What follows belongs to an exercise in optimizing a design on an open flow for small area; a production flow would make more cautious choices. Function was checked by simulation only, so behaviour that the tests miss may differ from the original. The series may have gaps, and a smaller design here may also do less where the tests do not look.

Figure 1. Clock network drawn from the DEF (run 1).
Bar = 100 um.
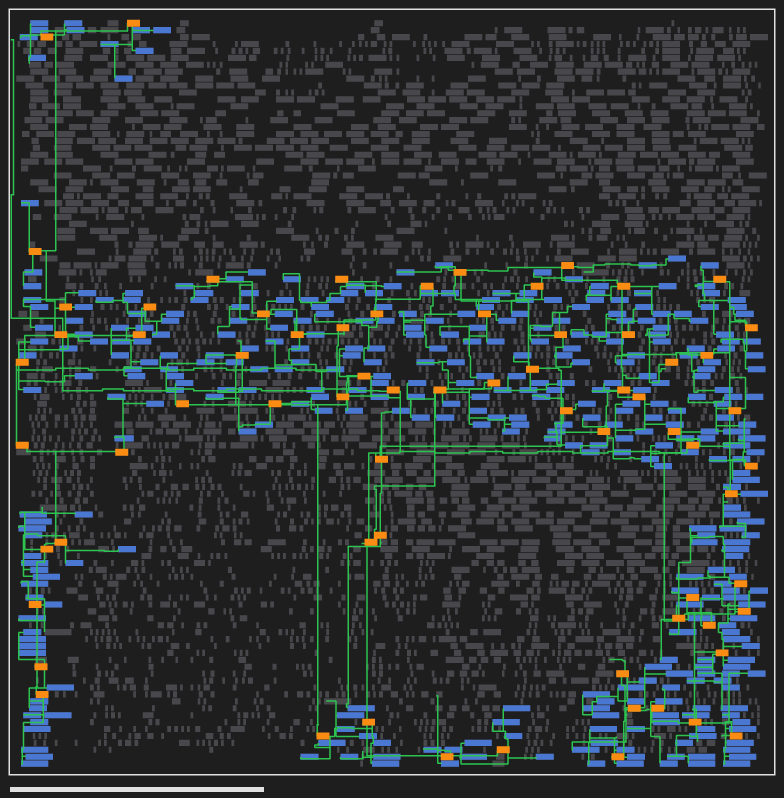
Figure 2. Cell sizes after repair (run 1).
Bar = 100 um.
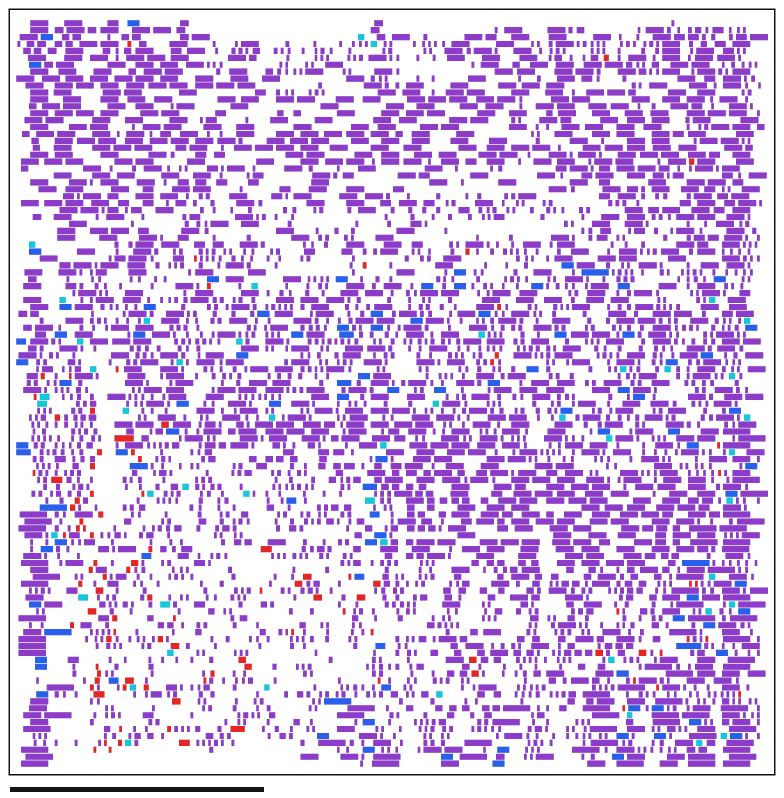
Figure 3. Routed metal per tile (run 1).
30 x 30 tiles, from dark blue (low) to red (high), scaled to the fullest tile. Values are wire area over tile area, all layers added.
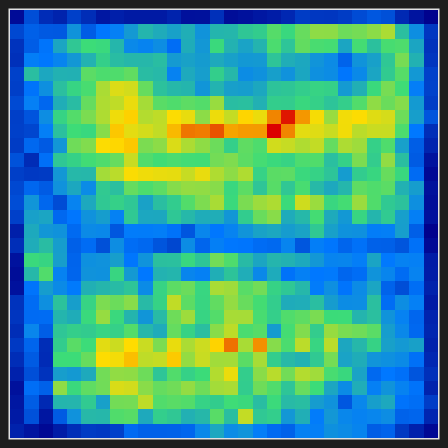
## config.mk

```make
export PLATFORM = sky130hd
export DESIGN_NAME = qam_transmitter
export DESIGN_NICKNAME = qam_transmitter
export VERILOG_FILES = /design/flow/design.v
export SDC_FILE = /design/flow/constraint.sdc
export NUM_CORES = 4
export LEC_CHECK = 0
export ABC_AREA = 1
export CAP_MARGIN = 20
export CELL_PAD_IN_SITES_DETAIL_PLACEMENT = 1
export CELL_PAD_IN_SITES_GLOBAL_PLACEMENT = 2
export CORE_MARGIN = 2
export CORE_UTILIZATION = 40
export CTS_BUF_LIST = sky130_fd_sc_hd__clkbuf_4 sky130_fd_sc_hd__clkbuf_8
export GPL_ROUTABILITY_DRIVEN = 1
export GPL_TIMING_DRIVEN = 0
export SLEW_MARGIN = 20
export SYNTH_HIERARCHICAL = 1
export SYNTH_MINIMUM_KEEP_SIZE = 0
```

## constraint.sdc

```tcl
create_clock -name core_clock -period 16.0 [get_ports {clk}]
set_input_delay 3.2000 -clock core_clock [delete_from_list [all_inputs] [get_ports {clk}]]
set_output_delay 3.2000 -clock core_clock [all_outputs]
set_load 0.01 [all_outputs]
```

## design.v

```verilog
module qam_transmitter (
    input clk,
    input reset,
    input [1:0] syms_in_i,
    input [1:0] syms_in_q,
    output sym_ready,
    output signed [17:0] transmitter_out
);
reg [3:0] c;
always @(posedge clk)
    if (reset) c <= 4'd0;
    else c <= c + 4'd1;
assign sym_ready = (c == 4'd0);
reg [3:0] hold;
always @(posedge clk)
    if (c == 4'd0) hold <= {syms_in_i[1], syms_in_i[1] ~^ syms_in_i[0], syms_in_q[1], syms_in_q[1] ~^ syms_in_q[0]};
wire xfer = (c == 4'd6);
reg [5:0] nv;
always @(posedge clk)
    if (reset) nv <= 6'd0;
    else if (xfer && !nv[5]) nv <= nv + 6'd1;
reg [3:0] R0_0, R0_1, R0_2, R0_3, R1_0, R1_1, R1_2, R1_3, R2_0, R2_1, R2_2, R2_3, R3_0, R3_1, R3_2, R3_3, R4_0, R4_1, R4_2, R4_3, R5_0, R5_1, R5_2, R5_3, R6_0, R6_1, R6_2, R6_3, R7_0, R7_1, R7_2, R7_3;
always @(posedge clk) begin
    R0_0 <= xfer ? hold : R0_1;
    R0_1 <= xfer ? R0_1 : R0_2;
    R0_2 <= xfer ? R1_0 : R0_3;
    R0_3 <= xfer ? R0_3 : R0_0;
    R1_0 <= xfer ? R0_2 : R1_1;
    R1_1 <= xfer ? R1_1 : R1_2;
    R1_2 <= xfer ? R2_0 : R1_3;
    R1_3 <= xfer ? R1_3 : R1_0;
    R2_0 <= xfer ? R1_2 : R2_1;
    R2_1 <= xfer ? R2_1 : R2_2;
    R2_2 <= xfer ? R3_0 : R2_3;
    R2_3 <= xfer ? R2_3 : R2_0;
    R3_0 <= xfer ? R2_2 : R3_1;
    R3_1 <= xfer ? R4_0 : R3_2;
    R3_2 <= xfer ? R3_2 : R3_3;
    R3_3 <= xfer ? R3_3 : R3_0;
    R4_0 <= xfer ? R3_1 : R4_1;
    R4_1 <= xfer ? R4_1 : R4_2;
    R4_2 <= xfer ? R4_2 : R4_3;
    R4_3 <= xfer ? R5_0 : R4_0;
    R5_0 <= xfer ? R4_3 : R5_1;
    R5_1 <= xfer ? R5_1 : R5_2;
    R5_2 <= xfer ? R6_0 : R5_3;
    R5_3 <= xfer ? R5_3 : R5_0;
    R6_0 <= xfer ? R5_2 : R6_1;
    R6_1 <= xfer ? R6_1 : R6_2;
    R6_2 <= xfer ? R7_0 : R6_3;
    R6_3 <= xfer ? R6_3 : R6_0;
    R7_0 <= xfer ? R6_2 : R7_1;
    R7_1 <= xfer ? R7_1 : R7_2;
    R7_2 <= xfer ? R7_2 : R7_3;
    R7_3 <= xfer ? R7_3 : R7_0;
end
wire [3:0] u = c + 4'd1;
wire [1:0] r = u[1:0];    
reg signed [6:0] pa0, pb0;
always @* case (u)
    4'd1: begin pa0 = -10; pb0 = -3; end
    4'd2: begin pa0 = -56; pb0 = -19; end
    4'd3: begin pa0 = 40; pb0 = 13; end
    4'd4: begin pa0 = -19; pb0 = -6; end
    4'd5: begin pa0 = 46; pb0 = 15; end
    4'd6: begin pa0 = -19; pb0 = -6; end
    4'd7: begin pa0 = 0; pb0 = 0; end
    4'd8: begin pa0 = 40; pb0 = 13; end
    4'd9: begin pa0 = -56; pb0 = -19; end
    4'd10: begin pa0 = -10; pb0 = -3; end
    4'd11: begin pa0 = 28; pb0 = 9; end
    4'd12: begin pa0 = 53; pb0 = 18; end
    4'd13: begin pa0 = -54; pb0 = -18; end
    4'd14: begin pa0 = -54; pb0 = -18; end
    4'd15: begin pa0 = 53; pb0 = 18; end
    4'd0: begin pa0 = 28; pb0 = 9; end
endcase
reg v0;
always @* case (r) 2'd0: v0 = nv > 6'd0; 2'd1: v0 = nv > 6'd1; 2'd2: v0 = nv > 6'd30; 2'd3: v0 = nv > 6'd31; endcase
wire signed [6:0] ga0 = v0 ? pa0 : 7'sd0;
wire signed [6:0] gb0 = v0 ? pb0 : 7'sd0;
wire [1:0] si0 = R0_0[3:2];
wire signed [6:0] mi0 = si0[0] ? ga0 : gb0;
wire [6:0] ti0 = mi0 ^ {7{~si0[1]}};
wire [1:0] sq0 = R0_0[1:0];
wire signed [6:0] mq0 = sq0[0] ? ga0 : gb0;
wire [6:0] tq0 = mq0 ^ {7{~sq0[1]}};
reg signed [7:0] pa1, pb1;
always @* case (u)
    4'd1: begin pa1 = 72; pb1 = 24; end
    4'd2: begin pa1 = -86; pb1 = -29; end
    4'd3: begin pa1 = 72; pb1 = 24; end
    4'd4: begin pa1 = -82; pb1 = -27; end
    4'd5: begin pa1 = 127; pb1 = 42; end
    4'd6: begin pa1 = -82; pb1 = -27; end
    4'd7: begin pa1 = 46; pb1 = 15; end
    4'd8: begin pa1 = 72; pb1 = 24; end
    4'd9: begin pa1 = -86; pb1 = -29; end
    4'd10: begin pa1 = 72; pb1 = 24; end
    4'd11: begin pa1 = -22; pb1 = -7; end
    4'd12: begin pa1 = 45; pb1 = 15; end
    4'd13: begin pa1 = -22; pb1 = -7; end
    4'd14: begin pa1 = -22; pb1 = -7; end
    4'd15: begin pa1 = 45; pb1 = 15; end
    4'd0: begin pa1 = -22; pb1 = -7; end
endcase
reg v1;
always @* case (r) 2'd0: v1 = nv > 6'd2; 2'd1: v1 = nv > 6'd3; 2'd2: v1 = nv > 6'd28; 2'd3: v1 = nv > 6'd29; endcase
wire signed [7:0] ga1 = v1 ? pa1 : 8'sd0;
wire signed [7:0] gb1 = v1 ? pb1 : 8'sd0;
wire [1:0] si1 = R1_0[3:2];
wire signed [7:0] mi1 = si1[0] ? ga1 : gb1;
wire [7:0] ti1 = mi1 ^ {8{~si1[1]}};
wire [1:0] sq1 = R1_0[1:0];
wire signed [7:0] mq1 = sq1[0] ? ga1 : gb1;
wire [7:0] tq1 = mq1 ^ {8{~sq1[1]}};
reg signed [8:0] pa2, pb2;
always @* case (u)
    4'd1: begin pa2 = 239; pb2 = 80; end
    4'd2: begin pa2 = -90; pb2 = -30; end
    4'd3: begin pa2 = 93; pb2 = 31; end
    4'd4: begin pa2 = -182; pb2 = -61; end
    4'd5: begin pa2 = 244; pb2 = 81; end
    4'd6: begin pa2 = -182; pb2 = -61; end
    4'd7: begin pa2 = 127; pb2 = 42; end
    4'd8: begin pa2 = 93; pb2 = 31; end
    4'd9: begin pa2 = -90; pb2 = -30; end
    4'd10: begin pa2 = 239; pb2 = 80; end
    4'd11: begin pa2 = -143; pb2 = -48; end
    4'd12: begin pa2 = -21; pb2 = -7; end
    4'd13: begin pa2 = 89; pb2 = 30; end
    4'd14: begin pa2 = 89; pb2 = 30; end
    4'd15: begin pa2 = -21; pb2 = -7; end
    4'd0: begin pa2 = -143; pb2 = -48; end
endcase
reg v2;
always @* case (r) 2'd0: v2 = nv > 6'd4; 2'd1: v2 = nv > 6'd5; 2'd2: v2 = nv > 6'd26; 2'd3: v2 = nv > 6'd27; endcase
wire signed [8:0] ga2 = v2 ? pa2 : 9'sd0;
wire signed [8:0] gb2 = v2 ? pb2 : 9'sd0;
wire [1:0] si2 = R2_0[3:2];
wire signed [8:0] mi2 = si2[0] ? ga2 : gb2;
wire [8:0] ti2 = mi2 ^ {9{~si2[1]}};
wire [1:0] sq2 = R2_0[1:0];
wire signed [8:0] mq2 = sq2[0] ? ga2 : gb2;
wire [8:0] tq2 = mq2 ^ {9{~sq2[1]}};
reg signed [10:0] pa3, pb3;
always @* case (u)
    4'd1: begin pa3 = -49; pb3 = -16; end
    4'd2: begin pa3 = -27; pb3 = -9; end
    4'd3: begin pa3 = 70; pb3 = 23; end
    4'd4: begin pa3 = -313; pb3 = -104; end
    4'd5: begin pa3 = 387; pb3 = 129; end
    4'd6: begin pa3 = -313; pb3 = -104; end
    4'd7: begin pa3 = 244; pb3 = 81; end
    4'd8: begin pa3 = 70; pb3 = 23; end
    4'd9: begin pa3 = -730; pb3 = -243; end
    4'd10: begin pa3 = 527; pb3 = 176; end
    4'd11: begin pa3 = -366; pb3 = -122; end
    4'd12: begin pa3 = -190; pb3 = -63; end
    4'd13: begin pa3 = -530; pb3 = -177; end
    4'd14: begin pa3 = 333; pb3 = 111; end
    4'd15: begin pa3 = -190; pb3 = -63; end
    4'd0: begin pa3 = -366; pb3 = -122; end
endcase
reg v3;
always @* case (r) 2'd0: v3 = nv > 6'd6; 2'd1: v3 = nv > 6'd23; 2'd2: v3 = nv > 6'd24; 2'd3: v3 = nv > 6'd25; endcase
wire signed [10:0] ga3 = v3 ? pa3 : 11'sd0;
wire signed [10:0] gb3 = v3 ? pb3 : 11'sd0;
wire [1:0] si3 = R3_0[3:2];
wire signed [10:0] mi3 = si3[0] ? ga3 : gb3;
wire [10:0] ti3 = mi3 ^ {11{~si3[1]}};
wire [1:0] sq3 = R3_0[1:0];
wire signed [10:0] mq3 = sq3[0] ? ga3 : gb3;
wire [10:0] tq3 = mq3 ^ {11{~sq3[1]}};
reg signed [10:0] pa4, pb4;
always @* case (u)
    4'd1: begin pa4 = -730; pb4 = -243; end
    4'd2: begin pa4 = 988; pb4 = 329; end
    4'd3: begin pa4 = 170; pb4 = 57; end
    4'd4: begin pa4 = 387; pb4 = 129; end
    4'd5: begin pa4 = -463; pb4 = -154; end
    4'd6: begin pa4 = 537; pb4 = 179; end
    4'd7: begin pa4 = -463; pb4 = -154; end
    4'd8: begin pa4 = -27; pb4 = -9; end
    4'd9: begin pa4 = -49; pb4 = -16; end
    4'd10: begin pa4 = 170; pb4 = 57; end
    4'd11: begin pa4 = 988; pb4 = 329; end
    4'd12: begin pa4 = 333; pb4 = 111; end
    4'd13: begin pa4 = -530; pb4 = -177; end
    4'd14: begin pa4 = 797; pb4 = 266; end
    4'd15: begin pa4 = 797; pb4 = 266; end
    4'd0: begin pa4 = 527; pb4 = 176; end
endcase
reg v4;
always @* case (r) 2'd0: v4 = nv > 6'd7; 2'd1: v4 = nv > 6'd8; 2'd2: v4 = nv > 6'd9; 2'd3: v4 = nv > 6'd22; endcase
wire signed [10:0] ga4 = v4 ? pa4 : 11'sd0;
wire signed [10:0] gb4 = v4 ? pb4 : 11'sd0;
wire [1:0] si4 = R4_0[3:2];
wire signed [10:0] mi4 = si4[0] ? ga4 : gb4;
wire [10:0] ti4 = mi4 ^ {11{~si4[1]}};
wire [1:0] sq4 = R4_0[1:0];
wire signed [10:0] mq4 = sq4[0] ? ga4 : gb4;
wire [10:0] tq4 = mq4 ^ {11{~sq4[1]}};
reg signed [11:0] pa5, pb5;
always @* case (u)
    4'd1: begin pa5 = 1762; pb5 = 587; end
    4'd2: begin pa5 = 639; pb5 = 213; end
    4'd3: begin pa5 = -356; pb5 = -119; end
    4'd4: begin pa5 = -608; pb5 = -203; end
    4'd5: begin pa5 = 671; pb5 = 224; end
    4'd6: begin pa5 = -608; pb5 = -203; end
    4'd7: begin pa5 = 537; pb5 = 179; end
    4'd8: begin pa5 = -356; pb5 = -119; end
    4'd9: begin pa5 = 639; pb5 = 213; end
    4'd10: begin pa5 = 1762; pb5 = 587; end
    4'd11: begin pa5 = -1318; pb5 = -439; end
    4'd12: begin pa5 = -1162; pb5 = -387; end
    4'd13: begin pa5 = 1675; pb5 = 558; end
    4'd14: begin pa5 = 1675; pb5 = 558; end
    4'd15: begin pa5 = -1162; pb5 = -387; end
    4'd0: begin pa5 = -1318; pb5 = -439; end
endcase
reg v5;
always @* case (r) 2'd0: v5 = nv > 6'd10; 2'd1: v5 = nv > 6'd11; 2'd2: v5 = nv > 6'd20; 2'd3: v5 = nv > 6'd21; endcase
wire signed [11:0] ga5 = v5 ? pa5 : 12'sd0;
wire signed [11:0] gb5 = v5 ? pb5 : 12'sd0;
wire [1:0] si5 = R5_0[3:2];
wire signed [11:0] mi5 = si5[0] ? ga5 : gb5;
wire [11:0] ti5 = mi5 ^ {12{~si5[1]}};
wire [1:0] sq5 = R5_0[1:0];
wire signed [11:0] mq5 = sq5[0] ? ga5 : gb5;
wire [11:0] tq5 = mq5 ^ {12{~sq5[1]}};
reg signed [12:0] pa6, pb6;
always @* case (u)
    4'd1: begin pa6 = 3533; pb6 = 1178; end
    4'd2: begin pa6 = 1844; pb6 = 615; end
    4'd3: begin pa6 = -1084; pb6 = -361; end
    4'd4: begin pa6 = -723; pb6 = -241; end
    4'd5: begin pa6 = 763; pb6 = 254; end
    4'd6: begin pa6 = -723; pb6 = -241; end
    4'd7: begin pa6 = 671; pb6 = 224; end
    4'd8: begin pa6 = -1084; pb6 = -361; end
    4'd9: begin pa6 = 1844; pb6 = 615; end
    4'd10: begin pa6 = 3533; pb6 = 1178; end
    4'd11: begin pa6 = -2413; pb6 = -804; end
    4'd12: begin pa6 = -2444; pb6 = -815; end
    4'd13: begin pa6 = 3751; pb6 = 1250; end
    4'd14: begin pa6 = 3751; pb6 = 1250; end
    4'd15: begin pa6 = -2444; pb6 = -815; end
    4'd0: begin pa6 = -2413; pb6 = -804; end
endcase
reg v6;
always @* case (r) 2'd0: v6 = nv > 6'd12; 2'd1: v6 = nv > 6'd13; 2'd2: v6 = nv > 6'd18; 2'd3: v6 = nv > 6'd19; endcase
wire signed [12:0] ga6 = v6 ? pa6 : 13'sd0;
wire signed [12:0] gb6 = v6 ? pb6 : 13'sd0;
wire [1:0] si6 = R6_0[3:2];
wire signed [12:0] mi6 = si6[0] ? ga6 : gb6;
wire [12:0] ti6 = mi6 ^ {13{~si6[1]}};
wire [1:0] sq6 = R6_0[1:0];
wire signed [12:0] mq6 = sq6[0] ? ga6 : gb6;
wire [12:0] tq6 = mq6 ^ {13{~sq6[1]}};
reg signed [16:0] pa7, pb7;
always @* case (u)
    4'd1: begin pa7 = 29655; pb7 = 9885; end
    4'd2: begin pa7 = 9067; pb7 = 3022; end
    4'd3: begin pa7 = -3430; pb7 = -1143; end
    4'd4: begin pa7 = -787; pb7 = -262; end
    4'd5: begin pa7 = 33140; pb7 = 11047; end
    4'd6: begin pa7 = -787; pb7 = -262; end
    4'd7: begin pa7 = 763; pb7 = 254; end
    4'd8: begin pa7 = -3430; pb7 = -1143; end
    4'd9: begin pa7 = 9067; pb7 = 3022; end
    4'd10: begin pa7 = 29655; pb7 = 9885; end
    4'd11: begin pa7 = -6244; pb7 = -2081; end
    4'd12: begin pa7 = -6638; pb7 = -2213; end
    4'd13: begin pa7 = 20515; pb7 = 6838; end
    4'd14: begin pa7 = 20515; pb7 = 6838; end
    4'd15: begin pa7 = -6638; pb7 = -2213; end
    4'd0: begin pa7 = -6244; pb7 = -2081; end
endcase
reg v7;
always @* case (r) 2'd0: v7 = nv > 6'd14; 2'd1: v7 = nv > 6'd15; 2'd2: v7 = nv > 6'd16; 2'd3: v7 = nv > 6'd17; endcase
wire signed [16:0] ga7 = v7 ? pa7 : 17'sd0;
wire signed [16:0] gb7 = v7 ? pb7 : 17'sd0;
wire [1:0] si7 = R7_0[3:2];
wire signed [16:0] mi7 = si7[0] ? ga7 : gb7;
wire [16:0] ti7 = mi7 ^ {17{~si7[1]}};
wire [1:0] sq7 = R7_0[1:0];
wire signed [16:0] mq7 = sq7[0] ? ga7 : gb7;
wire [16:0] tq7 = mq7 ^ {17{~sq7[1]}};
reg [17:0] acc_i;
wire [17:0] acc0_i = (r == 2'd0) ? 18'd0 : acc_i;
wire psi_1, psi_2;
FA psi_1_u (.a(~si7[1]), .b(ti7[0]), .c(~si6[1]), .s(psi_1), .co(psi_2));
wire psi_3, psi_4;
FA psi_3_u (.a(ti6[0]), .b(~si5[1]), .c(ti5[0]), .s(psi_3), .co(psi_4));
wire psi_5, psi_6;
FA psi_5_u (.a(~si4[1]), .b(ti4[0]), .c(~si3[1]), .s(psi_5), .co(psi_6));
wire psi_7, psi_8;
FA psi_7_u (.a(ti3[0]), .b(~si2[1]), .c(ti2[0]), .s(psi_7), .co(psi_8));
wire psi_9, psi_10;
FA psi_9_u (.a(ti7[1]), .b(ti6[1]), .c(ti5[1]), .s(psi_9), .co(psi_10));
wire psi_11, psi_12;
FA psi_11_u (.a(ti4[1]), .b(ti3[1]), .c(ti2[1]), .s(psi_11), .co(psi_12));
wire psi_13, psi_14;
FA psi_13_u (.a(ti7[2]), .b(ti6[2]), .c(ti5[2]), .s(psi_13), .co(psi_14));
wire psi_15, psi_16;
HA psi_15_u (.a(ti7[3]), .b(ti6[3]), .s(psi_15), .co(psi_16));
wire psi_17, psi_18;
HA psi_17_u (.a(ti7[4]), .b(ti6[4]), .s(psi_17), .co(psi_18));
wire psi_19, psi_20;
HA psi_19_u (.a(ti7[5]), .b(ti6[5]), .s(psi_19), .co(psi_20));
wire psi_21 = ~(ti7[6] ^ ti6[6]);
wire psi_22 = ti7[6] | ti6[6];
wire psi_23, psi_24;
FA psi_23_u (.a(~si1[1]), .b(ti1[0]), .c(~si0[1]), .s(psi_23), .co(psi_24));
wire psi_25, psi_26;
HA psi_25_u (.a(ti0[0]), .b(acc0_i[0]), .s(psi_25), .co(psi_26));
wire psi_27, psi_28;
FA psi_27_u (.a(ti1[1]), .b(ti0[1]), .c(acc0_i[1]), .s(psi_27), .co(psi_28));
wire psi_29, psi_30;
FA psi_29_u (.a(psi_4), .b(psi_2), .c(psi_11), .s(psi_29), .co(psi_30));
wire psi_31, psi_32;
HA psi_31_u (.a(psi_9), .b(psi_8), .s(psi_31), .co(psi_32));
wire psi_33, psi_34;
FA psi_33_u (.a(ti4[2]), .b(ti3[2]), .c(ti2[2]), .s(psi_33), .co(psi_34));
wire psi_35, psi_36;
FA psi_35_u (.a(ti1[2]), .b(ti0[2]), .c(acc0_i[2]), .s(psi_35), .co(psi_36));
wire psi_37, psi_38;
FA psi_37_u (.a(psi_13), .b(psi_12), .c(psi_10), .s(psi_37), .co(psi_38));
wire psi_39, psi_40;
FA psi_39_u (.a(ti5[3]), .b(ti4[3]), .c(ti3[3]), .s(psi_39), .co(psi_40));
wire psi_41, psi_42;
FA psi_41_u (.a(ti2[3]), .b(ti1[3]), .c(ti0[3]), .s(psi_41), .co(psi_42));
wire psi_43, psi_44;
FA psi_43_u (.a(acc0_i[3]), .b(psi_15), .c(psi_14), .s(psi_43), .co(psi_44));
wire psi_45, psi_46;
FA psi_45_u (.a(ti5[4]), .b(ti4[4]), .c(ti3[4]), .s(psi_45), .co(psi_46));
wire psi_47, psi_48;
FA psi_47_u (.a(ti2[4]), .b(ti1[4]), .c(ti0[4]), .s(psi_47), .co(psi_48));
wire psi_49, psi_50;
FA psi_49_u (.a(acc0_i[4]), .b(psi_17), .c(psi_16), .s(psi_49), .co(psi_50));
wire psi_51, psi_52;
FA psi_51_u (.a(ti5[5]), .b(ti4[5]), .c(ti3[5]), .s(psi_51), .co(psi_52));
wire psi_53, psi_54;
FA psi_53_u (.a(ti2[5]), .b(ti1[5]), .c(ti0[5]), .s(psi_53), .co(psi_54));
wire psi_55, psi_56;
FA psi_55_u (.a(acc0_i[5]), .b(psi_19), .c(psi_18), .s(psi_55), .co(psi_56));
wire psi_57, psi_58;
FA psi_57_u (.a(ti5[6]), .b(ti4[6]), .c(ti3[6]), .s(psi_57), .co(psi_58));
wire psi_59, psi_60;
FA psi_59_u (.a(ti2[6]), .b(ti1[6]), .c(~ti0[6]), .s(psi_59), .co(psi_60));
wire psi_61, psi_62;
FA psi_61_u (.a(acc0_i[6]), .b(psi_21), .c(psi_20), .s(psi_61), .co(psi_62));
wire psi_63, psi_64;
FA psi_63_u (.a(ti7[7]), .b(ti6[7]), .c(ti5[7]), .s(psi_63), .co(psi_64));
wire psi_65, psi_66;
FA psi_65_u (.a(ti4[7]), .b(ti3[7]), .c(ti2[7]), .s(psi_65), .co(psi_66));
wire psi_67, psi_68;
FA psi_67_u (.a(~ti1[7]), .b(acc0_i[7]), .c(psi_22), .s(psi_67), .co(psi_68));
wire psi_69, psi_70;
FA psi_69_u (.a(ti7[8]), .b(ti6[8]), .c(ti5[8]), .s(psi_69), .co(psi_70));
wire psi_71, psi_72;
FA psi_71_u (.a(ti4[8]), .b(ti3[8]), .c(~ti2[8]), .s(psi_71), .co(psi_72));
wire psi_73 = ~(ti7[9] ^ ti6[9]);
wire psi_74 = ti7[9] | ti6[9];
wire psi_75, psi_76;
HA psi_75_u (.a(ti5[9]), .b(ti4[9]), .s(psi_75), .co(psi_76));
wire psi_77 = ~(ti7[10] ^ ti6[10]);
wire psi_78 = ti7[10] | ti6[10];
wire psi_79, psi_80;
HA psi_79_u (.a(ti5[10]), .b(~ti4[10]), .s(psi_79), .co(psi_80));
wire psi_81 = ~ti7[11];
wire psi_82 = ti7[11];
wire psi_83, psi_84;
FA psi_83_u (.a(psi_3), .b(psi_1), .c(psi_7), .s(psi_83), .co(psi_84));
wire psi_85, psi_86;
FA psi_85_u (.a(psi_6), .b(psi_31), .c(psi_29), .s(psi_85), .co(psi_86));
wire psi_87, psi_88;
HA psi_87_u (.a(psi_27), .b(psi_26), .s(psi_87), .co(psi_88));
wire psi_89, psi_90;
FA psi_89_u (.a(psi_37), .b(psi_35), .c(psi_33), .s(psi_89), .co(psi_90));
wire psi_91, psi_92;
FA psi_91_u (.a(psi_32), .b(psi_30), .c(psi_28), .s(psi_91), .co(psi_92));
wire psi_93, psi_94;
FA psi_93_u (.a(psi_43), .b(psi_41), .c(psi_39), .s(psi_93), .co(psi_94));
wire psi_95, psi_96;
FA psi_95_u (.a(psi_38), .b(psi_36), .c(psi_34), .s(psi_95), .co(psi_96));
wire psi_97, psi_98;
FA psi_97_u (.a(psi_49), .b(psi_47), .c(psi_45), .s(psi_97), .co(psi_98));
wire psi_99, psi_100;
FA psi_99_u (.a(psi_44), .b(psi_42), .c(psi_40), .s(psi_99), .co(psi_100));
wire psi_101, psi_102;
FA psi_101_u (.a(psi_55), .b(psi_53), .c(psi_51), .s(psi_101), .co(psi_102));
wire psi_103, psi_104;
FA psi_103_u (.a(psi_50), .b(psi_48), .c(psi_46), .s(psi_103), .co(psi_104));
wire psi_105, psi_106;
FA psi_105_u (.a(psi_61), .b(psi_59), .c(psi_57), .s(psi_105), .co(psi_106));
wire psi_107, psi_108;
FA psi_107_u (.a(psi_56), .b(psi_54), .c(psi_52), .s(psi_107), .co(psi_108));
wire psi_109, psi_110;
FA psi_109_u (.a(psi_67), .b(psi_65), .c(psi_63), .s(psi_109), .co(psi_110));
wire psi_111, psi_112;
FA psi_111_u (.a(psi_62), .b(psi_60), .c(psi_58), .s(psi_111), .co(psi_112));
wire psi_113, psi_114;
FA psi_113_u (.a(acc0_i[8]), .b(psi_71), .c(psi_69), .s(psi_113), .co(psi_114));
wire psi_115, psi_116;
FA psi_115_u (.a(psi_68), .b(psi_66), .c(psi_64), .s(psi_115), .co(psi_116));
wire psi_117, psi_118;
FA psi_117_u (.a(ti3[9]), .b(acc0_i[9]), .c(psi_75), .s(psi_117), .co(psi_118));
wire psi_119, psi_120;
FA psi_119_u (.a(psi_73), .b(psi_72), .c(psi_70), .s(psi_119), .co(psi_120));
wire psi_121, psi_122;
FA psi_121_u (.a(~ti3[10]), .b(acc0_i[10]), .c(psi_79), .s(psi_121), .co(psi_122));
wire psi_123, psi_124;
FA psi_123_u (.a(psi_77), .b(psi_76), .c(psi_74), .s(psi_123), .co(psi_124));
wire psi_125, psi_126;
FA psi_125_u (.a(ti6[11]), .b(~ti5[11]), .c(acc0_i[11]), .s(psi_125), .co(psi_126));
wire psi_127, psi_128;
FA psi_127_u (.a(psi_81), .b(psi_80), .c(psi_78), .s(psi_127), .co(psi_128));
wire psi_129 = ~(ti7[12] ^ ~ti6[12]);
wire psi_130 = ti7[12] | ~ti6[12];
wire psi_131, psi_132;
HA psi_131_u (.a(acc0_i[12]), .b(psi_82), .s(psi_131), .co(psi_132));
wire psi_133, psi_134;
HA psi_133_u (.a(psi_5), .b(psi_25), .s(psi_133), .co(psi_134));
wire psi_135, psi_136;
FA psi_135_u (.a(psi_24), .b(psi_87), .c(psi_85), .s(psi_135), .co(psi_136));
wire psi_137, psi_138;
FA psi_137_u (.a(psi_91), .b(psi_89), .c(psi_88), .s(psi_137), .co(psi_138));
wire psi_139, psi_140;
FA psi_139_u (.a(psi_95), .b(psi_93), .c(psi_92), .s(psi_139), .co(psi_140));
wire psi_141, psi_142;
FA psi_141_u (.a(psi_99), .b(psi_97), .c(psi_96), .s(psi_141), .co(psi_142));
wire psi_143, psi_144;
FA psi_143_u (.a(psi_103), .b(psi_101), .c(psi_100), .s(psi_143), .co(psi_144));
wire psi_145, psi_146;
FA psi_145_u (.a(psi_107), .b(psi_105), .c(psi_104), .s(psi_145), .co(psi_146));
wire psi_147, psi_148;
FA psi_147_u (.a(psi_111), .b(psi_109), .c(psi_108), .s(psi_147), .co(psi_148));
wire psi_149, psi_150;
FA psi_149_u (.a(psi_115), .b(psi_113), .c(psi_112), .s(psi_149), .co(psi_150));
wire psi_151, psi_152;
FA psi_151_u (.a(psi_119), .b(psi_117), .c(psi_116), .s(psi_151), .co(psi_152));
wire psi_153, psi_154;
FA psi_153_u (.a(psi_123), .b(psi_121), .c(psi_120), .s(psi_153), .co(psi_154));
wire psi_155, psi_156;
FA psi_155_u (.a(psi_127), .b(psi_125), .c(psi_124), .s(psi_155), .co(psi_156));
wire psi_157, psi_158;
FA psi_157_u (.a(psi_131), .b(psi_129), .c(psi_128), .s(psi_157), .co(psi_158));
wire psi_159, psi_160;
FA psi_159_u (.a(ti7[13]), .b(acc0_i[13]), .c(psi_132), .s(psi_159), .co(psi_160));
wire psi_161 = ~ti7[14];
wire psi_162 = ti7[14];
wire psi_163 = ~ti7[15];
wire psi_164 = ti7[15];
wire psi_165, psi_166;
HA psi_165_u (.a(psi_23), .b(psi_83), .s(psi_165), .co(psi_166));
wire psi_167, psi_168;
FA psi_167_u (.a(psi_84), .b(psi_135), .c(psi_134), .s(psi_167), .co(psi_168));
wire psi_169, psi_170;
FA psi_169_u (.a(psi_86), .b(psi_137), .c(psi_136), .s(psi_169), .co(psi_170));
wire psi_171, psi_172;
FA psi_171_u (.a(psi_90), .b(psi_139), .c(psi_138), .s(psi_171), .co(psi_172));
wire psi_173, psi_174;
FA psi_173_u (.a(psi_94), .b(psi_141), .c(psi_140), .s(psi_173), .co(psi_174));
wire psi_175, psi_176;
FA psi_175_u (.a(psi_98), .b(psi_143), .c(psi_142), .s(psi_175), .co(psi_176));
wire psi_177, psi_178;
FA psi_177_u (.a(psi_102), .b(psi_145), .c(psi_144), .s(psi_177), .co(psi_178));
wire psi_179, psi_180;
FA psi_179_u (.a(psi_106), .b(psi_147), .c(psi_146), .s(psi_179), .co(psi_180));
wire psi_181, psi_182;
FA psi_181_u (.a(psi_110), .b(psi_149), .c(psi_148), .s(psi_181), .co(psi_182));
wire psi_183, psi_184;
FA psi_183_u (.a(psi_114), .b(psi_151), .c(psi_150), .s(psi_183), .co(psi_184));
wire psi_185, psi_186;
FA psi_185_u (.a(psi_118), .b(psi_153), .c(psi_152), .s(psi_185), .co(psi_186));
wire psi_187, psi_188;
FA psi_187_u (.a(psi_122), .b(psi_155), .c(psi_154), .s(psi_187), .co(psi_188));
wire psi_189, psi_190;
FA psi_189_u (.a(psi_126), .b(psi_157), .c(psi_156), .s(psi_189), .co(psi_190));
wire psi_191, psi_192;
FA psi_191_u (.a(psi_130), .b(psi_159), .c(psi_158), .s(psi_191), .co(psi_192));
wire psi_193, psi_194;
FA psi_193_u (.a(acc0_i[14]), .b(psi_161), .c(psi_160), .s(psi_193), .co(psi_194));
wire psi_195, psi_196;
FA psi_195_u (.a(acc0_i[15]), .b(psi_163), .c(psi_162), .s(psi_195), .co(psi_196));
wire psi_197, psi_198;
FA psi_197_u (.a(~ti7[16]), .b(acc0_i[16]), .c(psi_164), .s(psi_197), .co(psi_198));
wire psi_199 = ~acc0_i[17];
wire psi_200 = acc0_i[17];
wire psi_201, psi_202;
HA psi_201_u (.a(psi_165), .b(psi_133), .s(psi_201), .co(psi_202));
wire psi_203, psi_204;
FA psi_203_u (.a(psi_166), .b(psi_167), .c(psi_202), .s(psi_203), .co(psi_204));
wire psi_205, psi_206;
FA psi_205_u (.a(psi_168), .b(psi_169), .c(psi_204), .s(psi_205), .co(psi_206));
wire psi_207, psi_208;
FA psi_207_u (.a(psi_170), .b(psi_171), .c(psi_206), .s(psi_207), .co(psi_208));
wire psi_209, psi_210;
FA psi_209_u (.a(psi_172), .b(psi_173), .c(psi_208), .s(psi_209), .co(psi_210));
wire psi_211, psi_212;
FA psi_211_u (.a(psi_174), .b(psi_175), .c(psi_210), .s(psi_211), .co(psi_212));
wire psi_213, psi_214;
FA psi_213_u (.a(psi_176), .b(psi_177), .c(psi_212), .s(psi_213), .co(psi_214));
wire psi_215, psi_216;
FA psi_215_u (.a(psi_178), .b(psi_179), .c(psi_214), .s(psi_215), .co(psi_216));
wire psi_217, psi_218;
FA psi_217_u (.a(psi_180), .b(psi_181), .c(psi_216), .s(psi_217), .co(psi_218));
wire psi_219, psi_220;
FA psi_219_u (.a(psi_182), .b(psi_183), .c(psi_218), .s(psi_219), .co(psi_220));
wire psi_221, psi_222;
FA psi_221_u (.a(psi_184), .b(psi_185), .c(psi_220), .s(psi_221), .co(psi_222));
wire psi_223, psi_224;
FA psi_223_u (.a(psi_186), .b(psi_187), .c(psi_222), .s(psi_223), .co(psi_224));
wire psi_225, psi_226;
FA psi_225_u (.a(psi_188), .b(psi_189), .c(psi_224), .s(psi_225), .co(psi_226));
wire psi_227, psi_228;
FA psi_227_u (.a(psi_190), .b(psi_191), .c(psi_226), .s(psi_227), .co(psi_228));
wire psi_229, psi_230;
FA psi_229_u (.a(psi_192), .b(psi_193), .c(psi_228), .s(psi_229), .co(psi_230));
wire psi_231, psi_232;
FA psi_231_u (.a(psi_194), .b(psi_195), .c(psi_230), .s(psi_231), .co(psi_232));
wire psi_233, psi_234;
FA psi_233_u (.a(psi_196), .b(psi_197), .c(psi_232), .s(psi_233), .co(psi_234));
wire psi_235, psi_236;
FA psi_235_u (.a(psi_198), .b(psi_199), .c(psi_234), .s(psi_235), .co(psi_236));
wire [17:0] sum_i = {psi_235, psi_233, psi_231, psi_229, psi_227, psi_225, psi_223, psi_221, psi_219, psi_217, psi_215, psi_213, psi_211, psi_209, psi_207, psi_205, psi_203, psi_201};
always @(posedge clk) acc_i <= reset ? 18'd0 : sum_i;
reg [17:0] acc_q;
wire [17:0] acc0_q = (r == 2'd0) ? 18'd0 : acc_q;
wire psq_1, psq_2;
FA psq_1_u (.a(~sq7[1]), .b(tq7[0]), .c(~sq6[1]), .s(psq_1), .co(psq_2));
wire psq_3, psq_4;
FA psq_3_u (.a(tq6[0]), .b(~sq5[1]), .c(tq5[0]), .s(psq_3), .co(psq_4));
wire psq_5, psq_6;
FA psq_5_u (.a(~sq4[1]), .b(tq4[0]), .c(~sq3[1]), .s(psq_5), .co(psq_6));
wire psq_7, psq_8;
FA psq_7_u (.a(tq3[0]), .b(~sq2[1]), .c(tq2[0]), .s(psq_7), .co(psq_8));
wire psq_9, psq_10;
FA psq_9_u (.a(tq7[1]), .b(tq6[1]), .c(tq5[1]), .s(psq_9), .co(psq_10));
wire psq_11, psq_12;
FA psq_11_u (.a(tq4[1]), .b(tq3[1]), .c(tq2[1]), .s(psq_11), .co(psq_12));
wire psq_13, psq_14;
FA psq_13_u (.a(tq7[2]), .b(tq6[2]), .c(tq5[2]), .s(psq_13), .co(psq_14));
wire psq_15, psq_16;
HA psq_15_u (.a(tq7[3]), .b(tq6[3]), .s(psq_15), .co(psq_16));
wire psq_17, psq_18;
HA psq_17_u (.a(tq7[4]), .b(tq6[4]), .s(psq_17), .co(psq_18));
wire psq_19, psq_20;
HA psq_19_u (.a(tq7[5]), .b(tq6[5]), .s(psq_19), .co(psq_20));
wire psq_21 = ~(tq7[6] ^ tq6[6]);
wire psq_22 = tq7[6] | tq6[6];
wire psq_23, psq_24;
FA psq_23_u (.a(~sq1[1]), .b(tq1[0]), .c(~sq0[1]), .s(psq_23), .co(psq_24));
wire psq_25, psq_26;
HA psq_25_u (.a(tq0[0]), .b(acc0_q[0]), .s(psq_25), .co(psq_26));
wire psq_27, psq_28;
FA psq_27_u (.a(tq1[1]), .b(tq0[1]), .c(acc0_q[1]), .s(psq_27), .co(psq_28));
wire psq_29, psq_30;
FA psq_29_u (.a(psq_4), .b(psq_2), .c(psq_11), .s(psq_29), .co(psq_30));
wire psq_31, psq_32;
HA psq_31_u (.a(psq_9), .b(psq_8), .s(psq_31), .co(psq_32));
wire psq_33, psq_34;
FA psq_33_u (.a(tq4[2]), .b(tq3[2]), .c(tq2[2]), .s(psq_33), .co(psq_34));
wire psq_35, psq_36;
FA psq_35_u (.a(tq1[2]), .b(tq0[2]), .c(acc0_q[2]), .s(psq_35), .co(psq_36));
wire psq_37, psq_38;
FA psq_37_u (.a(psq_13), .b(psq_12), .c(psq_10), .s(psq_37), .co(psq_38));
wire psq_39, psq_40;
FA psq_39_u (.a(tq5[3]), .b(tq4[3]), .c(tq3[3]), .s(psq_39), .co(psq_40));
wire psq_41, psq_42;
FA psq_41_u (.a(tq2[3]), .b(tq1[3]), .c(tq0[3]), .s(psq_41), .co(psq_42));
wire psq_43, psq_44;
FA psq_43_u (.a(acc0_q[3]), .b(psq_15), .c(psq_14), .s(psq_43), .co(psq_44));
wire psq_45, psq_46;
FA psq_45_u (.a(tq5[4]), .b(tq4[4]), .c(tq3[4]), .s(psq_45), .co(psq_46));
wire psq_47, psq_48;
FA psq_47_u (.a(tq2[4]), .b(tq1[4]), .c(tq0[4]), .s(psq_47), .co(psq_48));
wire psq_49, psq_50;
FA psq_49_u (.a(acc0_q[4]), .b(psq_17), .c(psq_16), .s(psq_49), .co(psq_50));
wire psq_51, psq_52;
FA psq_51_u (.a(tq5[5]), .b(tq4[5]), .c(tq3[5]), .s(psq_51), .co(psq_52));
wire psq_53, psq_54;
FA psq_53_u (.a(tq2[5]), .b(tq1[5]), .c(tq0[5]), .s(psq_53), .co(psq_54));
wire psq_55, psq_56;
FA psq_55_u (.a(acc0_q[5]), .b(psq_19), .c(psq_18), .s(psq_55), .co(psq_56));
wire psq_57, psq_58;
FA psq_57_u (.a(tq5[6]), .b(tq4[6]), .c(tq3[6]), .s(psq_57), .co(psq_58));
wire psq_59, psq_60;
FA psq_59_u (.a(tq2[6]), .b(tq1[6]), .c(~tq0[6]), .s(psq_59), .co(psq_60));
wire psq_61, psq_62;
FA psq_61_u (.a(acc0_q[6]), .b(psq_21), .c(psq_20), .s(psq_61), .co(psq_62));
wire psq_63, psq_64;
FA psq_63_u (.a(tq7[7]), .b(tq6[7]), .c(tq5[7]), .s(psq_63), .co(psq_64));
wire psq_65, psq_66;
FA psq_65_u (.a(tq4[7]), .b(tq3[7]), .c(tq2[7]), .s(psq_65), .co(psq_66));
wire psq_67, psq_68;
FA psq_67_u (.a(~tq1[7]), .b(acc0_q[7]), .c(psq_22), .s(psq_67), .co(psq_68));
wire psq_69, psq_70;
FA psq_69_u (.a(tq7[8]), .b(tq6[8]), .c(tq5[8]), .s(psq_69), .co(psq_70));
wire psq_71, psq_72;
FA psq_71_u (.a(tq4[8]), .b(tq3[8]), .c(~tq2[8]), .s(psq_71), .co(psq_72));
wire psq_73 = ~(tq7[9] ^ tq6[9]);
wire psq_74 = tq7[9] | tq6[9];
wire psq_75, psq_76;
HA psq_75_u (.a(tq5[9]), .b(tq4[9]), .s(psq_75), .co(psq_76));
wire psq_77 = ~(tq7[10] ^ tq6[10]);
wire psq_78 = tq7[10] | tq6[10];
wire psq_79, psq_80;
HA psq_79_u (.a(tq5[10]), .b(~tq4[10]), .s(psq_79), .co(psq_80));
wire psq_81 = ~tq7[11];
wire psq_82 = tq7[11];
wire psq_83, psq_84;
FA psq_83_u (.a(psq_3), .b(psq_1), .c(psq_7), .s(psq_83), .co(psq_84));
wire psq_85, psq_86;
FA psq_85_u (.a(psq_6), .b(psq_31), .c(psq_29), .s(psq_85), .co(psq_86));
wire psq_87, psq_88;
HA psq_87_u (.a(psq_27), .b(psq_26), .s(psq_87), .co(psq_88));
wire psq_89, psq_90;
FA psq_89_u (.a(psq_37), .b(psq_35), .c(psq_33), .s(psq_89), .co(psq_90));
wire psq_91, psq_92;
FA psq_91_u (.a(psq_32), .b(psq_30), .c(psq_28), .s(psq_91), .co(psq_92));
wire psq_93, psq_94;
FA psq_93_u (.a(psq_43), .b(psq_41), .c(psq_39), .s(psq_93), .co(psq_94));
wire psq_95, psq_96;
FA psq_95_u (.a(psq_38), .b(psq_36), .c(psq_34), .s(psq_95), .co(psq_96));
wire psq_97, psq_98;
FA psq_97_u (.a(psq_49), .b(psq_47), .c(psq_45), .s(psq_97), .co(psq_98));
wire psq_99, psq_100;
FA psq_99_u (.a(psq_44), .b(psq_42), .c(psq_40), .s(psq_99), .co(psq_100));
wire psq_101, psq_102;
FA psq_101_u (.a(psq_55), .b(psq_53), .c(psq_51), .s(psq_101), .co(psq_102));
wire psq_103, psq_104;
FA psq_103_u (.a(psq_50), .b(psq_48), .c(psq_46), .s(psq_103), .co(psq_104));
wire psq_105, psq_106;
FA psq_105_u (.a(psq_61), .b(psq_59), .c(psq_57), .s(psq_105), .co(psq_106));
wire psq_107, psq_108;
FA psq_107_u (.a(psq_56), .b(psq_54), .c(psq_52), .s(psq_107), .co(psq_108));
wire psq_109, psq_110;
FA psq_109_u (.a(psq_67), .b(psq_65), .c(psq_63), .s(psq_109), .co(psq_110));
wire psq_111, psq_112;
FA psq_111_u (.a(psq_62), .b(psq_60), .c(psq_58), .s(psq_111), .co(psq_112));
wire psq_113, psq_114;
FA psq_113_u (.a(acc0_q[8]), .b(psq_71), .c(psq_69), .s(psq_113), .co(psq_114));
wire psq_115, psq_116;
FA psq_115_u (.a(psq_68), .b(psq_66), .c(psq_64), .s(psq_115), .co(psq_116));
wire psq_117, psq_118;
FA psq_117_u (.a(tq3[9]), .b(acc0_q[9]), .c(psq_75), .s(psq_117), .co(psq_118));
wire psq_119, psq_120;
FA psq_119_u (.a(psq_73), .b(psq_72), .c(psq_70), .s(psq_119), .co(psq_120));
wire psq_121, psq_122;
FA psq_121_u (.a(~tq3[10]), .b(acc0_q[10]), .c(psq_79), .s(psq_121), .co(psq_122));
wire psq_123, psq_124;
FA psq_123_u (.a(psq_77), .b(psq_76), .c(psq_74), .s(psq_123), .co(psq_124));
wire psq_125, psq_126;
FA psq_125_u (.a(tq6[11]), .b(~tq5[11]), .c(acc0_q[11]), .s(psq_125), .co(psq_126));
wire psq_127, psq_128;
FA psq_127_u (.a(psq_81), .b(psq_80), .c(psq_78), .s(psq_127), .co(psq_128));
wire psq_129 = ~(tq7[12] ^ ~tq6[12]);
wire psq_130 = tq7[12] | ~tq6[12];
wire psq_131, psq_132;
HA psq_131_u (.a(acc0_q[12]), .b(psq_82), .s(psq_131), .co(psq_132));
wire psq_133, psq_134;
HA psq_133_u (.a(psq_5), .b(psq_25), .s(psq_133), .co(psq_134));
wire psq_135, psq_136;
FA psq_135_u (.a(psq_24), .b(psq_87), .c(psq_85), .s(psq_135), .co(psq_136));
wire psq_137, psq_138;
FA psq_137_u (.a(psq_91), .b(psq_89), .c(psq_88), .s(psq_137), .co(psq_138));
wire psq_139, psq_140;
FA psq_139_u (.a(psq_95), .b(psq_93), .c(psq_92), .s(psq_139), .co(psq_140));
wire psq_141, psq_142;
FA psq_141_u (.a(psq_99), .b(psq_97), .c(psq_96), .s(psq_141), .co(psq_142));
wire psq_143, psq_144;
FA psq_143_u (.a(psq_103), .b(psq_101), .c(psq_100), .s(psq_143), .co(psq_144));
wire psq_145, psq_146;
FA psq_145_u (.a(psq_107), .b(psq_105), .c(psq_104), .s(psq_145), .co(psq_146));
wire psq_147, psq_148;
FA psq_147_u (.a(psq_111), .b(psq_109), .c(psq_108), .s(psq_147), .co(psq_148));
wire psq_149, psq_150;
FA psq_149_u (.a(psq_115), .b(psq_113), .c(psq_112), .s(psq_149), .co(psq_150));
wire psq_151, psq_152;
FA psq_151_u (.a(psq_119), .b(psq_117), .c(psq_116), .s(psq_151), .co(psq_152));
wire psq_153, psq_154;
FA psq_153_u (.a(psq_123), .b(psq_121), .c(psq_120), .s(psq_153), .co(psq_154));
wire psq_155, psq_156;
FA psq_155_u (.a(psq_127), .b(psq_125), .c(psq_124), .s(psq_155), .co(psq_156));
wire psq_157, psq_158;
FA psq_157_u (.a(psq_131), .b(psq_129), .c(psq_128), .s(psq_157), .co(psq_158));
wire psq_159, psq_160;
FA psq_159_u (.a(tq7[13]), .b(acc0_q[13]), .c(psq_132), .s(psq_159), .co(psq_160));
wire psq_161 = ~tq7[14];
wire psq_162 = tq7[14];
wire psq_163 = ~tq7[15];
wire psq_164 = tq7[15];
wire psq_165, psq_166;
HA psq_165_u (.a(psq_23), .b(psq_83), .s(psq_165), .co(psq_166));
wire psq_167, psq_168;
FA psq_167_u (.a(psq_84), .b(psq_135), .c(psq_134), .s(psq_167), .co(psq_168));
wire psq_169, psq_170;
FA psq_169_u (.a(psq_86), .b(psq_137), .c(psq_136), .s(psq_169), .co(psq_170));
wire psq_171, psq_172;
FA psq_171_u (.a(psq_90), .b(psq_139), .c(psq_138), .s(psq_171), .co(psq_172));
wire psq_173, psq_174;
FA psq_173_u (.a(psq_94), .b(psq_141), .c(psq_140), .s(psq_173), .co(psq_174));
wire psq_175, psq_176;
FA psq_175_u (.a(psq_98), .b(psq_143), .c(psq_142), .s(psq_175), .co(psq_176));
wire psq_177, psq_178;
FA psq_177_u (.a(psq_102), .b(psq_145), .c(psq_144), .s(psq_177), .co(psq_178));
wire psq_179, psq_180;
FA psq_179_u (.a(psq_106), .b(psq_147), .c(psq_146), .s(psq_179), .co(psq_180));
wire psq_181, psq_182;
FA psq_181_u (.a(psq_110), .b(psq_149), .c(psq_148), .s(psq_181), .co(psq_182));
wire psq_183, psq_184;
FA psq_183_u (.a(psq_114), .b(psq_151), .c(psq_150), .s(psq_183), .co(psq_184));
wire psq_185, psq_186;
FA psq_185_u (.a(psq_118), .b(psq_153), .c(psq_152), .s(psq_185), .co(psq_186));
wire psq_187, psq_188;
FA psq_187_u (.a(psq_122), .b(psq_155), .c(psq_154), .s(psq_187), .co(psq_188));
wire psq_189, psq_190;
FA psq_189_u (.a(psq_126), .b(psq_157), .c(psq_156), .s(psq_189), .co(psq_190));
wire psq_191, psq_192;
FA psq_191_u (.a(psq_130), .b(psq_159), .c(psq_158), .s(psq_191), .co(psq_192));
wire psq_193, psq_194;
FA psq_193_u (.a(acc0_q[14]), .b(psq_161), .c(psq_160), .s(psq_193), .co(psq_194));
wire psq_195, psq_196;
FA psq_195_u (.a(acc0_q[15]), .b(psq_163), .c(psq_162), .s(psq_195), .co(psq_196));
wire psq_197, psq_198;
FA psq_197_u (.a(~tq7[16]), .b(acc0_q[16]), .c(psq_164), .s(psq_197), .co(psq_198));
wire psq_199 = ~acc0_q[17];
wire psq_200 = acc0_q[17];
wire psq_201, psq_202;
HA psq_201_u (.a(psq_165), .b(psq_133), .s(psq_201), .co(psq_202));
wire psq_203, psq_204;
FA psq_203_u (.a(psq_166), .b(psq_167), .c(psq_202), .s(psq_203), .co(psq_204));
wire psq_205, psq_206;
FA psq_205_u (.a(psq_168), .b(psq_169), .c(psq_204), .s(psq_205), .co(psq_206));
wire psq_207, psq_208;
FA psq_207_u (.a(psq_170), .b(psq_171), .c(psq_206), .s(psq_207), .co(psq_208));
wire psq_209, psq_210;
FA psq_209_u (.a(psq_172), .b(psq_173), .c(psq_208), .s(psq_209), .co(psq_210));
wire psq_211, psq_212;
FA psq_211_u (.a(psq_174), .b(psq_175), .c(psq_210), .s(psq_211), .co(psq_212));
wire psq_213, psq_214;
FA psq_213_u (.a(psq_176), .b(psq_177), .c(psq_212), .s(psq_213), .co(psq_214));
wire psq_215, psq_216;
FA psq_215_u (.a(psq_178), .b(psq_179), .c(psq_214), .s(psq_215), .co(psq_216));
wire psq_217, psq_218;
FA psq_217_u (.a(psq_180), .b(psq_181), .c(psq_216), .s(psq_217), .co(psq_218));
wire psq_219, psq_220;
FA psq_219_u (.a(psq_182), .b(psq_183), .c(psq_218), .s(psq_219), .co(psq_220));
wire psq_221, psq_222;
FA psq_221_u (.a(psq_184), .b(psq_185), .c(psq_220), .s(psq_221), .co(psq_222));
wire psq_223, psq_224;
FA psq_223_u (.a(psq_186), .b(psq_187), .c(psq_222), .s(psq_223), .co(psq_224));
wire psq_225, psq_226;
FA psq_225_u (.a(psq_188), .b(psq_189), .c(psq_224), .s(psq_225), .co(psq_226));
wire psq_227, psq_228;
FA psq_227_u (.a(psq_190), .b(psq_191), .c(psq_226), .s(psq_227), .co(psq_228));
wire psq_229, psq_230;
FA psq_229_u (.a(psq_192), .b(psq_193), .c(psq_228), .s(psq_229), .co(psq_230));
wire psq_231, psq_232;
FA psq_231_u (.a(psq_194), .b(psq_195), .c(psq_230), .s(psq_231), .co(psq_232));
wire psq_233, psq_234;
FA psq_233_u (.a(psq_196), .b(psq_197), .c(psq_232), .s(psq_233), .co(psq_234));
wire psq_235, psq_236;
FA psq_235_u (.a(psq_198), .b(psq_199), .c(psq_234), .s(psq_235), .co(psq_236));
wire [17:0] sum_q = {psq_235, psq_233, psq_231, psq_229, psq_227, psq_225, psq_223, psq_221, psq_219, psq_217, psq_215, psq_213, psq_211, psq_209, psq_207, psq_205, psq_203, psq_201};
always @(posedge clk) acc_q <= reset ? 18'd0 : sum_q;
wire shift = (c[1:0] == 2'd2);
reg [17:0] L0, L1, L2, L3, L4, N0, N1, N2, N3, N4;
always @(posedge clk) begin
    L0 <= reset ? 18'd0 : shift ? sum_q : N1;
    L1 <= reset ? 18'd0 : shift ? N1 : N0;
    L2 <= reset ? 18'd0 : shift ? N0 : N2;
    L3 <= reset ? 18'd0 : shift ? N2 : N3;
    L4 <= reset ? 18'd0 : shift ? N3 : N4;
    N0 <= reset ? 18'd0 : shift ? L1 : L0;
    N1 <= reset ? 18'd0 : shift ? L2 : L1;
    N2 <= reset ? 18'd0 : shift ? L3 : L2;
    N3 <= reset ? 18'd0 : shift ? L4 : L3;
    N4 <= reset ? 18'd0 : shift ? sum_i : L4;
end
wire [1:0] p = c[1:0] + 2'd1;    
wire [17:0] yo0 = L0 ^ 18'h20000;
reg [17:0] r0_0;
always @* case (p)
    2'd0: r0_0 = ~{18'd0, yo0};
    2'd1: r0_0 = ~{18'd0, yo0};
    2'd2: r0_0 = ~{18'd0, yo0};
    2'd3: r0_0 = ~{18'd0, yo0};
endcase
reg [17:0] r0_1;
always @* case (p)
    2'd0: r0_1 = {18'd0, yo0};
    2'd1: r0_1 = {18'd0, yo0};
    2'd2: r0_1 = {18'd0, yo0};
    2'd3: r0_1 = {18'd0, yo0};
endcase
reg [18:0] r0_2;
always @* case (p)
    2'd0: r0_2 = ~{19'd0, yo0};
    2'd1: r0_2 = ~({19'd0, yo0} << 1);
    2'd2: r0_2 = ~({19'd0, yo0} << 1);
    2'd3: r0_2 = ~{19'd0, yo0};
endcase
reg [17:0] r0_3;
always @* case (p)
    2'd0: r0_3 = 18'd0;
    2'd1: r0_3 = {18'd0, yo0};
    2'd2: r0_3 = {18'd0, yo0};
    2'd3: r0_3 = 18'd0;
endcase
reg [17:0] r0_4;
always @* case (p)
    2'd0: r0_4 = 18'd0;
    2'd1: r0_4 = ~{18'd0, yo0};
    2'd2: r0_4 = ~{18'd0, yo0};
    2'd3: r0_4 = 18'd0;
endcase
wire [17:0] yo1 = L1 ^ 18'h20000;
reg [17:0] r1_0;
always @* case (p)
    2'd0: r1_0 = ~{18'd0, yo1};
    2'd1: r1_0 = {18'd0, yo1};
    2'd2: r1_0 = {18'd0, yo1};
    2'd3: r1_0 = ~{18'd0, yo1};
endcase
reg [17:0] r1_1;
always @* case (p)
    2'd0: r1_1 = ~{18'd0, yo1};
    2'd1: r1_1 = ~{18'd0, yo1};
    2'd2: r1_1 = ~{18'd0, yo1};
    2'd3: r1_1 = ~{18'd0, yo1};
endcase
reg [17:0] r1_2;
always @* case (p)
    2'd0: r1_2 = {18'd0, yo1};
    2'd1: r1_2 = {18'd0, yo1};
    2'd2: r1_2 = {18'd0, yo1};
    2'd3: r1_2 = {18'd0, yo1};
endcase
reg [21:0] r1_3;
always @* case (p)
    2'd0: r1_3 = ~{22'd0, yo1};
    2'd1: r1_3 = ~({22'd0, yo1} << 4);
    2'd2: r1_3 = ~({22'd0, yo1} << 4);
    2'd3: r1_3 = ~{22'd0, yo1};
endcase
reg [21:0] r1_4;
always @* case (p)
    2'd0: r1_4 = ~({22'd0, yo1} << 4);
    2'd1: r1_4 = ~{22'd0, yo1};
    2'd2: r1_4 = ~{22'd0, yo1};
    2'd3: r1_4 = ~({22'd0, yo1} << 4);
endcase
wire [17:0] yo2 = L2 ^ 18'h20000;
reg [17:0] r2_0;
always @* case (p)
    2'd0: r2_0 = {18'd0, yo2};
    2'd1: r2_0 = ~{18'd0, yo2};
    2'd2: r2_0 = ~{18'd0, yo2};
    2'd3: r2_0 = {18'd0, yo2};
endcase
reg [17:0] r2_1;
always @* case (p)
    2'd0: r2_1 = {18'd0, yo2};
    2'd1: r2_1 = {18'd0, yo2};
    2'd2: r2_1 = {18'd0, yo2};
    2'd3: r2_1 = {18'd0, yo2};
endcase
reg [18:0] r2_2;
always @* case (p)
    2'd0: r2_2 = ~({19'd0, yo2} << 1);
    2'd1: r2_2 = {19'd0, yo2};
    2'd2: r2_2 = {19'd0, yo2};
    2'd3: r2_2 = ~({19'd0, yo2} << 1);
endcase
reg [19:0] r2_3;
always @* case (p)
    2'd0: r2_3 = ({20'd0, yo2} << 2);
    2'd1: r2_3 = {20'd0, yo2};
    2'd2: r2_3 = {20'd0, yo2};
    2'd3: r2_3 = ({20'd0, yo2} << 2);
endcase
reg [19:0] r2_4;
always @* case (p)
    2'd0: r2_4 = {20'd0, yo2};
    2'd1: r2_4 = ({20'd0, yo2} << 2);
    2'd2: r2_4 = ({20'd0, yo2} << 2);
    2'd3: r2_4 = {20'd0, yo2};
endcase
reg [17:0] r2_5;
always @* case (p)
    2'd0: r2_5 = ~{18'd0, yo2};
    2'd1: r2_5 = 18'd0;
    2'd2: r2_5 = 18'd0;
    2'd3: r2_5 = ~{18'd0, yo2};
endcase
wire [17:0] yo3 = L3 ^ 18'h20000;
reg [17:0] r3_0;
always @* case (p)
    2'd0: r3_0 = ~{18'd0, yo3};
    2'd1: r3_0 = ~{18'd0, yo3};
    2'd2: r3_0 = ~{18'd0, yo3};
    2'd3: r3_0 = ~{18'd0, yo3};
endcase
reg [17:0] r3_1;
always @* case (p)
    2'd0: r3_1 = {18'd0, yo3};
    2'd1: r3_1 = {18'd0, yo3};
    2'd2: r3_1 = {18'd0, yo3};
    2'd3: r3_1 = {18'd0, yo3};
endcase
reg [17:0] r3_2;
always @* case (p)
    2'd0: r3_2 = {18'd0, yo3};
    2'd1: r3_2 = ~{18'd0, yo3};
    2'd2: r3_2 = ~{18'd0, yo3};
    2'd3: r3_2 = {18'd0, yo3};
endcase
reg [21:0] r3_3;
always @* case (p)
    2'd0: r3_3 = {22'd0, yo3};
    2'd1: r3_3 = ~({22'd0, yo3} << 4);
    2'd2: r3_3 = ~({22'd0, yo3} << 4);
    2'd3: r3_3 = {22'd0, yo3};
endcase
reg [18:0] r3_4;
always @* case (p)
    2'd0: r3_4 = {19'd0, yo3};
    2'd1: r3_4 = ~({19'd0, yo3} << 1);
    2'd2: r3_4 = ~({19'd0, yo3} << 1);
    2'd3: r3_4 = {19'd0, yo3};
endcase
reg [18:0] r3_5;
always @* case (p)
    2'd0: r3_5 = {19'd0, yo3};
    2'd1: r3_5 = ({19'd0, yo3} << 1);
    2'd2: r3_5 = ({19'd0, yo3} << 1);
    2'd3: r3_5 = {19'd0, yo3};
endcase
wire [17:0] yo4 = L4 ^ 18'h20000;
reg [17:0] r4_0;
always @* case (p)
    2'd0: r4_0 = {18'd0, yo4};
    2'd1: r4_0 = {18'd0, yo4};
    2'd2: r4_0 = {18'd0, yo4};
    2'd3: r4_0 = {18'd0, yo4};
endcase
reg [17:0] r4_1;
always @* case (p)
    2'd0: r4_1 = {18'd0, yo4};
    2'd1: r4_1 = {18'd0, yo4};
    2'd2: r4_1 = {18'd0, yo4};
    2'd3: r4_1 = {18'd0, yo4};
endcase
reg [17:0] r4_2;
always @* case (p)
    2'd0: r4_2 = ~{18'd0, yo4};
    2'd1: r4_2 = {18'd0, yo4};
    2'd2: r4_2 = {18'd0, yo4};
    2'd3: r4_2 = ~{18'd0, yo4};
endcase
reg [18:0] r4_3;
always @* case (p)
    2'd0: r4_3 = ({19'd0, yo4} << 1);
    2'd1: r4_3 = ~{19'd0, yo4};
    2'd2: r4_3 = ~{19'd0, yo4};
    2'd3: r4_3 = ({19'd0, yo4} << 1);
endcase
reg [32:0] kc;
always @* case (p)
    2'd0: kc = 33'd908206909;
    2'd1: kc = 33'd644228659;
    2'd2: kc = 33'd644097587;
    2'd3: kc = 33'd908075837;
endcase
wire ups_1 = ~r4_3[8];
wire ups_2 = r4_3[8];
wire ups_3, ups_4;
FA ups_3_u (.a(r4_3[9]), .b(r4_2[1]), .c(r4_1[5]), .s(ups_3), .co(ups_4));
wire ups_5, ups_6;
FA ups_5_u (.a(r4_0[6]), .b(r3_4[2]), .c(r3_3[8]), .s(ups_5), .co(ups_6));
wire ups_7, ups_8;
HA ups_7_u (.a(r3_1[7]), .b(r3_0[10]), .s(ups_7), .co(ups_8));
wire ups_9, ups_10;
FA ups_9_u (.a(r4_3[10]), .b(r4_2[2]), .c(r4_1[6]), .s(ups_9), .co(ups_10));
wire ups_11, ups_12;
FA ups_11_u (.a(r4_0[7]), .b(r3_5[0]), .c(r3_4[3]), .s(ups_11), .co(ups_12));
wire ups_13, ups_14;
FA ups_13_u (.a(r3_3[9]), .b(r3_1[8]), .c(r3_0[11]), .s(ups_13), .co(ups_14));
wire ups_15, ups_16;
HA ups_15_u (.a(r2_4[1]), .b(r2_3[5]), .s(ups_15), .co(ups_16));
wire ups_17, ups_18;
FA ups_17_u (.a(r4_3[11]), .b(r4_2[3]), .c(r4_1[7]), .s(ups_17), .co(ups_18));
wire ups_19, ups_20;
FA ups_19_u (.a(r4_0[8]), .b(r3_5[1]), .c(r3_4[4]), .s(ups_19), .co(ups_20));
wire ups_21, ups_22;
FA ups_21_u (.a(r3_3[10]), .b(r3_1[9]), .c(r3_0[12]), .s(ups_21), .co(ups_22));
wire ups_23, ups_24;
FA ups_23_u (.a(r2_4[2]), .b(r2_3[6]), .c(r2_2[8]), .s(ups_23), .co(ups_24));
wire ups_25 = ~(r4_3[12] ^ r4_2[4]);
wire ups_26 = r4_3[12] | r4_2[4];
wire ups_27, ups_28;
FA ups_27_u (.a(r4_1[8]), .b(r4_0[9]), .c(r3_5[2]), .s(ups_27), .co(ups_28));
wire ups_29, ups_30;
FA ups_29_u (.a(r3_4[5]), .b(r3_3[11]), .c(r3_2[0]), .s(ups_29), .co(ups_30));
wire ups_31, ups_32;
FA ups_31_u (.a(r3_1[10]), .b(r3_0[13]), .c(r2_5[0]), .s(ups_31), .co(ups_32));
wire ups_33, ups_34;
FA ups_33_u (.a(r2_4[3]), .b(r2_3[7]), .c(r2_2[9]), .s(ups_33), .co(ups_34));
wire ups_35, ups_36;
HA ups_35_u (.a(r2_0[12]), .b(r1_4[5]), .s(ups_35), .co(ups_36));
wire ups_37, ups_38;
FA ups_37_u (.a(r4_3[13]), .b(r4_2[5]), .c(r4_1[9]), .s(ups_37), .co(ups_38));
wire ups_39, ups_40;
FA ups_39_u (.a(r4_0[10]), .b(r3_5[3]), .c(r3_4[6]), .s(ups_39), .co(ups_40));
wire ups_41, ups_42;
FA ups_41_u (.a(r3_3[12]), .b(r3_2[1]), .c(r3_1[11]), .s(ups_41), .co(ups_42));
wire ups_43, ups_44;
FA ups_43_u (.a(r3_0[14]), .b(r2_5[1]), .c(r2_4[4]), .s(ups_43), .co(ups_44));
wire ups_45, ups_46;
FA ups_45_u (.a(r2_3[8]), .b(r2_2[10]), .c(r2_0[13]), .s(ups_45), .co(ups_46));
wire ups_47, ups_48;
FA ups_47_u (.a(r1_4[6]), .b(r1_3[14]), .c(r1_2[4]), .s(ups_47), .co(ups_48));
wire ups_49, ups_50;
FA ups_49_u (.a(r4_3[14]), .b(r4_2[6]), .c(r4_1[10]), .s(ups_49), .co(ups_50));
wire ups_51, ups_52;
FA ups_51_u (.a(r4_0[11]), .b(r3_5[4]), .c(r3_4[7]), .s(ups_51), .co(ups_52));
wire ups_53, ups_54;
FA ups_53_u (.a(r3_3[13]), .b(r3_2[2]), .c(r3_1[12]), .s(ups_53), .co(ups_54));
wire ups_55, ups_56;
FA ups_55_u (.a(r3_0[15]), .b(r2_5[2]), .c(r2_4[5]), .s(ups_55), .co(ups_56));
wire ups_57, ups_58;
FA ups_57_u (.a(r2_3[9]), .b(r2_2[11]), .c(r2_1[0]), .s(ups_57), .co(ups_58));
wire ups_59, ups_60;
FA ups_59_u (.a(r2_0[14]), .b(r1_4[7]), .c(r1_3[15]), .s(ups_59), .co(ups_60));
wire ups_61, ups_62;
HA ups_61_u (.a(r1_2[5]), .b(r1_1[10]), .s(ups_61), .co(ups_62));
wire ups_63, ups_64;
FA ups_63_u (.a(r4_3[15]), .b(r4_2[7]), .c(r4_1[11]), .s(ups_63), .co(ups_64));
wire ups_65, ups_66;
FA ups_65_u (.a(r4_0[12]), .b(r3_5[5]), .c(r3_4[8]), .s(ups_65), .co(ups_66));
wire ups_67, ups_68;
FA ups_67_u (.a(r3_3[14]), .b(r3_2[3]), .c(r3_1[13]), .s(ups_67), .co(ups_68));
wire ups_69, ups_70;
FA ups_69_u (.a(r3_0[16]), .b(r2_5[3]), .c(r2_4[6]), .s(ups_69), .co(ups_70));
wire ups_71, ups_72;
FA ups_71_u (.a(r2_3[10]), .b(r2_2[12]), .c(r2_1[1]), .s(ups_71), .co(ups_72));
wire ups_73, ups_74;
FA ups_73_u (.a(r2_0[15]), .b(r1_4[8]), .c(r1_3[16]), .s(ups_73), .co(ups_74));
wire ups_75, ups_76;
FA ups_75_u (.a(r1_2[6]), .b(r1_1[11]), .c(r1_0[15]), .s(ups_75), .co(ups_76));
wire ups_77, ups_78;
FA ups_77_u (.a(r4_3[16]), .b(r4_2[8]), .c(r4_1[12]), .s(ups_77), .co(ups_78));
wire ups_79, ups_80;
FA ups_79_u (.a(r4_0[13]), .b(r3_5[6]), .c(r3_4[9]), .s(ups_79), .co(ups_80));
wire ups_81, ups_82;
FA ups_81_u (.a(r3_3[15]), .b(r3_2[4]), .c(r3_1[14]), .s(ups_81), .co(ups_82));
wire ups_83, ups_84;
FA ups_83_u (.a(r3_0[17]), .b(r2_5[4]), .c(r2_4[7]), .s(ups_83), .co(ups_84));
wire ups_85, ups_86;
FA ups_85_u (.a(r2_3[11]), .b(r2_2[13]), .c(r2_1[2]), .s(ups_85), .co(ups_86));
wire ups_87, ups_88;
FA ups_87_u (.a(r2_0[16]), .b(r1_4[9]), .c(r1_3[17]), .s(ups_87), .co(ups_88));
wire ups_89, ups_90;
FA ups_89_u (.a(r1_2[7]), .b(r1_1[12]), .c(r1_0[16]), .s(ups_89), .co(ups_90));
wire ups_91, ups_92;
HA ups_91_u (.a(r0_4[7]), .b(r0_3[10]), .s(ups_91), .co(ups_92));
wire ups_93, ups_94;
FA ups_93_u (.a(r4_3[17]), .b(r4_2[9]), .c(r4_1[13]), .s(ups_93), .co(ups_94));
wire ups_95, ups_96;
FA ups_95_u (.a(r4_0[14]), .b(r3_5[7]), .c(r3_4[10]), .s(ups_95), .co(ups_96));
wire ups_97, ups_98;
FA ups_97_u (.a(r3_3[16]), .b(r3_2[5]), .c(r3_1[15]), .s(ups_97), .co(ups_98));
wire ups_99, ups_100;
FA ups_99_u (.a(r2_5[5]), .b(r2_4[8]), .c(r2_3[12]), .s(ups_99), .co(ups_100));
wire ups_101, ups_102;
FA ups_101_u (.a(r2_2[14]), .b(r2_1[3]), .c(r2_0[17]), .s(ups_101), .co(ups_102));
wire ups_103, ups_104;
FA ups_103_u (.a(r1_4[10]), .b(r1_3[18]), .c(r1_2[8]), .s(ups_103), .co(ups_104));
wire ups_105, ups_106;
FA ups_105_u (.a(r1_1[13]), .b(r1_0[17]), .c(r0_4[8]), .s(ups_105), .co(ups_106));
wire ups_107, ups_108;
HA ups_107_u (.a(r0_3[11]), .b(r0_2[18]), .s(ups_107), .co(ups_108));
wire ups_109, ups_110;
FA ups_109_u (.a(r4_3[18]), .b(r4_2[10]), .c(r4_1[14]), .s(ups_109), .co(ups_110));
wire ups_111, ups_112;
FA ups_111_u (.a(r4_0[15]), .b(r3_5[8]), .c(r3_4[11]), .s(ups_111), .co(ups_112));
wire ups_113, ups_114;
FA ups_113_u (.a(r3_3[17]), .b(r3_2[6]), .c(r3_1[16]), .s(ups_113), .co(ups_114));
wire ups_115, ups_116;
FA ups_115_u (.a(r2_5[6]), .b(r2_4[9]), .c(r2_3[13]), .s(ups_115), .co(ups_116));
wire ups_117, ups_118;
FA ups_117_u (.a(r2_2[15]), .b(r2_1[4]), .c(r1_4[11]), .s(ups_117), .co(ups_118));
wire ups_119, ups_120;
HA ups_119_u (.a(r1_3[19]), .b(r1_2[9]), .s(ups_119), .co(ups_120));
wire ups_121, ups_122;
FA ups_121_u (.a(r4_2[11]), .b(r4_1[15]), .c(r4_0[16]), .s(ups_121), .co(ups_122));
wire ups_123, ups_124;
FA ups_123_u (.a(r3_5[9]), .b(r3_4[12]), .c(r3_3[18]), .s(ups_123), .co(ups_124));
wire ups_125, ups_126;
FA ups_125_u (.a(r3_2[7]), .b(r3_1[17]), .c(r2_5[7]), .s(ups_125), .co(ups_126));
wire ups_127, ups_128;
FA ups_127_u (.a(r2_4[10]), .b(r2_3[14]), .c(r2_2[16]), .s(ups_127), .co(ups_128));
wire ups_129 = ~(r4_2[12] ^ r4_1[16]);
wire ups_130 = r4_2[12] | r4_1[16];
wire ups_131, ups_132;
FA ups_131_u (.a(r4_0[17]), .b(r3_5[10]), .c(r3_4[13]), .s(ups_131), .co(ups_132));
wire ups_133, ups_134;
HA ups_133_u (.a(r3_3[19]), .b(r3_2[8]), .s(ups_133), .co(ups_134));
wire ups_135, ups_136;
FA ups_135_u (.a(r4_2[13]), .b(r4_1[17]), .c(r3_5[11]), .s(ups_135), .co(ups_136));
wire ups_137 = ~r4_3[4];
wire ups_138 = r4_3[4];
wire ups_139, ups_140;
FA ups_139_u (.a(r4_3[5]), .b(r4_1[1]), .c(r4_0[2]), .s(ups_139), .co(ups_140));
wire ups_141, ups_142;
HA ups_141_u (.a(r3_3[4]), .b(r3_1[3]), .s(ups_141), .co(ups_142));
wire ups_143, ups_144;
FA ups_143_u (.a(r4_3[6]), .b(r4_1[2]), .c(r4_0[3]), .s(ups_143), .co(ups_144));
wire ups_145, ups_146;
FA ups_145_u (.a(r3_3[5]), .b(r3_1[4]), .c(r3_0[7]), .s(ups_145), .co(ups_146));
wire ups_147, ups_148;
HA ups_147_u (.a(r2_3[1]), .b(r2_2[3]), .s(ups_147), .co(ups_148));
wire ups_149, ups_150;
FA ups_149_u (.a(r4_3[7]), .b(r4_1[3]), .c(r4_0[4]), .s(ups_149), .co(ups_150));
wire ups_151, ups_152;
FA ups_151_u (.a(r3_4[0]), .b(r3_3[6]), .c(r3_1[5]), .s(ups_151), .co(ups_152));
wire ups_153, ups_154;
FA ups_153_u (.a(r3_0[8]), .b(r2_3[2]), .c(r2_2[4]), .s(ups_153), .co(ups_154));
wire ups_155, ups_156;
FA ups_155_u (.a(r2_0[7]), .b(r1_4[0]), .c(r1_3[8]), .s(ups_155), .co(ups_156));
wire ups_157, ups_158;
HA ups_157_u (.a(r1_1[3]), .b(r1_0[7]), .s(ups_157), .co(ups_158));
wire ups_159, ups_160;
FA ups_159_u (.a(r4_2[0]), .b(r4_1[4]), .c(r4_0[5]), .s(ups_159), .co(ups_160));
wire ups_161, ups_162;
FA ups_161_u (.a(r3_4[1]), .b(r3_3[7]), .c(r3_1[6]), .s(ups_161), .co(ups_162));
wire ups_163, ups_164;
FA ups_163_u (.a(r3_0[9]), .b(r2_3[3]), .c(r2_2[5]), .s(ups_163), .co(ups_164));
wire ups_165, ups_166;
FA ups_165_u (.a(r2_0[8]), .b(r1_4[1]), .c(r1_3[9]), .s(ups_165), .co(ups_166));
wire ups_167, ups_168;
FA ups_167_u (.a(r1_1[4]), .b(r1_0[8]), .c(r0_3[2]), .s(ups_167), .co(ups_168));
wire ups_169, ups_170;
HA ups_169_u (.a(r0_2[9]), .b(r0_1[3]), .s(ups_169), .co(ups_170));
wire ups_171, ups_172;
FA ups_171_u (.a(r2_4[0]), .b(r2_3[4]), .c(r2_2[6]), .s(ups_171), .co(ups_172));
wire ups_173, ups_174;
FA ups_173_u (.a(r2_0[9]), .b(r1_4[2]), .c(r1_3[10]), .s(ups_173), .co(ups_174));
wire ups_175, ups_176;
FA ups_175_u (.a(r1_2[0]), .b(r1_1[5]), .c(r1_0[9]), .s(ups_175), .co(ups_176));
wire ups_177, ups_178;
FA ups_177_u (.a(r0_4[0]), .b(r0_3[3]), .c(r0_2[10]), .s(ups_177), .co(ups_178));
wire ups_179, ups_180;
FA ups_179_u (.a(r0_1[4]), .b(r0_0[7]), .c(kc[10]), .s(ups_179), .co(ups_180));
wire ups_181, ups_182;
FA ups_181_u (.a(ups_7), .b(ups_5), .c(ups_3), .s(ups_181), .co(ups_182));
wire ups_183, ups_184;
FA ups_183_u (.a(r2_2[7]), .b(r2_0[10]), .c(r1_4[3]), .s(ups_183), .co(ups_184));
wire ups_185, ups_186;
FA ups_185_u (.a(r1_3[11]), .b(r1_2[1]), .c(r1_1[6]), .s(ups_185), .co(ups_186));
wire ups_187, ups_188;
FA ups_187_u (.a(r1_0[10]), .b(r0_4[1]), .c(r0_3[4]), .s(ups_187), .co(ups_188));
wire ups_189, ups_190;
FA ups_189_u (.a(r0_2[11]), .b(r0_1[5]), .c(r0_0[8]), .s(ups_189), .co(ups_190));
wire ups_191, ups_192;
FA ups_191_u (.a(ups_15), .b(ups_13), .c(ups_11), .s(ups_191), .co(ups_192));
wire ups_193, ups_194;
FA ups_193_u (.a(ups_9), .b(ups_8), .c(ups_6), .s(ups_193), .co(ups_194));
wire ups_195, ups_196;
FA ups_195_u (.a(r2_0[11]), .b(r1_4[4]), .c(r1_3[12]), .s(ups_195), .co(ups_196));
wire ups_197, ups_198;
FA ups_197_u (.a(r1_2[2]), .b(r1_1[7]), .c(r1_0[11]), .s(ups_197), .co(ups_198));
wire ups_199, ups_200;
FA ups_199_u (.a(r0_4[2]), .b(r0_3[5]), .c(r0_2[12]), .s(ups_199), .co(ups_200));
wire ups_201, ups_202;
FA ups_201_u (.a(r0_1[6]), .b(r0_0[9]), .c(ups_23), .s(ups_201), .co(ups_202));
wire ups_203, ups_204;
FA ups_203_u (.a(ups_21), .b(ups_19), .c(ups_17), .s(ups_203), .co(ups_204));
wire ups_205, ups_206;
FA ups_205_u (.a(ups_16), .b(ups_14), .c(ups_12), .s(ups_205), .co(ups_206));
wire ups_207, ups_208;
FA ups_207_u (.a(r1_3[13]), .b(r1_2[3]), .c(r1_1[8]), .s(ups_207), .co(ups_208));
wire ups_209, ups_210;
FA ups_209_u (.a(r1_0[12]), .b(r0_4[3]), .c(r0_3[6]), .s(ups_209), .co(ups_210));
wire ups_211, ups_212;
FA ups_211_u (.a(r0_2[13]), .b(r0_1[7]), .c(r0_0[10]), .s(ups_211), .co(ups_212));
wire ups_213, ups_214;
FA ups_213_u (.a(ups_35), .b(ups_33), .c(ups_31), .s(ups_213), .co(ups_214));
wire ups_215, ups_216;
FA ups_215_u (.a(ups_29), .b(ups_27), .c(ups_25), .s(ups_215), .co(ups_216));
wire ups_217, ups_218;
FA ups_217_u (.a(ups_24), .b(ups_22), .c(ups_20), .s(ups_217), .co(ups_218));
wire ups_219, ups_220;
FA ups_219_u (.a(r1_1[9]), .b(r1_0[13]), .c(r0_4[4]), .s(ups_219), .co(ups_220));
wire ups_221, ups_222;
FA ups_221_u (.a(r0_3[7]), .b(r0_2[14]), .c(r0_1[8]), .s(ups_221), .co(ups_222));
wire ups_223, ups_224;
FA ups_223_u (.a(r0_0[11]), .b(ups_47), .c(ups_45), .s(ups_223), .co(ups_224));
wire ups_225, ups_226;
FA ups_225_u (.a(ups_43), .b(ups_41), .c(ups_39), .s(ups_225), .co(ups_226));
wire ups_227, ups_228;
FA ups_227_u (.a(ups_37), .b(ups_36), .c(ups_34), .s(ups_227), .co(ups_228));
wire ups_229, ups_230;
FA ups_229_u (.a(ups_32), .b(ups_30), .c(ups_28), .s(ups_229), .co(ups_230));
wire ups_231, ups_232;
FA ups_231_u (.a(r1_0[14]), .b(r0_4[5]), .c(r0_3[8]), .s(ups_231), .co(ups_232));
wire ups_233, ups_234;
FA ups_233_u (.a(r0_2[15]), .b(r0_1[9]), .c(r0_0[12]), .s(ups_233), .co(ups_234));
wire ups_235, ups_236;
FA ups_235_u (.a(ups_61), .b(ups_59), .c(ups_57), .s(ups_235), .co(ups_236));
wire ups_237, ups_238;
FA ups_237_u (.a(ups_55), .b(ups_53), .c(ups_51), .s(ups_237), .co(ups_238));
wire ups_239, ups_240;
FA ups_239_u (.a(ups_49), .b(ups_48), .c(ups_46), .s(ups_239), .co(ups_240));
wire ups_241, ups_242;
FA ups_241_u (.a(ups_44), .b(ups_42), .c(ups_40), .s(ups_241), .co(ups_242));
wire ups_243, ups_244;
FA ups_243_u (.a(r0_4[6]), .b(r0_3[9]), .c(r0_2[16]), .s(ups_243), .co(ups_244));
wire ups_245, ups_246;
FA ups_245_u (.a(r0_1[10]), .b(r0_0[13]), .c(ups_75), .s(ups_245), .co(ups_246));
wire ups_247, ups_248;
FA ups_247_u (.a(ups_73), .b(ups_71), .c(ups_69), .s(ups_247), .co(ups_248));
wire ups_249, ups_250;
FA ups_249_u (.a(ups_67), .b(ups_65), .c(ups_63), .s(ups_249), .co(ups_250));
wire ups_251, ups_252;
FA ups_251_u (.a(ups_62), .b(ups_60), .c(ups_58), .s(ups_251), .co(ups_252));
wire ups_253, ups_254;
FA ups_253_u (.a(ups_56), .b(ups_54), .c(ups_52), .s(ups_253), .co(ups_254));
wire ups_255, ups_256;
FA ups_255_u (.a(r0_2[17]), .b(r0_1[11]), .c(r0_0[14]), .s(ups_255), .co(ups_256));
wire ups_257, ups_258;
FA ups_257_u (.a(kc[17]), .b(ups_91), .c(ups_89), .s(ups_257), .co(ups_258));
wire ups_259, ups_260;
FA ups_259_u (.a(ups_87), .b(ups_85), .c(ups_83), .s(ups_259), .co(ups_260));
wire ups_261, ups_262;
FA ups_261_u (.a(ups_81), .b(ups_79), .c(ups_77), .s(ups_261), .co(ups_262));
wire ups_263, ups_264;
FA ups_263_u (.a(ups_76), .b(ups_74), .c(ups_72), .s(ups_263), .co(ups_264));
wire ups_265, ups_266;
FA ups_265_u (.a(ups_70), .b(ups_68), .c(ups_66), .s(ups_265), .co(ups_266));
wire ups_267, ups_268;
FA ups_267_u (.a(r0_1[12]), .b(r0_0[15]), .c(kc[18]), .s(ups_267), .co(ups_268));
wire ups_269, ups_270;
FA ups_269_u (.a(ups_107), .b(ups_105), .c(ups_103), .s(ups_269), .co(ups_270));
wire ups_271, ups_272;
FA ups_271_u (.a(ups_101), .b(ups_99), .c(ups_97), .s(ups_271), .co(ups_272));
wire ups_273, ups_274;
FA ups_273_u (.a(ups_95), .b(ups_93), .c(ups_92), .s(ups_273), .co(ups_274));
wire ups_275, ups_276;
FA ups_275_u (.a(ups_90), .b(ups_88), .c(ups_86), .s(ups_275), .co(ups_276));
wire ups_277, ups_278;
FA ups_277_u (.a(ups_84), .b(ups_82), .c(ups_80), .s(ups_277), .co(ups_278));
wire ups_279, ups_280;
FA ups_279_u (.a(r1_1[14]), .b(r0_4[9]), .c(r0_3[12]), .s(ups_279), .co(ups_280));
wire ups_281, ups_282;
FA ups_281_u (.a(r0_1[13]), .b(r0_0[16]), .c(ups_119), .s(ups_281), .co(ups_282));
wire ups_283, ups_284;
FA ups_283_u (.a(ups_117), .b(ups_115), .c(ups_113), .s(ups_283), .co(ups_284));
wire ups_285, ups_286;
FA ups_285_u (.a(ups_111), .b(ups_109), .c(ups_108), .s(ups_285), .co(ups_286));
wire ups_287, ups_288;
FA ups_287_u (.a(ups_106), .b(ups_104), .c(ups_102), .s(ups_287), .co(ups_288));
wire ups_289, ups_290;
FA ups_289_u (.a(ups_100), .b(ups_98), .c(ups_96), .s(ups_289), .co(ups_290));
wire ups_291, ups_292;
FA ups_291_u (.a(r2_1[5]), .b(r1_4[12]), .c(r1_3[20]), .s(ups_291), .co(ups_292));
wire ups_293, ups_294;
FA ups_293_u (.a(r1_2[10]), .b(r1_1[15]), .c(r0_4[10]), .s(ups_293), .co(ups_294));
wire ups_295, ups_296;
FA ups_295_u (.a(r0_3[13]), .b(r0_1[14]), .c(r0_0[17]), .s(ups_295), .co(ups_296));
wire ups_297, ups_298;
FA ups_297_u (.a(ups_127), .b(ups_125), .c(ups_123), .s(ups_297), .co(ups_298));
wire ups_299, ups_300;
FA ups_299_u (.a(ups_121), .b(ups_120), .c(ups_118), .s(ups_299), .co(ups_300));
wire ups_301, ups_302;
FA ups_301_u (.a(ups_116), .b(ups_114), .c(ups_112), .s(ups_301), .co(ups_302));
wire ups_303, ups_304;
FA ups_303_u (.a(r2_5[8]), .b(r2_4[11]), .c(r2_3[15]), .s(ups_303), .co(ups_304));
wire ups_305, ups_306;
FA ups_305_u (.a(r2_2[17]), .b(r2_1[6]), .c(r1_4[13]), .s(ups_305), .co(ups_306));
wire ups_307, ups_308;
FA ups_307_u (.a(r1_3[21]), .b(r1_2[11]), .c(r1_1[16]), .s(ups_307), .co(ups_308));
wire ups_309, ups_310;
FA ups_309_u (.a(r0_4[11]), .b(r0_3[14]), .c(r0_1[15]), .s(ups_309), .co(ups_310));
wire ups_311, ups_312;
FA ups_311_u (.a(ups_133), .b(ups_131), .c(ups_129), .s(ups_311), .co(ups_312));
wire ups_313, ups_314;
FA ups_313_u (.a(ups_128), .b(ups_126), .c(ups_124), .s(ups_313), .co(ups_314));
wire ups_315, ups_316;
FA ups_315_u (.a(r3_4[14]), .b(r3_3[20]), .c(r3_2[9]), .s(ups_315), .co(ups_316));
wire ups_317, ups_318;
FA ups_317_u (.a(r2_5[9]), .b(r2_4[12]), .c(r2_3[16]), .s(ups_317), .co(ups_318));
wire ups_319, ups_320;
FA ups_319_u (.a(r2_2[18]), .b(r2_1[7]), .c(r1_4[14]), .s(ups_319), .co(ups_320));
wire ups_321, ups_322;
FA ups_321_u (.a(r1_2[12]), .b(r1_1[17]), .c(r0_4[12]), .s(ups_321), .co(ups_322));
wire ups_323, ups_324;
FA ups_323_u (.a(r0_3[15]), .b(r0_1[16]), .c(kc[22]), .s(ups_323), .co(ups_324));
wire ups_325, ups_326;
FA ups_325_u (.a(ups_135), .b(ups_134), .c(ups_132), .s(ups_325), .co(ups_326));
wire ups_327, ups_328;
FA ups_327_u (.a(r4_2[14]), .b(r3_5[12]), .c(r3_4[15]), .s(ups_327), .co(ups_328));
wire ups_329, ups_330;
FA ups_329_u (.a(r3_3[21]), .b(r3_2[10]), .c(r2_5[10]), .s(ups_329), .co(ups_330));
wire ups_331, ups_332;
FA ups_331_u (.a(r2_4[13]), .b(r2_3[17]), .c(r2_1[8]), .s(ups_331), .co(ups_332));
wire ups_333, ups_334;
FA ups_333_u (.a(r1_4[15]), .b(r1_2[13]), .c(r0_4[13]), .s(ups_333), .co(ups_334));
wire ups_335, ups_336;
FA ups_335_u (.a(r4_2[15]), .b(r3_5[13]), .c(r3_4[16]), .s(ups_335), .co(ups_336));
wire ups_337, ups_338;
HA ups_337_u (.a(r3_2[11]), .b(r2_5[11]), .s(ups_337), .co(ups_338));
wire ups_339 = ~r4_2[16];
wire ups_340 = r4_2[16];
wire ups_341, ups_342;
HA ups_341_u (.a(r4_3[2]), .b(r3_3[1]), .s(ups_341), .co(ups_342));
wire ups_343 = ~(r4_3[3] ^ r4_0[0]);
wire ups_344 = r4_3[3] | r4_0[0];
wire ups_345, ups_346;
FA ups_345_u (.a(r3_3[2]), .b(r3_1[1]), .c(r3_0[4]), .s(ups_345), .co(ups_346));
wire ups_347, ups_348;
FA ups_347_u (.a(r4_1[0]), .b(r4_0[1]), .c(r3_3[3]), .s(ups_347), .co(ups_348));
wire ups_349, ups_350;
FA ups_349_u (.a(r3_1[2]), .b(r3_0[5]), .c(r2_2[1]), .s(ups_349), .co(ups_350));
wire ups_351, ups_352;
FA ups_351_u (.a(r2_0[4]), .b(r1_3[5]), .c(r1_1[0]), .s(ups_351), .co(ups_352));
wire ups_353, ups_354;
FA ups_353_u (.a(r3_0[6]), .b(r2_3[0]), .c(r2_2[2]), .s(ups_353), .co(ups_354));
wire ups_355, ups_356;
FA ups_355_u (.a(r2_0[5]), .b(r1_3[6]), .c(r1_1[1]), .s(ups_355), .co(ups_356));
wire ups_357, ups_358;
FA ups_357_u (.a(r1_0[5]), .b(r0_2[6]), .c(r0_1[0]), .s(ups_357), .co(ups_358));
wire ups_359, ups_360;
HA ups_359_u (.a(r0_0[3]), .b(ups_141), .s(ups_359), .co(ups_360));
wire ups_361, ups_362;
FA ups_361_u (.a(r2_0[6]), .b(r1_3[7]), .c(r1_1[2]), .s(ups_361), .co(ups_362));
wire ups_363, ups_364;
FA ups_363_u (.a(r1_0[6]), .b(r0_3[0]), .c(r0_2[7]), .s(ups_363), .co(ups_364));
wire ups_365, ups_366;
FA ups_365_u (.a(r0_1[1]), .b(r0_0[4]), .c(ups_147), .s(ups_365), .co(ups_366));
wire ups_367, ups_368;
FA ups_367_u (.a(ups_145), .b(ups_143), .c(ups_142), .s(ups_367), .co(ups_368));
wire ups_369, ups_370;
FA ups_369_u (.a(r0_3[1]), .b(r0_2[8]), .c(r0_1[2]), .s(ups_369), .co(ups_370));
wire ups_371, ups_372;
FA ups_371_u (.a(r0_0[5]), .b(kc[8]), .c(ups_157), .s(ups_371), .co(ups_372));
wire ups_373, ups_374;
FA ups_373_u (.a(ups_155), .b(ups_153), .c(ups_151), .s(ups_373), .co(ups_374));
wire ups_375, ups_376;
FA ups_375_u (.a(ups_149), .b(ups_148), .c(ups_146), .s(ups_375), .co(ups_376));
wire ups_377, ups_378;
FA ups_377_u (.a(r0_0[6]), .b(ups_1), .c(ups_169), .s(ups_377), .co(ups_378));
wire ups_379, ups_380;
FA ups_379_u (.a(ups_167), .b(ups_165), .c(ups_163), .s(ups_379), .co(ups_380));
wire ups_381, ups_382;
FA ups_381_u (.a(ups_161), .b(ups_159), .c(ups_158), .s(ups_381), .co(ups_382));
wire ups_383, ups_384;
FA ups_383_u (.a(ups_156), .b(ups_154), .c(ups_152), .s(ups_383), .co(ups_384));
wire ups_385, ups_386;
FA ups_385_u (.a(ups_2), .b(ups_181), .c(ups_179), .s(ups_385), .co(ups_386));
wire ups_387, ups_388;
FA ups_387_u (.a(ups_177), .b(ups_175), .c(ups_173), .s(ups_387), .co(ups_388));
wire ups_389, ups_390;
FA ups_389_u (.a(ups_171), .b(ups_170), .c(ups_168), .s(ups_389), .co(ups_390));
wire ups_391, ups_392;
FA ups_391_u (.a(ups_166), .b(ups_164), .c(ups_162), .s(ups_391), .co(ups_392));
wire ups_393, ups_394;
FA ups_393_u (.a(ups_4), .b(ups_193), .c(ups_191), .s(ups_393), .co(ups_394));
wire ups_395, ups_396;
FA ups_395_u (.a(ups_189), .b(ups_187), .c(ups_185), .s(ups_395), .co(ups_396));
wire ups_397, ups_398;
FA ups_397_u (.a(ups_183), .b(ups_182), .c(ups_180), .s(ups_397), .co(ups_398));
wire ups_399, ups_400;
FA ups_399_u (.a(ups_178), .b(ups_176), .c(ups_174), .s(ups_399), .co(ups_400));
wire ups_401, ups_402;
FA ups_401_u (.a(ups_10), .b(ups_205), .c(ups_203), .s(ups_401), .co(ups_402));
wire ups_403, ups_404;
FA ups_403_u (.a(ups_201), .b(ups_199), .c(ups_197), .s(ups_403), .co(ups_404));
wire ups_405, ups_406;
FA ups_405_u (.a(ups_195), .b(ups_194), .c(ups_192), .s(ups_405), .co(ups_406));
wire ups_407, ups_408;
FA ups_407_u (.a(ups_190), .b(ups_188), .c(ups_186), .s(ups_407), .co(ups_408));
wire ups_409, ups_410;
FA ups_409_u (.a(ups_18), .b(ups_217), .c(ups_215), .s(ups_409), .co(ups_410));
wire ups_411, ups_412;
FA ups_411_u (.a(ups_213), .b(ups_211), .c(ups_209), .s(ups_411), .co(ups_412));
wire ups_413, ups_414;
FA ups_413_u (.a(ups_207), .b(ups_206), .c(ups_204), .s(ups_413), .co(ups_414));
wire ups_415, ups_416;
FA ups_415_u (.a(ups_202), .b(ups_200), .c(ups_198), .s(ups_415), .co(ups_416));
wire ups_417, ups_418;
FA ups_417_u (.a(ups_26), .b(ups_229), .c(ups_227), .s(ups_417), .co(ups_418));
wire ups_419, ups_420;
FA ups_419_u (.a(ups_225), .b(ups_223), .c(ups_221), .s(ups_419), .co(ups_420));
wire ups_421, ups_422;
FA ups_421_u (.a(ups_219), .b(ups_218), .c(ups_216), .s(ups_421), .co(ups_422));
wire ups_423, ups_424;
FA ups_423_u (.a(ups_214), .b(ups_212), .c(ups_210), .s(ups_423), .co(ups_424));
wire ups_425, ups_426;
FA ups_425_u (.a(ups_38), .b(ups_241), .c(ups_239), .s(ups_425), .co(ups_426));
wire ups_427, ups_428;
FA ups_427_u (.a(ups_237), .b(ups_235), .c(ups_233), .s(ups_427), .co(ups_428));
wire ups_429, ups_430;
FA ups_429_u (.a(ups_231), .b(ups_230), .c(ups_228), .s(ups_429), .co(ups_430));
wire ups_431, ups_432;
FA ups_431_u (.a(ups_226), .b(ups_224), .c(ups_222), .s(ups_431), .co(ups_432));
wire ups_433, ups_434;
FA ups_433_u (.a(ups_50), .b(ups_253), .c(ups_251), .s(ups_433), .co(ups_434));
wire ups_435, ups_436;
FA ups_435_u (.a(ups_249), .b(ups_247), .c(ups_245), .s(ups_435), .co(ups_436));
wire ups_437, ups_438;
FA ups_437_u (.a(ups_243), .b(ups_242), .c(ups_240), .s(ups_437), .co(ups_438));
wire ups_439, ups_440;
FA ups_439_u (.a(ups_238), .b(ups_236), .c(ups_234), .s(ups_439), .co(ups_440));
wire ups_441, ups_442;
FA ups_441_u (.a(ups_64), .b(ups_265), .c(ups_263), .s(ups_441), .co(ups_442));
wire ups_443, ups_444;
FA ups_443_u (.a(ups_261), .b(ups_259), .c(ups_257), .s(ups_443), .co(ups_444));
wire ups_445, ups_446;
FA ups_445_u (.a(ups_255), .b(ups_254), .c(ups_252), .s(ups_445), .co(ups_446));
wire ups_447, ups_448;
FA ups_447_u (.a(ups_250), .b(ups_248), .c(ups_246), .s(ups_447), .co(ups_448));
wire ups_449, ups_450;
FA ups_449_u (.a(ups_78), .b(ups_277), .c(ups_275), .s(ups_449), .co(ups_450));
wire ups_451, ups_452;
FA ups_451_u (.a(ups_273), .b(ups_271), .c(ups_269), .s(ups_451), .co(ups_452));
wire ups_453, ups_454;
FA ups_453_u (.a(ups_267), .b(ups_266), .c(ups_264), .s(ups_453), .co(ups_454));
wire ups_455, ups_456;
FA ups_455_u (.a(ups_262), .b(ups_260), .c(ups_258), .s(ups_455), .co(ups_456));
wire ups_457, ups_458;
FA ups_457_u (.a(ups_94), .b(ups_289), .c(ups_287), .s(ups_457), .co(ups_458));
wire ups_459, ups_460;
FA ups_459_u (.a(ups_285), .b(ups_283), .c(ups_281), .s(ups_459), .co(ups_460));
wire ups_461, ups_462;
FA ups_461_u (.a(ups_279), .b(ups_278), .c(ups_276), .s(ups_461), .co(ups_462));
wire ups_463, ups_464;
FA ups_463_u (.a(ups_274), .b(ups_272), .c(ups_270), .s(ups_463), .co(ups_464));
wire ups_465, ups_466;
FA ups_465_u (.a(ups_110), .b(ups_301), .c(ups_299), .s(ups_465), .co(ups_466));
wire ups_467, ups_468;
FA ups_467_u (.a(ups_297), .b(ups_295), .c(ups_293), .s(ups_467), .co(ups_468));
wire ups_469, ups_470;
FA ups_469_u (.a(ups_291), .b(ups_290), .c(ups_288), .s(ups_469), .co(ups_470));
wire ups_471, ups_472;
FA ups_471_u (.a(ups_286), .b(ups_284), .c(ups_282), .s(ups_471), .co(ups_472));
wire ups_473, ups_474;
FA ups_473_u (.a(ups_122), .b(ups_313), .c(ups_311), .s(ups_473), .co(ups_474));
wire ups_475, ups_476;
FA ups_475_u (.a(ups_309), .b(ups_307), .c(ups_305), .s(ups_475), .co(ups_476));
wire ups_477, ups_478;
FA ups_477_u (.a(ups_303), .b(ups_302), .c(ups_300), .s(ups_477), .co(ups_478));
wire ups_479, ups_480;
FA ups_479_u (.a(ups_298), .b(ups_296), .c(ups_294), .s(ups_479), .co(ups_480));
wire ups_481, ups_482;
FA ups_481_u (.a(ups_130), .b(ups_325), .c(ups_323), .s(ups_481), .co(ups_482));
wire ups_483, ups_484;
FA ups_483_u (.a(ups_321), .b(ups_319), .c(ups_317), .s(ups_483), .co(ups_484));
wire ups_485, ups_486;
FA ups_485_u (.a(ups_315), .b(ups_314), .c(ups_312), .s(ups_485), .co(ups_486));
wire ups_487, ups_488;
FA ups_487_u (.a(ups_310), .b(ups_308), .c(ups_306), .s(ups_487), .co(ups_488));
wire ups_489, ups_490;
FA ups_489_u (.a(r0_3[16]), .b(r0_1[17]), .c(ups_136), .s(ups_489), .co(ups_490));
wire ups_491, ups_492;
FA ups_491_u (.a(ups_333), .b(ups_331), .c(ups_329), .s(ups_491), .co(ups_492));
wire ups_493, ups_494;
FA ups_493_u (.a(ups_327), .b(ups_326), .c(ups_324), .s(ups_493), .co(ups_494));
wire ups_495, ups_496;
FA ups_495_u (.a(ups_322), .b(ups_320), .c(ups_318), .s(ups_495), .co(ups_496));
wire ups_497, ups_498;
FA ups_497_u (.a(r2_4[14]), .b(r2_3[18]), .c(r2_1[9]), .s(ups_497), .co(ups_498));
wire ups_499, ups_500;
FA ups_499_u (.a(r1_4[16]), .b(r1_2[14]), .c(r0_4[14]), .s(ups_499), .co(ups_500));
wire ups_501, ups_502;
FA ups_501_u (.a(r0_3[17]), .b(ups_337), .c(ups_335), .s(ups_501), .co(ups_502));
wire ups_503, ups_504;
FA ups_503_u (.a(ups_334), .b(ups_332), .c(ups_330), .s(ups_503), .co(ups_504));
wire ups_505, ups_506;
FA ups_505_u (.a(r3_5[14]), .b(r3_4[17]), .c(r3_2[12]), .s(ups_505), .co(ups_506));
wire ups_507, ups_508;
FA ups_507_u (.a(r2_5[12]), .b(r2_4[15]), .c(r2_3[19]), .s(ups_507), .co(ups_508));
wire ups_509, ups_510;
FA ups_509_u (.a(r2_1[10]), .b(r1_4[17]), .c(r1_2[15]), .s(ups_509), .co(ups_510));
wire ups_511, ups_512;
FA ups_511_u (.a(r0_4[15]), .b(ups_339), .c(ups_338), .s(ups_511), .co(ups_512));
wire ups_513 = ~(r4_2[17] ^ r3_5[15]);
wire ups_514 = r4_2[17] | r3_5[15];
wire ups_515, ups_516;
FA ups_515_u (.a(r3_4[18]), .b(r3_2[13]), .c(r2_5[13]), .s(ups_515), .co(ups_516));
wire ups_517, ups_518;
FA ups_517_u (.a(r2_4[16]), .b(r2_1[11]), .c(r1_4[18]), .s(ups_517), .co(ups_518));
wire ups_519, ups_520;
HA ups_519_u (.a(r1_2[16]), .b(r0_4[16]), .s(ups_519), .co(ups_520));
wire ups_521, ups_522;
FA ups_521_u (.a(r3_5[16]), .b(r3_2[14]), .c(r2_5[14]), .s(ups_521), .co(ups_522));
wire ups_523, ups_524;
HA ups_523_u (.a(r2_4[17]), .b(r2_1[12]), .s(ups_523), .co(ups_524));
wire ups_525, ups_526;
HA ups_525_u (.a(r4_3[0]), .b(r3_0[1]), .s(ups_525), .co(ups_526));
wire ups_527, ups_528;
FA ups_527_u (.a(r4_3[1]), .b(r3_3[0]), .c(r3_0[2]), .s(ups_527), .co(ups_528));
wire ups_529, ups_530;
HA ups_529_u (.a(r2_0[1]), .b(r1_3[2]), .s(ups_529), .co(ups_530));
wire ups_531, ups_532;
FA ups_531_u (.a(r3_1[0]), .b(r3_0[3]), .c(r2_0[2]), .s(ups_531), .co(ups_532));
wire ups_533, ups_534;
FA ups_533_u (.a(r1_3[3]), .b(r1_0[2]), .c(r0_2[3]), .s(ups_533), .co(ups_534));
wire ups_535, ups_536;
HA ups_535_u (.a(r0_0[0]), .b(kc[3]), .s(ups_535), .co(ups_536));
wire ups_537, ups_538;
FA ups_537_u (.a(r2_2[0]), .b(r2_0[3]), .c(r1_3[4]), .s(ups_537), .co(ups_538));
wire ups_539, ups_540;
FA ups_539_u (.a(r1_0[3]), .b(r0_2[4]), .c(r0_0[1]), .s(ups_539), .co(ups_540));
wire ups_541, ups_542;
FA ups_541_u (.a(ups_345), .b(ups_343), .c(ups_342), .s(ups_541), .co(ups_542));
wire ups_543, ups_544;
FA ups_543_u (.a(r1_0[4]), .b(r0_2[5]), .c(r0_0[2]), .s(ups_543), .co(ups_544));
wire ups_545, ups_546;
FA ups_545_u (.a(ups_137), .b(ups_351), .c(ups_349), .s(ups_545), .co(ups_546));
wire ups_547, ups_548;
FA ups_547_u (.a(ups_347), .b(ups_346), .c(ups_344), .s(ups_547), .co(ups_548));
wire ups_549, ups_550;
FA ups_549_u (.a(ups_139), .b(ups_138), .c(ups_359), .s(ups_549), .co(ups_550));
wire ups_551, ups_552;
FA ups_551_u (.a(ups_357), .b(ups_355), .c(ups_353), .s(ups_551), .co(ups_552));
wire ups_553, ups_554;
FA ups_553_u (.a(ups_352), .b(ups_350), .c(ups_348), .s(ups_553), .co(ups_554));
wire ups_555, ups_556;
FA ups_555_u (.a(ups_140), .b(ups_367), .c(ups_365), .s(ups_555), .co(ups_556));
wire ups_557, ups_558;
FA ups_557_u (.a(ups_363), .b(ups_361), .c(ups_360), .s(ups_557), .co(ups_558));
wire ups_559, ups_560;
FA ups_559_u (.a(ups_358), .b(ups_356), .c(ups_354), .s(ups_559), .co(ups_560));
wire ups_561, ups_562;
FA ups_561_u (.a(ups_144), .b(ups_375), .c(ups_373), .s(ups_561), .co(ups_562));
wire ups_563, ups_564;
FA ups_563_u (.a(ups_371), .b(ups_369), .c(ups_368), .s(ups_563), .co(ups_564));
wire ups_565, ups_566;
FA ups_565_u (.a(ups_366), .b(ups_364), .c(ups_362), .s(ups_565), .co(ups_566));
wire ups_567, ups_568;
FA ups_567_u (.a(ups_150), .b(ups_383), .c(ups_381), .s(ups_567), .co(ups_568));
wire ups_569, ups_570;
FA ups_569_u (.a(ups_379), .b(ups_377), .c(ups_376), .s(ups_569), .co(ups_570));
wire ups_571, ups_572;
FA ups_571_u (.a(ups_374), .b(ups_372), .c(ups_370), .s(ups_571), .co(ups_572));
wire ups_573, ups_574;
FA ups_573_u (.a(ups_160), .b(ups_391), .c(ups_389), .s(ups_573), .co(ups_574));
wire ups_575, ups_576;
FA ups_575_u (.a(ups_387), .b(ups_385), .c(ups_384), .s(ups_575), .co(ups_576));
wire ups_577, ups_578;
FA ups_577_u (.a(ups_382), .b(ups_380), .c(ups_378), .s(ups_577), .co(ups_578));
wire ups_579, ups_580;
FA ups_579_u (.a(ups_172), .b(ups_399), .c(ups_397), .s(ups_579), .co(ups_580));
wire ups_581, ups_582;
FA ups_581_u (.a(ups_395), .b(ups_393), .c(ups_392), .s(ups_581), .co(ups_582));
wire ups_583, ups_584;
FA ups_583_u (.a(ups_390), .b(ups_388), .c(ups_386), .s(ups_583), .co(ups_584));
wire ups_585, ups_586;
FA ups_585_u (.a(ups_184), .b(ups_407), .c(ups_405), .s(ups_585), .co(ups_586));
wire ups_587, ups_588;
FA ups_587_u (.a(ups_403), .b(ups_401), .c(ups_400), .s(ups_587), .co(ups_588));
wire ups_589, ups_590;
FA ups_589_u (.a(ups_398), .b(ups_396), .c(ups_394), .s(ups_589), .co(ups_590));
wire ups_591, ups_592;
FA ups_591_u (.a(ups_196), .b(ups_415), .c(ups_413), .s(ups_591), .co(ups_592));
wire ups_593, ups_594;
FA ups_593_u (.a(ups_411), .b(ups_409), .c(ups_408), .s(ups_593), .co(ups_594));
wire ups_595, ups_596;
FA ups_595_u (.a(ups_406), .b(ups_404), .c(ups_402), .s(ups_595), .co(ups_596));
wire ups_597, ups_598;
FA ups_597_u (.a(ups_208), .b(ups_423), .c(ups_421), .s(ups_597), .co(ups_598));
wire ups_599, ups_600;
FA ups_599_u (.a(ups_419), .b(ups_417), .c(ups_416), .s(ups_599), .co(ups_600));
wire ups_601, ups_602;
FA ups_601_u (.a(ups_414), .b(ups_412), .c(ups_410), .s(ups_601), .co(ups_602));
wire ups_603, ups_604;
FA ups_603_u (.a(ups_220), .b(ups_431), .c(ups_429), .s(ups_603), .co(ups_604));
wire ups_605, ups_606;
FA ups_605_u (.a(ups_427), .b(ups_425), .c(ups_424), .s(ups_605), .co(ups_606));
wire ups_607, ups_608;
FA ups_607_u (.a(ups_422), .b(ups_420), .c(ups_418), .s(ups_607), .co(ups_608));
wire ups_609, ups_610;
FA ups_609_u (.a(ups_232), .b(ups_439), .c(ups_437), .s(ups_609), .co(ups_610));
wire ups_611, ups_612;
FA ups_611_u (.a(ups_435), .b(ups_433), .c(ups_432), .s(ups_611), .co(ups_612));
wire ups_613, ups_614;
FA ups_613_u (.a(ups_430), .b(ups_428), .c(ups_426), .s(ups_613), .co(ups_614));
wire ups_615, ups_616;
FA ups_615_u (.a(ups_244), .b(ups_447), .c(ups_445), .s(ups_615), .co(ups_616));
wire ups_617, ups_618;
FA ups_617_u (.a(ups_443), .b(ups_441), .c(ups_440), .s(ups_617), .co(ups_618));
wire ups_619, ups_620;
FA ups_619_u (.a(ups_438), .b(ups_436), .c(ups_434), .s(ups_619), .co(ups_620));
wire ups_621, ups_622;
FA ups_621_u (.a(ups_256), .b(ups_455), .c(ups_453), .s(ups_621), .co(ups_622));
wire ups_623, ups_624;
FA ups_623_u (.a(ups_451), .b(ups_449), .c(ups_448), .s(ups_623), .co(ups_624));
wire ups_625, ups_626;
FA ups_625_u (.a(ups_446), .b(ups_444), .c(ups_442), .s(ups_625), .co(ups_626));
wire ups_627, ups_628;
FA ups_627_u (.a(ups_268), .b(ups_463), .c(ups_461), .s(ups_627), .co(ups_628));
wire ups_629, ups_630;
FA ups_629_u (.a(ups_459), .b(ups_457), .c(ups_456), .s(ups_629), .co(ups_630));
wire ups_631, ups_632;
FA ups_631_u (.a(ups_454), .b(ups_452), .c(ups_450), .s(ups_631), .co(ups_632));
wire ups_633, ups_634;
FA ups_633_u (.a(ups_280), .b(ups_471), .c(ups_469), .s(ups_633), .co(ups_634));
wire ups_635, ups_636;
FA ups_635_u (.a(ups_467), .b(ups_465), .c(ups_464), .s(ups_635), .co(ups_636));
wire ups_637, ups_638;
FA ups_637_u (.a(ups_462), .b(ups_460), .c(ups_458), .s(ups_637), .co(ups_638));
wire ups_639, ups_640;
FA ups_639_u (.a(ups_292), .b(ups_479), .c(ups_477), .s(ups_639), .co(ups_640));
wire ups_641, ups_642;
FA ups_641_u (.a(ups_475), .b(ups_473), .c(ups_472), .s(ups_641), .co(ups_642));
wire ups_643, ups_644;
FA ups_643_u (.a(ups_470), .b(ups_468), .c(ups_466), .s(ups_643), .co(ups_644));
wire ups_645, ups_646;
FA ups_645_u (.a(ups_304), .b(ups_487), .c(ups_485), .s(ups_645), .co(ups_646));
wire ups_647, ups_648;
FA ups_647_u (.a(ups_483), .b(ups_481), .c(ups_480), .s(ups_647), .co(ups_648));
wire ups_649, ups_650;
FA ups_649_u (.a(ups_478), .b(ups_476), .c(ups_474), .s(ups_649), .co(ups_650));
wire ups_651, ups_652;
FA ups_651_u (.a(ups_316), .b(ups_495), .c(ups_493), .s(ups_651), .co(ups_652));
wire ups_653, ups_654;
FA ups_653_u (.a(ups_491), .b(ups_489), .c(ups_488), .s(ups_653), .co(ups_654));
wire ups_655, ups_656;
FA ups_655_u (.a(ups_486), .b(ups_484), .c(ups_482), .s(ups_655), .co(ups_656));
wire ups_657, ups_658;
FA ups_657_u (.a(ups_328), .b(ups_503), .c(ups_501), .s(ups_657), .co(ups_658));
wire ups_659, ups_660;
FA ups_659_u (.a(ups_499), .b(ups_497), .c(ups_496), .s(ups_659), .co(ups_660));
wire ups_661, ups_662;
FA ups_661_u (.a(ups_494), .b(ups_492), .c(ups_490), .s(ups_661), .co(ups_662));
wire ups_663, ups_664;
FA ups_663_u (.a(ups_336), .b(ups_511), .c(ups_509), .s(ups_663), .co(ups_664));
wire ups_665, ups_666;
FA ups_665_u (.a(ups_507), .b(ups_505), .c(ups_504), .s(ups_665), .co(ups_666));
wire ups_667, ups_668;
FA ups_667_u (.a(ups_502), .b(ups_500), .c(ups_498), .s(ups_667), .co(ups_668));
wire ups_669, ups_670;
FA ups_669_u (.a(ups_340), .b(ups_519), .c(ups_517), .s(ups_669), .co(ups_670));
wire ups_671, ups_672;
FA ups_671_u (.a(ups_515), .b(ups_513), .c(ups_512), .s(ups_671), .co(ups_672));
wire ups_673, ups_674;
FA ups_673_u (.a(ups_510), .b(ups_508), .c(ups_506), .s(ups_673), .co(ups_674));
wire ups_675, ups_676;
FA ups_675_u (.a(r1_4[19]), .b(r1_2[17]), .c(r0_4[17]), .s(ups_675), .co(ups_676));
wire ups_677, ups_678;
FA ups_677_u (.a(ups_523), .b(ups_521), .c(ups_520), .s(ups_677), .co(ups_678));
wire ups_679, ups_680;
FA ups_679_u (.a(ups_518), .b(ups_516), .c(ups_514), .s(ups_679), .co(ups_680));
wire ups_681, ups_682;
FA ups_681_u (.a(r3_5[17]), .b(r3_2[15]), .c(r2_5[15]), .s(ups_681), .co(ups_682));
wire ups_683, ups_684;
FA ups_683_u (.a(r2_4[18]), .b(r2_1[13]), .c(r1_4[20]), .s(ups_683), .co(ups_684));
wire ups_685, ups_686;
FA ups_685_u (.a(kc[28]), .b(ups_524), .c(ups_522), .s(ups_685), .co(ups_686));
wire ups_687 = ~(r3_5[18] ^ r3_2[16]);
wire ups_688 = r3_5[18] | r3_2[16];
wire ups_689, ups_690;
FA ups_689_u (.a(r2_5[16]), .b(r2_4[19]), .c(r2_1[14]), .s(ups_689), .co(ups_690));
wire ups_691, ups_692;
FA ups_691_u (.a(r2_0[0]), .b(r1_3[1]), .c(r1_0[0]), .s(ups_691), .co(ups_692));
wire ups_693, ups_694;
FA ups_693_u (.a(r1_0[1]), .b(r0_2[2]), .c(kc[2]), .s(ups_693), .co(ups_694));
wire ups_695, ups_696;
HA ups_695_u (.a(ups_529), .b(ups_527), .s(ups_695), .co(ups_696));
wire ups_697, ups_698;
FA ups_697_u (.a(ups_341), .b(ups_535), .c(ups_533), .s(ups_697), .co(ups_698));
wire ups_699, ups_700;
FA ups_699_u (.a(ups_531), .b(ups_530), .c(ups_528), .s(ups_699), .co(ups_700));
wire ups_701, ups_702;
FA ups_701_u (.a(ups_541), .b(ups_539), .c(ups_537), .s(ups_701), .co(ups_702));
wire ups_703, ups_704;
FA ups_703_u (.a(ups_536), .b(ups_534), .c(ups_532), .s(ups_703), .co(ups_704));
wire ups_705, ups_706;
FA ups_705_u (.a(ups_547), .b(ups_545), .c(ups_543), .s(ups_705), .co(ups_706));
wire ups_707, ups_708;
FA ups_707_u (.a(ups_542), .b(ups_540), .c(ups_538), .s(ups_707), .co(ups_708));
wire ups_709, ups_710;
FA ups_709_u (.a(ups_553), .b(ups_551), .c(ups_549), .s(ups_709), .co(ups_710));
wire ups_711, ups_712;
FA ups_711_u (.a(ups_548), .b(ups_546), .c(ups_544), .s(ups_711), .co(ups_712));
wire ups_713, ups_714;
FA ups_713_u (.a(ups_559), .b(ups_557), .c(ups_555), .s(ups_713), .co(ups_714));
wire ups_715, ups_716;
FA ups_715_u (.a(ups_554), .b(ups_552), .c(ups_550), .s(ups_715), .co(ups_716));
wire ups_717, ups_718;
FA ups_717_u (.a(ups_565), .b(ups_563), .c(ups_561), .s(ups_717), .co(ups_718));
wire ups_719, ups_720;
FA ups_719_u (.a(ups_560), .b(ups_558), .c(ups_556), .s(ups_719), .co(ups_720));
wire ups_721, ups_722;
FA ups_721_u (.a(ups_571), .b(ups_569), .c(ups_567), .s(ups_721), .co(ups_722));
wire ups_723, ups_724;
FA ups_723_u (.a(ups_566), .b(ups_564), .c(ups_562), .s(ups_723), .co(ups_724));
wire ups_725, ups_726;
FA ups_725_u (.a(ups_577), .b(ups_575), .c(ups_573), .s(ups_725), .co(ups_726));
wire ups_727, ups_728;
FA ups_727_u (.a(ups_572), .b(ups_570), .c(ups_568), .s(ups_727), .co(ups_728));
wire ups_729, ups_730;
FA ups_729_u (.a(ups_583), .b(ups_581), .c(ups_579), .s(ups_729), .co(ups_730));
wire ups_731, ups_732;
FA ups_731_u (.a(ups_578), .b(ups_576), .c(ups_574), .s(ups_731), .co(ups_732));
wire ups_733, ups_734;
FA ups_733_u (.a(ups_589), .b(ups_587), .c(ups_585), .s(ups_733), .co(ups_734));
wire ups_735, ups_736;
FA ups_735_u (.a(ups_584), .b(ups_582), .c(ups_580), .s(ups_735), .co(ups_736));
wire ups_737, ups_738;
FA ups_737_u (.a(ups_595), .b(ups_593), .c(ups_591), .s(ups_737), .co(ups_738));
wire ups_739, ups_740;
FA ups_739_u (.a(ups_590), .b(ups_588), .c(ups_586), .s(ups_739), .co(ups_740));
wire ups_741, ups_742;
FA ups_741_u (.a(ups_601), .b(ups_599), .c(ups_597), .s(ups_741), .co(ups_742));
wire ups_743, ups_744;
FA ups_743_u (.a(ups_596), .b(ups_594), .c(ups_592), .s(ups_743), .co(ups_744));
wire ups_745, ups_746;
FA ups_745_u (.a(ups_607), .b(ups_605), .c(ups_603), .s(ups_745), .co(ups_746));
wire ups_747, ups_748;
FA ups_747_u (.a(ups_602), .b(ups_600), .c(ups_598), .s(ups_747), .co(ups_748));
wire ups_749, ups_750;
FA ups_749_u (.a(ups_613), .b(ups_611), .c(ups_609), .s(ups_749), .co(ups_750));
wire ups_751, ups_752;
FA ups_751_u (.a(ups_608), .b(ups_606), .c(ups_604), .s(ups_751), .co(ups_752));
wire ups_753, ups_754;
FA ups_753_u (.a(ups_619), .b(ups_617), .c(ups_615), .s(ups_753), .co(ups_754));
wire ups_755, ups_756;
FA ups_755_u (.a(ups_614), .b(ups_612), .c(ups_610), .s(ups_755), .co(ups_756));
wire ups_757, ups_758;
FA ups_757_u (.a(ups_625), .b(ups_623), .c(ups_621), .s(ups_757), .co(ups_758));
wire ups_759, ups_760;
FA ups_759_u (.a(ups_620), .b(ups_618), .c(ups_616), .s(ups_759), .co(ups_760));
wire ups_761, ups_762;
FA ups_761_u (.a(ups_631), .b(ups_629), .c(ups_627), .s(ups_761), .co(ups_762));
wire ups_763, ups_764;
FA ups_763_u (.a(ups_626), .b(ups_624), .c(ups_622), .s(ups_763), .co(ups_764));
wire ups_765, ups_766;
FA ups_765_u (.a(ups_637), .b(ups_635), .c(ups_633), .s(ups_765), .co(ups_766));
wire ups_767, ups_768;
FA ups_767_u (.a(ups_632), .b(ups_630), .c(ups_628), .s(ups_767), .co(ups_768));
wire ups_769, ups_770;
FA ups_769_u (.a(ups_643), .b(ups_641), .c(ups_639), .s(ups_769), .co(ups_770));
wire ups_771, ups_772;
FA ups_771_u (.a(ups_638), .b(ups_636), .c(ups_634), .s(ups_771), .co(ups_772));
wire ups_773, ups_774;
FA ups_773_u (.a(ups_649), .b(ups_647), .c(ups_645), .s(ups_773), .co(ups_774));
wire ups_775, ups_776;
FA ups_775_u (.a(ups_644), .b(ups_642), .c(ups_640), .s(ups_775), .co(ups_776));
wire ups_777, ups_778;
FA ups_777_u (.a(ups_655), .b(ups_653), .c(ups_651), .s(ups_777), .co(ups_778));
wire ups_779, ups_780;
FA ups_779_u (.a(ups_650), .b(ups_648), .c(ups_646), .s(ups_779), .co(ups_780));
wire ups_781, ups_782;
FA ups_781_u (.a(ups_661), .b(ups_659), .c(ups_657), .s(ups_781), .co(ups_782));
wire ups_783, ups_784;
FA ups_783_u (.a(ups_656), .b(ups_654), .c(ups_652), .s(ups_783), .co(ups_784));
wire ups_785, ups_786;
FA ups_785_u (.a(ups_667), .b(ups_665), .c(ups_663), .s(ups_785), .co(ups_786));
wire ups_787, ups_788;
FA ups_787_u (.a(ups_662), .b(ups_660), .c(ups_658), .s(ups_787), .co(ups_788));
wire ups_789, ups_790;
FA ups_789_u (.a(ups_673), .b(ups_671), .c(ups_669), .s(ups_789), .co(ups_790));
wire ups_791, ups_792;
FA ups_791_u (.a(ups_668), .b(ups_666), .c(ups_664), .s(ups_791), .co(ups_792));
wire ups_793, ups_794;
FA ups_793_u (.a(ups_679), .b(ups_677), .c(ups_675), .s(ups_793), .co(ups_794));
wire ups_795, ups_796;
FA ups_795_u (.a(ups_674), .b(ups_672), .c(ups_670), .s(ups_795), .co(ups_796));
wire ups_797, ups_798;
FA ups_797_u (.a(ups_685), .b(ups_683), .c(ups_681), .s(ups_797), .co(ups_798));
wire ups_799, ups_800;
FA ups_799_u (.a(ups_680), .b(ups_678), .c(ups_676), .s(ups_799), .co(ups_800));
wire ups_801, ups_802;
FA ups_801_u (.a(r1_4[21]), .b(ups_689), .c(ups_687), .s(ups_801), .co(ups_802));
wire ups_803, ups_804;
FA ups_803_u (.a(ups_686), .b(ups_684), .c(ups_682), .s(ups_803), .co(ups_804));
wire ups_805, ups_806;
FA ups_805_u (.a(r3_2[17]), .b(r2_5[17]), .c(r2_1[15]), .s(ups_805), .co(ups_806));
wire ups_807, ups_808;
HA ups_807_u (.a(ups_690), .b(ups_688), .s(ups_807), .co(ups_808));
wire ups_809 = ~r3_0[0];
wire ups_810 = r3_0[0];
wire ups_811, ups_812;
FA ups_811_u (.a(r0_2[1]), .b(kc[1]), .c(ups_525), .s(ups_811), .co(ups_812));
wire ups_813, ups_814;
FA ups_813_u (.a(ups_526), .b(ups_695), .c(ups_693), .s(ups_813), .co(ups_814));
wire ups_815, ups_816;
FA ups_815_u (.a(ups_699), .b(ups_697), .c(ups_696), .s(ups_815), .co(ups_816));
wire ups_817, ups_818;
FA ups_817_u (.a(ups_703), .b(ups_701), .c(ups_700), .s(ups_817), .co(ups_818));
wire ups_819, ups_820;
FA ups_819_u (.a(ups_707), .b(ups_705), .c(ups_704), .s(ups_819), .co(ups_820));
wire ups_821, ups_822;
FA ups_821_u (.a(ups_711), .b(ups_709), .c(ups_708), .s(ups_821), .co(ups_822));
wire ups_823, ups_824;
FA ups_823_u (.a(ups_715), .b(ups_713), .c(ups_712), .s(ups_823), .co(ups_824));
wire ups_825, ups_826;
FA ups_825_u (.a(ups_719), .b(ups_717), .c(ups_716), .s(ups_825), .co(ups_826));
wire ups_827, ups_828;
FA ups_827_u (.a(ups_723), .b(ups_721), .c(ups_720), .s(ups_827), .co(ups_828));
wire ups_829, ups_830;
FA ups_829_u (.a(ups_727), .b(ups_725), .c(ups_724), .s(ups_829), .co(ups_830));
wire ups_831, ups_832;
FA ups_831_u (.a(ups_731), .b(ups_729), .c(ups_728), .s(ups_831), .co(ups_832));
wire ups_833, ups_834;
FA ups_833_u (.a(ups_735), .b(ups_733), .c(ups_732), .s(ups_833), .co(ups_834));
wire ups_835, ups_836;
FA ups_835_u (.a(ups_739), .b(ups_737), .c(ups_736), .s(ups_835), .co(ups_836));
wire ups_837, ups_838;
FA ups_837_u (.a(ups_743), .b(ups_741), .c(ups_740), .s(ups_837), .co(ups_838));
wire ups_839, ups_840;
FA ups_839_u (.a(ups_747), .b(ups_745), .c(ups_744), .s(ups_839), .co(ups_840));
wire ups_841, ups_842;
FA ups_841_u (.a(ups_751), .b(ups_749), .c(ups_748), .s(ups_841), .co(ups_842));
wire ups_843, ups_844;
FA ups_843_u (.a(ups_755), .b(ups_753), .c(ups_752), .s(ups_843), .co(ups_844));
wire ups_845, ups_846;
FA ups_845_u (.a(ups_759), .b(ups_757), .c(ups_756), .s(ups_845), .co(ups_846));
wire ups_847, ups_848;
FA ups_847_u (.a(ups_763), .b(ups_761), .c(ups_760), .s(ups_847), .co(ups_848));
wire ups_849, ups_850;
FA ups_849_u (.a(ups_767), .b(ups_765), .c(ups_764), .s(ups_849), .co(ups_850));
wire ups_851, ups_852;
FA ups_851_u (.a(ups_771), .b(ups_769), .c(ups_768), .s(ups_851), .co(ups_852));
wire ups_853, ups_854;
FA ups_853_u (.a(ups_775), .b(ups_773), .c(ups_772), .s(ups_853), .co(ups_854));
wire ups_855, ups_856;
FA ups_855_u (.a(ups_779), .b(ups_777), .c(ups_776), .s(ups_855), .co(ups_856));
wire ups_857, ups_858;
FA ups_857_u (.a(ups_783), .b(ups_781), .c(ups_780), .s(ups_857), .co(ups_858));
wire ups_859, ups_860;
FA ups_859_u (.a(ups_787), .b(ups_785), .c(ups_784), .s(ups_859), .co(ups_860));
wire ups_861, ups_862;
FA ups_861_u (.a(ups_791), .b(ups_789), .c(ups_788), .s(ups_861), .co(ups_862));
wire ups_863, ups_864;
FA ups_863_u (.a(ups_795), .b(ups_793), .c(ups_792), .s(ups_863), .co(ups_864));
wire ups_865, ups_866;
FA ups_865_u (.a(ups_799), .b(ups_797), .c(ups_796), .s(ups_865), .co(ups_866));
wire ups_867, ups_868;
FA ups_867_u (.a(ups_803), .b(ups_801), .c(ups_800), .s(ups_867), .co(ups_868));
wire ups_869, ups_870;
FA ups_869_u (.a(ups_807), .b(ups_805), .c(ups_804), .s(ups_869), .co(ups_870));
wire ups_871, ups_872;
HA ups_871_u (.a(r2_1[16]), .b(ups_808), .s(ups_871), .co(ups_872));
wire ups_873, ups_874;
HA ups_873_u (.a(r1_3[0]), .b(r0_2[0]), .s(ups_873), .co(ups_874));
wire ups_875, ups_876;
FA ups_875_u (.a(ups_691), .b(ups_811), .c(ups_810), .s(ups_875), .co(ups_876));
wire ups_877, ups_878;
FA ups_877_u (.a(ups_692), .b(ups_813), .c(ups_812), .s(ups_877), .co(ups_878));
wire ups_879, ups_880;
FA ups_879_u (.a(ups_694), .b(ups_815), .c(ups_814), .s(ups_879), .co(ups_880));
wire ups_881, ups_882;
FA ups_881_u (.a(ups_698), .b(ups_817), .c(ups_816), .s(ups_881), .co(ups_882));
wire ups_883, ups_884;
FA ups_883_u (.a(ups_702), .b(ups_819), .c(ups_818), .s(ups_883), .co(ups_884));
wire ups_885, ups_886;
FA ups_885_u (.a(ups_706), .b(ups_821), .c(ups_820), .s(ups_885), .co(ups_886));
wire ups_887, ups_888;
FA ups_887_u (.a(ups_710), .b(ups_823), .c(ups_822), .s(ups_887), .co(ups_888));
wire ups_889, ups_890;
FA ups_889_u (.a(ups_714), .b(ups_825), .c(ups_824), .s(ups_889), .co(ups_890));
wire ups_891, ups_892;
FA ups_891_u (.a(ups_718), .b(ups_827), .c(ups_826), .s(ups_891), .co(ups_892));
wire ups_893, ups_894;
FA ups_893_u (.a(ups_722), .b(ups_829), .c(ups_828), .s(ups_893), .co(ups_894));
wire ups_895, ups_896;
FA ups_895_u (.a(ups_726), .b(ups_831), .c(ups_830), .s(ups_895), .co(ups_896));
wire ups_897, ups_898;
FA ups_897_u (.a(ups_730), .b(ups_833), .c(ups_832), .s(ups_897), .co(ups_898));
wire ups_899, ups_900;
FA ups_899_u (.a(ups_734), .b(ups_835), .c(ups_834), .s(ups_899), .co(ups_900));
wire ups_901, ups_902;
FA ups_901_u (.a(ups_738), .b(ups_837), .c(ups_836), .s(ups_901), .co(ups_902));
wire ups_903, ups_904;
FA ups_903_u (.a(ups_742), .b(ups_839), .c(ups_838), .s(ups_903), .co(ups_904));
wire ups_905, ups_906;
FA ups_905_u (.a(ups_746), .b(ups_841), .c(ups_840), .s(ups_905), .co(ups_906));
wire ups_907, ups_908;
FA ups_907_u (.a(ups_750), .b(ups_843), .c(ups_842), .s(ups_907), .co(ups_908));
wire ups_909, ups_910;
FA ups_909_u (.a(ups_754), .b(ups_845), .c(ups_844), .s(ups_909), .co(ups_910));
wire ups_911, ups_912;
FA ups_911_u (.a(ups_758), .b(ups_847), .c(ups_846), .s(ups_911), .co(ups_912));
wire ups_913, ups_914;
FA ups_913_u (.a(ups_762), .b(ups_849), .c(ups_848), .s(ups_913), .co(ups_914));
wire ups_915, ups_916;
FA ups_915_u (.a(ups_766), .b(ups_851), .c(ups_850), .s(ups_915), .co(ups_916));
wire ups_917, ups_918;
FA ups_917_u (.a(ups_770), .b(ups_853), .c(ups_852), .s(ups_917), .co(ups_918));
wire ups_919, ups_920;
FA ups_919_u (.a(ups_774), .b(ups_855), .c(ups_854), .s(ups_919), .co(ups_920));
wire ups_921, ups_922;
FA ups_921_u (.a(ups_778), .b(ups_857), .c(ups_856), .s(ups_921), .co(ups_922));
wire ups_923, ups_924;
FA ups_923_u (.a(ups_782), .b(ups_859), .c(ups_858), .s(ups_923), .co(ups_924));
wire ups_925, ups_926;
FA ups_925_u (.a(ups_786), .b(ups_861), .c(ups_860), .s(ups_925), .co(ups_926));
wire ups_927, ups_928;
FA ups_927_u (.a(ups_790), .b(ups_863), .c(ups_862), .s(ups_927), .co(ups_928));
wire ups_929, ups_930;
FA ups_929_u (.a(ups_794), .b(ups_865), .c(ups_864), .s(ups_929), .co(ups_930));
wire ups_931, ups_932;
FA ups_931_u (.a(ups_798), .b(ups_867), .c(ups_866), .s(ups_931), .co(ups_932));
wire ups_933, ups_934;
FA ups_933_u (.a(ups_802), .b(ups_869), .c(ups_868), .s(ups_933), .co(ups_934));
wire ups_935, ups_936;
FA ups_935_u (.a(ups_806), .b(ups_871), .c(ups_870), .s(ups_935), .co(ups_936));
wire ups_937, ups_938;
HA ups_937_u (.a(r2_1[17]), .b(ups_872), .s(ups_937), .co(ups_938));
wire ups_939 = ups_873 & ups_809;
wire ups_940 = (ups_874 & ups_875) | (ups_939 & (ups_874 | ups_875));
wire ups_941 = (ups_876 & ups_877) | (ups_940 & (ups_876 | ups_877));
wire ups_942 = (ups_878 & ups_879) | (ups_941 & (ups_878 | ups_879));
wire ups_943 = (ups_880 & ups_881) | (ups_942 & (ups_880 | ups_881));
wire ups_944 = (ups_882 & ups_883) | (ups_943 & (ups_882 | ups_883));
wire ups_945 = (ups_884 & ups_885) | (ups_944 & (ups_884 | ups_885));
wire ups_946 = (ups_886 & ups_887) | (ups_945 & (ups_886 | ups_887));
wire ups_947 = (ups_888 & ups_889) | (ups_946 & (ups_888 | ups_889));
wire ups_948 = (ups_890 & ups_891) | (ups_947 & (ups_890 | ups_891));
wire ups_949 = (ups_892 & ups_893) | (ups_948 & (ups_892 | ups_893));
wire ups_950 = (ups_894 & ups_895) | (ups_949 & (ups_894 | ups_895));
wire ups_951 = (ups_896 & ups_897) | (ups_950 & (ups_896 | ups_897));
wire ups_952 = (ups_898 & ups_899) | (ups_951 & (ups_898 | ups_899));
wire ups_953 = (ups_900 & ups_901) | (ups_952 & (ups_900 | ups_901));
wire ups_954 = (ups_902 & ups_903) | (ups_953 & (ups_902 | ups_903));
wire ups_955 = (ups_904 & ups_905) | (ups_954 & (ups_904 | ups_905));
wire ups_956, ups_957;
FA ups_956_u (.a(ups_906), .b(ups_907), .c(ups_955), .s(ups_956), .co(ups_957));
wire ups_958, ups_959;
FA ups_958_u (.a(ups_908), .b(ups_909), .c(ups_957), .s(ups_958), .co(ups_959));
wire ups_960, ups_961;
FA ups_960_u (.a(ups_910), .b(ups_911), .c(ups_959), .s(ups_960), .co(ups_961));
wire ups_962, ups_963;
FA ups_962_u (.a(ups_912), .b(ups_913), .c(ups_961), .s(ups_962), .co(ups_963));
wire ups_964, ups_965;
FA ups_964_u (.a(ups_914), .b(ups_915), .c(ups_963), .s(ups_964), .co(ups_965));
wire ups_966, ups_967;
FA ups_966_u (.a(ups_916), .b(ups_917), .c(ups_965), .s(ups_966), .co(ups_967));
wire ups_968, ups_969;
FA ups_968_u (.a(ups_918), .b(ups_919), .c(ups_967), .s(ups_968), .co(ups_969));
wire ups_970, ups_971;
FA ups_970_u (.a(ups_920), .b(ups_921), .c(ups_969), .s(ups_970), .co(ups_971));
wire ups_972, ups_973;
FA ups_972_u (.a(ups_922), .b(ups_923), .c(ups_971), .s(ups_972), .co(ups_973));
wire ups_974, ups_975;
FA ups_974_u (.a(ups_924), .b(ups_925), .c(ups_973), .s(ups_974), .co(ups_975));
wire ups_976, ups_977;
FA ups_976_u (.a(ups_926), .b(ups_927), .c(ups_975), .s(ups_976), .co(ups_977));
wire ups_978, ups_979;
FA ups_978_u (.a(ups_928), .b(ups_929), .c(ups_977), .s(ups_978), .co(ups_979));
wire ups_980, ups_981;
FA ups_980_u (.a(ups_930), .b(ups_931), .c(ups_979), .s(ups_980), .co(ups_981));
wire ups_982, ups_983;
FA ups_982_u (.a(ups_932), .b(ups_933), .c(ups_981), .s(ups_982), .co(ups_983));
wire ups_984, ups_985;
FA ups_984_u (.a(ups_934), .b(ups_935), .c(ups_983), .s(ups_984), .co(ups_985));
wire ups_986, ups_987;
FA ups_986_u (.a(ups_936), .b(ups_937), .c(ups_985), .s(ups_986), .co(ups_987));
wire [32:0] tot = {ups_986, ups_984, ups_982, ups_980, ups_978, ups_976, ups_974, ups_972, ups_970, ups_968, ups_966, ups_964, ups_962, ups_960, ups_958, ups_956, 1'b0, 1'b0, 1'b0, 1'b0, 1'b0, 1'b0, 1'b0, 1'b0, 1'b0, 1'b0, 1'b0, 1'b0, 1'b0, 1'b0, 1'b0, 1'b0, 1'b0};
reg [15:0] yo;
always @(posedge clk) yo <= tot[32:17] ^ {16{p[1]}};
assign transmitter_out = {{2{yo[15]}}, yo};
endmodule
module FA (input a, input b, input c, output s, output co);
assign s = a ^ b ^ c;
assign co = (a & b) | (c & (a ^ b));
endmodule
module HA (input a, input b, output s, output co);
assign s = a ^ b;
assign co = a & b;
endmodule
```

## run.sh

```bash
#!/bin/bash
# synth_recipe.tcl (not shown) runs the flow's synth.tcl, then flattens the netlist and writes it again
# the make line also repeats each setting of config.mk as NAME=value (left out here)
make -C /OpenROAD-flow-scripts/flow DESIGN_CONFIG=/design/flow/config.mk WORK_HOME=/design/flow/orfs CLKGATE_MAP_FILE= SYNTH_SCRIPT=/design/flow/synth_recipe.tcl finish
```

==> impl_results.md, run 1 <==
- Synth Area in Compound Gates: 0.1030
- Worst slew pin tran: 1173 ps
- Crit-path max FO: 28
- Dpl ws: 735.2 ps
- Max incr delay on CP: 730 ps
- Number of fill cells: 9,966
- Slowest CP cell: clkbuf_2
- Final cell count without fillers: 5,075
- Most Frequent Cell on Critical Path: fa_1
- Reg2Reg Depth: 37
- # diodes: 4
- Rows: 108
- Post-Syn Area: 35,120 um2
- Final wirelength: 169,500 um
- Status: complete, no violations
- Max-cap violation count: 0
- CP Depth: 37
- Post-CTS sizing: 0
- First-pass GRT wire length: 238,200 um
- Hold Vio Cnt, Final: 0
- Grt ovf: 0
- Asr flop ratio synth: 0
- Inverters: 375
- Sequential share of cell area: 0.2134
- CP Data Required Time: 16,540 ps
- Share of cells above drive strength 1: 0.06307
- FF/Latch Area: 8209 um2
- Crit path time final: 15,500 ps
- DRT Pass-1 Iters: 5
- Max Root-Sink Buffers: 3
- Fraction of area in multi-input gates: 0.6427
- #MultiIn Comb: 2,836
- Post-DP HPWL: 145,000 um
- Clock net sink count: 374
- Synth Area in Simple Gates: 0.1314
- Multi-input gate area: 24,730 um2
- Via density: 5.728
- Initial drt markers: 3,046
- Highest achievable clock rate: 64.52 MHz
- Post-synthesis cell count: 3,766
- Critical path class: reg2reg
- Hold endpoint: R4_1[3]$_DFFE_PN_
- Number of primary I/O pins: 25
- Final setup fails: 0
- Sequential cells: 374
- Non-clock buffers, area share: 0.02888
- Avg Inst Size Synth: 9.327 um2
- RSZ-0062 raised after global routing: no
- CTS Hold Bufs: 0
- Gpl congestion: 1.074
- Largest class: multi-input gates
- Reg-to-Reg Start: c[0]$_SDFF_PP0_
- Largest net degree at the start of global routing: 52
- Mux share of post-synthesis cell area: 0.0005700
- Chip height: 300.3 um
- Top_reg_cell synth: dfxtp_1
- Post-route ant nets: 0
- Routed via count: 29,070
- Clk root buf: clkbuf_8
- DRC viols: 0
- Clkbuf count: 104
- NumNets Final: 4,657
- XOR/XNOR Fraction of Synth Area: 0.05062
- Die span in x: 300.3 um
- Port bufs: 24
- Sequential fraction of the synthesis area: 0.2337
- Placed cells: 4,949
- Taps Inserted: 1,155
- TritonCTS clock tree: done
- Max-slew violation count: 0
- CP startpoint: c[0]$_SDFF_PP0_
- Slew margin rel.: 0.2096
- Hold_sp: R4_2[3]$_DFFE_PN_
- Core area: 86,890 um2
- Number of global-route vias before repair: 31,290
- Worst Hold Class: reg2reg
- Critical path capture point: yo[15]$_DFF_P_
- Cell variety after synth: 51
- Seq cells post-synth: 374
- Hold path cells: 0
- Setup Buffers After CTS: 0
- Synth Area in Adders: 0.4179
- Critical R2R Capture: yo[15]$_DFF_P_
- Critical path buffers and inverters: 5
- Yosys warns: 7
- Clock buffers and inverters, area share: 0.04062
- Clock Pin Slew Worst Setup and Hold Paths: 70 ps
- Commonest non-fill, non-tap cells in the layout: 650 x nand2_1, 647 x fa_1, 413 x o21ai_0, 388 x nor2_1, 334 x inv_1
- Post-synth EDFFs: 72
- Initial Util: 0.4042
- Delay-heaviest family, CP: adder cells
- Setup crit start kind: register
- Largest family of logic cells by synthesized area: adder cells
- Most common cell after layout, fill and taps aside: nand2_1
- CTS buffer count: 70
- Critical Path AT: 16,030 ps
- Setup slack, reg-to-reg: 500 ps
- Initial antenna violation count: 10
- Final Cycle Share: 0.9687
- Endpoint type of the worst setup path: register
- H-tree depth: 3
- Die ar.: 90,200 um2
## Picture notes: Figure 1
[cells driving clock nets] orange | count: 70
[flip-flops] blue | count: 374
[clock wires] green | length: 6,260 um
routed clock nets	71
Worst-Skew Late Latency: 690 ps
clk_skew: 55.80 ps

## Picture notes: Figure 2
size	color	cells	share	most used
drive 1 or less	purple	3,669	94%	nand2_1
drive 3 to 4	cyan	47	1.2%	clkbuf_4
drive 6 and up	blue	100	2.6%	clkbuf_8
drive 2	red	100	2.6%	inv_2
P&R area growth vs syn: 9.540%
fin area: 38,470 um2
final worst setup slack: 501.2 ps
Plain + repair buffers: 209

## Picture notes: Figure 3
tiles over half the peak	31%
mean over tiles	0.32
fullest tile	0.79
densest ninth of the die	bottom middle
nearly empty tiles	0.70%
average routed wire per standard cell: 33.40 um
global router's overall resource usage: 0.3834

## run 1: layer usage
layer,part of all wire,routed length [um],GRT usage
met1,0.45,76030,0.5593
met2,0.40,68050,0.5253
met3,0.12,20540,0.1488
met4,0.029,4858,0.1038
met5,0.000041,7,0
## run 1: Yosys cell counts, types with 6 or more instances
| cell type | instances | share of area |
|---|---|---|
| nand2_1 | 650 | 0.069 |
| nand3_1 | 64 | 0.0091 |
| clkbuf_1 | 133 | 0.014 |
| clkinv_1 | 6 | 0.00064 |
| buf_4 | 9 | 0.0019 |
| o31ai_1 | 7 | 0.0015 |
| dfxtp_1 | 302 | 0.17 |
| inv_2 | 33 | 0.0035 |
| nor2_2 | 6 | 0.0011 |
| edfxtp_1 | 72 | 0.062 |
| o211ai_1 | 15 | 0.0032 |
| o21ai_1 | 43 | 0.0061 |
| buf_2 | 22 | 0.0031 |
| inv_1 | 335 | 0.036 |
| fa_1 | 647 | 0.37 |
| ha_1 | 138 | 0.049 |
| buf_1 | 10 | 0.0011 |
| a21oi_1 | 167 | 0.024 |
| nor3_1 | 17 | 0.0024 |
| buf_6 | 7 | 0.0022 |
| nand4_1 | 10 | 0.0018 |
| o21ai_0 | 414 | 0.059 |
| nor2_1 | 388 | 0.041 |
| o21ai_2 | 7 | 0.0017 |
| xor2_1 | 201 | 0.050 |
## run 1: metrics by stage
step | setup TNS [ps] | area [um2] | hold WS (ps) | utilization
2_1_floorplan | 0 | 35120 | 400.3 | -
3_3_place_gp | -349.6 | 36810 | 402.8 | 0.4236
3_5_place_dp | 0 | 36900 | 407.7 | 0.4246
4_1_cts | 0 | 38460 | 426.7 | 0.4426
5_1_grt | 0 | 38470 | 440.7 | 0.4427
6_report | 0 | 38470 | 425.5 | 0.4428
## run 1: Yosys stat by module (local to each module, per instance)
module,cell area [um2],flip-flops and latches,copies in the design,cells
HA,12.51,0,49,1
FA,20.02,0,647,1
qam_transmitter,21560,374,1,3070
## run 1: worst reg2reg max path: cells and delay by family, from the launching register on
| kind | cells | cell delay [ps] |
|---|---|---|
| fa+ha+maj | 25 | 11140 |
| buf+inv | 5 | 2430 |
| simple gates | 5 | 940 |
| flops | 1 | 600 |
| xor+xnor | 1 | 160 |
| compound gates | 1 | 130 |
--- run 2 (diff from run 1) ---
--- a/config.mk
+++ b/config.mk
@@ -12,6 +12,8 @@
 export CORE_MARGIN = 2
 export CORE_UTILIZATION = 40
 export CTS_BUF_LIST = sky130_fd_sc_hd__clkbuf_4 sky130_fd_sc_hd__clkbuf_8
+export CTS_CLUSTER_DIAMETER = 60
+export CTS_CLUSTER_SIZE = 10
 export GPL_ROUTABILITY_DRIVEN = 1
 export GPL_TIMING_DRIVEN = 0
 export SLEW_MARGIN = 20
==> impl_results.md, run 2 <==
- Status: complete, no violations
- Synth Area in Adders: 0.4179 (unchanged)
- Share of cells above drive strength 1: 0.05292 (-0.01016)
- XOR/XNOR Fraction of Synth Area: 0.05062 (unchanged)
- Chip height: 300.3 um (unchanged)
- First-pass GRT wire length: 237,700 um (-0.21%)
- Hold_sp: R7_2[3]$_DFFE_PN_
- TritonCTS clock tree: done
- Post-route ant nets: 0 (unchanged)
- Avg Inst Size Synth: 9.327 um2 (unchanged)
- CTS Hold Bufs: 0 (unchanged)
- H-tree depth: 2 (-1)
- Max-cap violation count: 0 (unchanged)
- Initial Util: 0.4042 (unchanged)
- Slew margin rel.: 0.1896 (-0.01999)
- Number of primary I/O pins: 25 (unchanged)
- Max incr delay on CP: 750 ps (+20 ps)
- Leading area contributor after synthesis: fa_1
- Clock net sink count: 374 (unchanged)
- Count leader, synth: nand2_1
- Commonest non-fill, non-tap cells in the layout: 650 x nand2_1, 647 x fa_1, 413 x o21ai_0, 388 x nor2_1, 334 x inv_1
- DRC viols: 0 (unchanged)
- Fin area: 37,940 um2 (-1.4%)
- Clk root buf: clkbuf_8
- Highest achievable clock rate: 64.32 MHz (-0.31%)
- Worst Hold Class: reg2reg
- Reg-to-Reg Start: c[0]$_SDFF_PP0_
- Largest net degree at the start of global routing: 52 (unchanged)
- Crit path time final: 15,550 ps (+48.68 ps)
- CTS buffer count: 49 (-30%)
- Clock Pin Slew Worst Setup and Hold Paths: 80 ps (about the same)
- Max-slew violation count: 0 (unchanged)
- Synth Area in Simple Gates: 0.1314 (unchanged)
- Endpoint type of the worst setup path: register
- Post-synth EDFFs: 72 (unchanged)
- Number of fill cells: 9,978 (+0.12%)
- Grt ovf: 0 (unchanged)
- Critical Path AT: 16,110 ps (+80 ps)
- Seq cells post-synth: 374 (unchanged)
- Slowest CP cell: clkbuf_2
- Die ar.: 90,200 um2 (unchanged)
- Final Cycle Share: 0.9717 (+0.003043)
- Initial antenna violation count: 9 (-1)
- Hold endpoint: R7_1[3]$_DFFE_PN_
- Setup TNS: 0 ps (unchanged)
- Die span in x: 300.3 um (unchanged)
- Post-synthesis cell count: 3,766 (unchanged)
- Sequential fraction of the synthesis area: 0.2337 (unchanged)
- Via density: 5.790 (+1.1%)
- Hold Vio Cnt, Final: 0 (unchanged)
- Setup Buffers After CTS: 0 (unchanged)
## run 2: cell counts after synthesis
No cell type changed its count.
## run 2: worst max path at each step
stage | startpoint | slack, ps | end
4_1_cts | c[0]$_SDFF_PP0_ | 710 | yo[15]$_DFF_P_
5_1_grt | c[0]$_SDFF_PP0_ | 280 | yo[15]$_DFF_P_
3_3_place_gp | c[0]$_SDFF_PP0_ | -350 | yo[15]$_DFF_P_
3_5_place_dp | c[0]$_SDFF_PP0_ | 740 | yo[15]$_DFF_P_
2_1_floorplan | c[0]$_SDFF_PP0_ | 2780 | yo[15]$_DFF_P_
6_report | c[0]$_SDFF_PP0_ | 450 | yo[15]$_DFF_P_
## run 2: logic make-up (layout without fill, tap and decap cells)
logic type,count (synthesis),count (layout)
AND/OR/NAND/NOR,1161,1161
flip-flops,374,374
buffers and inverters,556,664
XOR/XNOR,203,203
adder cells (fa/ha/maj),785,785
AO/OA/AOI/OAI,685,685
other,0,4
multiplexers,2,2
## run 2: layout make-up
cell class | instances | area [um2] | area share
Antenna cell | 4 | 10.01 | 0.0002639
Buffer | 181 | 800.8 | 0.02111
Clock buffer | 65 | 800.8 | 0.02111
Clock inverter | 14 | 212.7 | 0.005607
Inverter | 375 | 1410 | 0.03717
Multi-Input combinational cell | 2836 | 24730 | 0.6518
Sequential cell | 374 | 8209 | 0.2164
Tap cell | 1155 | 1445 | 0.03809
Timing Repair Buffer | 29 | 321.6 | 0.008476
## run 2: stage by stage
step | instances | setup slack, ps
floorplan | 3766 | 2775
global placement | 4945 | -349.6
detailed placement | 4949 | 735.2
CTS | 5028 | 712.6
global route | 5031 | 279.3
finish | 5033 | 452.5
## run 2: layer usage
metal / share of wire / global-route usage
met2: 0.41 / 0.5273
met3: 0.12 / 0.1303
met1: 0.45 / 0.5694
met5: 0 / 0
met4: 0.026 / 0.09190
## run 2: critical path: cells and delay by family, from the launching register on
family                     cells  cell delay [ps]
AOI/OAI and AO/OA              1              130
and+or+nand+nor                5              910
buffers and inverters          5             2420
DFF                            1              600
adders and majority gates     25            11120
xor gates and xnor gates       1              170
## run 2: Yosys stat by module, one instance, submodules excluded
module	cells inside	flops+latches
HA	1	0
FA	1	0
qam_transmitter	3070	374
Figure 4. Cell sizes after repair (run 2).
Bar = 100 um.
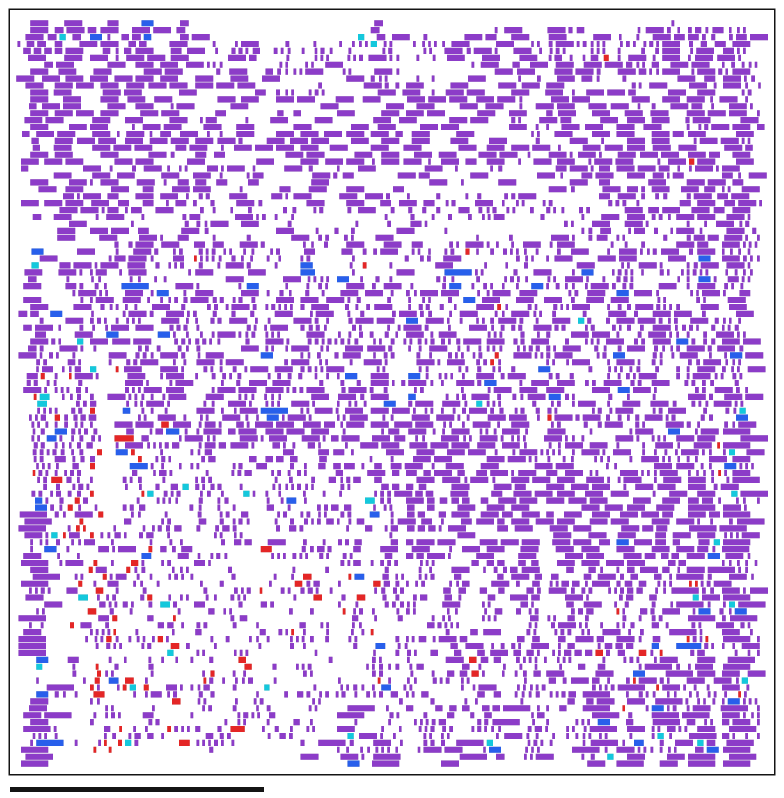
size	color	cells	share	most used
drive 1 or less	purple	3,669	95%	nand2_1
drive 2	red	99	2.6%	inv_2
drive 3 to 4	cyan	34	0.88%	clkbuf_4
drive 6 and up	blue	72	1.9%	clkbuf_8
Plain + repair buffers: 210
final worst setup slack: 452.5 ps

Figure 5. Gate families picked out (run 2).
Bar = 100 um.
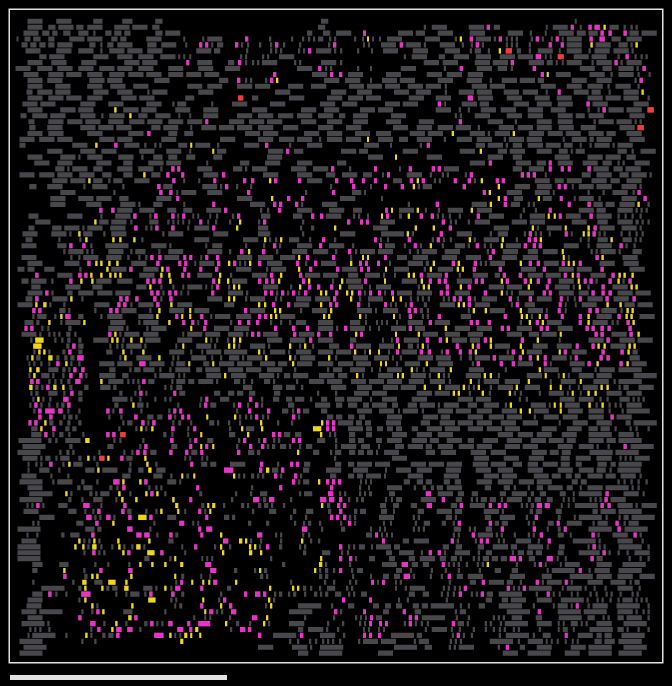
family	color	cells	most used
AND-OR and OR-AND gates	red	7	o21a_1
inverting AOI/OAI gates	magenta	678	o21ai_0
NOR gates	yellow	417	nor2_1
most common cell after layout, fill and taps aside: nand2_1
final cell count without fillers: 5,033

Figure 6. Routed metal per tile (run 2).
30 x 30 tiles, from dark blue (low) to red (high), scaled to the fullest tile. Values are wire area over tile area, all layers added.
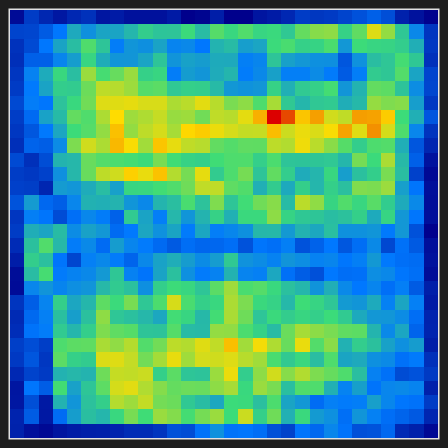
tiles over half the peak	30%
densest ninth of the die	bottom middle
nearly empty tiles	1.0%
fullest tile	0.79
mean over tiles	0.31
average routed wire per standard cell: 33.57 um
global router's overall resource usage: 0.3817
final wirelength: 169,000 um
routed via count: 29,140

--- run 3 (diff from run 2) ---
--- a/config.mk
+++ b/config.mk
@@ -12,8 +12,8 @@
 export CORE_MARGIN = 2
 export CORE_UTILIZATION = 40
 export CTS_BUF_LIST = sky130_fd_sc_hd__clkbuf_4 sky130_fd_sc_hd__clkbuf_8
-export CTS_CLUSTER_DIAMETER = 60
-export CTS_CLUSTER_SIZE = 10
+export CTS_CLUSTER_DIAMETER = 70
+export CTS_CLUSTER_SIZE = 14
 export GPL_ROUTABILITY_DRIVEN = 1
 export GPL_TIMING_DRIVEN = 0
 export SLEW_MARGIN = 20
Figure 7. Cell sizes after repair (run 3).
Bar = 100 um.
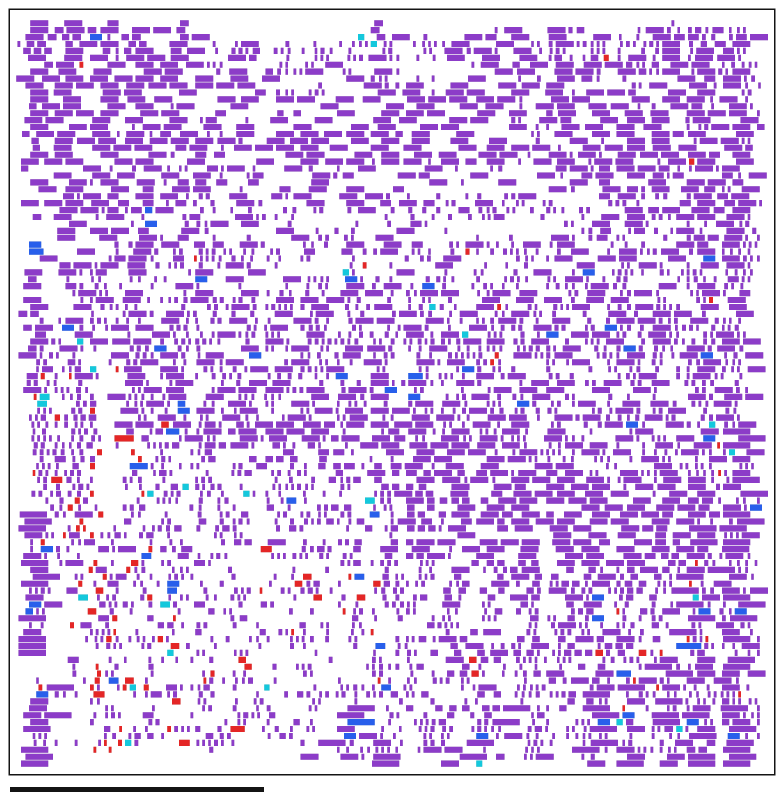
size	color	cells	share	most used
drive 3 to 4	cyan	25	0.65%	buf_4
drive 6 and up	blue	56	1.5%	clkbuf_8
drive 2	red	102	2.6%	inv_2
drive 1 or less	purple	3,669	95%	nand2_1
Plain + repair buffers: 209
P&R area growth vs syn: 7.160%

Figure 8. Gate families picked out (run 3).
Bar = 100 um.
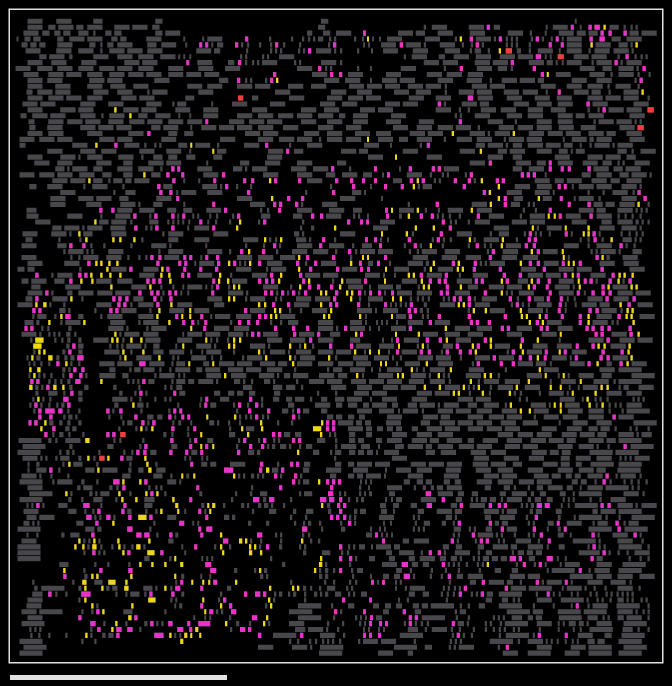
family	color	cells	most used
NOR gates	yellow	417	nor2_1
inverting AOI/OAI gates	magenta	678	o21ai_0
AND-OR and OR-AND gates	red	7	o21a_1
fraction of area in multi-input gates: 0.6569
final cell count without fillers: 5,014

Figure 9. Clock network drawn from the DEF (run 3).
Bar = 100 um.
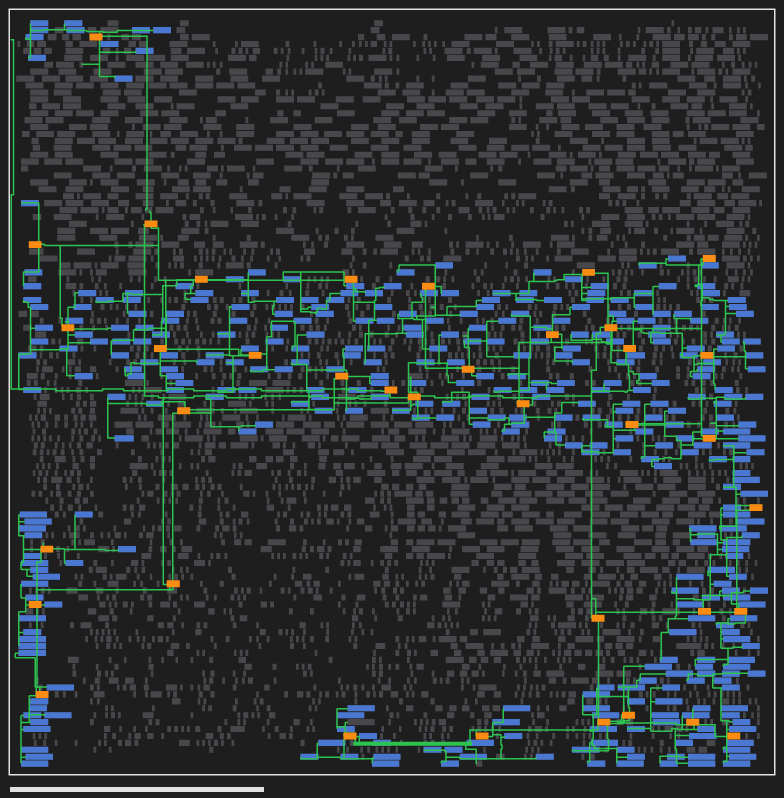
[clock wires] green | length: 5,520 um
[flip-flops] blue | count: 374
[cells driving clock nets] orange | count: 37
routed clock nets	38
clk_skew: 41.28 ps

==> impl_results.md, run 3 <==
- Status: complete, no violations
- Top_reg_cell synth: dfxtp_1
- Number of primary I/O pins: 25 (unchanged)
- Max-slew violation count: 0 (unchanged)
- Final Cycle Share: 0.9698 (-0.001902)
- Worst-Skew Late Latency: 690 ps
- Chip height: 300.3 um (unchanged)
- Post-synth EDFFs: 72 (unchanged)
- Commonest non-fill, non-tap cells in the layout: 650 x nand2_1, 647 x fa_1, 413 x o21ai_0, 388 x nor2_1, 334 x inv_1
- Seq cells post-synth: 374 (unchanged)
- Avg Inst Size Synth: 9.327 um2 (unchanged)
- Top-area cell type share of the netlist area: 0.3688
- Final wirelength: 168,600 um (-0.25%)
- Worst Hold Class: reg2reg
- Most common cell after layout, fill and taps aside: nand2_1
- Post-synthesis cell count: 3,766 (unchanged)
- Max incr delay on CP: 730 ps (-20 ps)
- Endpoint type of the worst setup path: register
- Highest achievable clock rate: 64.45 MHz (+0.20%)
- Synth Area in Compound Gates: 0.1030
- NumNets Final: 4,624
- Rows: 108
- CTS buffer count: 37 (-24%)
- Initial antenna violation count: 10 (+1)
- Final setup fails: 0
- Slowest CP cell: clkbuf_2
- First-pass GRT wire length: 236,500 um (-0.52%)
- Slew margin rel.: 0.1875 (-0.002021)
- Leading area contributor after synthesis: fa_1
- DRT Pass-1 Iters: 5
- Clock net sink count: 374 (unchanged)
- Core area: 86,890 um2
- Max Root-Sink Buffers: 3
- Commonest cells in the netlist: 650 x nand2_1, 647 x fa_1, 414 x o21ai_0
- Setup crit start kind: register
- Global router's overall resource usage: 0.3803 (-0.001467)
- Post-CTS sizing: 0
- Hold Vio Cnt, Final: 0 (unchanged)
- Via density: 5.805 (+0.25%)
- Routed via count: 29,110 (-0.13%)
- RSZ-0062 raised after global routing: no
- Mux share of post-synthesis cell area: 0.0005700
- XOR/XNOR Fraction of Synth Area: 0.05062 (unchanged)
- DRC viols: 0 (unchanged)
- Largest net degree at the start of global routing: 52 (unchanged)
- Average routed wire per standard cell: 33.62 um (+0.13%)
- Count leader, synth: nand2_1
- H-tree depth: 2 (unchanged)
- Clock Pin Slew Worst Setup and Hold Paths: 90 ps (about the same)
- Number of global-route vias before repair: 30,750
- Worst slew pin tran: 1219 ps
- Grt ovf: 0 (unchanged)
- Die ar.: 90,200 um2 (unchanged)
- Clk root buf: clkbuf_8
- Most Frequent Cell on Critical Path: fa_1
- Critical Path AT: 16,090 ps (-20 ps)
- Post-Syn Area: 35,120 um2
- Post-DP HPWL: 145,000 um
- Crit path time final: 15,520 ps (-30.44 ps)
- Largest family of logic cells by synthesized area: adder cells
- Port bufs: 24
- Max-cap violation count: 0 (unchanged)
- Asr flop ratio synth: 0
- Sequential fraction of the synthesis area: 0.2337 (unchanged)
- Crit-path max FO: 28
- Initial drt markers: 3,173
- Yosys warns: 7
- Initial Util: 0.4042 (unchanged)
- Die span in x: 300.3 um (unchanged)
- Synth Area in Simple Gates: 0.1314 (unchanged)
- Setup Buffers After CTS: 0 (unchanged)
- CP Data Required Time: 16,570 ps
- CTS Hold Bufs: 0 (unchanged)
- TritonCTS clock tree: done
- Share of cells above drive strength 1: 0.04751 (-0.005409)
- Placed cells: 4,949 (unchanged)
- Synth Area in Adders: 0.4179 (unchanged)
- Critical path class: reg2reg
- Cell variety after synth: 51
- Gpl congestion: 1.074
- Largest cells by area after synthesis: fa_1 37%, dfxtp_1 17%, nand2_1 6.9%
- Post-route ant nets: 0 (unchanged)
run 3: cell counts after synthesis:
Identical to the previous run, type by type.
run 3: logic make-up after synthesis:
group / Yosys count
buffers and inverters: 556
AO/OA/AOI/OAI: 685
flip-flops: 374
AND/OR/NAND/NOR: 1161
multiplexers: 2
XOR/XNOR: 203
adder cells (fa/ha/maj): 785
run 3: per-layer routing:
metal	share of wire	global-route usage
met3	0.12	0.1279
met5	0.00027	0.003704
met4	0.026	0.09500
met1	0.45	0.5687
met2	0.40	0.5230
run 3: metrics by stage:
stage	instance area (um2)	hold slack, ps	util	worst slack (ps)	TNS, ps
after CTS	37620	427.0	0.4329	740.6	0
after floorplan	35120	400.3	-	2775	0
after global placement	36810	402.8	0.4236	-349.6	-349.6
after detailed placement	36900	407.7	0.4246	735.2	0
final	37640	425.2	0.4332	482.9	0
after global routing	37620	422.8	0.4330	308.9	0
run 3: critical path, delay by kind of cell (launching register included):
kind,cells,cell delay (ps)
buf+inv,5,2400
compound gates,1,120
xor+xnor,1,160
fa+ha+maj,25,11140
simple gates,5,930
flops,1,600
run 3: Yosys stat by module (local to each module, per instance):
module | cell area [um2] | cells inside | flops+latches | times used
HA | 12.51 | 1 | 0 | 49
FA | 20.02 | 1 | 0 | 647
qam_transmitter | 21560 | 3070 | 374 | 1
run 3: area by class of cell:
| class | instances | area (um2) |
|---|---|---|
| Clock inverter | 13 | 143.9 |
| Clock buffer | 45 | 575.6 |
| Fill cell | 9998 | 49250 |
| Inverter | 375 | 1410 |
| Multi-Input combinational cell | 2836 | 24730 |
| Sequential cell | 374 | 8209 |
| Antenna cell | 7 | 17.52 |
| Timing Repair Buffer | 28 | 310.3 |
| Buffer | 181 | 800.8 |
| Tap cell | 1155 | 1445 |
run 3: final timing paths:
path                     start                end  slack [ps]  cells past startpoint
max reg2reg    c[0]$_SDFF_PP0_     yo[15]$_DFF_P_         480                     37
min          R7_2[2]$_DFFE_PN_  R7_1[2]$_DFFE_PN_         430                      0
min reg2reg  R7_2[2]$_DFFE_PN_  R7_1[2]$_DFFE_PN_         430                      0
max            c[0]$_SDFF_PP0_     yo[15]$_DFF_P_         480                     37
--- run 4 (diff from run 3) ---
--- a/config.mk
+++ b/config.mk
@@ -11,9 +11,9 @@
 export CELL_PAD_IN_SITES_GLOBAL_PLACEMENT = 2
 export CORE_MARGIN = 2
 export CORE_UTILIZATION = 40
-export CTS_BUF_LIST = sky130_fd_sc_hd__clkbuf_4 sky130_fd_sc_hd__clkbuf_8
-export CTS_CLUSTER_DIAMETER = 70
-export CTS_CLUSTER_SIZE = 14
+export CTS_BUF_LIST = sky130_fd_sc_hd__clkbuf_8 sky130_fd_sc_hd__clkbuf_16
+export CTS_CLUSTER_DIAMETER = 50
+export CTS_CLUSTER_SIZE = 12
 export GPL_ROUTABILITY_DRIVEN = 1
 export GPL_TIMING_DRIVEN = 0
 export SLEW_MARGIN = 20
==> impl_results.md, run 4 <==
- Status: complete, no violations
- Crit-path max FO: 28 (unchanged)
- Die span in x: 300.3 um (unchanged)
- Core area: 86,890 um2 (unchanged)
- Post-Syn Area: 35,120 um2 (unchanged)
- Top_reg_cell synth: dfxtp_1
- Grt ovf: 0 (unchanged)
- First-pass GRT wire length: 239,000 um (+1.1%)
- Sequential fraction of the synthesis area: 0.2337 (unchanged)
- CTS Hold Bufs: 0 (unchanged)
- Number of global-route vias before repair: 31,230 (+1.6%)
- Global router's overall resource usage: 0.3841 (+0.003799)
- Post-synth EDFFs: 72 (unchanged)
- Via density: 5.795 (-0.17%)
- Critical path class: reg2reg
- Hold Vio Cnt, Final: 0 (unchanged)
- P&R area growth vs syn: 10.34%
- Clock net sink count: 374 (unchanged)
- DRT Pass-1 Iters: 5 (unchanged)
- Number of fill cells: 9,944 (-0.54%)
- Post-synthesis cell count: 3,766 (unchanged)
- Dpl ws: 735.2 ps (unchanged)
- Endpoint type of the worst setup path: register
- Asr flop ratio synth: 0 (unchanged)
- Die ar.: 90,200 um2 (unchanged)
- Slowest CP cell: clkbuf_2
- Number of primary I/O pins: 25 (unchanged)
- Fin area: 38,760 um2 (+3.0%)
- Largest net degree at the start of global routing: 52 (unchanged)
- CP Data Required Time: 16,510 ps (-60 ps)
- Setup crit start kind: register
- Initial antenna violation count: 6 (-4)
- Commonest non-fill, non-tap cells in the layout: 650 x nand2_1, 647 x fa_1, 413 x o21ai_0, 388 x nor2_1, 340 x inv_1
- Critical Path AT: 16,120 ps (+30 ps)
- NumNets Final: 4,639 (+0.32%)
- RSZ-0062 raised after global routing: no
- Commonest cells in the netlist: 650 x nand2_1, 647 x fa_1, 414 x o21ai_0
- Worst slew pin tran: 1179 ps (-40.12 ps)
- Seq cells post-synth: 374 (unchanged)
- Most Frequent Cell on Critical Path: fa_1
- Yosys warns: 7 (unchanged)
- Max-slew violation count: 0 (unchanged)
- Worst Hold Class: reg2reg
- Top-area cell type share of the netlist area: 0.3688 (unchanged)
- Dpl cell area: 36,900 um2 (unchanged)
- Setup slack, reg-to-reg: 390 ps (-90 ps)
- Post-CTS sizing: 0 (unchanged)
- CTS buffer count: 52 (+41%)
- Max incr delay on CP: 730 ps (about the same)
- Avg Inst Size Synth: 9.327 um2 (unchanged)
- DRC viols: 0 (unchanged)
- Setup Buffers After CTS: 0 (unchanged)
- H-tree depth: 2 (unchanged)
- Max-cap violation count: 0 (unchanged)
- Final setup fails: 0 (unchanged)
- Initial Util: 0.4042 (unchanged)
- TritonCTS clock tree: done
- Post-route ant nets: 0 (unchanged)
- Cell variety after synth: 51 (unchanged)
- Routed via count: 29,260 (+0.55%)
- Setup TNS: 0 ps (unchanged)
- Highest achievable clock rate: 64.07 MHz (-0.58%)
- Leading area contributor after synthesis: fa_1
- Share of cells above drive strength 1: 0.05551 (+0.008005)
- Final Cycle Share: 0.9754 (+0.005625)
- Largest cells by area after synthesis: fa_1 37%, dfxtp_1 17%, nand2_1 6.9%
- Gpl congestion: 1.074 (unchanged)
- Chip height: 300.3 um (unchanged)
- Placed cells: 4,949 (unchanged)
- Clk root buf: clkbuf_16
- Port bufs: 24 (unchanged)
- Clock Pin Slew Worst Setup and Hold Paths: 60 ps (-30 ps)
- WHS: 420.6 ps (-4.614 ps)
- Most common cell after layout, fill and taps aside: nand2_1
- Rows: 108 (unchanged)
- Count leader, synth: nand2_1
- Final cell count without fillers: 5,050 (+0.72%)
- Max Root-Sink Buffers: 3 (unchanged)
- Post-DP HPWL: 145,000 um (unchanged)
- Slew margin rel.: 0.2143 (+0.02675)
- Initial drt markers: 3,295 (+3.8%)
run 4: cell counts after synthesis:
No cell type changed its count.
run 4: path summary, 6_finish.rpt:
check / from / to / cells after the start
setup / recovery: c[0]$_SDFF_PP0_ / yo[15]$_DFF_P_ / 37
hold / removal: R7_2[2]$_DFFE_PN_ / R7_1[2]$_DFFE_PN_ / 0
hold reg to reg: R7_2[2]$_DFFE_PN_ / R7_1[2]$_DFFE_PN_ / 0
setup reg to reg: c[0]$_SDFF_PP0_ / yo[15]$_DFF_P_ / 37
run 4: critical path: cells and delay by family, from the launching register on:
kind,cells,cell delay (ps)
AND/OR/NAND/NOR,5,960
adder cells (fa/ha/maj),25,11200
XOR/XNOR,1,160
buffers and inverters,5,2370
AO/OA/AOI/OAI,1,120
flip-flops,1,600
run 4: per-module statistics from Yosys, one instance, submodules excluded:
module	times used	flip-flops and latches
HA	49	0
qam_transmitter	1	374
FA	647	0
run 4: kinds of logic (layout without fill, tap and decap cells):
logic type                 Yosys count  in the layout  share of synthesized area
muxes                                2              2                  0.0005700
and+or+nand+nor                   1161           1161                     0.1314
adders and majority gates          785            785                     0.4179
xor gates and xnor gates           203            203                    0.05062
DFF                                374            374                     0.2337
AOI/OAI and AO/OA                  685            685                     0.1030
buffers and inverters              556            681                    0.06273
other                                0              4                          0
run 4: layout make-up:
class,count,area (um2),share of cell area
sequential,374,8209,0.2118
timing repair buffer,28,310.3,0.008006
antenna,4,10.01,0.0002583
buffer,181,802.0,0.02069
clock inverter,41,488.0,0.01259
multi-input combinational,2836,24730,0.6380
tap,1155,1445,0.03729
clock buffer,56,1356,0.03499
inverter,375,1410,0.03638
run 4: per-layer routing:
metal | track usage | vias to the layer above | part of all wire
met5 | 0 | - | 0
met4 | 0.09762 | 0 | 0.027
met3 | 0.1346 | 220 | 0.12
met2 | 0.5321 | 1491 | 0.41
met1 | 0.5672 | 15490 | 0.45
li1 | - | 12060 | -
Figure 10. Routed metal per tile (run 4).
30 x 30 tiles, from dark blue (low) to red (high), scaled to the fullest tile. Values are wire area over tile area, all layers added.
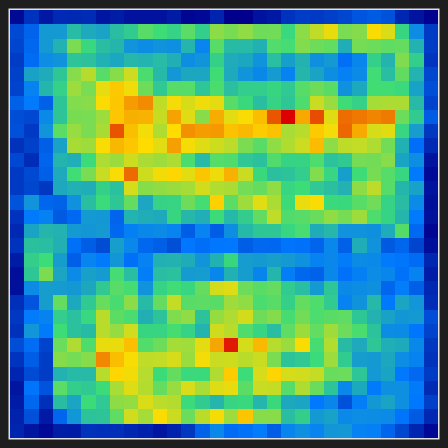
nearly empty tiles	0.80%
fullest tile	0.73
tiles over half the peak	39%
average routed wire per standard cell: 33.63 um
final wirelength: 169,800 um

Figure 11. Critical path on the layout (run 4).
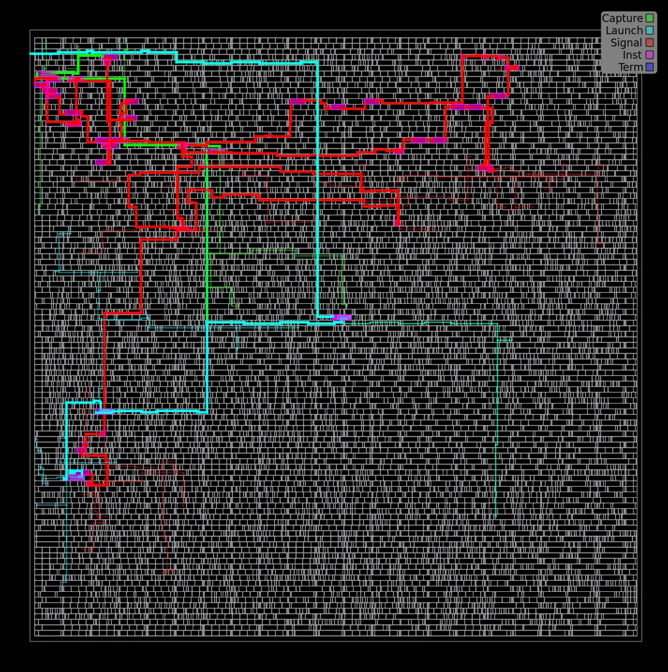
final worst setup slack: 392.9 ps
crit path time final: 15,610 ps
Finished Core Util: 0.4461

Figure 12. Clock network drawn from the DEF (run 4).
Bar = 100 um.
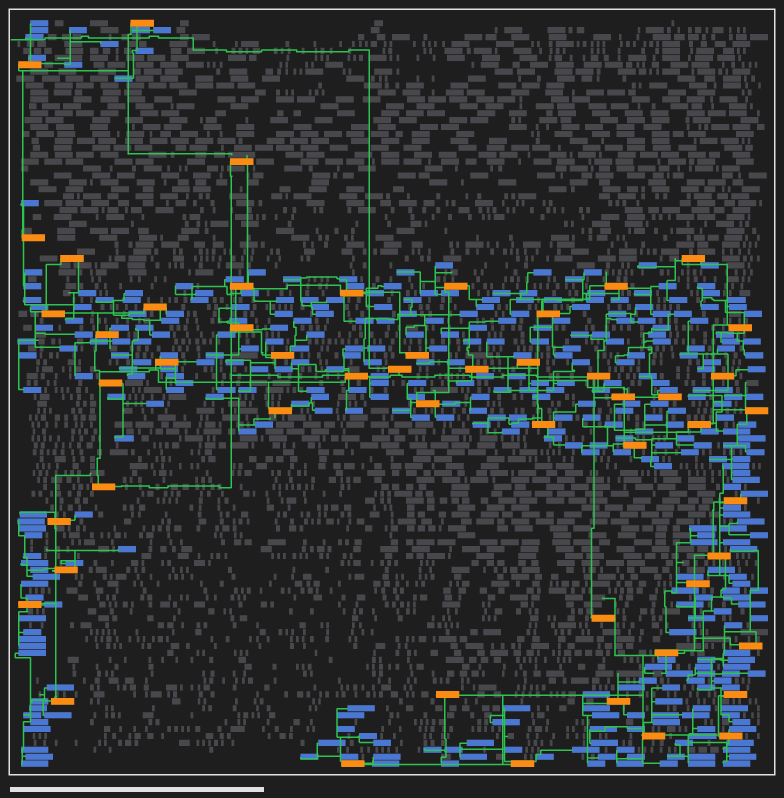
[cells driving clock nets] orange | count: 52
[flip-flops] blue | count: 374
[clock wires] green | length: 5,930 um
routed clock nets	53
clk_skew: 21.07 ps
Worst-Skew Late Latency: 650 ps

--- run 5 (diff from run 4) ---
--- a/config.mk
+++ b/config.mk
@@ -11,8 +11,8 @@
 export CELL_PAD_IN_SITES_GLOBAL_PLACEMENT = 2
 export CORE_MARGIN = 2
 export CORE_UTILIZATION = 40
-export CTS_BUF_LIST = sky130_fd_sc_hd__clkbuf_8 sky130_fd_sc_hd__clkbuf_16
-export CTS_CLUSTER_DIAMETER = 50
+export CTS_BUF_LIST = sky130_fd_sc_hd__clkbuf_2 sky130_fd_sc_hd__clkbuf_4 sky130_fd_sc_hd__clkbuf_8
+export CTS_CLUSTER_DIAMETER = 60
 export CTS_CLUSTER_SIZE = 12
 export GPL_ROUTABILITY_DRIVEN = 1
 export GPL_TIMING_DRIVEN = 0
==> impl_results.md, run 5 <==
- Number of global-route vias before repair: 30,990 (-0.77%)
- Placed cells: 4,949 (unchanged)
- Initial drt markers: 3,202 (-2.8%)
- Top-area cell type share of the netlist area: 0.3688 (unchanged)
- Number of fill cells: 10,000 (+0.60%)
- Via density: 5.787 (-0.14%)
- Clk root buf: clkbuf_8
- Chip height: 300.3 um (unchanged)
- Top_reg_cell synth: dfxtp_1
- RSZ-0062 raised after global routing: no
- Most common cell after layout, fill and taps aside: nand2_1
- Worst slew pin tran: 1201 ps (+22.67 ps)
- Critical Path AT: 16,050 ps (-70 ps)
- DRC viols: 0 (unchanged)
- Status: complete, no violations
- First-pass GRT wire length: 237,300 um (-0.71%)
- Crit-path max FO: 28 (unchanged)
- Critical path class: reg2reg
- Post-CTS sizing: 0 (unchanged)
- Die ar.: 90,200 um2 (unchanged)
- CP Data Required Time: 16,600 ps (+90 ps)
- Commonest non-fill, non-tap cells in the layout: 650 x nand2_1, 647 x fa_1, 413 x o21ai_0, 388 x nor2_1, 334 x inv_1
- P&R area growth vs syn: 7.876%
- Delay-heaviest family, CP: adder cells
- Setup Buffers After CTS: 0 (unchanged)
- Die span in x: 300.3 um (unchanged)
- Sequential fraction of the synthesis area: 0.2337 (unchanged)
- Post-synthesis cell count: 3,766 (unchanged)
- Critical path buffers and inverters: 5 (unchanged)
- Final Cycle Share: 0.9655 (-0.009944)
- Max-cap violation count: 0 (unchanged)
- TritonCTS clock tree: done
- Setup crit start kind: register
- Grt ovf: 0 (unchanged)
- Routed via count: 29,110 (-0.52%)
- Leading area contributor after synthesis: fa_1
- Clock Pin Slew Worst Setup and Hold Paths: 80 ps (+20 ps)
- CTS buffer count: 44 (-15%)
- Max incr delay on CP: 730 ps (about the same)
- Final setup fails: 0 (unchanged)
- Rows: 108 (unchanged)
- Initial Util: 0.4042 (unchanged)
- Largest cells by area after synthesis: fa_1 37%, dfxtp_1 17%, nand2_1 6.9%
- Endpoint type of the worst setup path: register
- Commonest cells in the netlist: 650 x nand2_1, 647 x fa_1, 414 x o21ai_0
- Slew margin rel.: 0.1907 (-0.02358)
- Share of cells above drive strength 1: 0.05218 (-0.003330)
- Asr flop ratio synth: 0 (unchanged)
- Post-DP HPWL: 145,000 um (unchanged)
- DRT Pass-1 Iters: 6 (+1)
- Worst Hold Class: reg2reg
- CTS Hold Bufs: 0 (unchanged)
- Multi-input gate area: 24,730 um2 (unchanged)
- Dpl ws: 735.2 ps (unchanged)
- Highest achievable clock rate: 64.73 MHz (+1.0%)
- Clock net sink count: 374 (unchanged)
- Hold Vio Cnt, Final: 0 (unchanged)
- FF/Latch Area: 8209 um2 (unchanged)
- Core area: 86,890 um2 (unchanged)
- Count leader, synth: nand2_1
- Gpl congestion: 1.074 (unchanged)
- Max Root-Sink Buffers: 3 (unchanged)
- Initial antenna violation count: 9 (+3)
- Avg Inst Size Synth: 9.327 um2 (unchanged)
- Post-Syn Area: 35,120 um2 (unchanged)
- Seq cells post-synth: 374 (unchanged)
- Yosys warns: 7 (unchanged)
- Largest net degree at the start of global routing: 52 (unchanged)
- Cell variety after synth: 51 (unchanged)
- Most Frequent Cell on Critical Path: fa_1
- Post-synth EDFFs: 72 (unchanged)
- Number of primary I/O pins: 25 (unchanged)
- Worst-Skew Late Latency: 720 ps (+70 ps)
- Post-route ant nets: 0 (unchanged)
- Port bufs: 24 (unchanged)
- Crit path time final: 15,450 ps (-159.1 ps)
- Max-slew violation count: 0 (unchanged)
- NumNets Final: 4,631 (-0.17%)
- Slowest CP cell: clkbuf_2
- Clk_skew: 72.76 ps (+51.69 ps)
- Finished Core Util: 0.4361 (-0.009979)
- H-tree depth: 2 (unchanged)
-- run 5: cell counts after synthesis --
Identical to the previous run, type by type.
-- run 5: Yosys stat by module, one instance, submodules excluded --
module / flip-flops and latches / cells
HA: 0 / 1
qam_transmitter: 374 / 3070
FA: 0 / 1
-- run 5: worst paths after layout --
path                     start           endpoint  slack, ps  cells past startpoint
max            c[0]$_SDFF_PP0_     yo[15]$_DFF_P_        550                     37
min          R7_2[2]$_DFFE_PN_  R7_1[2]$_DFFE_PN_        420                      0
max reg2reg    c[0]$_SDFF_PP0_     yo[15]$_DFF_P_        550                     37
min reg2reg  R7_2[2]$_DFFE_PN_  R7_1[2]$_DFFE_PN_        420                      0
-- run 5: metal layers --
metal  part of all wire  track usage
met1               0.45       0.5679
met2               0.40       0.5246
met3               0.12       0.1311
met4              0.029      0.09429
met5                  0            0
-- run 5: kinds of logic (layout without fill, tap and decap cells) --
logic type	count (synthesis)	in the layout	share of synthesized area
and+or+nand+nor	1161	1161	0.1314
adders and majority gates	785	785	0.4179
AOI/OAI and AO/OA	685	685	0.1030
buffers and inverters	556	661	0.06273
DFF	374	374	0.2337
xor gates and xnor gates	203	203	0.05062
muxes	2	2	0.0005700
other	0	5	0
-- run 5: layout make-up --
class                           instances  area share
Tap cell                             1155     0.03814
Clock buffer                           61     0.02018
Timing Repair Buffer                   28    0.008189
Clock inverter                         16    0.005581
Buffer                                181     0.02113
Sequential cell                       374      0.2167
Antenna cell                            5   0.0003302
Inverter                              375     0.03722
Multi-Input combinational cell       2836      0.6526
-- run 5: per-stage QoR --
step                hold slack [ps]  instance area, um2  setup TNS, ps
floorplan                     400.3               35120              0
global placement              402.8               36810         -349.6
detailed placement            407.7               36900              0
CTS                           422.4               37870              0
global route                  437.8               37880              0
finish                        422.6               37890              0
Figure 13. Critical path on the layout (run 5).
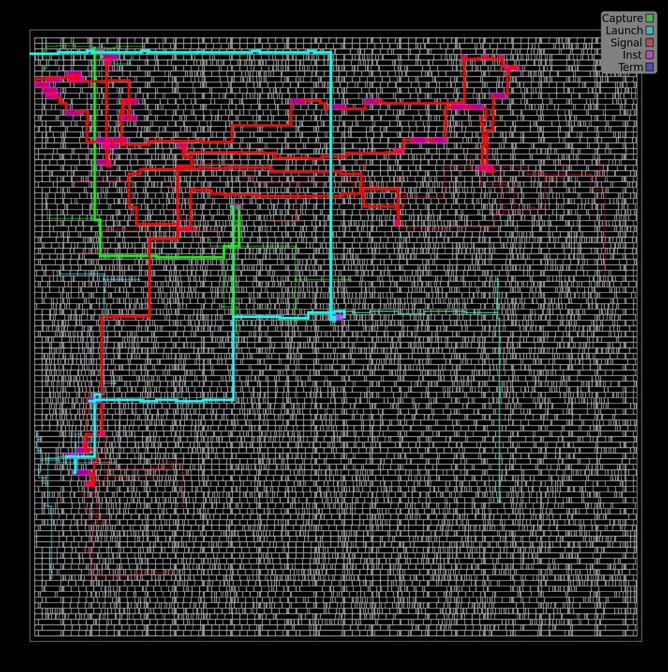
final cell count without fillers: 5,031
final worst setup slack: 552.0 ps

Figure 14. Gate families picked out (run 5).
Bar = 100 um.
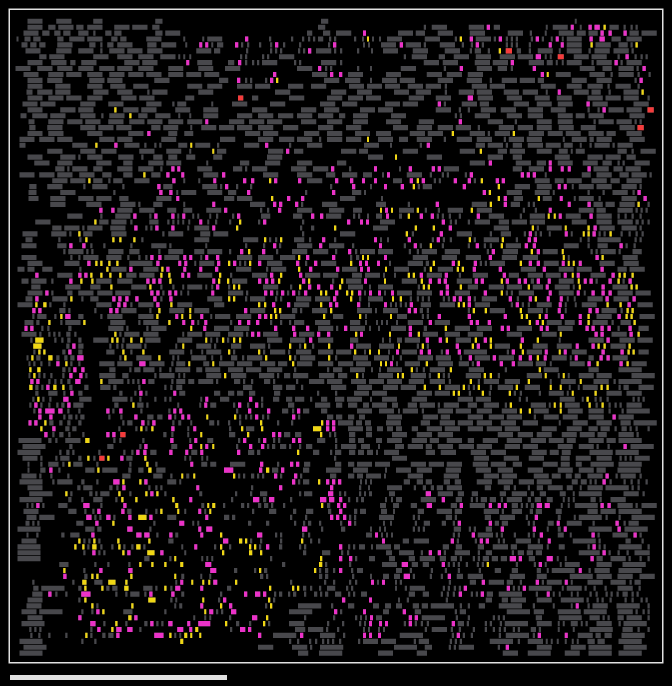
family	color	cells	most used
NOR gates	yellow	417	nor2_1
inverting AOI/OAI gates	magenta	678	o21ai_0
AND-OR and OR-AND gates	red	7	o21a_1
fraction of area in multi-input gates: 0.6526

Figure 15. Routed metal per tile (run 5).
30 x 30 tiles, from dark blue (low) to red (high), scaled to the fullest tile. Values are wire area over tile area, all layers added.
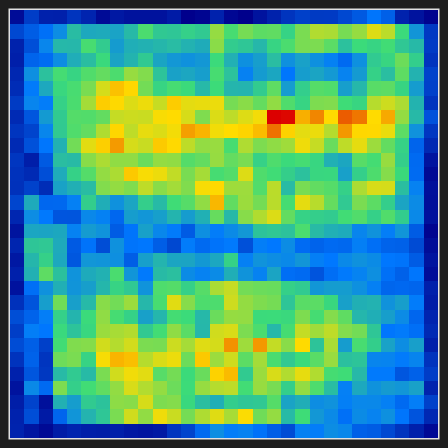
fullest tile	0.75
densest ninth of the die	bottom middle
nearly empty tiles	0.90%
tiles over half the peak	39%
mean over tiles	0.31
global router's overall resource usage: 0.3809
average routed wire per standard cell: 33.51 um
final wirelength: 168,600 um

--- run 6 (diff from run 5) ---
==> flow/run.sh (new file) <==
#!/bin/bash
# Layout flow: the standard flow (standard.sh), with two changes:
#  - synthesis maps logic with an area-only ABC script (flow/abc_area.script)
#    instead of ORFS's abc_area.script; every other ORFS script is used
#    unchanged from a copy of $FLOW_HOME/scripts;
#  - clock tree synthesis runs without dummy loads.
# Each tool's output goes to standard.log (and ORFS's own logs under orfs/).
set -euo pipefail
rm -rf scripts
cp -r "$FLOW_HOME/scripts" scripts
cp flow/abc_area.script scripts/abc_area.script
CTS="-sink_clustering_enable -repair_clock_nets -sink_clustering_size 14 -sink_clustering_max_diameter 70 -buf_list {sky130_fd_sc_hd__clkbuf_4 sky130_fd_sc_hd__clkbuf_8} -dont_use_dummy_load"
bash standard.sh "SCRIPTS_DIR=$PWD/scripts" "CTS_ARGS=$CTS" finish > standard.log 2>&1
==> flow/abc_area.script (new file) <==
strash
dch
map -a -B 0
topo
dnsize -c
==> standard.sh (new file) <==
#!/bin/bash
# synth_recipe.tcl (not shown) runs the flow's synth.tcl, then flattens the netlist and writes it again
# the make line also repeats each setting of config.mk as NAME=value (left out here)
make -C /OpenROAD-flow-scripts/flow DESIGN_CONFIG=/design/flow/config.mk WORK_HOME=/design/flow/orfs CLKGATE_MAP_FILE= SYNTH_SCRIPT=/design/flow/synth_recipe.tcl "${@:-finish}"
==> config.mk (replaced) <==
export PLATFORM = sky130hd
export DESIGN_NAME = qam_transmitter
export DESIGN_NICKNAME = qam_transmitter
export VERILOG_FILES = /design/flow/design.v
export SDC_FILE = /design/flow/constraint.sdc
export NUM_CORES = 4
export LEC_CHECK = 0
export ABC_AREA = 1
export CAP_MARGIN = 5
export CELL_PAD_IN_SITES_DETAIL_PLACEMENT = 1
export CELL_PAD_IN_SITES_GLOBAL_PLACEMENT = 2
export CORE_MARGIN = 2
export CORE_UTILIZATION = 40
export CTS_BUF_LIST = sky130_fd_sc_hd__clkbuf_4 sky130_fd_sc_hd__clkbuf_8
export CTS_CLUSTER_DIAMETER = 70
export CTS_CLUSTER_SIZE = 14
export GPL_ROUTABILITY_DRIVEN = 1
export GPL_TIMING_DRIVEN = 0
export SLEW_MARGIN = 5
export SYNTH_HIERARCHICAL = 1
export SYNTH_MINIMUM_KEEP_SIZE = 0
removed: run.sh
==> impl_results.md, run 6 <==
- Rows: 106 (-1.9%)
- NumNets Final: 4,313 (-6.9%)
- DRC viols: 0 (unchanged)
- Port bufs: 24 (unchanged)
- Global router's overall resource usage: 0.3309 (-0.05003)
- WHS: 390.8 ps (-31.80 ps)
- Setup Buffers After CTS: 0 (unchanged)
- Post-route ant nets: 0 (unchanged)
- Multi-input gate area: 24,450 um2 (-1.1%)
- Largest net degree at the start of global routing: 148 (+180%)
- Setup crit start kind: register
- CTS buffer count: 37 (-16%)
- Crit-path max FO: 49 (+75%)
- Busiest grt layer: met2
- Top-area cell type share of the netlist area: 0.3831 (+0.01430)
- Highest achievable clock rate: 64.52 MHz (-0.33%)
- Chip height: 294.7 um (-1.9%)
- Endpoint type of the worst setup path: register
- Initial antenna violation count: 3 (-6)
- Core area: 83,690 um2 (-3.7%)
- Commonest non-fill, non-tap cells in the layout: 598 x fa_1, 457 x nand2_1, 419 x o21ai_0, 375 x clkinv_1, 344 x a21oi_1
- Met2 usage: 0.5610 (+0.03634)
- Routed via count: 25,930 (-11%)
- Cell variety after synth: 32 (-37%)
- Top sig layer: met5
- Share of cells above drive strength 1: 0.04091 (-0.01127)
- Yosys warns: 7 (unchanged)
- Die span in x: 294.7 um (-1.9%)
- Fin area: 36,730 um2 (-3.1%)
- CTS Hold Bufs: 0 (unchanged)
- Number of global-route vias before repair: 28,670 (-7.5%)
- H-tree depth: 2 (unchanged)
- Status: complete, no violations
- Max-slew violation count: 0 (unchanged)
- Critical path class: reg2reg
- Clk root buf: clkbuf_8
- Top_reg_cell synth: dfxtp_1
- Final wirelength: 141,400 um (-16%)
- Average routed wire per standard cell: 30.35 um (-9.4%)
- Post-synthesis cell count: 3,440 (-8.7%)
- Max-cap violation count: 0 (unchanged)
- Worst slew pin tran: 1329 ps (+128.1 ps)
- Critical Path AT: 16,080 ps (+30 ps)
- Largest cells by area after synthesis: fa_1 38%, dfxtp_1 18%, edfxtp_1 6.4%
- Worst Hold Class: reg2reg
- Sequential fraction of the synthesis area: 0.2427 (+0.009062)
- Number of fill cells: 9,410 (-5.9%)
- Critical path buffers and inverters: 5 (unchanged)
- Initial drt markers: 1,726 (-46%)
- Post-Syn Area: 33,810 um2 (-3.7%)
- Wl on met1: 59,240 um (-22%)
- Post-DP HPWL: 117,700 um (-19%)
- First-pass GRT wire length: 203,600 um (-14%)
- Initial Util: 0.4040 (about the same)
- Commonest cells in the netlist: 647 x fa_1, 457 x nand2_1, 420 x o21ai_0
- Gpl congestion: 0.9808 (-8.7%)
- Max Root-Sink Buffers: 3 (unchanged)
- Asr flop ratio synth: 0 (unchanged)
- Final setup fails: 0 (unchanged)
- RSZ-0062 raised after global routing: no
- Met2 wire length: 68,410 um (+1.3%)
- DRT Pass-1 Iters: 5 (-1)
- Number of primary I/O pins: 25 (unchanged)
- Clock Pin Slew Worst Setup and Hold Paths: 90 ps (about the same)
- Via density: 5.566 (-3.8%)
- Post-CTS sizing: 2 (+2)
- Count leader, synth: fa_1
- Clock net sink count: 374 (unchanged)
- FF/Latch Area: 8213 um2 (about the same)
- P&R area growth vs syn: 8.614%
- Hold Vio Cnt, Final: 0 (unchanged)
- Most Frequent Cell on Critical Path: fa_2
- Leading area contributor after synthesis: fa_1
- Avg Inst Size Synth: 9.829 um2 (+5.4%)
- Grt ovf: 0 (unchanged)
- Post-synth EDFFs: 72 (unchanged)
- Met3 wire len: 5522 um (-72%)
- Final Cycle Share: 0.9687 (+0.003226)
- Met3 GRT Util: 0.03160 (-0.09948)
- Slew margin rel.: 0.1070 (-0.08375)
- Dpl cell area: 36,170 um2 (-2.0%)
- Max incr delay on CP: 930 ps (+200 ps)
- Delay-heaviest family, CP: adder cells
- CP Data Required Time: 16,590 ps (about the same)
- Seq cells post-synth: 374 (unchanged)
- Met1 Resource Use GR: 0.4243 (-0.1436)
- TritonCTS clock tree: done
- Placed cells: 4,616 (-6.7%)
- Die ar.: 86,870 um2 (-3.7%)
- Slowest CP cell: ha_2
## run 6: changes by cell type after synthesis, moves of 69 or more
cell and change:
a21oi_1 +178, clkbuf_1 -133, clkinv_1 +379, inv_1 -335
nand2_1 -193, nor2_1 -69
## run 6: kinds of logic (layout without fill, tap and decap cells)
group                    count (synthesis)  in the layout  synth area share
other                                    0              5                 0
buffers and inverters                  388            468           0.04329
AND/OR/NAND/NOR                        851            851           0.09751
flip-flops                             374            374            0.2427
XOR/XNOR                               206            206           0.05336
adder cells (fa/ha/maj)                785            785            0.4341
AO/OA/AOI/OAI                          836            836            0.1290
## run 6: cell type report
class | instances | share of cell area
Buffer | 3 | 0.0008177
Multi-Input combinational cell | 2678 | 0.6659
Antenna cell | 5 | 0.0003407
Timing Repair Buffer | 43 | 0.01666
Sequential cell | 374 | 0.2236
Inverter | 385 | 0.04020
Clock buffer | 37 | 0.01387
Tap cell | 1134 | 0.03863
## run 6: worst reg2reg max path: cells and delay by family, from the launching register on
| family | cells | cell delay (ps) |
|---|---|---|
| and+or+nand+nor | 4 | 1710 |
| buffers and inverters | 5 | 1760 |
| adders and majority gates | 24 | 10270 |
| xor gates and xnor gates | 1 | 200 |
| AOI/OAI and AO/OA | 3 | 670 |
| DFF | 1 | 820 |
## run 6: through the flow
step	setup WS, ps	TNS (ps)
finish	500.4	0
floorplan	-589.5	-1164
detailed placement	-618.1	-3215
global route	32.32	0
CTS	221.5	0
global placement	-7779	-998320
## run 6: path summary, 6_finish.rpt
kind                                  startpoint           endpoint  slack [ps]  cells after the start
worst max-delay path             c[1]$_SDFF_PP0_  L0[17]$_SDFF_PP0_         500                     37
worst min-delay path            N0[8]$_SDFF_PP0_   L2[8]$_SDFF_PP0_         390                      2
worst max register to register   c[1]$_SDFF_PP0_  L0[17]$_SDFF_PP0_         500                     37
worst min register to register  N0[8]$_SDFF_PP0_   L2[8]$_SDFF_PP0_         390                      2
## run 6: modules after synthesis, one instance, submodules excluded
module / flops+latches / cells / times used
qam_transmitter: 374 / 2744 / 1
HA: 0 / 1 / 49
FA: 0 / 1 / 647
Figure 16. Gate families picked out (run 6).
Bar = 100 um.
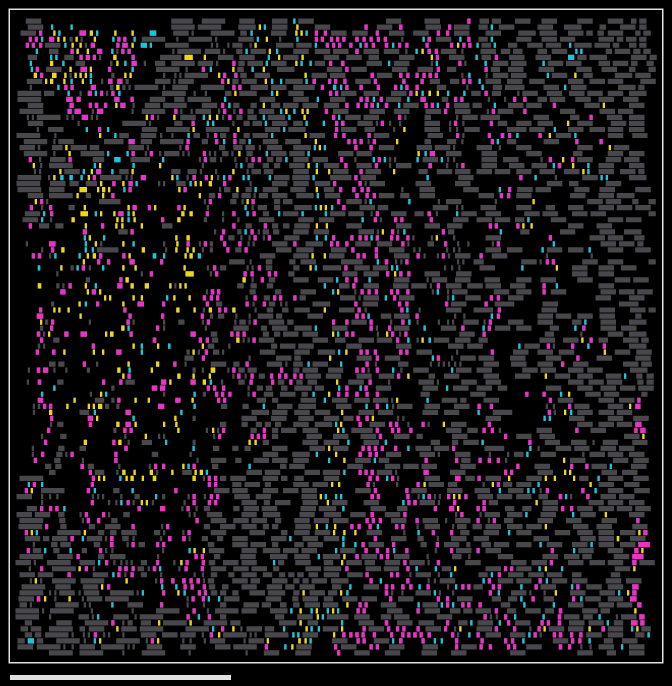
family	color	cells	most used	where
NOR gates	yellow	365	nor2_1	all over the die
inverters	cyan	385	clkinv_1	all over the die
inverting AOI/OAI gates	magenta	835	o21ai_0	all over the die
final cell count without fillers: 4,659
most common cell after layout, fill and taps aside: fa_1
fraction of area in multi-input gates: 0.6659

Figure 17. Clock network drawn from the DEF (run 6).
Bar = 100 um.
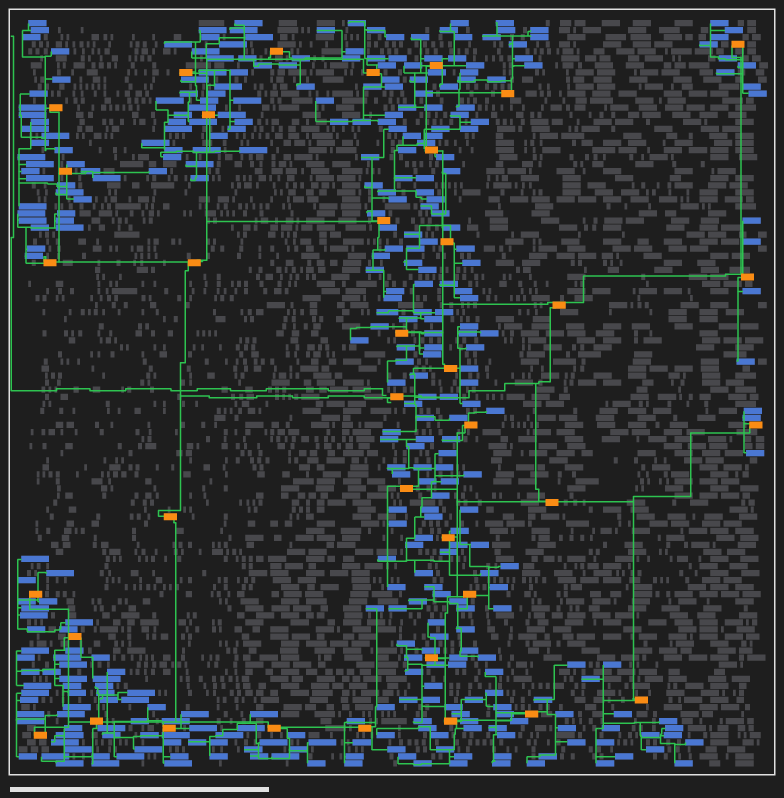
[flip-flops] blue | count: 374
[cells driving clock nets] orange | count: 37
[clock wires] green | length: 5,450 um
routed clock nets	38
Worst-Skew Late Latency: 670 ps
clk_skew: 98.22 ps

Figure 18. Critical path on the layout (run 6).
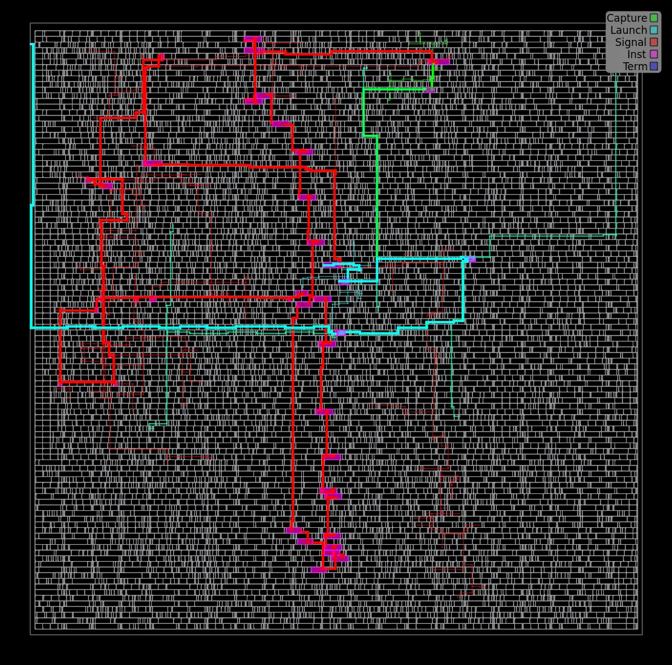
Setup TNS: 0 ps
Finished Core Util: 0.4388
final worst setup slack: 500.4 ps
crit path time final: 15,500 ps

--- run 7 (diff from run 6) ---
--- a/config.mk
+++ b/config.mk
@@ -6,7 +6,7 @@
 export NUM_CORES = 4
 export LEC_CHECK = 0
 export ABC_AREA = 1
-export CAP_MARGIN = 5
+export CAP_MARGIN = 20
 export CELL_PAD_IN_SITES_DETAIL_PLACEMENT = 1
 export CELL_PAD_IN_SITES_GLOBAL_PLACEMENT = 2
 export CORE_MARGIN = 2
@@ -16,6 +16,6 @@
 export CTS_CLUSTER_SIZE = 14
 export GPL_ROUTABILITY_DRIVEN = 1
 export GPL_TIMING_DRIVEN = 0
-export SLEW_MARGIN = 5
+export SLEW_MARGIN = 20
 export SYNTH_HIERARCHICAL = 1
 export SYNTH_MINIMUM_KEEP_SIZE = 0
==> impl_results.md, run 7 <==
- Status: complete, no violations
- Initial antenna violation count: 2 (-1)
- Placed cells: 4,623 (+0.15%)
- Global router's overall resource usage: 0.3309 (about the same)
- Count leader, synth: fa_1
- Setup TNS: 0 ps (unchanged)
- NumNets Final: 4,320 (+0.16%)
- Port bufs: 24 (unchanged)
- Avg Inst Size Synth: 9.829 um2 (unchanged)
- Max-slew violation count: 0 (unchanged)
- Most common cell after layout, fill and taps aside: fa_1
- Via density: 5.557 (-0.16%)
- Final setup fails: 0 (unchanged)
- Max incr delay on CP: 930 ps (about the same)
- Setup Buffers After CTS: 0 (unchanged)
- Worst Hold Class: reg2reg
- CP Data Required Time: 16,590 ps (about the same)
- Leading area contributor after synthesis: fa_1
- Slew margin rel.: 0.2711 (+0.1641)
- Number of global-route vias before repair: 28,650 (-0.052%)
- WHS: 388.2 ps (-2.524 ps)
- Max Root-Sink Buffers: 3 (unchanged)
- Top-area cell type share of the netlist area: 0.3831 (unchanged)
- Commonest cells in the netlist: 647 x fa_1, 457 x nand2_1, 420 x o21ai_0
- Dpl cell area: 36,300 um2 (+0.35%)
- Chip height: 294.7 um (unchanged)
- Core area: 83,690 um2 (unchanged)
- Share of cells above drive strength 1: 0.04366 (+0.002754)
- Grt ovf: 0 (unchanged)
- Endpoint type of the worst setup path: register
- Post-Syn Area: 33,810 um2 (unchanged)
- DRC viols: 0 (unchanged)
- Dpl ws: -371.1 ps (+247.0 ps)
- Post-synth EDFFs: 72 (unchanged)
- Die ar.: 86,870 um2 (unchanged)
- Commonest non-fill, non-tap cells in the layout: 598 x fa_1, 457 x nand2_1, 419 x o21ai_0, 375 x clkinv_1, 344 x a21oi_1
- Hold Vio Cnt, Final: 0 (unchanged)
- Worst slew pin tran: 1082 ps (-247.4 ps)
- Crit-path max FO: 41 (-16%)
- CTS buffer count: 38 (+2.7%)
- Initial Util: 0.4040 (unchanged)
- Clock net sink count: 374 (unchanged)
- Hold path cells: 2 (unchanged)
- Reg2Reg Depth: 38 (+2.7%)
- Clock Pin Slew Worst Setup and Hold Paths: 90 ps (about the same)
- Routed via count: 25,930 (+0.012%)
- Asr flop ratio synth: 0 (unchanged)
- Critical Path AT: 15,910 ps (-170 ps)
- Number of primary I/O pins: 25 (unchanged)
- Worst-Skew Late Latency: 670 ps (about the same)
- DRT Pass-1 Iters: 5 (unchanged)
- Seq cells post-synth: 374 (unchanged)
- Clk root buf: clkbuf_8
- TritonCTS clock tree: done
- Highest achievable clock rate: 65.28 MHz (+1.2%)
- Max-cap violation count: 0 (unchanged)
- Largest net degree at the start of global routing: 123 (-17%)
- Yosys warns: 7 (unchanged)
- Gpl congestion: 0.9808 (unchanged)
- Top_reg_cell synth: dfxtp_1
- Initial drt markers: 1,757 (+1.8%)
- Post-DP HPWL: 118,200 um (+0.44%)
- Slowest CP cell: ha_2
- First-pass GRT wire length: 203,600 um (about the same)
- Most Frequent Cell on Critical Path: fa_2
- Final wirelength: 141,000 um (-0.30%)
- Critical path class: reg2reg
- Setup crit start kind: register
- Sequential fraction of the synthesis area: 0.2427 (unchanged)
- Final Cycle Share: 0.9574 (-0.01130)
- Cell variety after synth: 32 (unchanged)
- Largest cells by area after synthesis: fa_1 38%, dfxtp_1 18%, edfxtp_1 6.4%
- H-tree depth: 2 (unchanged)
- Die span in x: 294.7 um (unchanged)
- Post-synthesis cell count: 3,440 (unchanged)
- Rows: 106 (unchanged)
- Post-route ant nets: 0 (unchanged)
- Average routed wire per standard cell: 30.21 um (-0.47%)
- RSZ-0062 raised after global routing: no
- Crit path time final: 15,320 ps (-180.8 ps)
-- run 7: timing repair --
action,CTS,global route
hold buffers,0,0
gates resized for setup,1,2
endpoints found under the setup margin,5,8
-- run 7: per-module statistics from Yosys, one instance, submodules excluded --
module / copies in the design / cell area (um2) / cells / flops+latches
HA: 49 / 12.51 / 1 / 0
qam_transmitter: 1 / 20250 / 2744 / 374
FA: 647 / 20.02 / 1 / 0
-- run 7: final cells by class --
| cell class | count | area (um2) |
|---|---|---|
| repair buffers | 49 | 703.2 |
| diodes | 6 | 15.01 |
| multi-input cells | 2678 | 24460 |
| well taps | 1134 | 1419 |
| flip-flops and latches | 374 | 8213 |
| inverters | 385 | 1476 |
| clock buffers | 38 | 523.0 |
| plain buffers | 3 | 30.03 |
| fillers | 9389 | 46840 |
-- run 7: cells by family after synthesis --
family | Yosys count | share of synthesized area
AO/OA/AOI/OAI | 836 | 0.1290
XOR/XNOR | 206 | 0.05336
adder cells (fa/ha/maj) | 785 | 0.4341
buffers and inverters | 388 | 0.04329
flip-flops | 374 | 0.2427
AND/OR/NAND/NOR | 851 | 0.09751
-- run 7: path summary, 6_finish.rpt --
kind                            end               from  slack, ps
setup reg to reg  L0[17]$_SDFF_PP0_    c[1]$_SDFF_PP0_        680
setup / recovery  L0[17]$_SDFF_PP0_    c[1]$_SDFF_PP0_        680
hold / removal      R0_0[3]$_DFF_P_  R0_1[3]$_DFFE_PN_        390
hold reg to reg     R0_0[3]$_DFF_P_  R0_1[3]$_DFFE_PN_        390
-- run 7: layer usage --
layer / up-vias / wire, um / GRT usage
met3: 261 / 5859 / 0.03220
met4: 0 / 7810 / 0.1542
met2: 771 / 68190 / 0.5635
met1: 13500 / 59110 / 0.4249
li1: 11400 / - / -
met5: - / 0 / 0
-- run 7: critical path, delay by kind of cell, from the launching register on --
kind                     cells  cell delay, ps
AND/OR/NAND/NOR              6            1780
flip-flops                   1             770
XOR/XNOR                     1             120
buffers and inverters        5            1830
adder cells (fa/ha/maj)     24           10330
AO/OA/AOI/OAI                2             300
Figure 19. Cell sizes after repair (run 7).
Bar = 100 um.
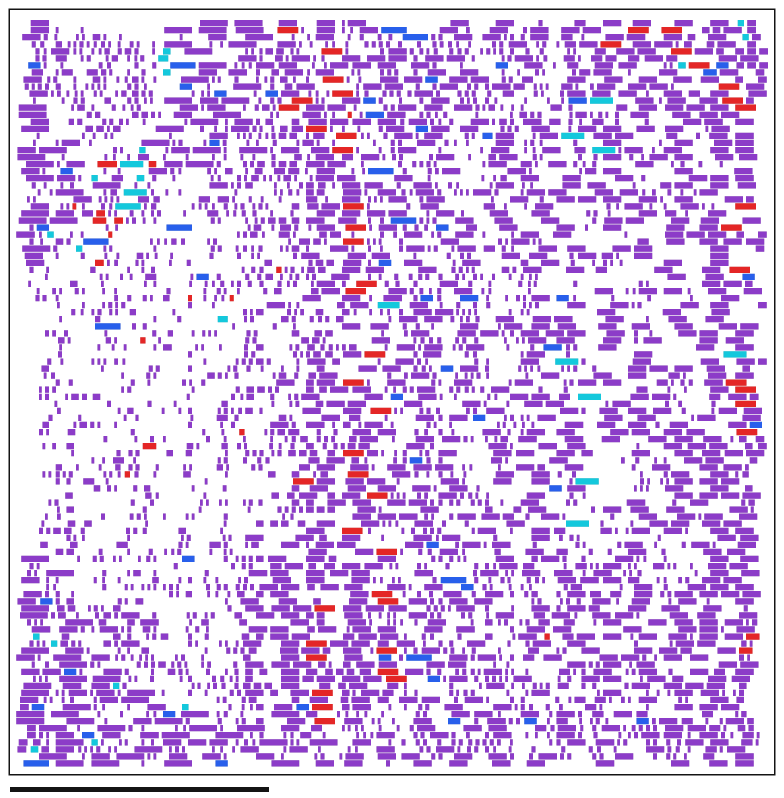
size	color	cells	share	most used
drive 1 or less	purple	3,373	96%	fa_1
drive 2	red	68	1.9%	fa_2
drive 6 and up	blue	56	1.6%	clkbuf_8
drive 3 to 4	cyan	30	0.85%	buf_4
Plain + repair buffers: 52
final worst setup slack: 681.2 ps
fin area: 36,840 um2
P&R area growth vs syn: 8.966%

Figure 20. Critical path on the layout (run 7).
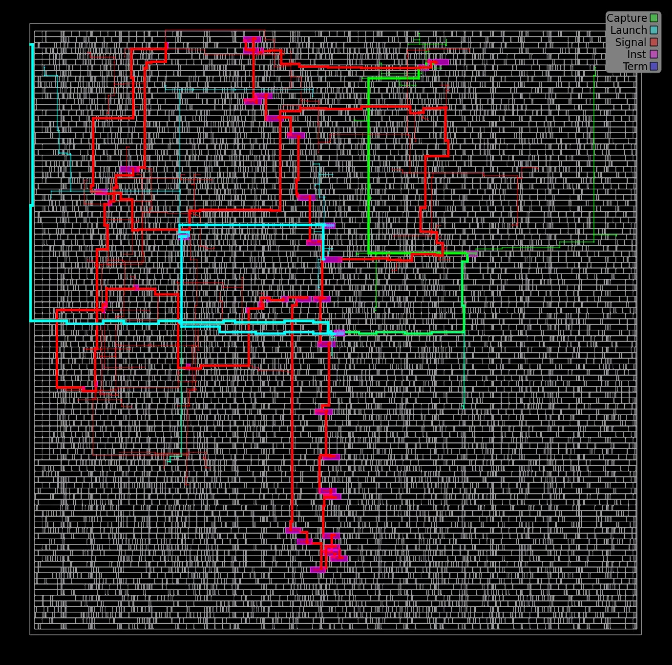
final cell count without fillers: 4,667
Finished Core Util: 0.4403

Figure 21. Clock network drawn from the DEF (run 7).
Bar = 100 um.
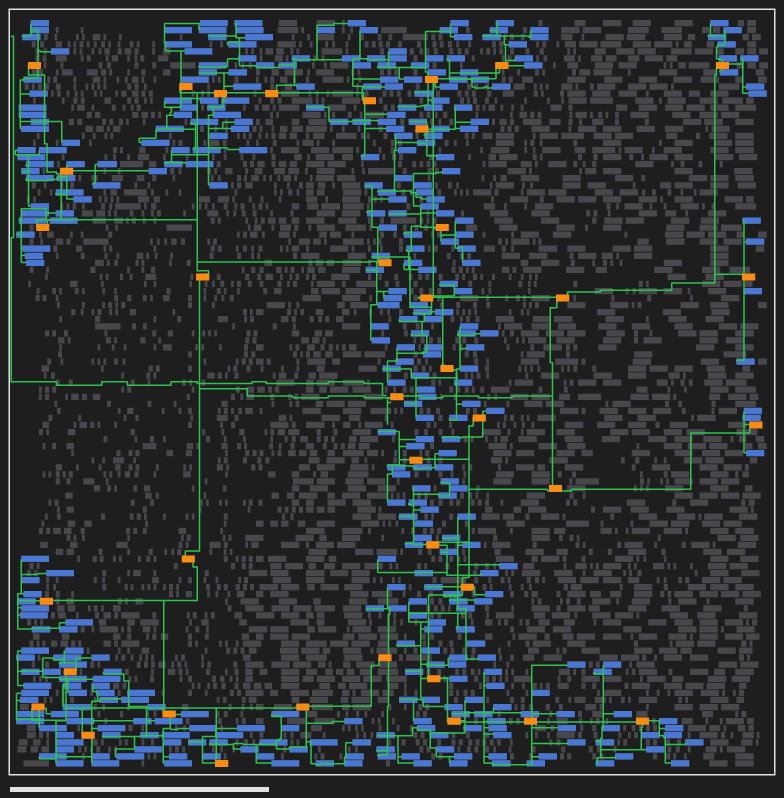
[cells driving clock nets] orange | count: 38
[flip-flops] blue | count: 374
[clock wires] green | length: 5,490 um
flops lie	all over the die
clk_skew: 76.38 ps

--- run 8 (diff from run 7) ---
--- a/design.v
+++ b/design.v
@@ -13,7 +13,7 @@
 assign sym_ready = (c == 4'd0);
 reg [3:0] hold;
 always @(posedge clk)
-    if (c == 4'd0) hold <= {syms_in_i[1], syms_in_i[1] ~^ syms_in_i[0], syms_in_q[1], syms_in_q[1] ~^ syms_in_q[0]};
+    if (c == 4'd0) hold <= {~syms_in_i[1], syms_in_i[1] ~^ syms_in_i[0], ~syms_in_q[1], syms_in_q[1] ~^ syms_in_q[0]};    
 wire xfer = (c == 4'd6);
 reg [5:0] nv;
 always @(posedge clk)
@@ -81,10 +81,10 @@
 wire signed [6:0] gb0 = v0 ? pb0 : 7'sd0;
 wire [1:0] si0 = R0_0[3:2];
 wire signed [6:0] mi0 = si0[0] ? ga0 : gb0;
-wire [6:0] ti0 = mi0 ^ {7{~si0[1]}};
+wire [6:0] ti0 = mi0 ^ {7{si0[1]}};
 wire [1:0] sq0 = R0_0[1:0];
 wire signed [6:0] mq0 = sq0[0] ? ga0 : gb0;
-wire [6:0] tq0 = mq0 ^ {7{~sq0[1]}};
+wire [6:0] tq0 = mq0 ^ {7{sq0[1]}};
 reg signed [7:0] pa1, pb1;
 always @* case (u)
     4'd1: begin pa1 = 72; pb1 = 24; end
@@ -110,10 +110,10 @@
 wire signed [7:0] gb1 = v1 ? pb1 : 8'sd0;
 wire [1:0] si1 = R1_0[3:2];
 wire signed [7:0] mi1 = si1[0] ? ga1 : gb1;
-wire [7:0] ti1 = mi1 ^ {8{~si1[1]}};
+wire [7:0] ti1 = mi1 ^ {8{si1[1]}};
 wire [1:0] sq1 = R1_0[1:0];
 wire signed [7:0] mq1 = sq1[0] ? ga1 : gb1;
-wire [7:0] tq1 = mq1 ^ {8{~sq1[1]}};
+wire [7:0] tq1 = mq1 ^ {8{sq1[1]}};
 reg signed [8:0] pa2, pb2;
 always @* case (u)
     4'd1: begin pa2 = 239; pb2 = 80; end
@@ -139,10 +139,10 @@
 wire signed [8:0] gb2 = v2 ? pb2 : 9'sd0;
 wire [1:0] si2 = R2_0[3:2];
 wire signed [8:0] mi2 = si2[0] ? ga2 : gb2;
-wire [8:0] ti2 = mi2 ^ {9{~si2[1]}};
+wire [8:0] ti2 = mi2 ^ {9{si2[1]}};
 wire [1:0] sq2 = R2_0[1:0];
 wire signed [8:0] mq2 = sq2[0] ? ga2 : gb2;
-wire [8:0] tq2 = mq2 ^ {9{~sq2[1]}};
+wire [8:0] tq2 = mq2 ^ {9{sq2[1]}};
 reg signed [10:0] pa3, pb3;
 always @* case (u)
     4'd1: begin pa3 = -49; pb3 = -16; end
@@ -168,10 +168,10 @@
 wire signed [10:0] gb3 = v3 ? pb3 : 11'sd0;
 wire [1:0] si3 = R3_0[3:2];
 wire signed [10:0] mi3 = si3[0] ? ga3 : gb3;
-wire [10:0] ti3 = mi3 ^ {11{~si3[1]}};
+wire [10:0] ti3 = mi3 ^ {11{si3[1]}};
 wire [1:0] sq3 = R3_0[1:0];
 wire signed [10:0] mq3 = sq3[0] ? ga3 : gb3;
-wire [10:0] tq3 = mq3 ^ {11{~sq3[1]}};
+wire [10:0] tq3 = mq3 ^ {11{sq3[1]}};
 reg signed [10:0] pa4, pb4;
 always @* case (u)
     4'd1: begin pa4 = -730; pb4 = -243; end
@@ -197,10 +197,10 @@
 wire signed [10:0] gb4 = v4 ? pb4 : 11'sd0;
 wire [1:0] si4 = R4_0[3:2];
 wire signed [10:0] mi4 = si4[0] ? ga4 : gb4;
-wire [10:0] ti4 = mi4 ^ {11{~si4[1]}};
+wire [10:0] ti4 = mi4 ^ {11{si4[1]}};
 wire [1:0] sq4 = R4_0[1:0];
 wire signed [10:0] mq4 = sq4[0] ? ga4 : gb4;
-wire [10:0] tq4 = mq4 ^ {11{~sq4[1]}};
+wire [10:0] tq4 = mq4 ^ {11{sq4[1]}};
 reg signed [11:0] pa5, pb5;
 always @* case (u)
     4'd1: begin pa5 = 1762; pb5 = 587; end
@@ -226,10 +226,10 @@
 wire signed [11:0] gb5 = v5 ? pb5 : 12'sd0;
 wire [1:0] si5 = R5_0[3:2];
 wire signed [11:0] mi5 = si5[0] ? ga5 : gb5;
-wire [11:0] ti5 = mi5 ^ {12{~si5[1]}};
+wire [11:0] ti5 = mi5 ^ {12{si5[1]}};
 wire [1:0] sq5 = R5_0[1:0];
 wire signed [11:0] mq5 = sq5[0] ? ga5 : gb5;
-wire [11:0] tq5 = mq5 ^ {12{~sq5[1]}};
+wire [11:0] tq5 = mq5 ^ {12{sq5[1]}};
 reg signed [12:0] pa6, pb6;
 always @* case (u)
     4'd1: begin pa6 = 3533; pb6 = 1178; end
@@ -255,10 +255,10 @@
 wire signed [12:0] gb6 = v6 ? pb6 : 13'sd0;
 wire [1:0] si6 = R6_0[3:2];
 wire signed [12:0] mi6 = si6[0] ? ga6 : gb6;
-wire [12:0] ti6 = mi6 ^ {13{~si6[1]}};
+wire [12:0] ti6 = mi6 ^ {13{si6[1]}};
 wire [1:0] sq6 = R6_0[1:0];
 wire signed [12:0] mq6 = sq6[0] ? ga6 : gb6;
-wire [12:0] tq6 = mq6 ^ {13{~sq6[1]}};
+wire [12:0] tq6 = mq6 ^ {13{sq6[1]}};
 reg signed [16:0] pa7, pb7;
 always @* case (u)
     4'd1: begin pa7 = 29655; pb7 = 9885; end
@@ -284,20 +284,20 @@
 wire signed [16:0] gb7 = v7 ? pb7 : 17'sd0;
 wire [1:0] si7 = R7_0[3:2];
 wire signed [16:0] mi7 = si7[0] ? ga7 : gb7;
-wire [16:0] ti7 = mi7 ^ {17{~si7[1]}};
+wire [16:0] ti7 = mi7 ^ {17{si7[1]}};
 wire [1:0] sq7 = R7_0[1:0];
 wire signed [16:0] mq7 = sq7[0] ? ga7 : gb7;
-wire [16:0] tq7 = mq7 ^ {17{~sq7[1]}};
-reg [17:0] acc_i;
-wire [17:0] acc0_i = (r == 2'd0) ? 18'd0 : acc_i;
+wire [16:0] tq7 = mq7 ^ {17{sq7[1]}};
+reg [17:0] nacc_i;    
+wire [17:0] acc0_i = (r == 2'd0) ? 18'd0 : ~nacc_i;
 wire psi_1, psi_2;
-FA psi_1_u (.a(~si7[1]), .b(ti7[0]), .c(~si6[1]), .s(psi_1), .co(psi_2));
+FA psi_1_u (.a(si7[1]), .b(ti7[0]), .c(si6[1]), .s(psi_1), .co(psi_2));
 wire psi_3, psi_4;
-FA psi_3_u (.a(ti6[0]), .b(~si5[1]), .c(ti5[0]), .s(psi_3), .co(psi_4));
+FA psi_3_u (.a(ti6[0]), .b(si5[1]), .c(ti5[0]), .s(psi_3), .co(psi_4));
 wire psi_5, psi_6;
-FA psi_5_u (.a(~si4[1]), .b(ti4[0]), .c(~si3[1]), .s(psi_5), .co(psi_6));
+FA psi_5_u (.a(si4[1]), .b(ti4[0]), .c(si3[1]), .s(psi_5), .co(psi_6));
 wire psi_7, psi_8;
-FA psi_7_u (.a(ti3[0]), .b(~si2[1]), .c(ti2[0]), .s(psi_7), .co(psi_8));
+FA psi_7_u (.a(ti3[0]), .b(si2[1]), .c(ti2[0]), .s(psi_7), .co(psi_8));
 wire psi_9, psi_10;
 FA psi_9_u (.a(ti7[1]), .b(ti6[1]), .c(ti5[1]), .s(psi_9), .co(psi_10));
 wire psi_11, psi_12;
@@ -313,7 +313,7 @@
 wire psi_21 = ~(ti7[6] ^ ti6[6]);
 wire psi_22 = ti7[6] | ti6[6];
 wire psi_23, psi_24;
-FA psi_23_u (.a(~si1[1]), .b(ti1[0]), .c(~si0[1]), .s(psi_23), .co(psi_24));
+FA psi_23_u (.a(si1[1]), .b(ti1[0]), .c(si0[1]), .s(psi_23), .co(psi_24));
 wire psi_25, psi_26;
 HA psi_25_u (.a(ti0[0]), .b(acc0_i[0]), .s(psi_25), .co(psi_26));
 wire psi_27, psi_28;
@@ -527,17 +527,17 @@
 wire psi_235, psi_236;
 FA psi_235_u (.a(psi_198), .b(psi_199), .c(psi_234), .s(psi_235), .co(psi_236));
 wire [17:0] sum_i = {psi_235, psi_233, psi_231, psi_229, psi_227, psi_225, psi_223, psi_221, psi_219, psi_217, psi_215, psi_213, psi_211, psi_209, psi_207, psi_205, psi_203, psi_201};
-always @(posedge clk) acc_i <= reset ? 18'd0 : sum_i;
-reg [17:0] acc_q;
-wire [17:0] acc0_q = (r == 2'd0) ? 18'd0 : acc_q;
+always @(posedge clk) nacc_i <= reset ? 18'h3ffff : ~sum_i;
+reg [17:0] nacc_q;    
+wire [17:0] acc0_q = (r == 2'd0) ? 18'd0 : ~nacc_q;
 wire psq_1, psq_2;
-FA psq_1_u (.a(~sq7[1]), .b(tq7[0]), .c(~sq6[1]), .s(psq_1), .co(psq_2));
+FA psq_1_u (.a(sq7[1]), .b(tq7[0]), .c(sq6[1]), .s(psq_1), .co(psq_2));
 wire psq_3, psq_4;
-FA psq_3_u (.a(tq6[0]), .b(~sq5[1]), .c(tq5[0]), .s(psq_3), .co(psq_4));
+FA psq_3_u (.a(tq6[0]), .b(sq5[1]), .c(tq5[0]), .s(psq_3), .co(psq_4));
 wire psq_5, psq_6;
-FA psq_5_u (.a(~sq4[1]), .b(tq4[0]), .c(~sq3[1]), .s(psq_5), .co(psq_6));
+FA psq_5_u (.a(sq4[1]), .b(tq4[0]), .c(sq3[1]), .s(psq_5), .co(psq_6));
 wire psq_7, psq_8;
-FA psq_7_u (.a(tq3[0]), .b(~sq2[1]), .c(tq2[0]), .s(psq_7), .co(psq_8));
+FA psq_7_u (.a(tq3[0]), .b(sq2[1]), .c(tq2[0]), .s(psq_7), .co(psq_8));
 wire psq_9, psq_10;
 FA psq_9_u (.a(tq7[1]), .b(tq6[1]), .c(tq5[1]), .s(psq_9), .co(psq_10));
 wire psq_11, psq_12;
@@ -553,7 +553,7 @@
 wire psq_21 = ~(tq7[6] ^ tq6[6]);
 wire psq_22 = tq7[6] | tq6[6];
 wire psq_23, psq_24;
-FA psq_23_u (.a(~sq1[1]), .b(tq1[0]), .c(~sq0[1]), .s(psq_23), .co(psq_24));
+FA psq_23_u (.a(sq1[1]), .b(tq1[0]), .c(sq0[1]), .s(psq_23), .co(psq_24));
 wire psq_25, psq_26;
 HA psq_25_u (.a(tq0[0]), .b(acc0_q[0]), .s(psq_25), .co(psq_26));
 wire psq_27, psq_28;
@@ -767,20 +767,20 @@
 wire psq_235, psq_236;
 FA psq_235_u (.a(psq_198), .b(psq_199), .c(psq_234), .s(psq_235), .co(psq_236));
 wire [17:0] sum_q = {psq_235, psq_233, psq_231, psq_229, psq_227, psq_225, psq_223, psq_221, psq_219, psq_217, psq_215, psq_213, psq_211, psq_209, psq_207, psq_205, psq_203, psq_201};
-always @(posedge clk) acc_q <= reset ? 18'd0 : sum_q;
+always @(posedge clk) nacc_q <= reset ? 18'h3ffff : ~sum_q;
 wire shift = (c[1:0] == 2'd2);
 reg [17:0] L0, L1, L2, L3, L4, N0, N1, N2, N3, N4;
 always @(posedge clk) begin
-    L0 <= reset ? 18'd0 : shift ? sum_q : N1;
-    L1 <= reset ? 18'd0 : shift ? N1 : N0;
-    L2 <= reset ? 18'd0 : shift ? N0 : N2;
-    L3 <= reset ? 18'd0 : shift ? N2 : N3;
-    L4 <= reset ? 18'd0 : shift ? N3 : N4;
-    N0 <= reset ? 18'd0 : shift ? L1 : L0;
-    N1 <= reset ? 18'd0 : shift ? L2 : L1;
-    N2 <= reset ? 18'd0 : shift ? L3 : L2;
-    N3 <= reset ? 18'd0 : shift ? L4 : L3;
-    N4 <= reset ? 18'd0 : shift ? sum_i : L4;
+    L0 <= reset ? 18'd0 : shift ? sum_q : ~N1;
+    L1 <= reset ? 18'd0 : shift ? ~N1 : ~N0;
+    L2 <= reset ? 18'd0 : shift ? ~N0 : ~N2;
+    L3 <= reset ? 18'd0 : shift ? ~N2 : ~N3;
+    L4 <= reset ? 18'd0 : shift ? ~N3 : ~N4;
+    N0 <= reset ? 18'h3ffff : shift ? ~(L1) : ~(L0);
+    N1 <= reset ? 18'h3ffff : shift ? ~(L2) : ~(L1);
+    N2 <= reset ? 18'h3ffff : shift ? ~(L3) : ~(L2);
+    N3 <= reset ? 18'h3ffff : shift ? ~(L4) : ~(L3);
+    N4 <= reset ? 18'h3ffff : shift ? ~(sum_i) : ~(L4);
 end
 wire [1:0] p = c[1:0] + 2'd1;    
 wire [17:0] yo0 = L0 ^ 18'h20000;
--- a/config.mk
+++ b/config.mk
@@ -16,6 +16,7 @@
 export CTS_CLUSTER_SIZE = 14
 export GPL_ROUTABILITY_DRIVEN = 1
 export GPL_TIMING_DRIVEN = 0
+export SETUP_SLACK_MARGIN = -0.5
 export SLEW_MARGIN = 20
 export SYNTH_HIERARCHICAL = 1
 export SYNTH_MINIMUM_KEEP_SIZE = 0
Figure 22. Routed metal per tile (run 8).
29 x 29 tiles, from dark blue (low) to red (high), scaled to the fullest tile. Values are wire area over tile area, all layers added.
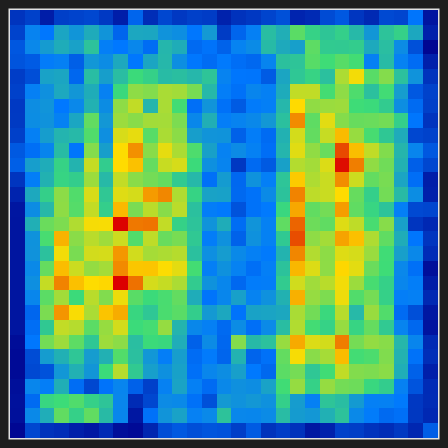
mean over tiles	0.26
tiles over half the peak	34%
fullest tile	0.64
final wirelength: 138,300 um
routed via count: 25,550

Figure 23. Critical path on the layout (run 8).
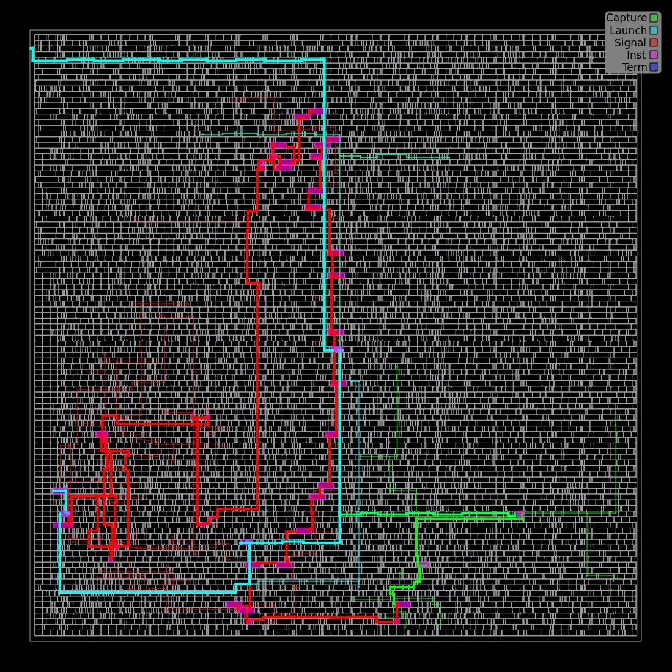
final worst setup slack: -96.06 ps
crit path time final: 16,100 ps
Setup TNS: -96.06 ps

==> impl_results.md, run 8 <==
- Status: finished with violations
- Layout check faults: negative setup slack
- NumNets Final: 4,223 (-2.2%)
- Via density: 5.664 (+1.9%)
- Hold path cells: 1 (-1)
- Finished Core Util: 0.4342 (-0.006069)
- Cell variety after synth: 35 (+9.4%)
- Clock Pin Slew Worst Setup and Hold Paths: 90 ps (about the same)
- Global router's overall resource usage: 0.3263 (-0.004623)
- Gpl congestion: 1.039 (+6.0%)
- Final setup fails: 1 (+1)
- Critical Path AT: 16,630 ps (+720 ps)
- Clock net sink count: 374 (unchanged)
- Placed cells: 4,470 (-3.3%)
- Number of primary I/O pins: 25 (unchanged)
- Avg Inst Size Synth: 10.01 um2 (+1.8%)
- Reg-to-Reg Start: c[1]$_SDFF_PP0_
- Highest achievable clock rate: 62.13 MHz (-4.8%)
- Hold Vio Cnt, Final: 0 (unchanged)
- Top_reg_cell synth: dfxtp_1
- Hold_sp: N4[10]$_SDFF_PP1_
- Chip height: 293.3 um (-0.48%)
- Largest cells by area after synthesis: fa_1 39%, dfxtp_1 18%, edfxtp_1 6.5%
- Setup crit start kind: register
- Seq cells post-synth: 374 (unchanged)
- CP startpoint: c[1]$_SDFF_PP0_
- Final Cycle Share: 1.006 (+0.04858)
- Post-CTS sizing: 2 (+1)
- First-pass GRT wire length: 199,900 um (-1.8%)
- Final worst setup slack: -96.06 ps (-777.3 ps)
- DRT Pass-1 Iters: 5 (unchanged)
- Grt ovf: 0 (unchanged)
- Crit-path max FO: 50 (+22%)
- Commonest cells in the netlist: 647 x fa_1, 507 x nand2_1, 405 x o21ai_0
- Slew margin rel.: 0.2272 (-0.04390)
- Leading area contributor after synthesis: fa_1
- Die ar.: 86,040 um2 (-0.95%)
- Post-route ant nets: 0 (unchanged)
- Max-slew violation count: 0 (unchanged)
- Port bufs: 24 (unchanged)
- Commonest non-fill, non-tap cells in the layout: 641 x fa_1, 506 x nand2_1, 403 x o21ai_0, 343 x a21oi_1, 301 x dfxtp_1
- Worst slew pin tran: 1150 ps (+68.43 ps)
- Hold endpoint: L4[10]$_SDFF_PP0_
- CP Data Required Time: 16,530 ps (-60 ps)
- Rows: 106 (unchanged)
- Average routed wire per standard cell: 30.65 um (+1.5%)
- Critical path capture point: L0[17]$_SDFF_PP0_
- Clk_skew: 107.9 ps (+31.56 ps)
- Clk root buf: clkbuf_8
- Most common cell after layout, fill and taps aside: fa_1
- Worst-Skew Late Latency: 700 ps (+30 ps)
- Slowest CP cell: ha_2
- Critical path class: reg2reg
- Number of global-route vias before repair: 28,290 (-1.3%)
- Critical R2R Capture: L0[17]$_SDFF_PP0_
- Die span in x: 293.3 um (-0.48%)
- Initial Util: 0.4020 (-0.002006)
Figure 24. Cell sizes after repair (run 8).
Bar = 100 um.
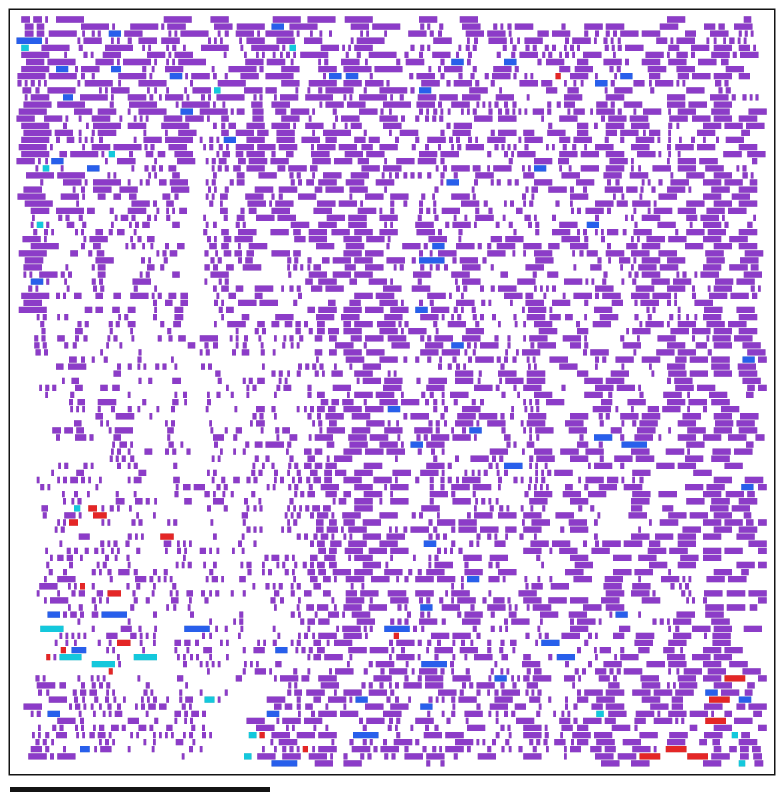
size	color	cells	share	most used
drive 3 to 4	cyan	17	0.50%	buf_4
drive 6 and up	blue	57	1.7%	clkbuf_8
drive 1 or less	purple	3,336	97%	fa_1
drive 2	red	20	0.58%	fa_2
fin area: 36,160 um2
P&R area growth vs syn: 8.000%

## run 8: cell types whose count changed in the layout (fill, tap and decap cells not counted), sizes merged, moves of 5 or more
cell and change:
clkinv -78, diode -5, mux2i +6, nand2 +50, nand3 +10, nor2 -56, nor3 -13, o21ai -15
xnor2 +12, xor2 -15
## run 8: modules after synthesis, one instance, submodules excluded
module / times used / cells / flip-flops and latches
qam_transmitter: 1 / 2649 / 374
FA: 647 / 1 / 0
HA: 49 / 1 / 0
## run 8: cells by family (layout without fill, tap and decap cells)
family | count (synthesis) | after routing | synth area share
AOI/OAI and AO/OA | 821 | 821 | 0.1284
xor gates and xnor gates | 203 | 203 | 0.05310
adders and majority gates | 786 | 786 | 0.4387
buffers and inverters | 310 | 395 | 0.03497
DFF | 374 | 374 | 0.2451
muxes | 6 | 6 | 0.001794
other | 0 | 1 | 0
and+or+nand+nor | 845 | 845 | 0.09794
## run 8: routing by layer
| layer | GRT usage | share of wire |
|---|---|---|
| met5 | 0 | 0 |
| met4 | 0.1903 | 0.069 |
| met3 | 0.03154 | 0.037 |
| met2 | 0.5468 | 0.48 |
| met1 | 0.4124 | 0.41 |
## run 8: area by class of cell
| cell class | count | area (um2) |
|---|---|---|
| Buffer | 3 | 18.77 |
| Antenna cell | 1 | 2.502 |
| Inverter | 307 | 1187 |
| Multi-Input combinational cell | 2661 | 24200 |
| Timing Repair Buffer | 45 | 636.9 |
| Fill cell | 9368 | 47130 |
| Sequential cell | 374 | 8212 |
| Clock buffer | 40 | 550.5 |
| Tap cell | 1080 | 1351 |
## run 8: worst max-delay path: cells and delay by family, from the launching register on
family / cells / cell delay [ps]
compound gates: 4 / 870
xor+xnor: 1 / 120
fa+ha+maj: 24 / 11040
buf+inv: 3 / 1440
flops: 1 / 660
simple gates: 4 / 1820
--- run 9 (diff from run 8) ---
--- a/config.mk
+++ b/config.mk
@@ -16,7 +16,6 @@
 export CTS_CLUSTER_SIZE = 14
 export GPL_ROUTABILITY_DRIVEN = 1
 export GPL_TIMING_DRIVEN = 0
-export SETUP_SLACK_MARGIN = -0.5
 export SLEW_MARGIN = 20
 export SYNTH_HIERARCHICAL = 1
 export SYNTH_MINIMUM_KEEP_SIZE = 0
Figure 25. Gate families picked out (run 9).
Bar = 100 um.
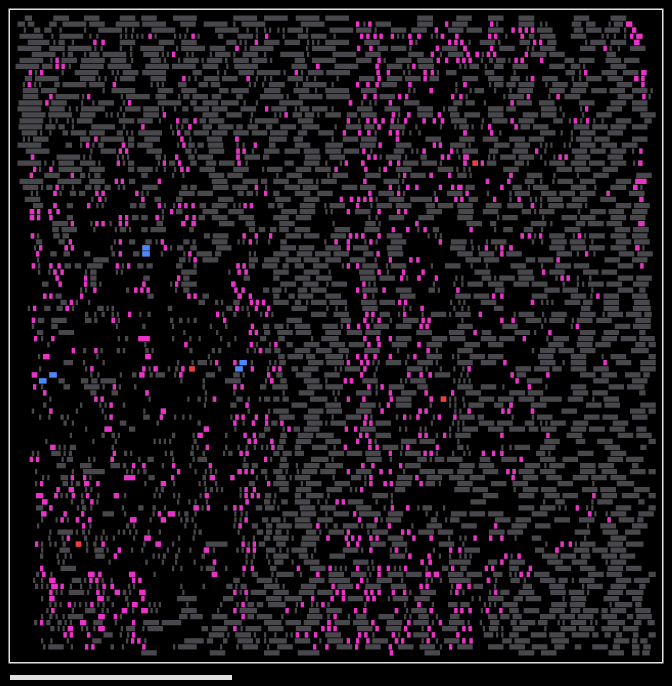
family	color	cells	most used
multiplexers	blue	6	mux2i_1
AND-OR and OR-AND gates	red	4	o21a_1
inverting AOI/OAI gates	magenta	817	o21ai_0
fraction of area in multi-input gates: 0.6696
final cell count without fillers: 4,516

Figure 26. Clock network drawn from the DEF (run 9).
Bar = 100 um.
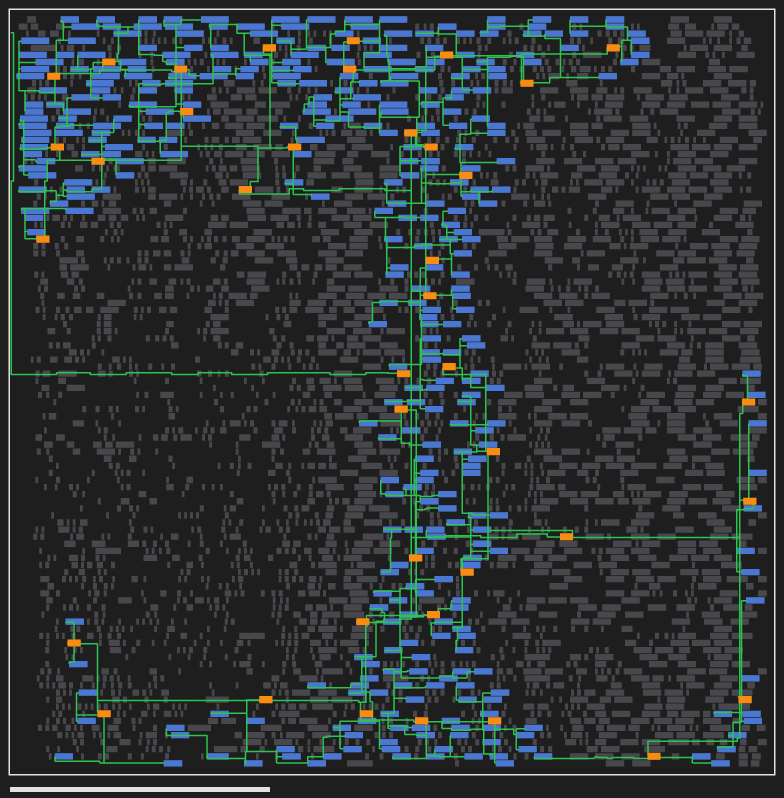
[clock wires] green | length: 5,270 um
[cells driving clock nets] orange | count: 39
[flip-flops] blue | count: 374
routed clock nets	40
clk_skew: 60.42 ps
Worst-Skew Late Latency: 640 ps

==> impl_results.md, run 9 <==
- Status: complete, no violations
- Top_reg_cell synth: dfxtp_1
- Largest cells by area after synthesis: fa_1 39%, dfxtp_1 18%, edfxtp_1 6.5%
- Via density: 5.601 (-1.1%)
- Synth Area in Simple Gates: 0.09794 (unchanged)
- Leading area contributor after synthesis: fa_1
- Die ar.: 86,040 um2 (unchanged)
- Placed cells: 4,473 (+0.067%)
- Highest achievable clock rate: 64.68 MHz (+4.1%)
- Rows: 106 (unchanged)
- Crit-path max FO: 50 (unchanged)
- Met2 usage: 0.5494 (+0.002537)
- Max incr delay on CP: 950 ps
- DRT Pass-1 Iters: 5 (unchanged)
- Number of fill cells: 9,311 (-0.61%)
- Max-cap violation count: 0
- Chip height: 293.3 um (unchanged)
- Commonest non-fill, non-tap cells in the layout: 608 x fa_1, 506 x nand2_1, 403 x o21ai_0, 343 x a21oi_1
- Clock net sink count: 374 (unchanged)
- Number of global-route vias before repair: 28,240 (-0.17%)
- Most Frequent Cell on Critical Path: fa_2
- Routed via count: 25,290 (-1.0%)
- Met1 Resource Use GR: 0.4132 (+0.0008480)
- Synth Area in Adders: 0.4387 (unchanged)
- Most common cell after layout, fill and taps aside: fa_1
- CP Data Required Time: 16,510 ps (-20 ps)
- Global router's overall resource usage: 0.3262 (about the same)
- Initial Util: 0.4020 (unchanged)
- Slew margin rel.: 0.2161 (-0.01116)
- Hold Vio Cnt, Final: 0 (unchanged)
- Met3 GRT Util: 0.03124 (-0.0003026)
- Fin area: 36,290 um2 (+0.35%)
- Critical path class: reg2reg
- Port bufs: 24 (unchanged)
- Clock Pin Slew Worst Setup and Hold Paths: 90 ps (about the same)
- Post-synth EDFFs: 72
- Critical Path AT: 15,970 ps (-660 ps)
- Final wirelength: 138,400 um (+0.12%)
- Seq cells post-synth: 374 (unchanged)
- Gpl congestion: 0.9962 (-4.1%)
- Dpl cell area: 35,730 um2
- Busiest grt layer: met2
- Final Cycle Share: 0.9664 (-0.03964)
- CTS buffer count: 39
- Count leader, synth: fa_1
- Max-slew violation count: 0 (unchanged)
- Mux share of post-synthesis cell area: 0.001794 (unchanged)
- Die span in x: 293.3 um (unchanged)
- NumNets Final: 4,225 (+0.047%)
- XOR/XNOR Fraction of Synth Area: 0.05310 (unchanged)
- Cell variety after synth: 35 (unchanged)
- Worst slew pin tran: 1174 ps (+23.98 ps)
- Initial drt markers: 1,771
- Clk root buf: clkbuf_8
- Crit path time final: 15,460 ps (-634.2 ps)
- Synth Area in Compound Gates: 0.1284 (unchanged)
- Average routed wire per standard cell: 30.65 um (about the same)
- Largest family of logic cells by synthesized area: adder cells
- Avg Inst Size Synth: 10.01 um2 (unchanged)
- Post-CTS sizing: 2 (unchanged)
- Commonest cells in the netlist: 647 x fa_1, 507 x nand2_1, 405 x o21ai_0
- First-pass GRT wire length: 199,900 um (about the same)
- Grt ovf: 0 (unchanged)
- Setup crit start kind: register
- Post-route ant nets: 0 (unchanged)
- Slowest CP cell: ha_2
- Number of primary I/O pins: 25 (unchanged)
- Final setup fails: 0 (-1)
- H-tree depth: 2
Figure 27. Cell sizes after repair (run 9).
Bar = 100 um.
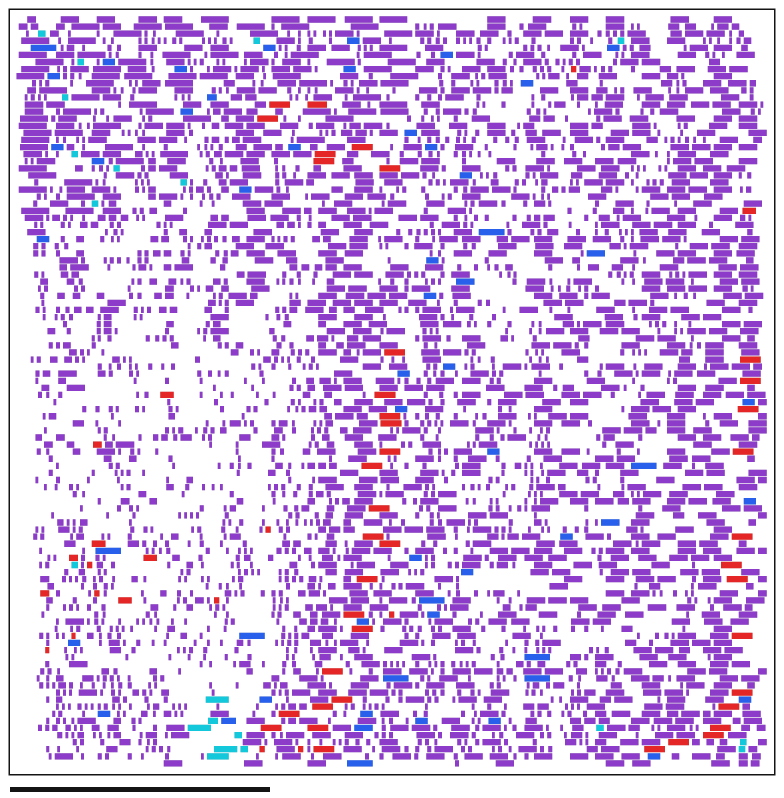
size	color	cells	share	most used
drive 6 and up	blue	55	1.6%	clkbuf_8
drive 1 or less	purple	3,299	96%	fa_1
drive 3 to 4	cyan	20	0.58%	buf_4
drive 2	red	58	1.7%	fa_2
Plain + repair buffers: 51
P&R area growth vs syn: 8.378%

[run 9: cell type report]
class / instances / area, um2 / area share
inverter: 307 / 1187 / 0.03272
buffer: 3 / 18.77 / 0.0005172
sequential: 374 / 8213 / 0.2263
antenna: 4 / 10.01 / 0.0002758
timing repair buffer: 48 / 674.4 / 0.01858
tap: 1080 / 1351 / 0.03724
multi-input combinational: 2661 / 24300 / 0.6696
clock buffer: 39 / 536.8 / 0.01479
[run 9: cells by family (layout without fill, tap and decap cells)]
logic type               after synthesis  after routing
AO/OA/AOI/OAI                        821            821
XOR/XNOR                             203            203
adder cells (fa/ha/maj)              786            786
buffers and inverters                310            397
flip-flops                           374            374
multiplexers                           6              6
other                                  0              4
AND/OR/NAND/NOR                      845            845
[run 9: per-stage QoR]
stage | hold slack (ps) | TNS [ps] | utilization | worst slack (ps)
after global routing | 385.3 | 0 | 0.4356 | 121.3
after floorplan | 389.0 | -519.3 | - | -448.8
after detailed placement | 397.3 | -1822 | 0.4290 | -602.2
after global placement | 390.1 | -1057080 | 0.4230 | -8280
after CTS | 364.7 | 0 | 0.4355 | 381.3
final | 364.5 | 0 | 0.4357 | 538.1
[run 9: metal layers]
metal	share of wire	wire, um	vias up
met5	0	0	-
met4	0.066	9137	0
met3	0.037	5151	249
met2	0.48	66530	693
met1	0.42	57600	13140
li1	-	-	11210
[run 9: per-module statistics from Yosys, one instance, submodules excluded]
| module | times used | flops+latches | cells inside | cell area, um2 |
|---|---|---|---|---|
| FA | 647 | 0 | 1 | 20.02 |
| qam_transmitter | 1 | 374 | 2649 | 19920 |
| HA | 49 | 0 | 1 | 12.51 |
[run 9: worst paths after layout]
| kind | end | depth (start not counted) | slack [ps] | start |
|---|---|---|---|---|
| setup reg to reg | L0[17]$_SDFF_PP0_ | 34 | 540 | c[1]$_SDFF_PP0_ |
| hold / removal | L4[10]$_SDFF_PP0_ | 1 | 360 | N4[10]$_SDFF_PP1_ |
| setup / recovery | L0[17]$_SDFF_PP0_ | 34 | 540 | c[1]$_SDFF_PP0_ |
| hold reg to reg | L4[10]$_SDFF_PP0_ | 1 | 360 | N4[10]$_SDFF_PP1_ |
[run 9: critical path, delay by kind of cell, from the launching register on]
family,cells,cell delay [ps]
XOR/XNOR,1,170
AO/OA/AOI/OAI,3,1050
flip-flops,1,660
AND/OR/NAND/NOR,4,1690
buffers and inverters,2,1280
adder cells (fa/ha/maj),24,10440
Figure 28. Critical path on the layout (run 9).
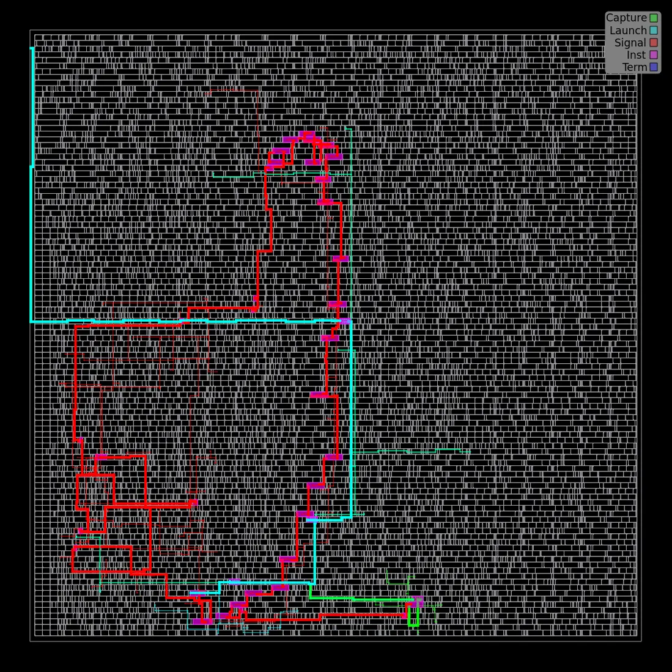

--- run 10 (diff from run 9) ---
--- a/flow/run.sh
+++ b/flow/run.sh
@@ -10,4 +10,4 @@
 cp -r "$FLOW_HOME/scripts" scripts
 cp flow/abc_area.script scripts/abc_area.script
 CTS="-sink_clustering_enable -repair_clock_nets -sink_clustering_size 14 -sink_clustering_max_diameter 70 -buf_list {sky130_fd_sc_hd__clkbuf_4 sky130_fd_sc_hd__clkbuf_8} -dont_use_dummy_load"
-bash standard.sh "SCRIPTS_DIR=$PWD/scripts" "CTS_ARGS=$CTS" finish > standard.log 2>&1
+bash standard.sh "SCRIPTS_DIR=$PWD/scripts" "CTS_ARGS=$CTS" REMOVE_ABC_BUFFERS=1 finish > standard.log 2>&1
Figure 29. Critical path on the layout (run 10).
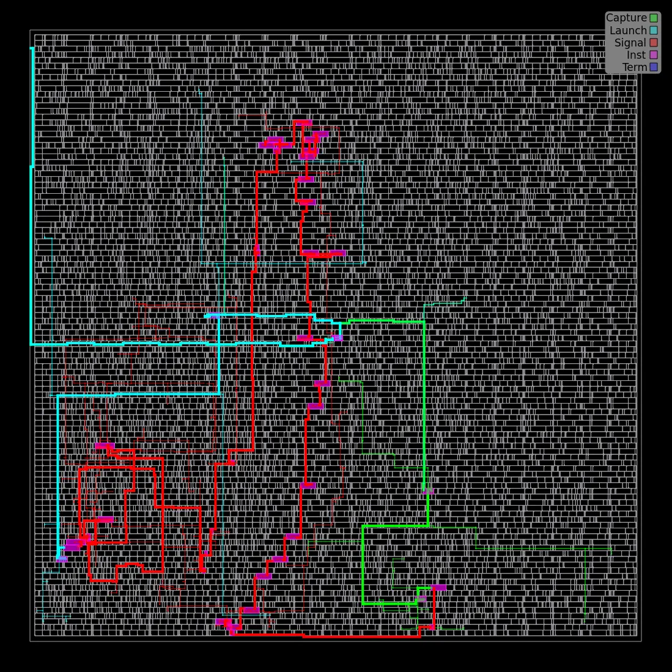
Setup TNS: 0 ps
crit path time final: 15,530 ps
Finished Core Util: 0.4342
final worst setup slack: 474.9 ps

Figure 30. Cell sizes after repair (run 10).
Bar = 100 um.
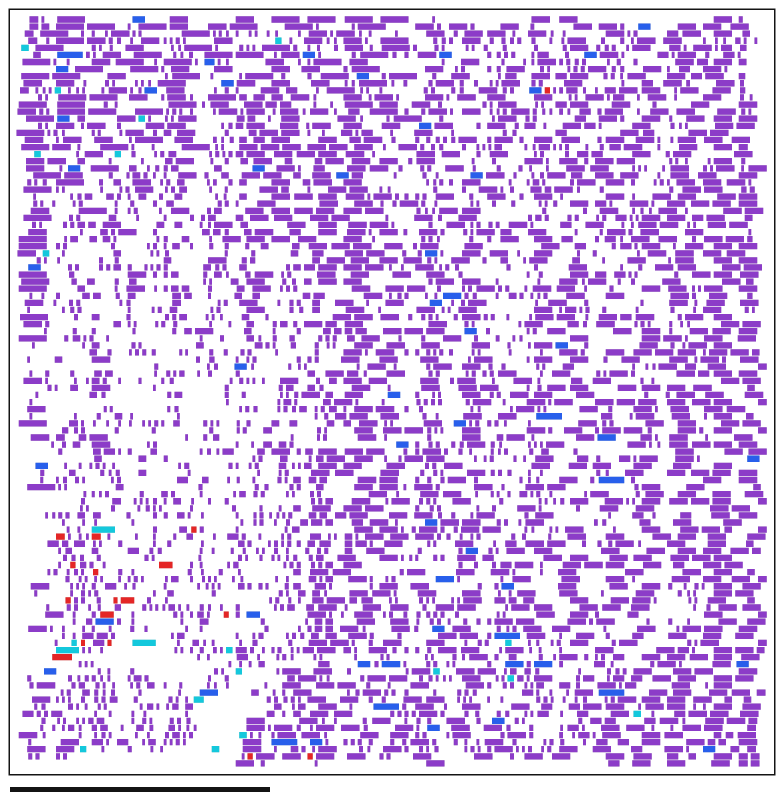
size	color	cells	share	most used
drive 2	red	17	0.50%	nor2_2
drive 3 to 4	cyan	21	0.61%	buf_4
drive 1 or less	purple	3,340	97%	fa_1
drive 6 and up	blue	55	1.6%	clkbuf_8
P&R area growth vs syn: 8.000%
Plain + repair buffers: 53

Figure 31. Clock network drawn from the DEF (run 10).
Bar = 100 um.
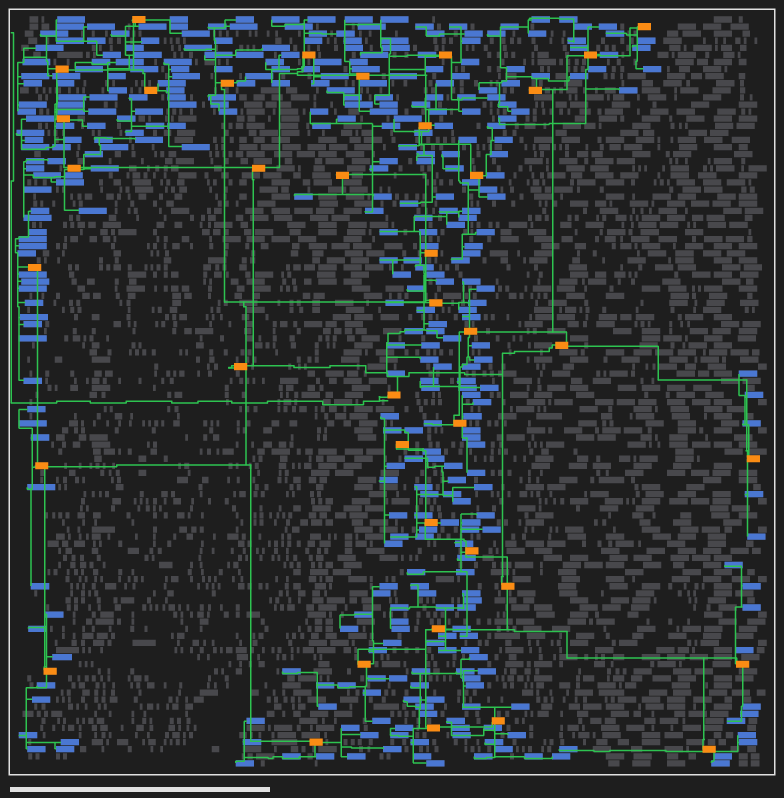
[flip-flops] blue | count: 374
[cells driving clock nets] orange | count: 38
[clock wires] green | length: 5,790 um
flops lie	all over the die
Worst-Skew Late Latency: 730 ps

==> impl_results.md, run 10 <==
- Hold Vio Cnt, Final: 0 (unchanged)
- Gpl congestion: 1.018 (+2.2%)
- Reg-to-Reg Start: c[0]$_SDFF_PP0_
- Asr flop ratio synth: 0
- Hold_sp: N2[7]$_SDFF_PP1_
- FF/Latch Area: 8209 um2 (about the same)
- Die ar.: 86,040 um2 (unchanged)
- Clk_skew: 141.9 ps (+81.45 ps)
- Post-route ant nets: 0 (unchanged)
- Critical path class: reg2reg
- Die span in x: 293.3 um (unchanged)
- Highest achievable clock rate: 64.41 MHz (-0.41%)
- Sequential fraction of the synthesis area: 0.2451
- Multi-input gate area: 24,190 um2 (-0.44%)
- Max-cap violation count: 0 (unchanged)
- Chip height: 293.3 um (unchanged)
- Initial antenna violation count: 3
- Global router's overall resource usage: 0.3232 (-0.003053)
- Routed via count: 25,500 (+0.83%)
- Reg2Reg Depth: 36 (+5.9%)
- Core area: 83,290 um2
- Seq cells post-synth: 374 (unchanged)
- DRC viols: 0
- Hold endpoint: L2[7]$_SDFF_PP0_
- Commonest cells in the netlist: 647 x fa_1, 507 x nand2_1, 405 x o21ai_0
- Commonest non-fill, non-tap cells in the layout: 647 x fa_1, 506 x nand2_1, 404 x o21ai_0, 343 x a21oi_1, 301 x dfxtp_1
- Share of cells above drive strength 1: 0.02709
- Hold path cells: 1 (unchanged)
- Critical path capture point: L0[17]$_SDFF_PP0_
- DRT Pass-1 Iters: 5 (unchanged)
- Slew margin rel.: 0.2473 (+0.03121)
- Post-Syn Area: 33,480 um2
- CP startpoint: c[0]$_SDFF_PP0_
- Max incr delay on CP: 780 ps (-170 ps)
- CTS buffer count: 38 (-2.6%)
- Setup slack, reg-to-reg: 470 ps (-60 ps)
- Post-synthesis cell count: 3,345
- Largest net degree at the start of global routing: 108
- Number of fill cells: 9,389 (+0.84%)
- Worst slew pin tran: 1126 ps (-48.05 ps)
- Critical path buffers and inverters: 4 (+2)
- Largest cells by area after synthesis: fa_1 39%, dfxtp_1 18%, edfxtp_1 6.5%
- Most common cell after layout, fill and taps aside: fa_1
- Average routed wire per standard cell: 30.42 um (-0.76%)
- NumNets Final: 4,226 (+0.024%)
- Count leader, synth: fa_1
- Final setup fails: 0 (unchanged)
- RSZ-0062 raised after global routing: no
- Number of primary I/O pins: 25 (unchanged)
- Fin area: 36,160 um2 (-0.35%)
- Critical R2R Capture: L0[17]$_SDFF_PP0_
- Endpoint type of the worst setup path: register
- Worst Hold Class: reg2reg
- Status: complete, no violations
- Clk root buf: clkbuf_8
- Rows: 106 (unchanged)
- Initial Util: 0.4020 (unchanged)
- First-pass GRT wire length: 198,800 um (-0.55%)
- Cell variety after synth: 35 (unchanged)
- Max-slew violation count: 0 (unchanged)
- Post-DP HPWL: 115,200 um
- Crit-path max FO: 43 (-14%)
- Most Frequent Cell on Critical Path: fa_1
- Top-area cell type share of the netlist area: 0.3868
- CP Data Required Time: 16,510 ps (about the same)
- Clock Pin Slew Worst Setup and Hold Paths: 90 ps (about the same)
- Critical Path AT: 16,040 ps (+70 ps)
- Initial drt markers: 1,741 (-1.7%)
- Leading area contributor after synthesis: fa_1
- Slowest CP cell: nor2_1
- Clock net sink count: 374 (unchanged)
- CP Depth: 36 (+5.9%)
- Final Cycle Share: 0.9703 (+0.003949)
- Max Root-Sink Buffers: 3
- Via density: 5.647 (+0.83%)
- Post-CTS sizing: 6 (+4)
- Dpl cell area: 35,560 um2 (-0.49%)
- Final wirelength: 137,400 um (-0.76%)
- CTS Hold Bufs: 0
- Setup crit start kind: register
- Delay-heaviest family, CP: adder cells
- Number of global-route vias before repair: 28,330 (+0.34%)
- H-tree depth: 2 (unchanged)
- Avg Inst Size Synth: 10.01 um2 (unchanged)
- Grt ovf: 0 (unchanged)
- Setup Buffers After CTS: 0
- Port bufs: 24 (unchanged)
- Top_reg_cell synth: dfxtp_1
- Post-synth EDFFs: 72 (unchanged)
[run 10: cell counts after synthesis]
Identical to the previous run, type by type.
[run 10: area by class of cell]
cell class | instances | area share
antenna | 3 | 0.0002076
multi-input combinational | 2661 | 0.6689
clock buffer | 38 | 0.01446
inverter | 307 | 0.03256
timing repair buffer | 53 | 0.01948
sequential | 374 | 0.2270
tap | 1080 | 0.03737
[run 10: through the flow]
| step | utilization | instances | hold slack [ps] | TNS (ps) | setup WS [ps] |
|---|---|---|---|---|---|
| after global routing | 0.4342 | 4515 | 333.2 | 0 | 27.74 |
| final | 0.4342 | 4516 | 329.1 | 0 | 474.9 |
| after CTS | 0.4334 | 4508 | 307.8 | 0 | 176.8 |
| after detailed placement | 0.4269 | 4470 | 397.0 | -5090 | -1191 |
| after floorplan | - | 3342 | 389.0 | -372340 | -5847 |
| after global placement | 0.4209 | 4446 | 391.4 | -2226600 | -14420 |
[run 10: worst register-to-register path, delay by kind of cell, from the launching register on]
| kind | cells | cell delay (ps) |
|---|---|---|
| AOI/OAI and AO/OA | 4 | 970 |
| xor gates and xnor gates | 1 | 240 |
| adders and majority gates | 24 | 10490 |
| buffers and inverters | 4 | 1450 |
| DFF | 1 | 630 |
| and+or+nand+nor | 3 | 1540 |
[run 10: cell families (layout without fill, tap and decap cells)]
group | after synthesis | after routing | synth area share
muxes | 6 | 6 | 0.001794
other | 0 | 3 | 0
and+or+nand+nor | 845 | 845 | 0.09794
AOI/OAI and AO/OA | 821 | 821 | 0.1284
DFF | 374 | 374 | 0.2451
xor gates and xnor gates | 203 | 203 | 0.05310
adders and majority gates | 786 | 786 | 0.4387
buffers and inverters | 310 | 398 | 0.03497
[run 10: layer usage]
layer | up-vias | part of all wire | global-route usage
li1 | 11190 | - | -
met1 | 13350 | 0.41 | 0.4046
met2 | 698 | 0.48 | 0.5472
met3 | 263 | 0.036 | 0.03026
met4 | 0 | 0.069 | 0.1879
met5 | - | 0 | 0
[run 10: Yosys stat by module, one instance, submodules excluded]
module	cells	times used	area [um2]	flip-flops and latches
FA	1	647	20.02	0
HA	1	49	12.51	0
qam_transmitter	2649	1	19920	374

==> layout pictures side by side <==
Gate families picked out.
Bar = 100 um.
(a)
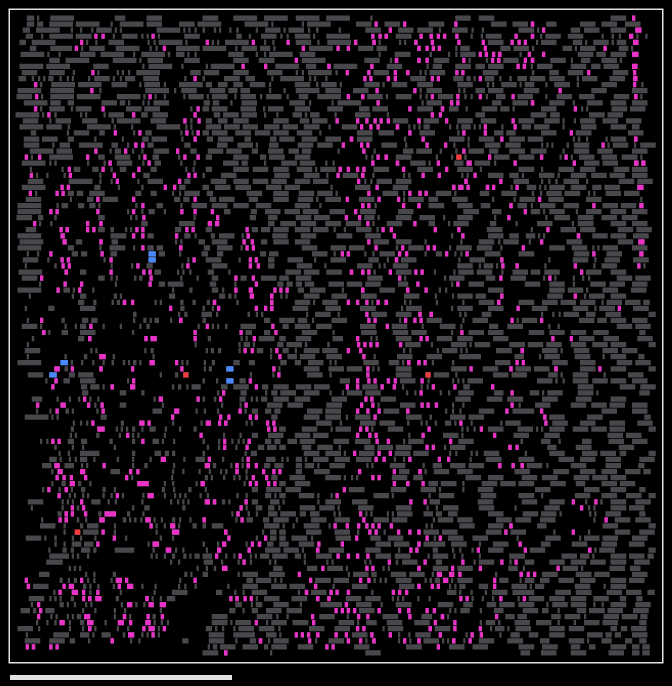
(b)
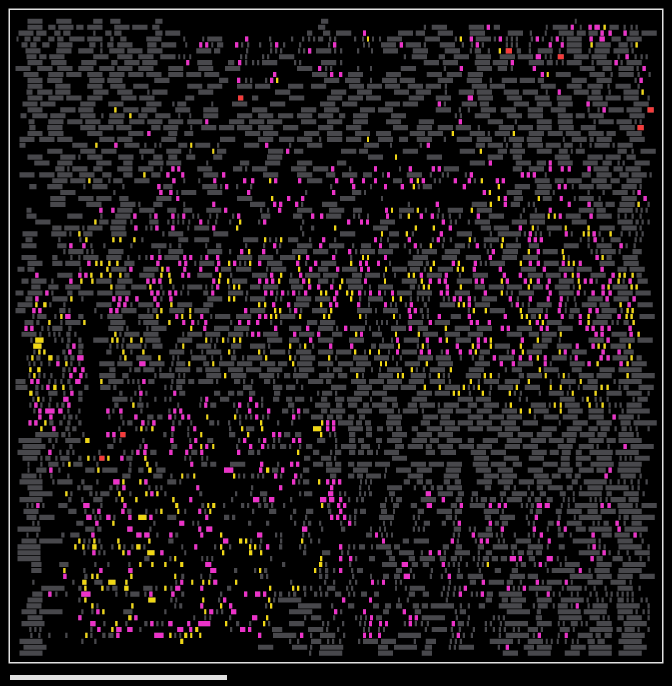
(c)
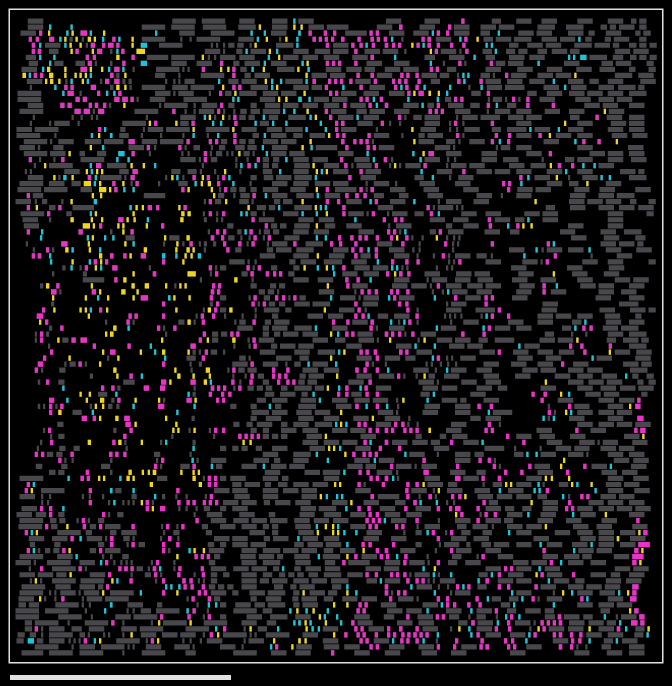
(b) -> run 1
(c) -> run 7
(a) -> run 10


==> notes/layouts.md <==
Pictures saved along the way, in no particular order.

Clock network drawn from the DEF.
Bar = 100 um.
image #1
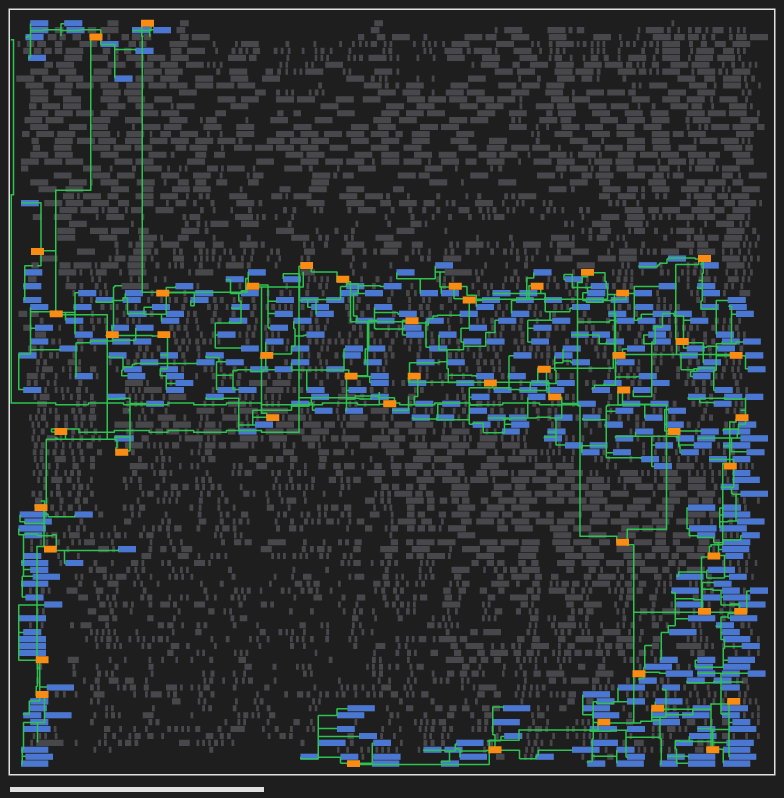
image #2
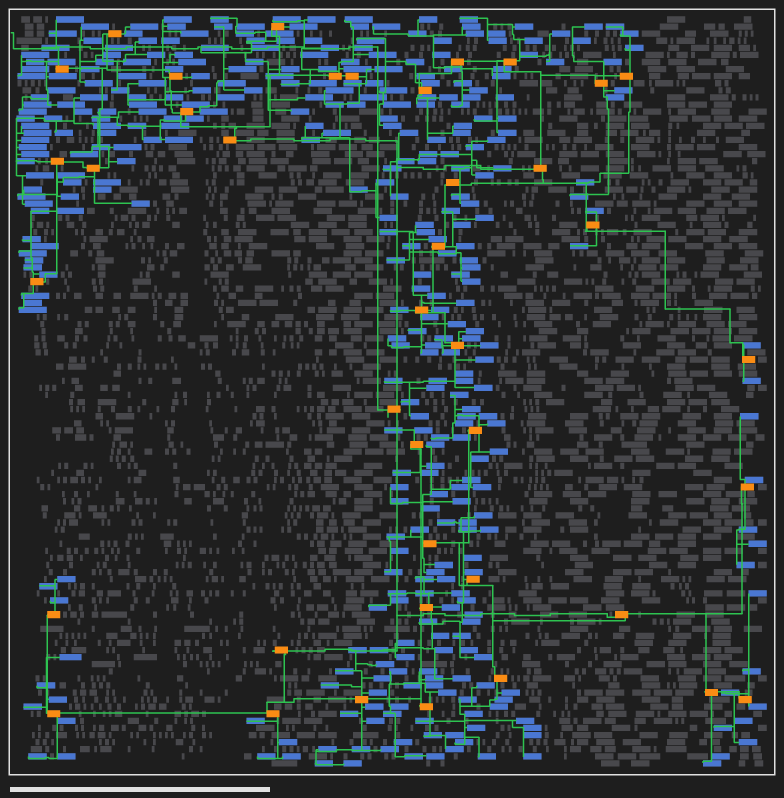
| picture | from |
|---|---|
| image #2 | run 8 |
| image #1 | run 2 |

-- what the ideal ports hide --
Ports are ideal in the flow. The routed layouts listed here were re-timed in OpenROAD. Step 1 (the two cells are an assumption about what drives the block):
set clk [get_ports {clk}]
set_driving_cell -lib_cell sky130_fd_sc_hd__clkbuf_16 $clk
set_driving_cell -lib_cell sky130_fd_sc_hd__buf_2 [delete_from_list [all_inputs] $clk]
Step 2 moves the port delays by t, midway between the first and last clock arrival at a register: inputs arrive t later, outputs are due t later. That takes back most of the time a late clock gives input paths. Slacks: no drivers / after step 1 / after step 2; pairs: no drivers / after step 1.
run | t, ns | slack for setup (ns) | worst setup path at the end | worst data-port slew with drivers (ns) | pins driven straight from the clock port
run 1 | 0.720 | 0.501 / 0.501 / 0.501 | register to register | 0.09 | 1
run 2 | 0.766 | 0.452 / 0.452 / 0.452 | register to register | 0.09 | 1
run 3 | 0.736 | 0.483 / 0.483 / 0.483 | register to register | 0.09 | 1
run 4 | 0.714 | 0.393 / 0.393 / 0.393 | register to register | 0.10 | 1
run 5 | 0.754 | 0.552 / 0.552 / 0.552 | register to register | 0.10 | 1
run 6 | 0.692 | 0.500 / 0.500 / 0.500 | register to register | 0.03 | 1
run 7 | 0.705 | 0.681 / 0.681 / 0.681 | register to register | 0.03 | 1
run 8 | 0.722 | -0.096 / -0.096 / -0.096 | register to register | 0.04 | 1
run 9 | 0.676 | 0.538 / 0.538 / 0.538 | register to register | 0.03 | 1
run 10 | 0.724 | 0.475 / 0.475 / 0.475 | register to register | 0.03 | 1
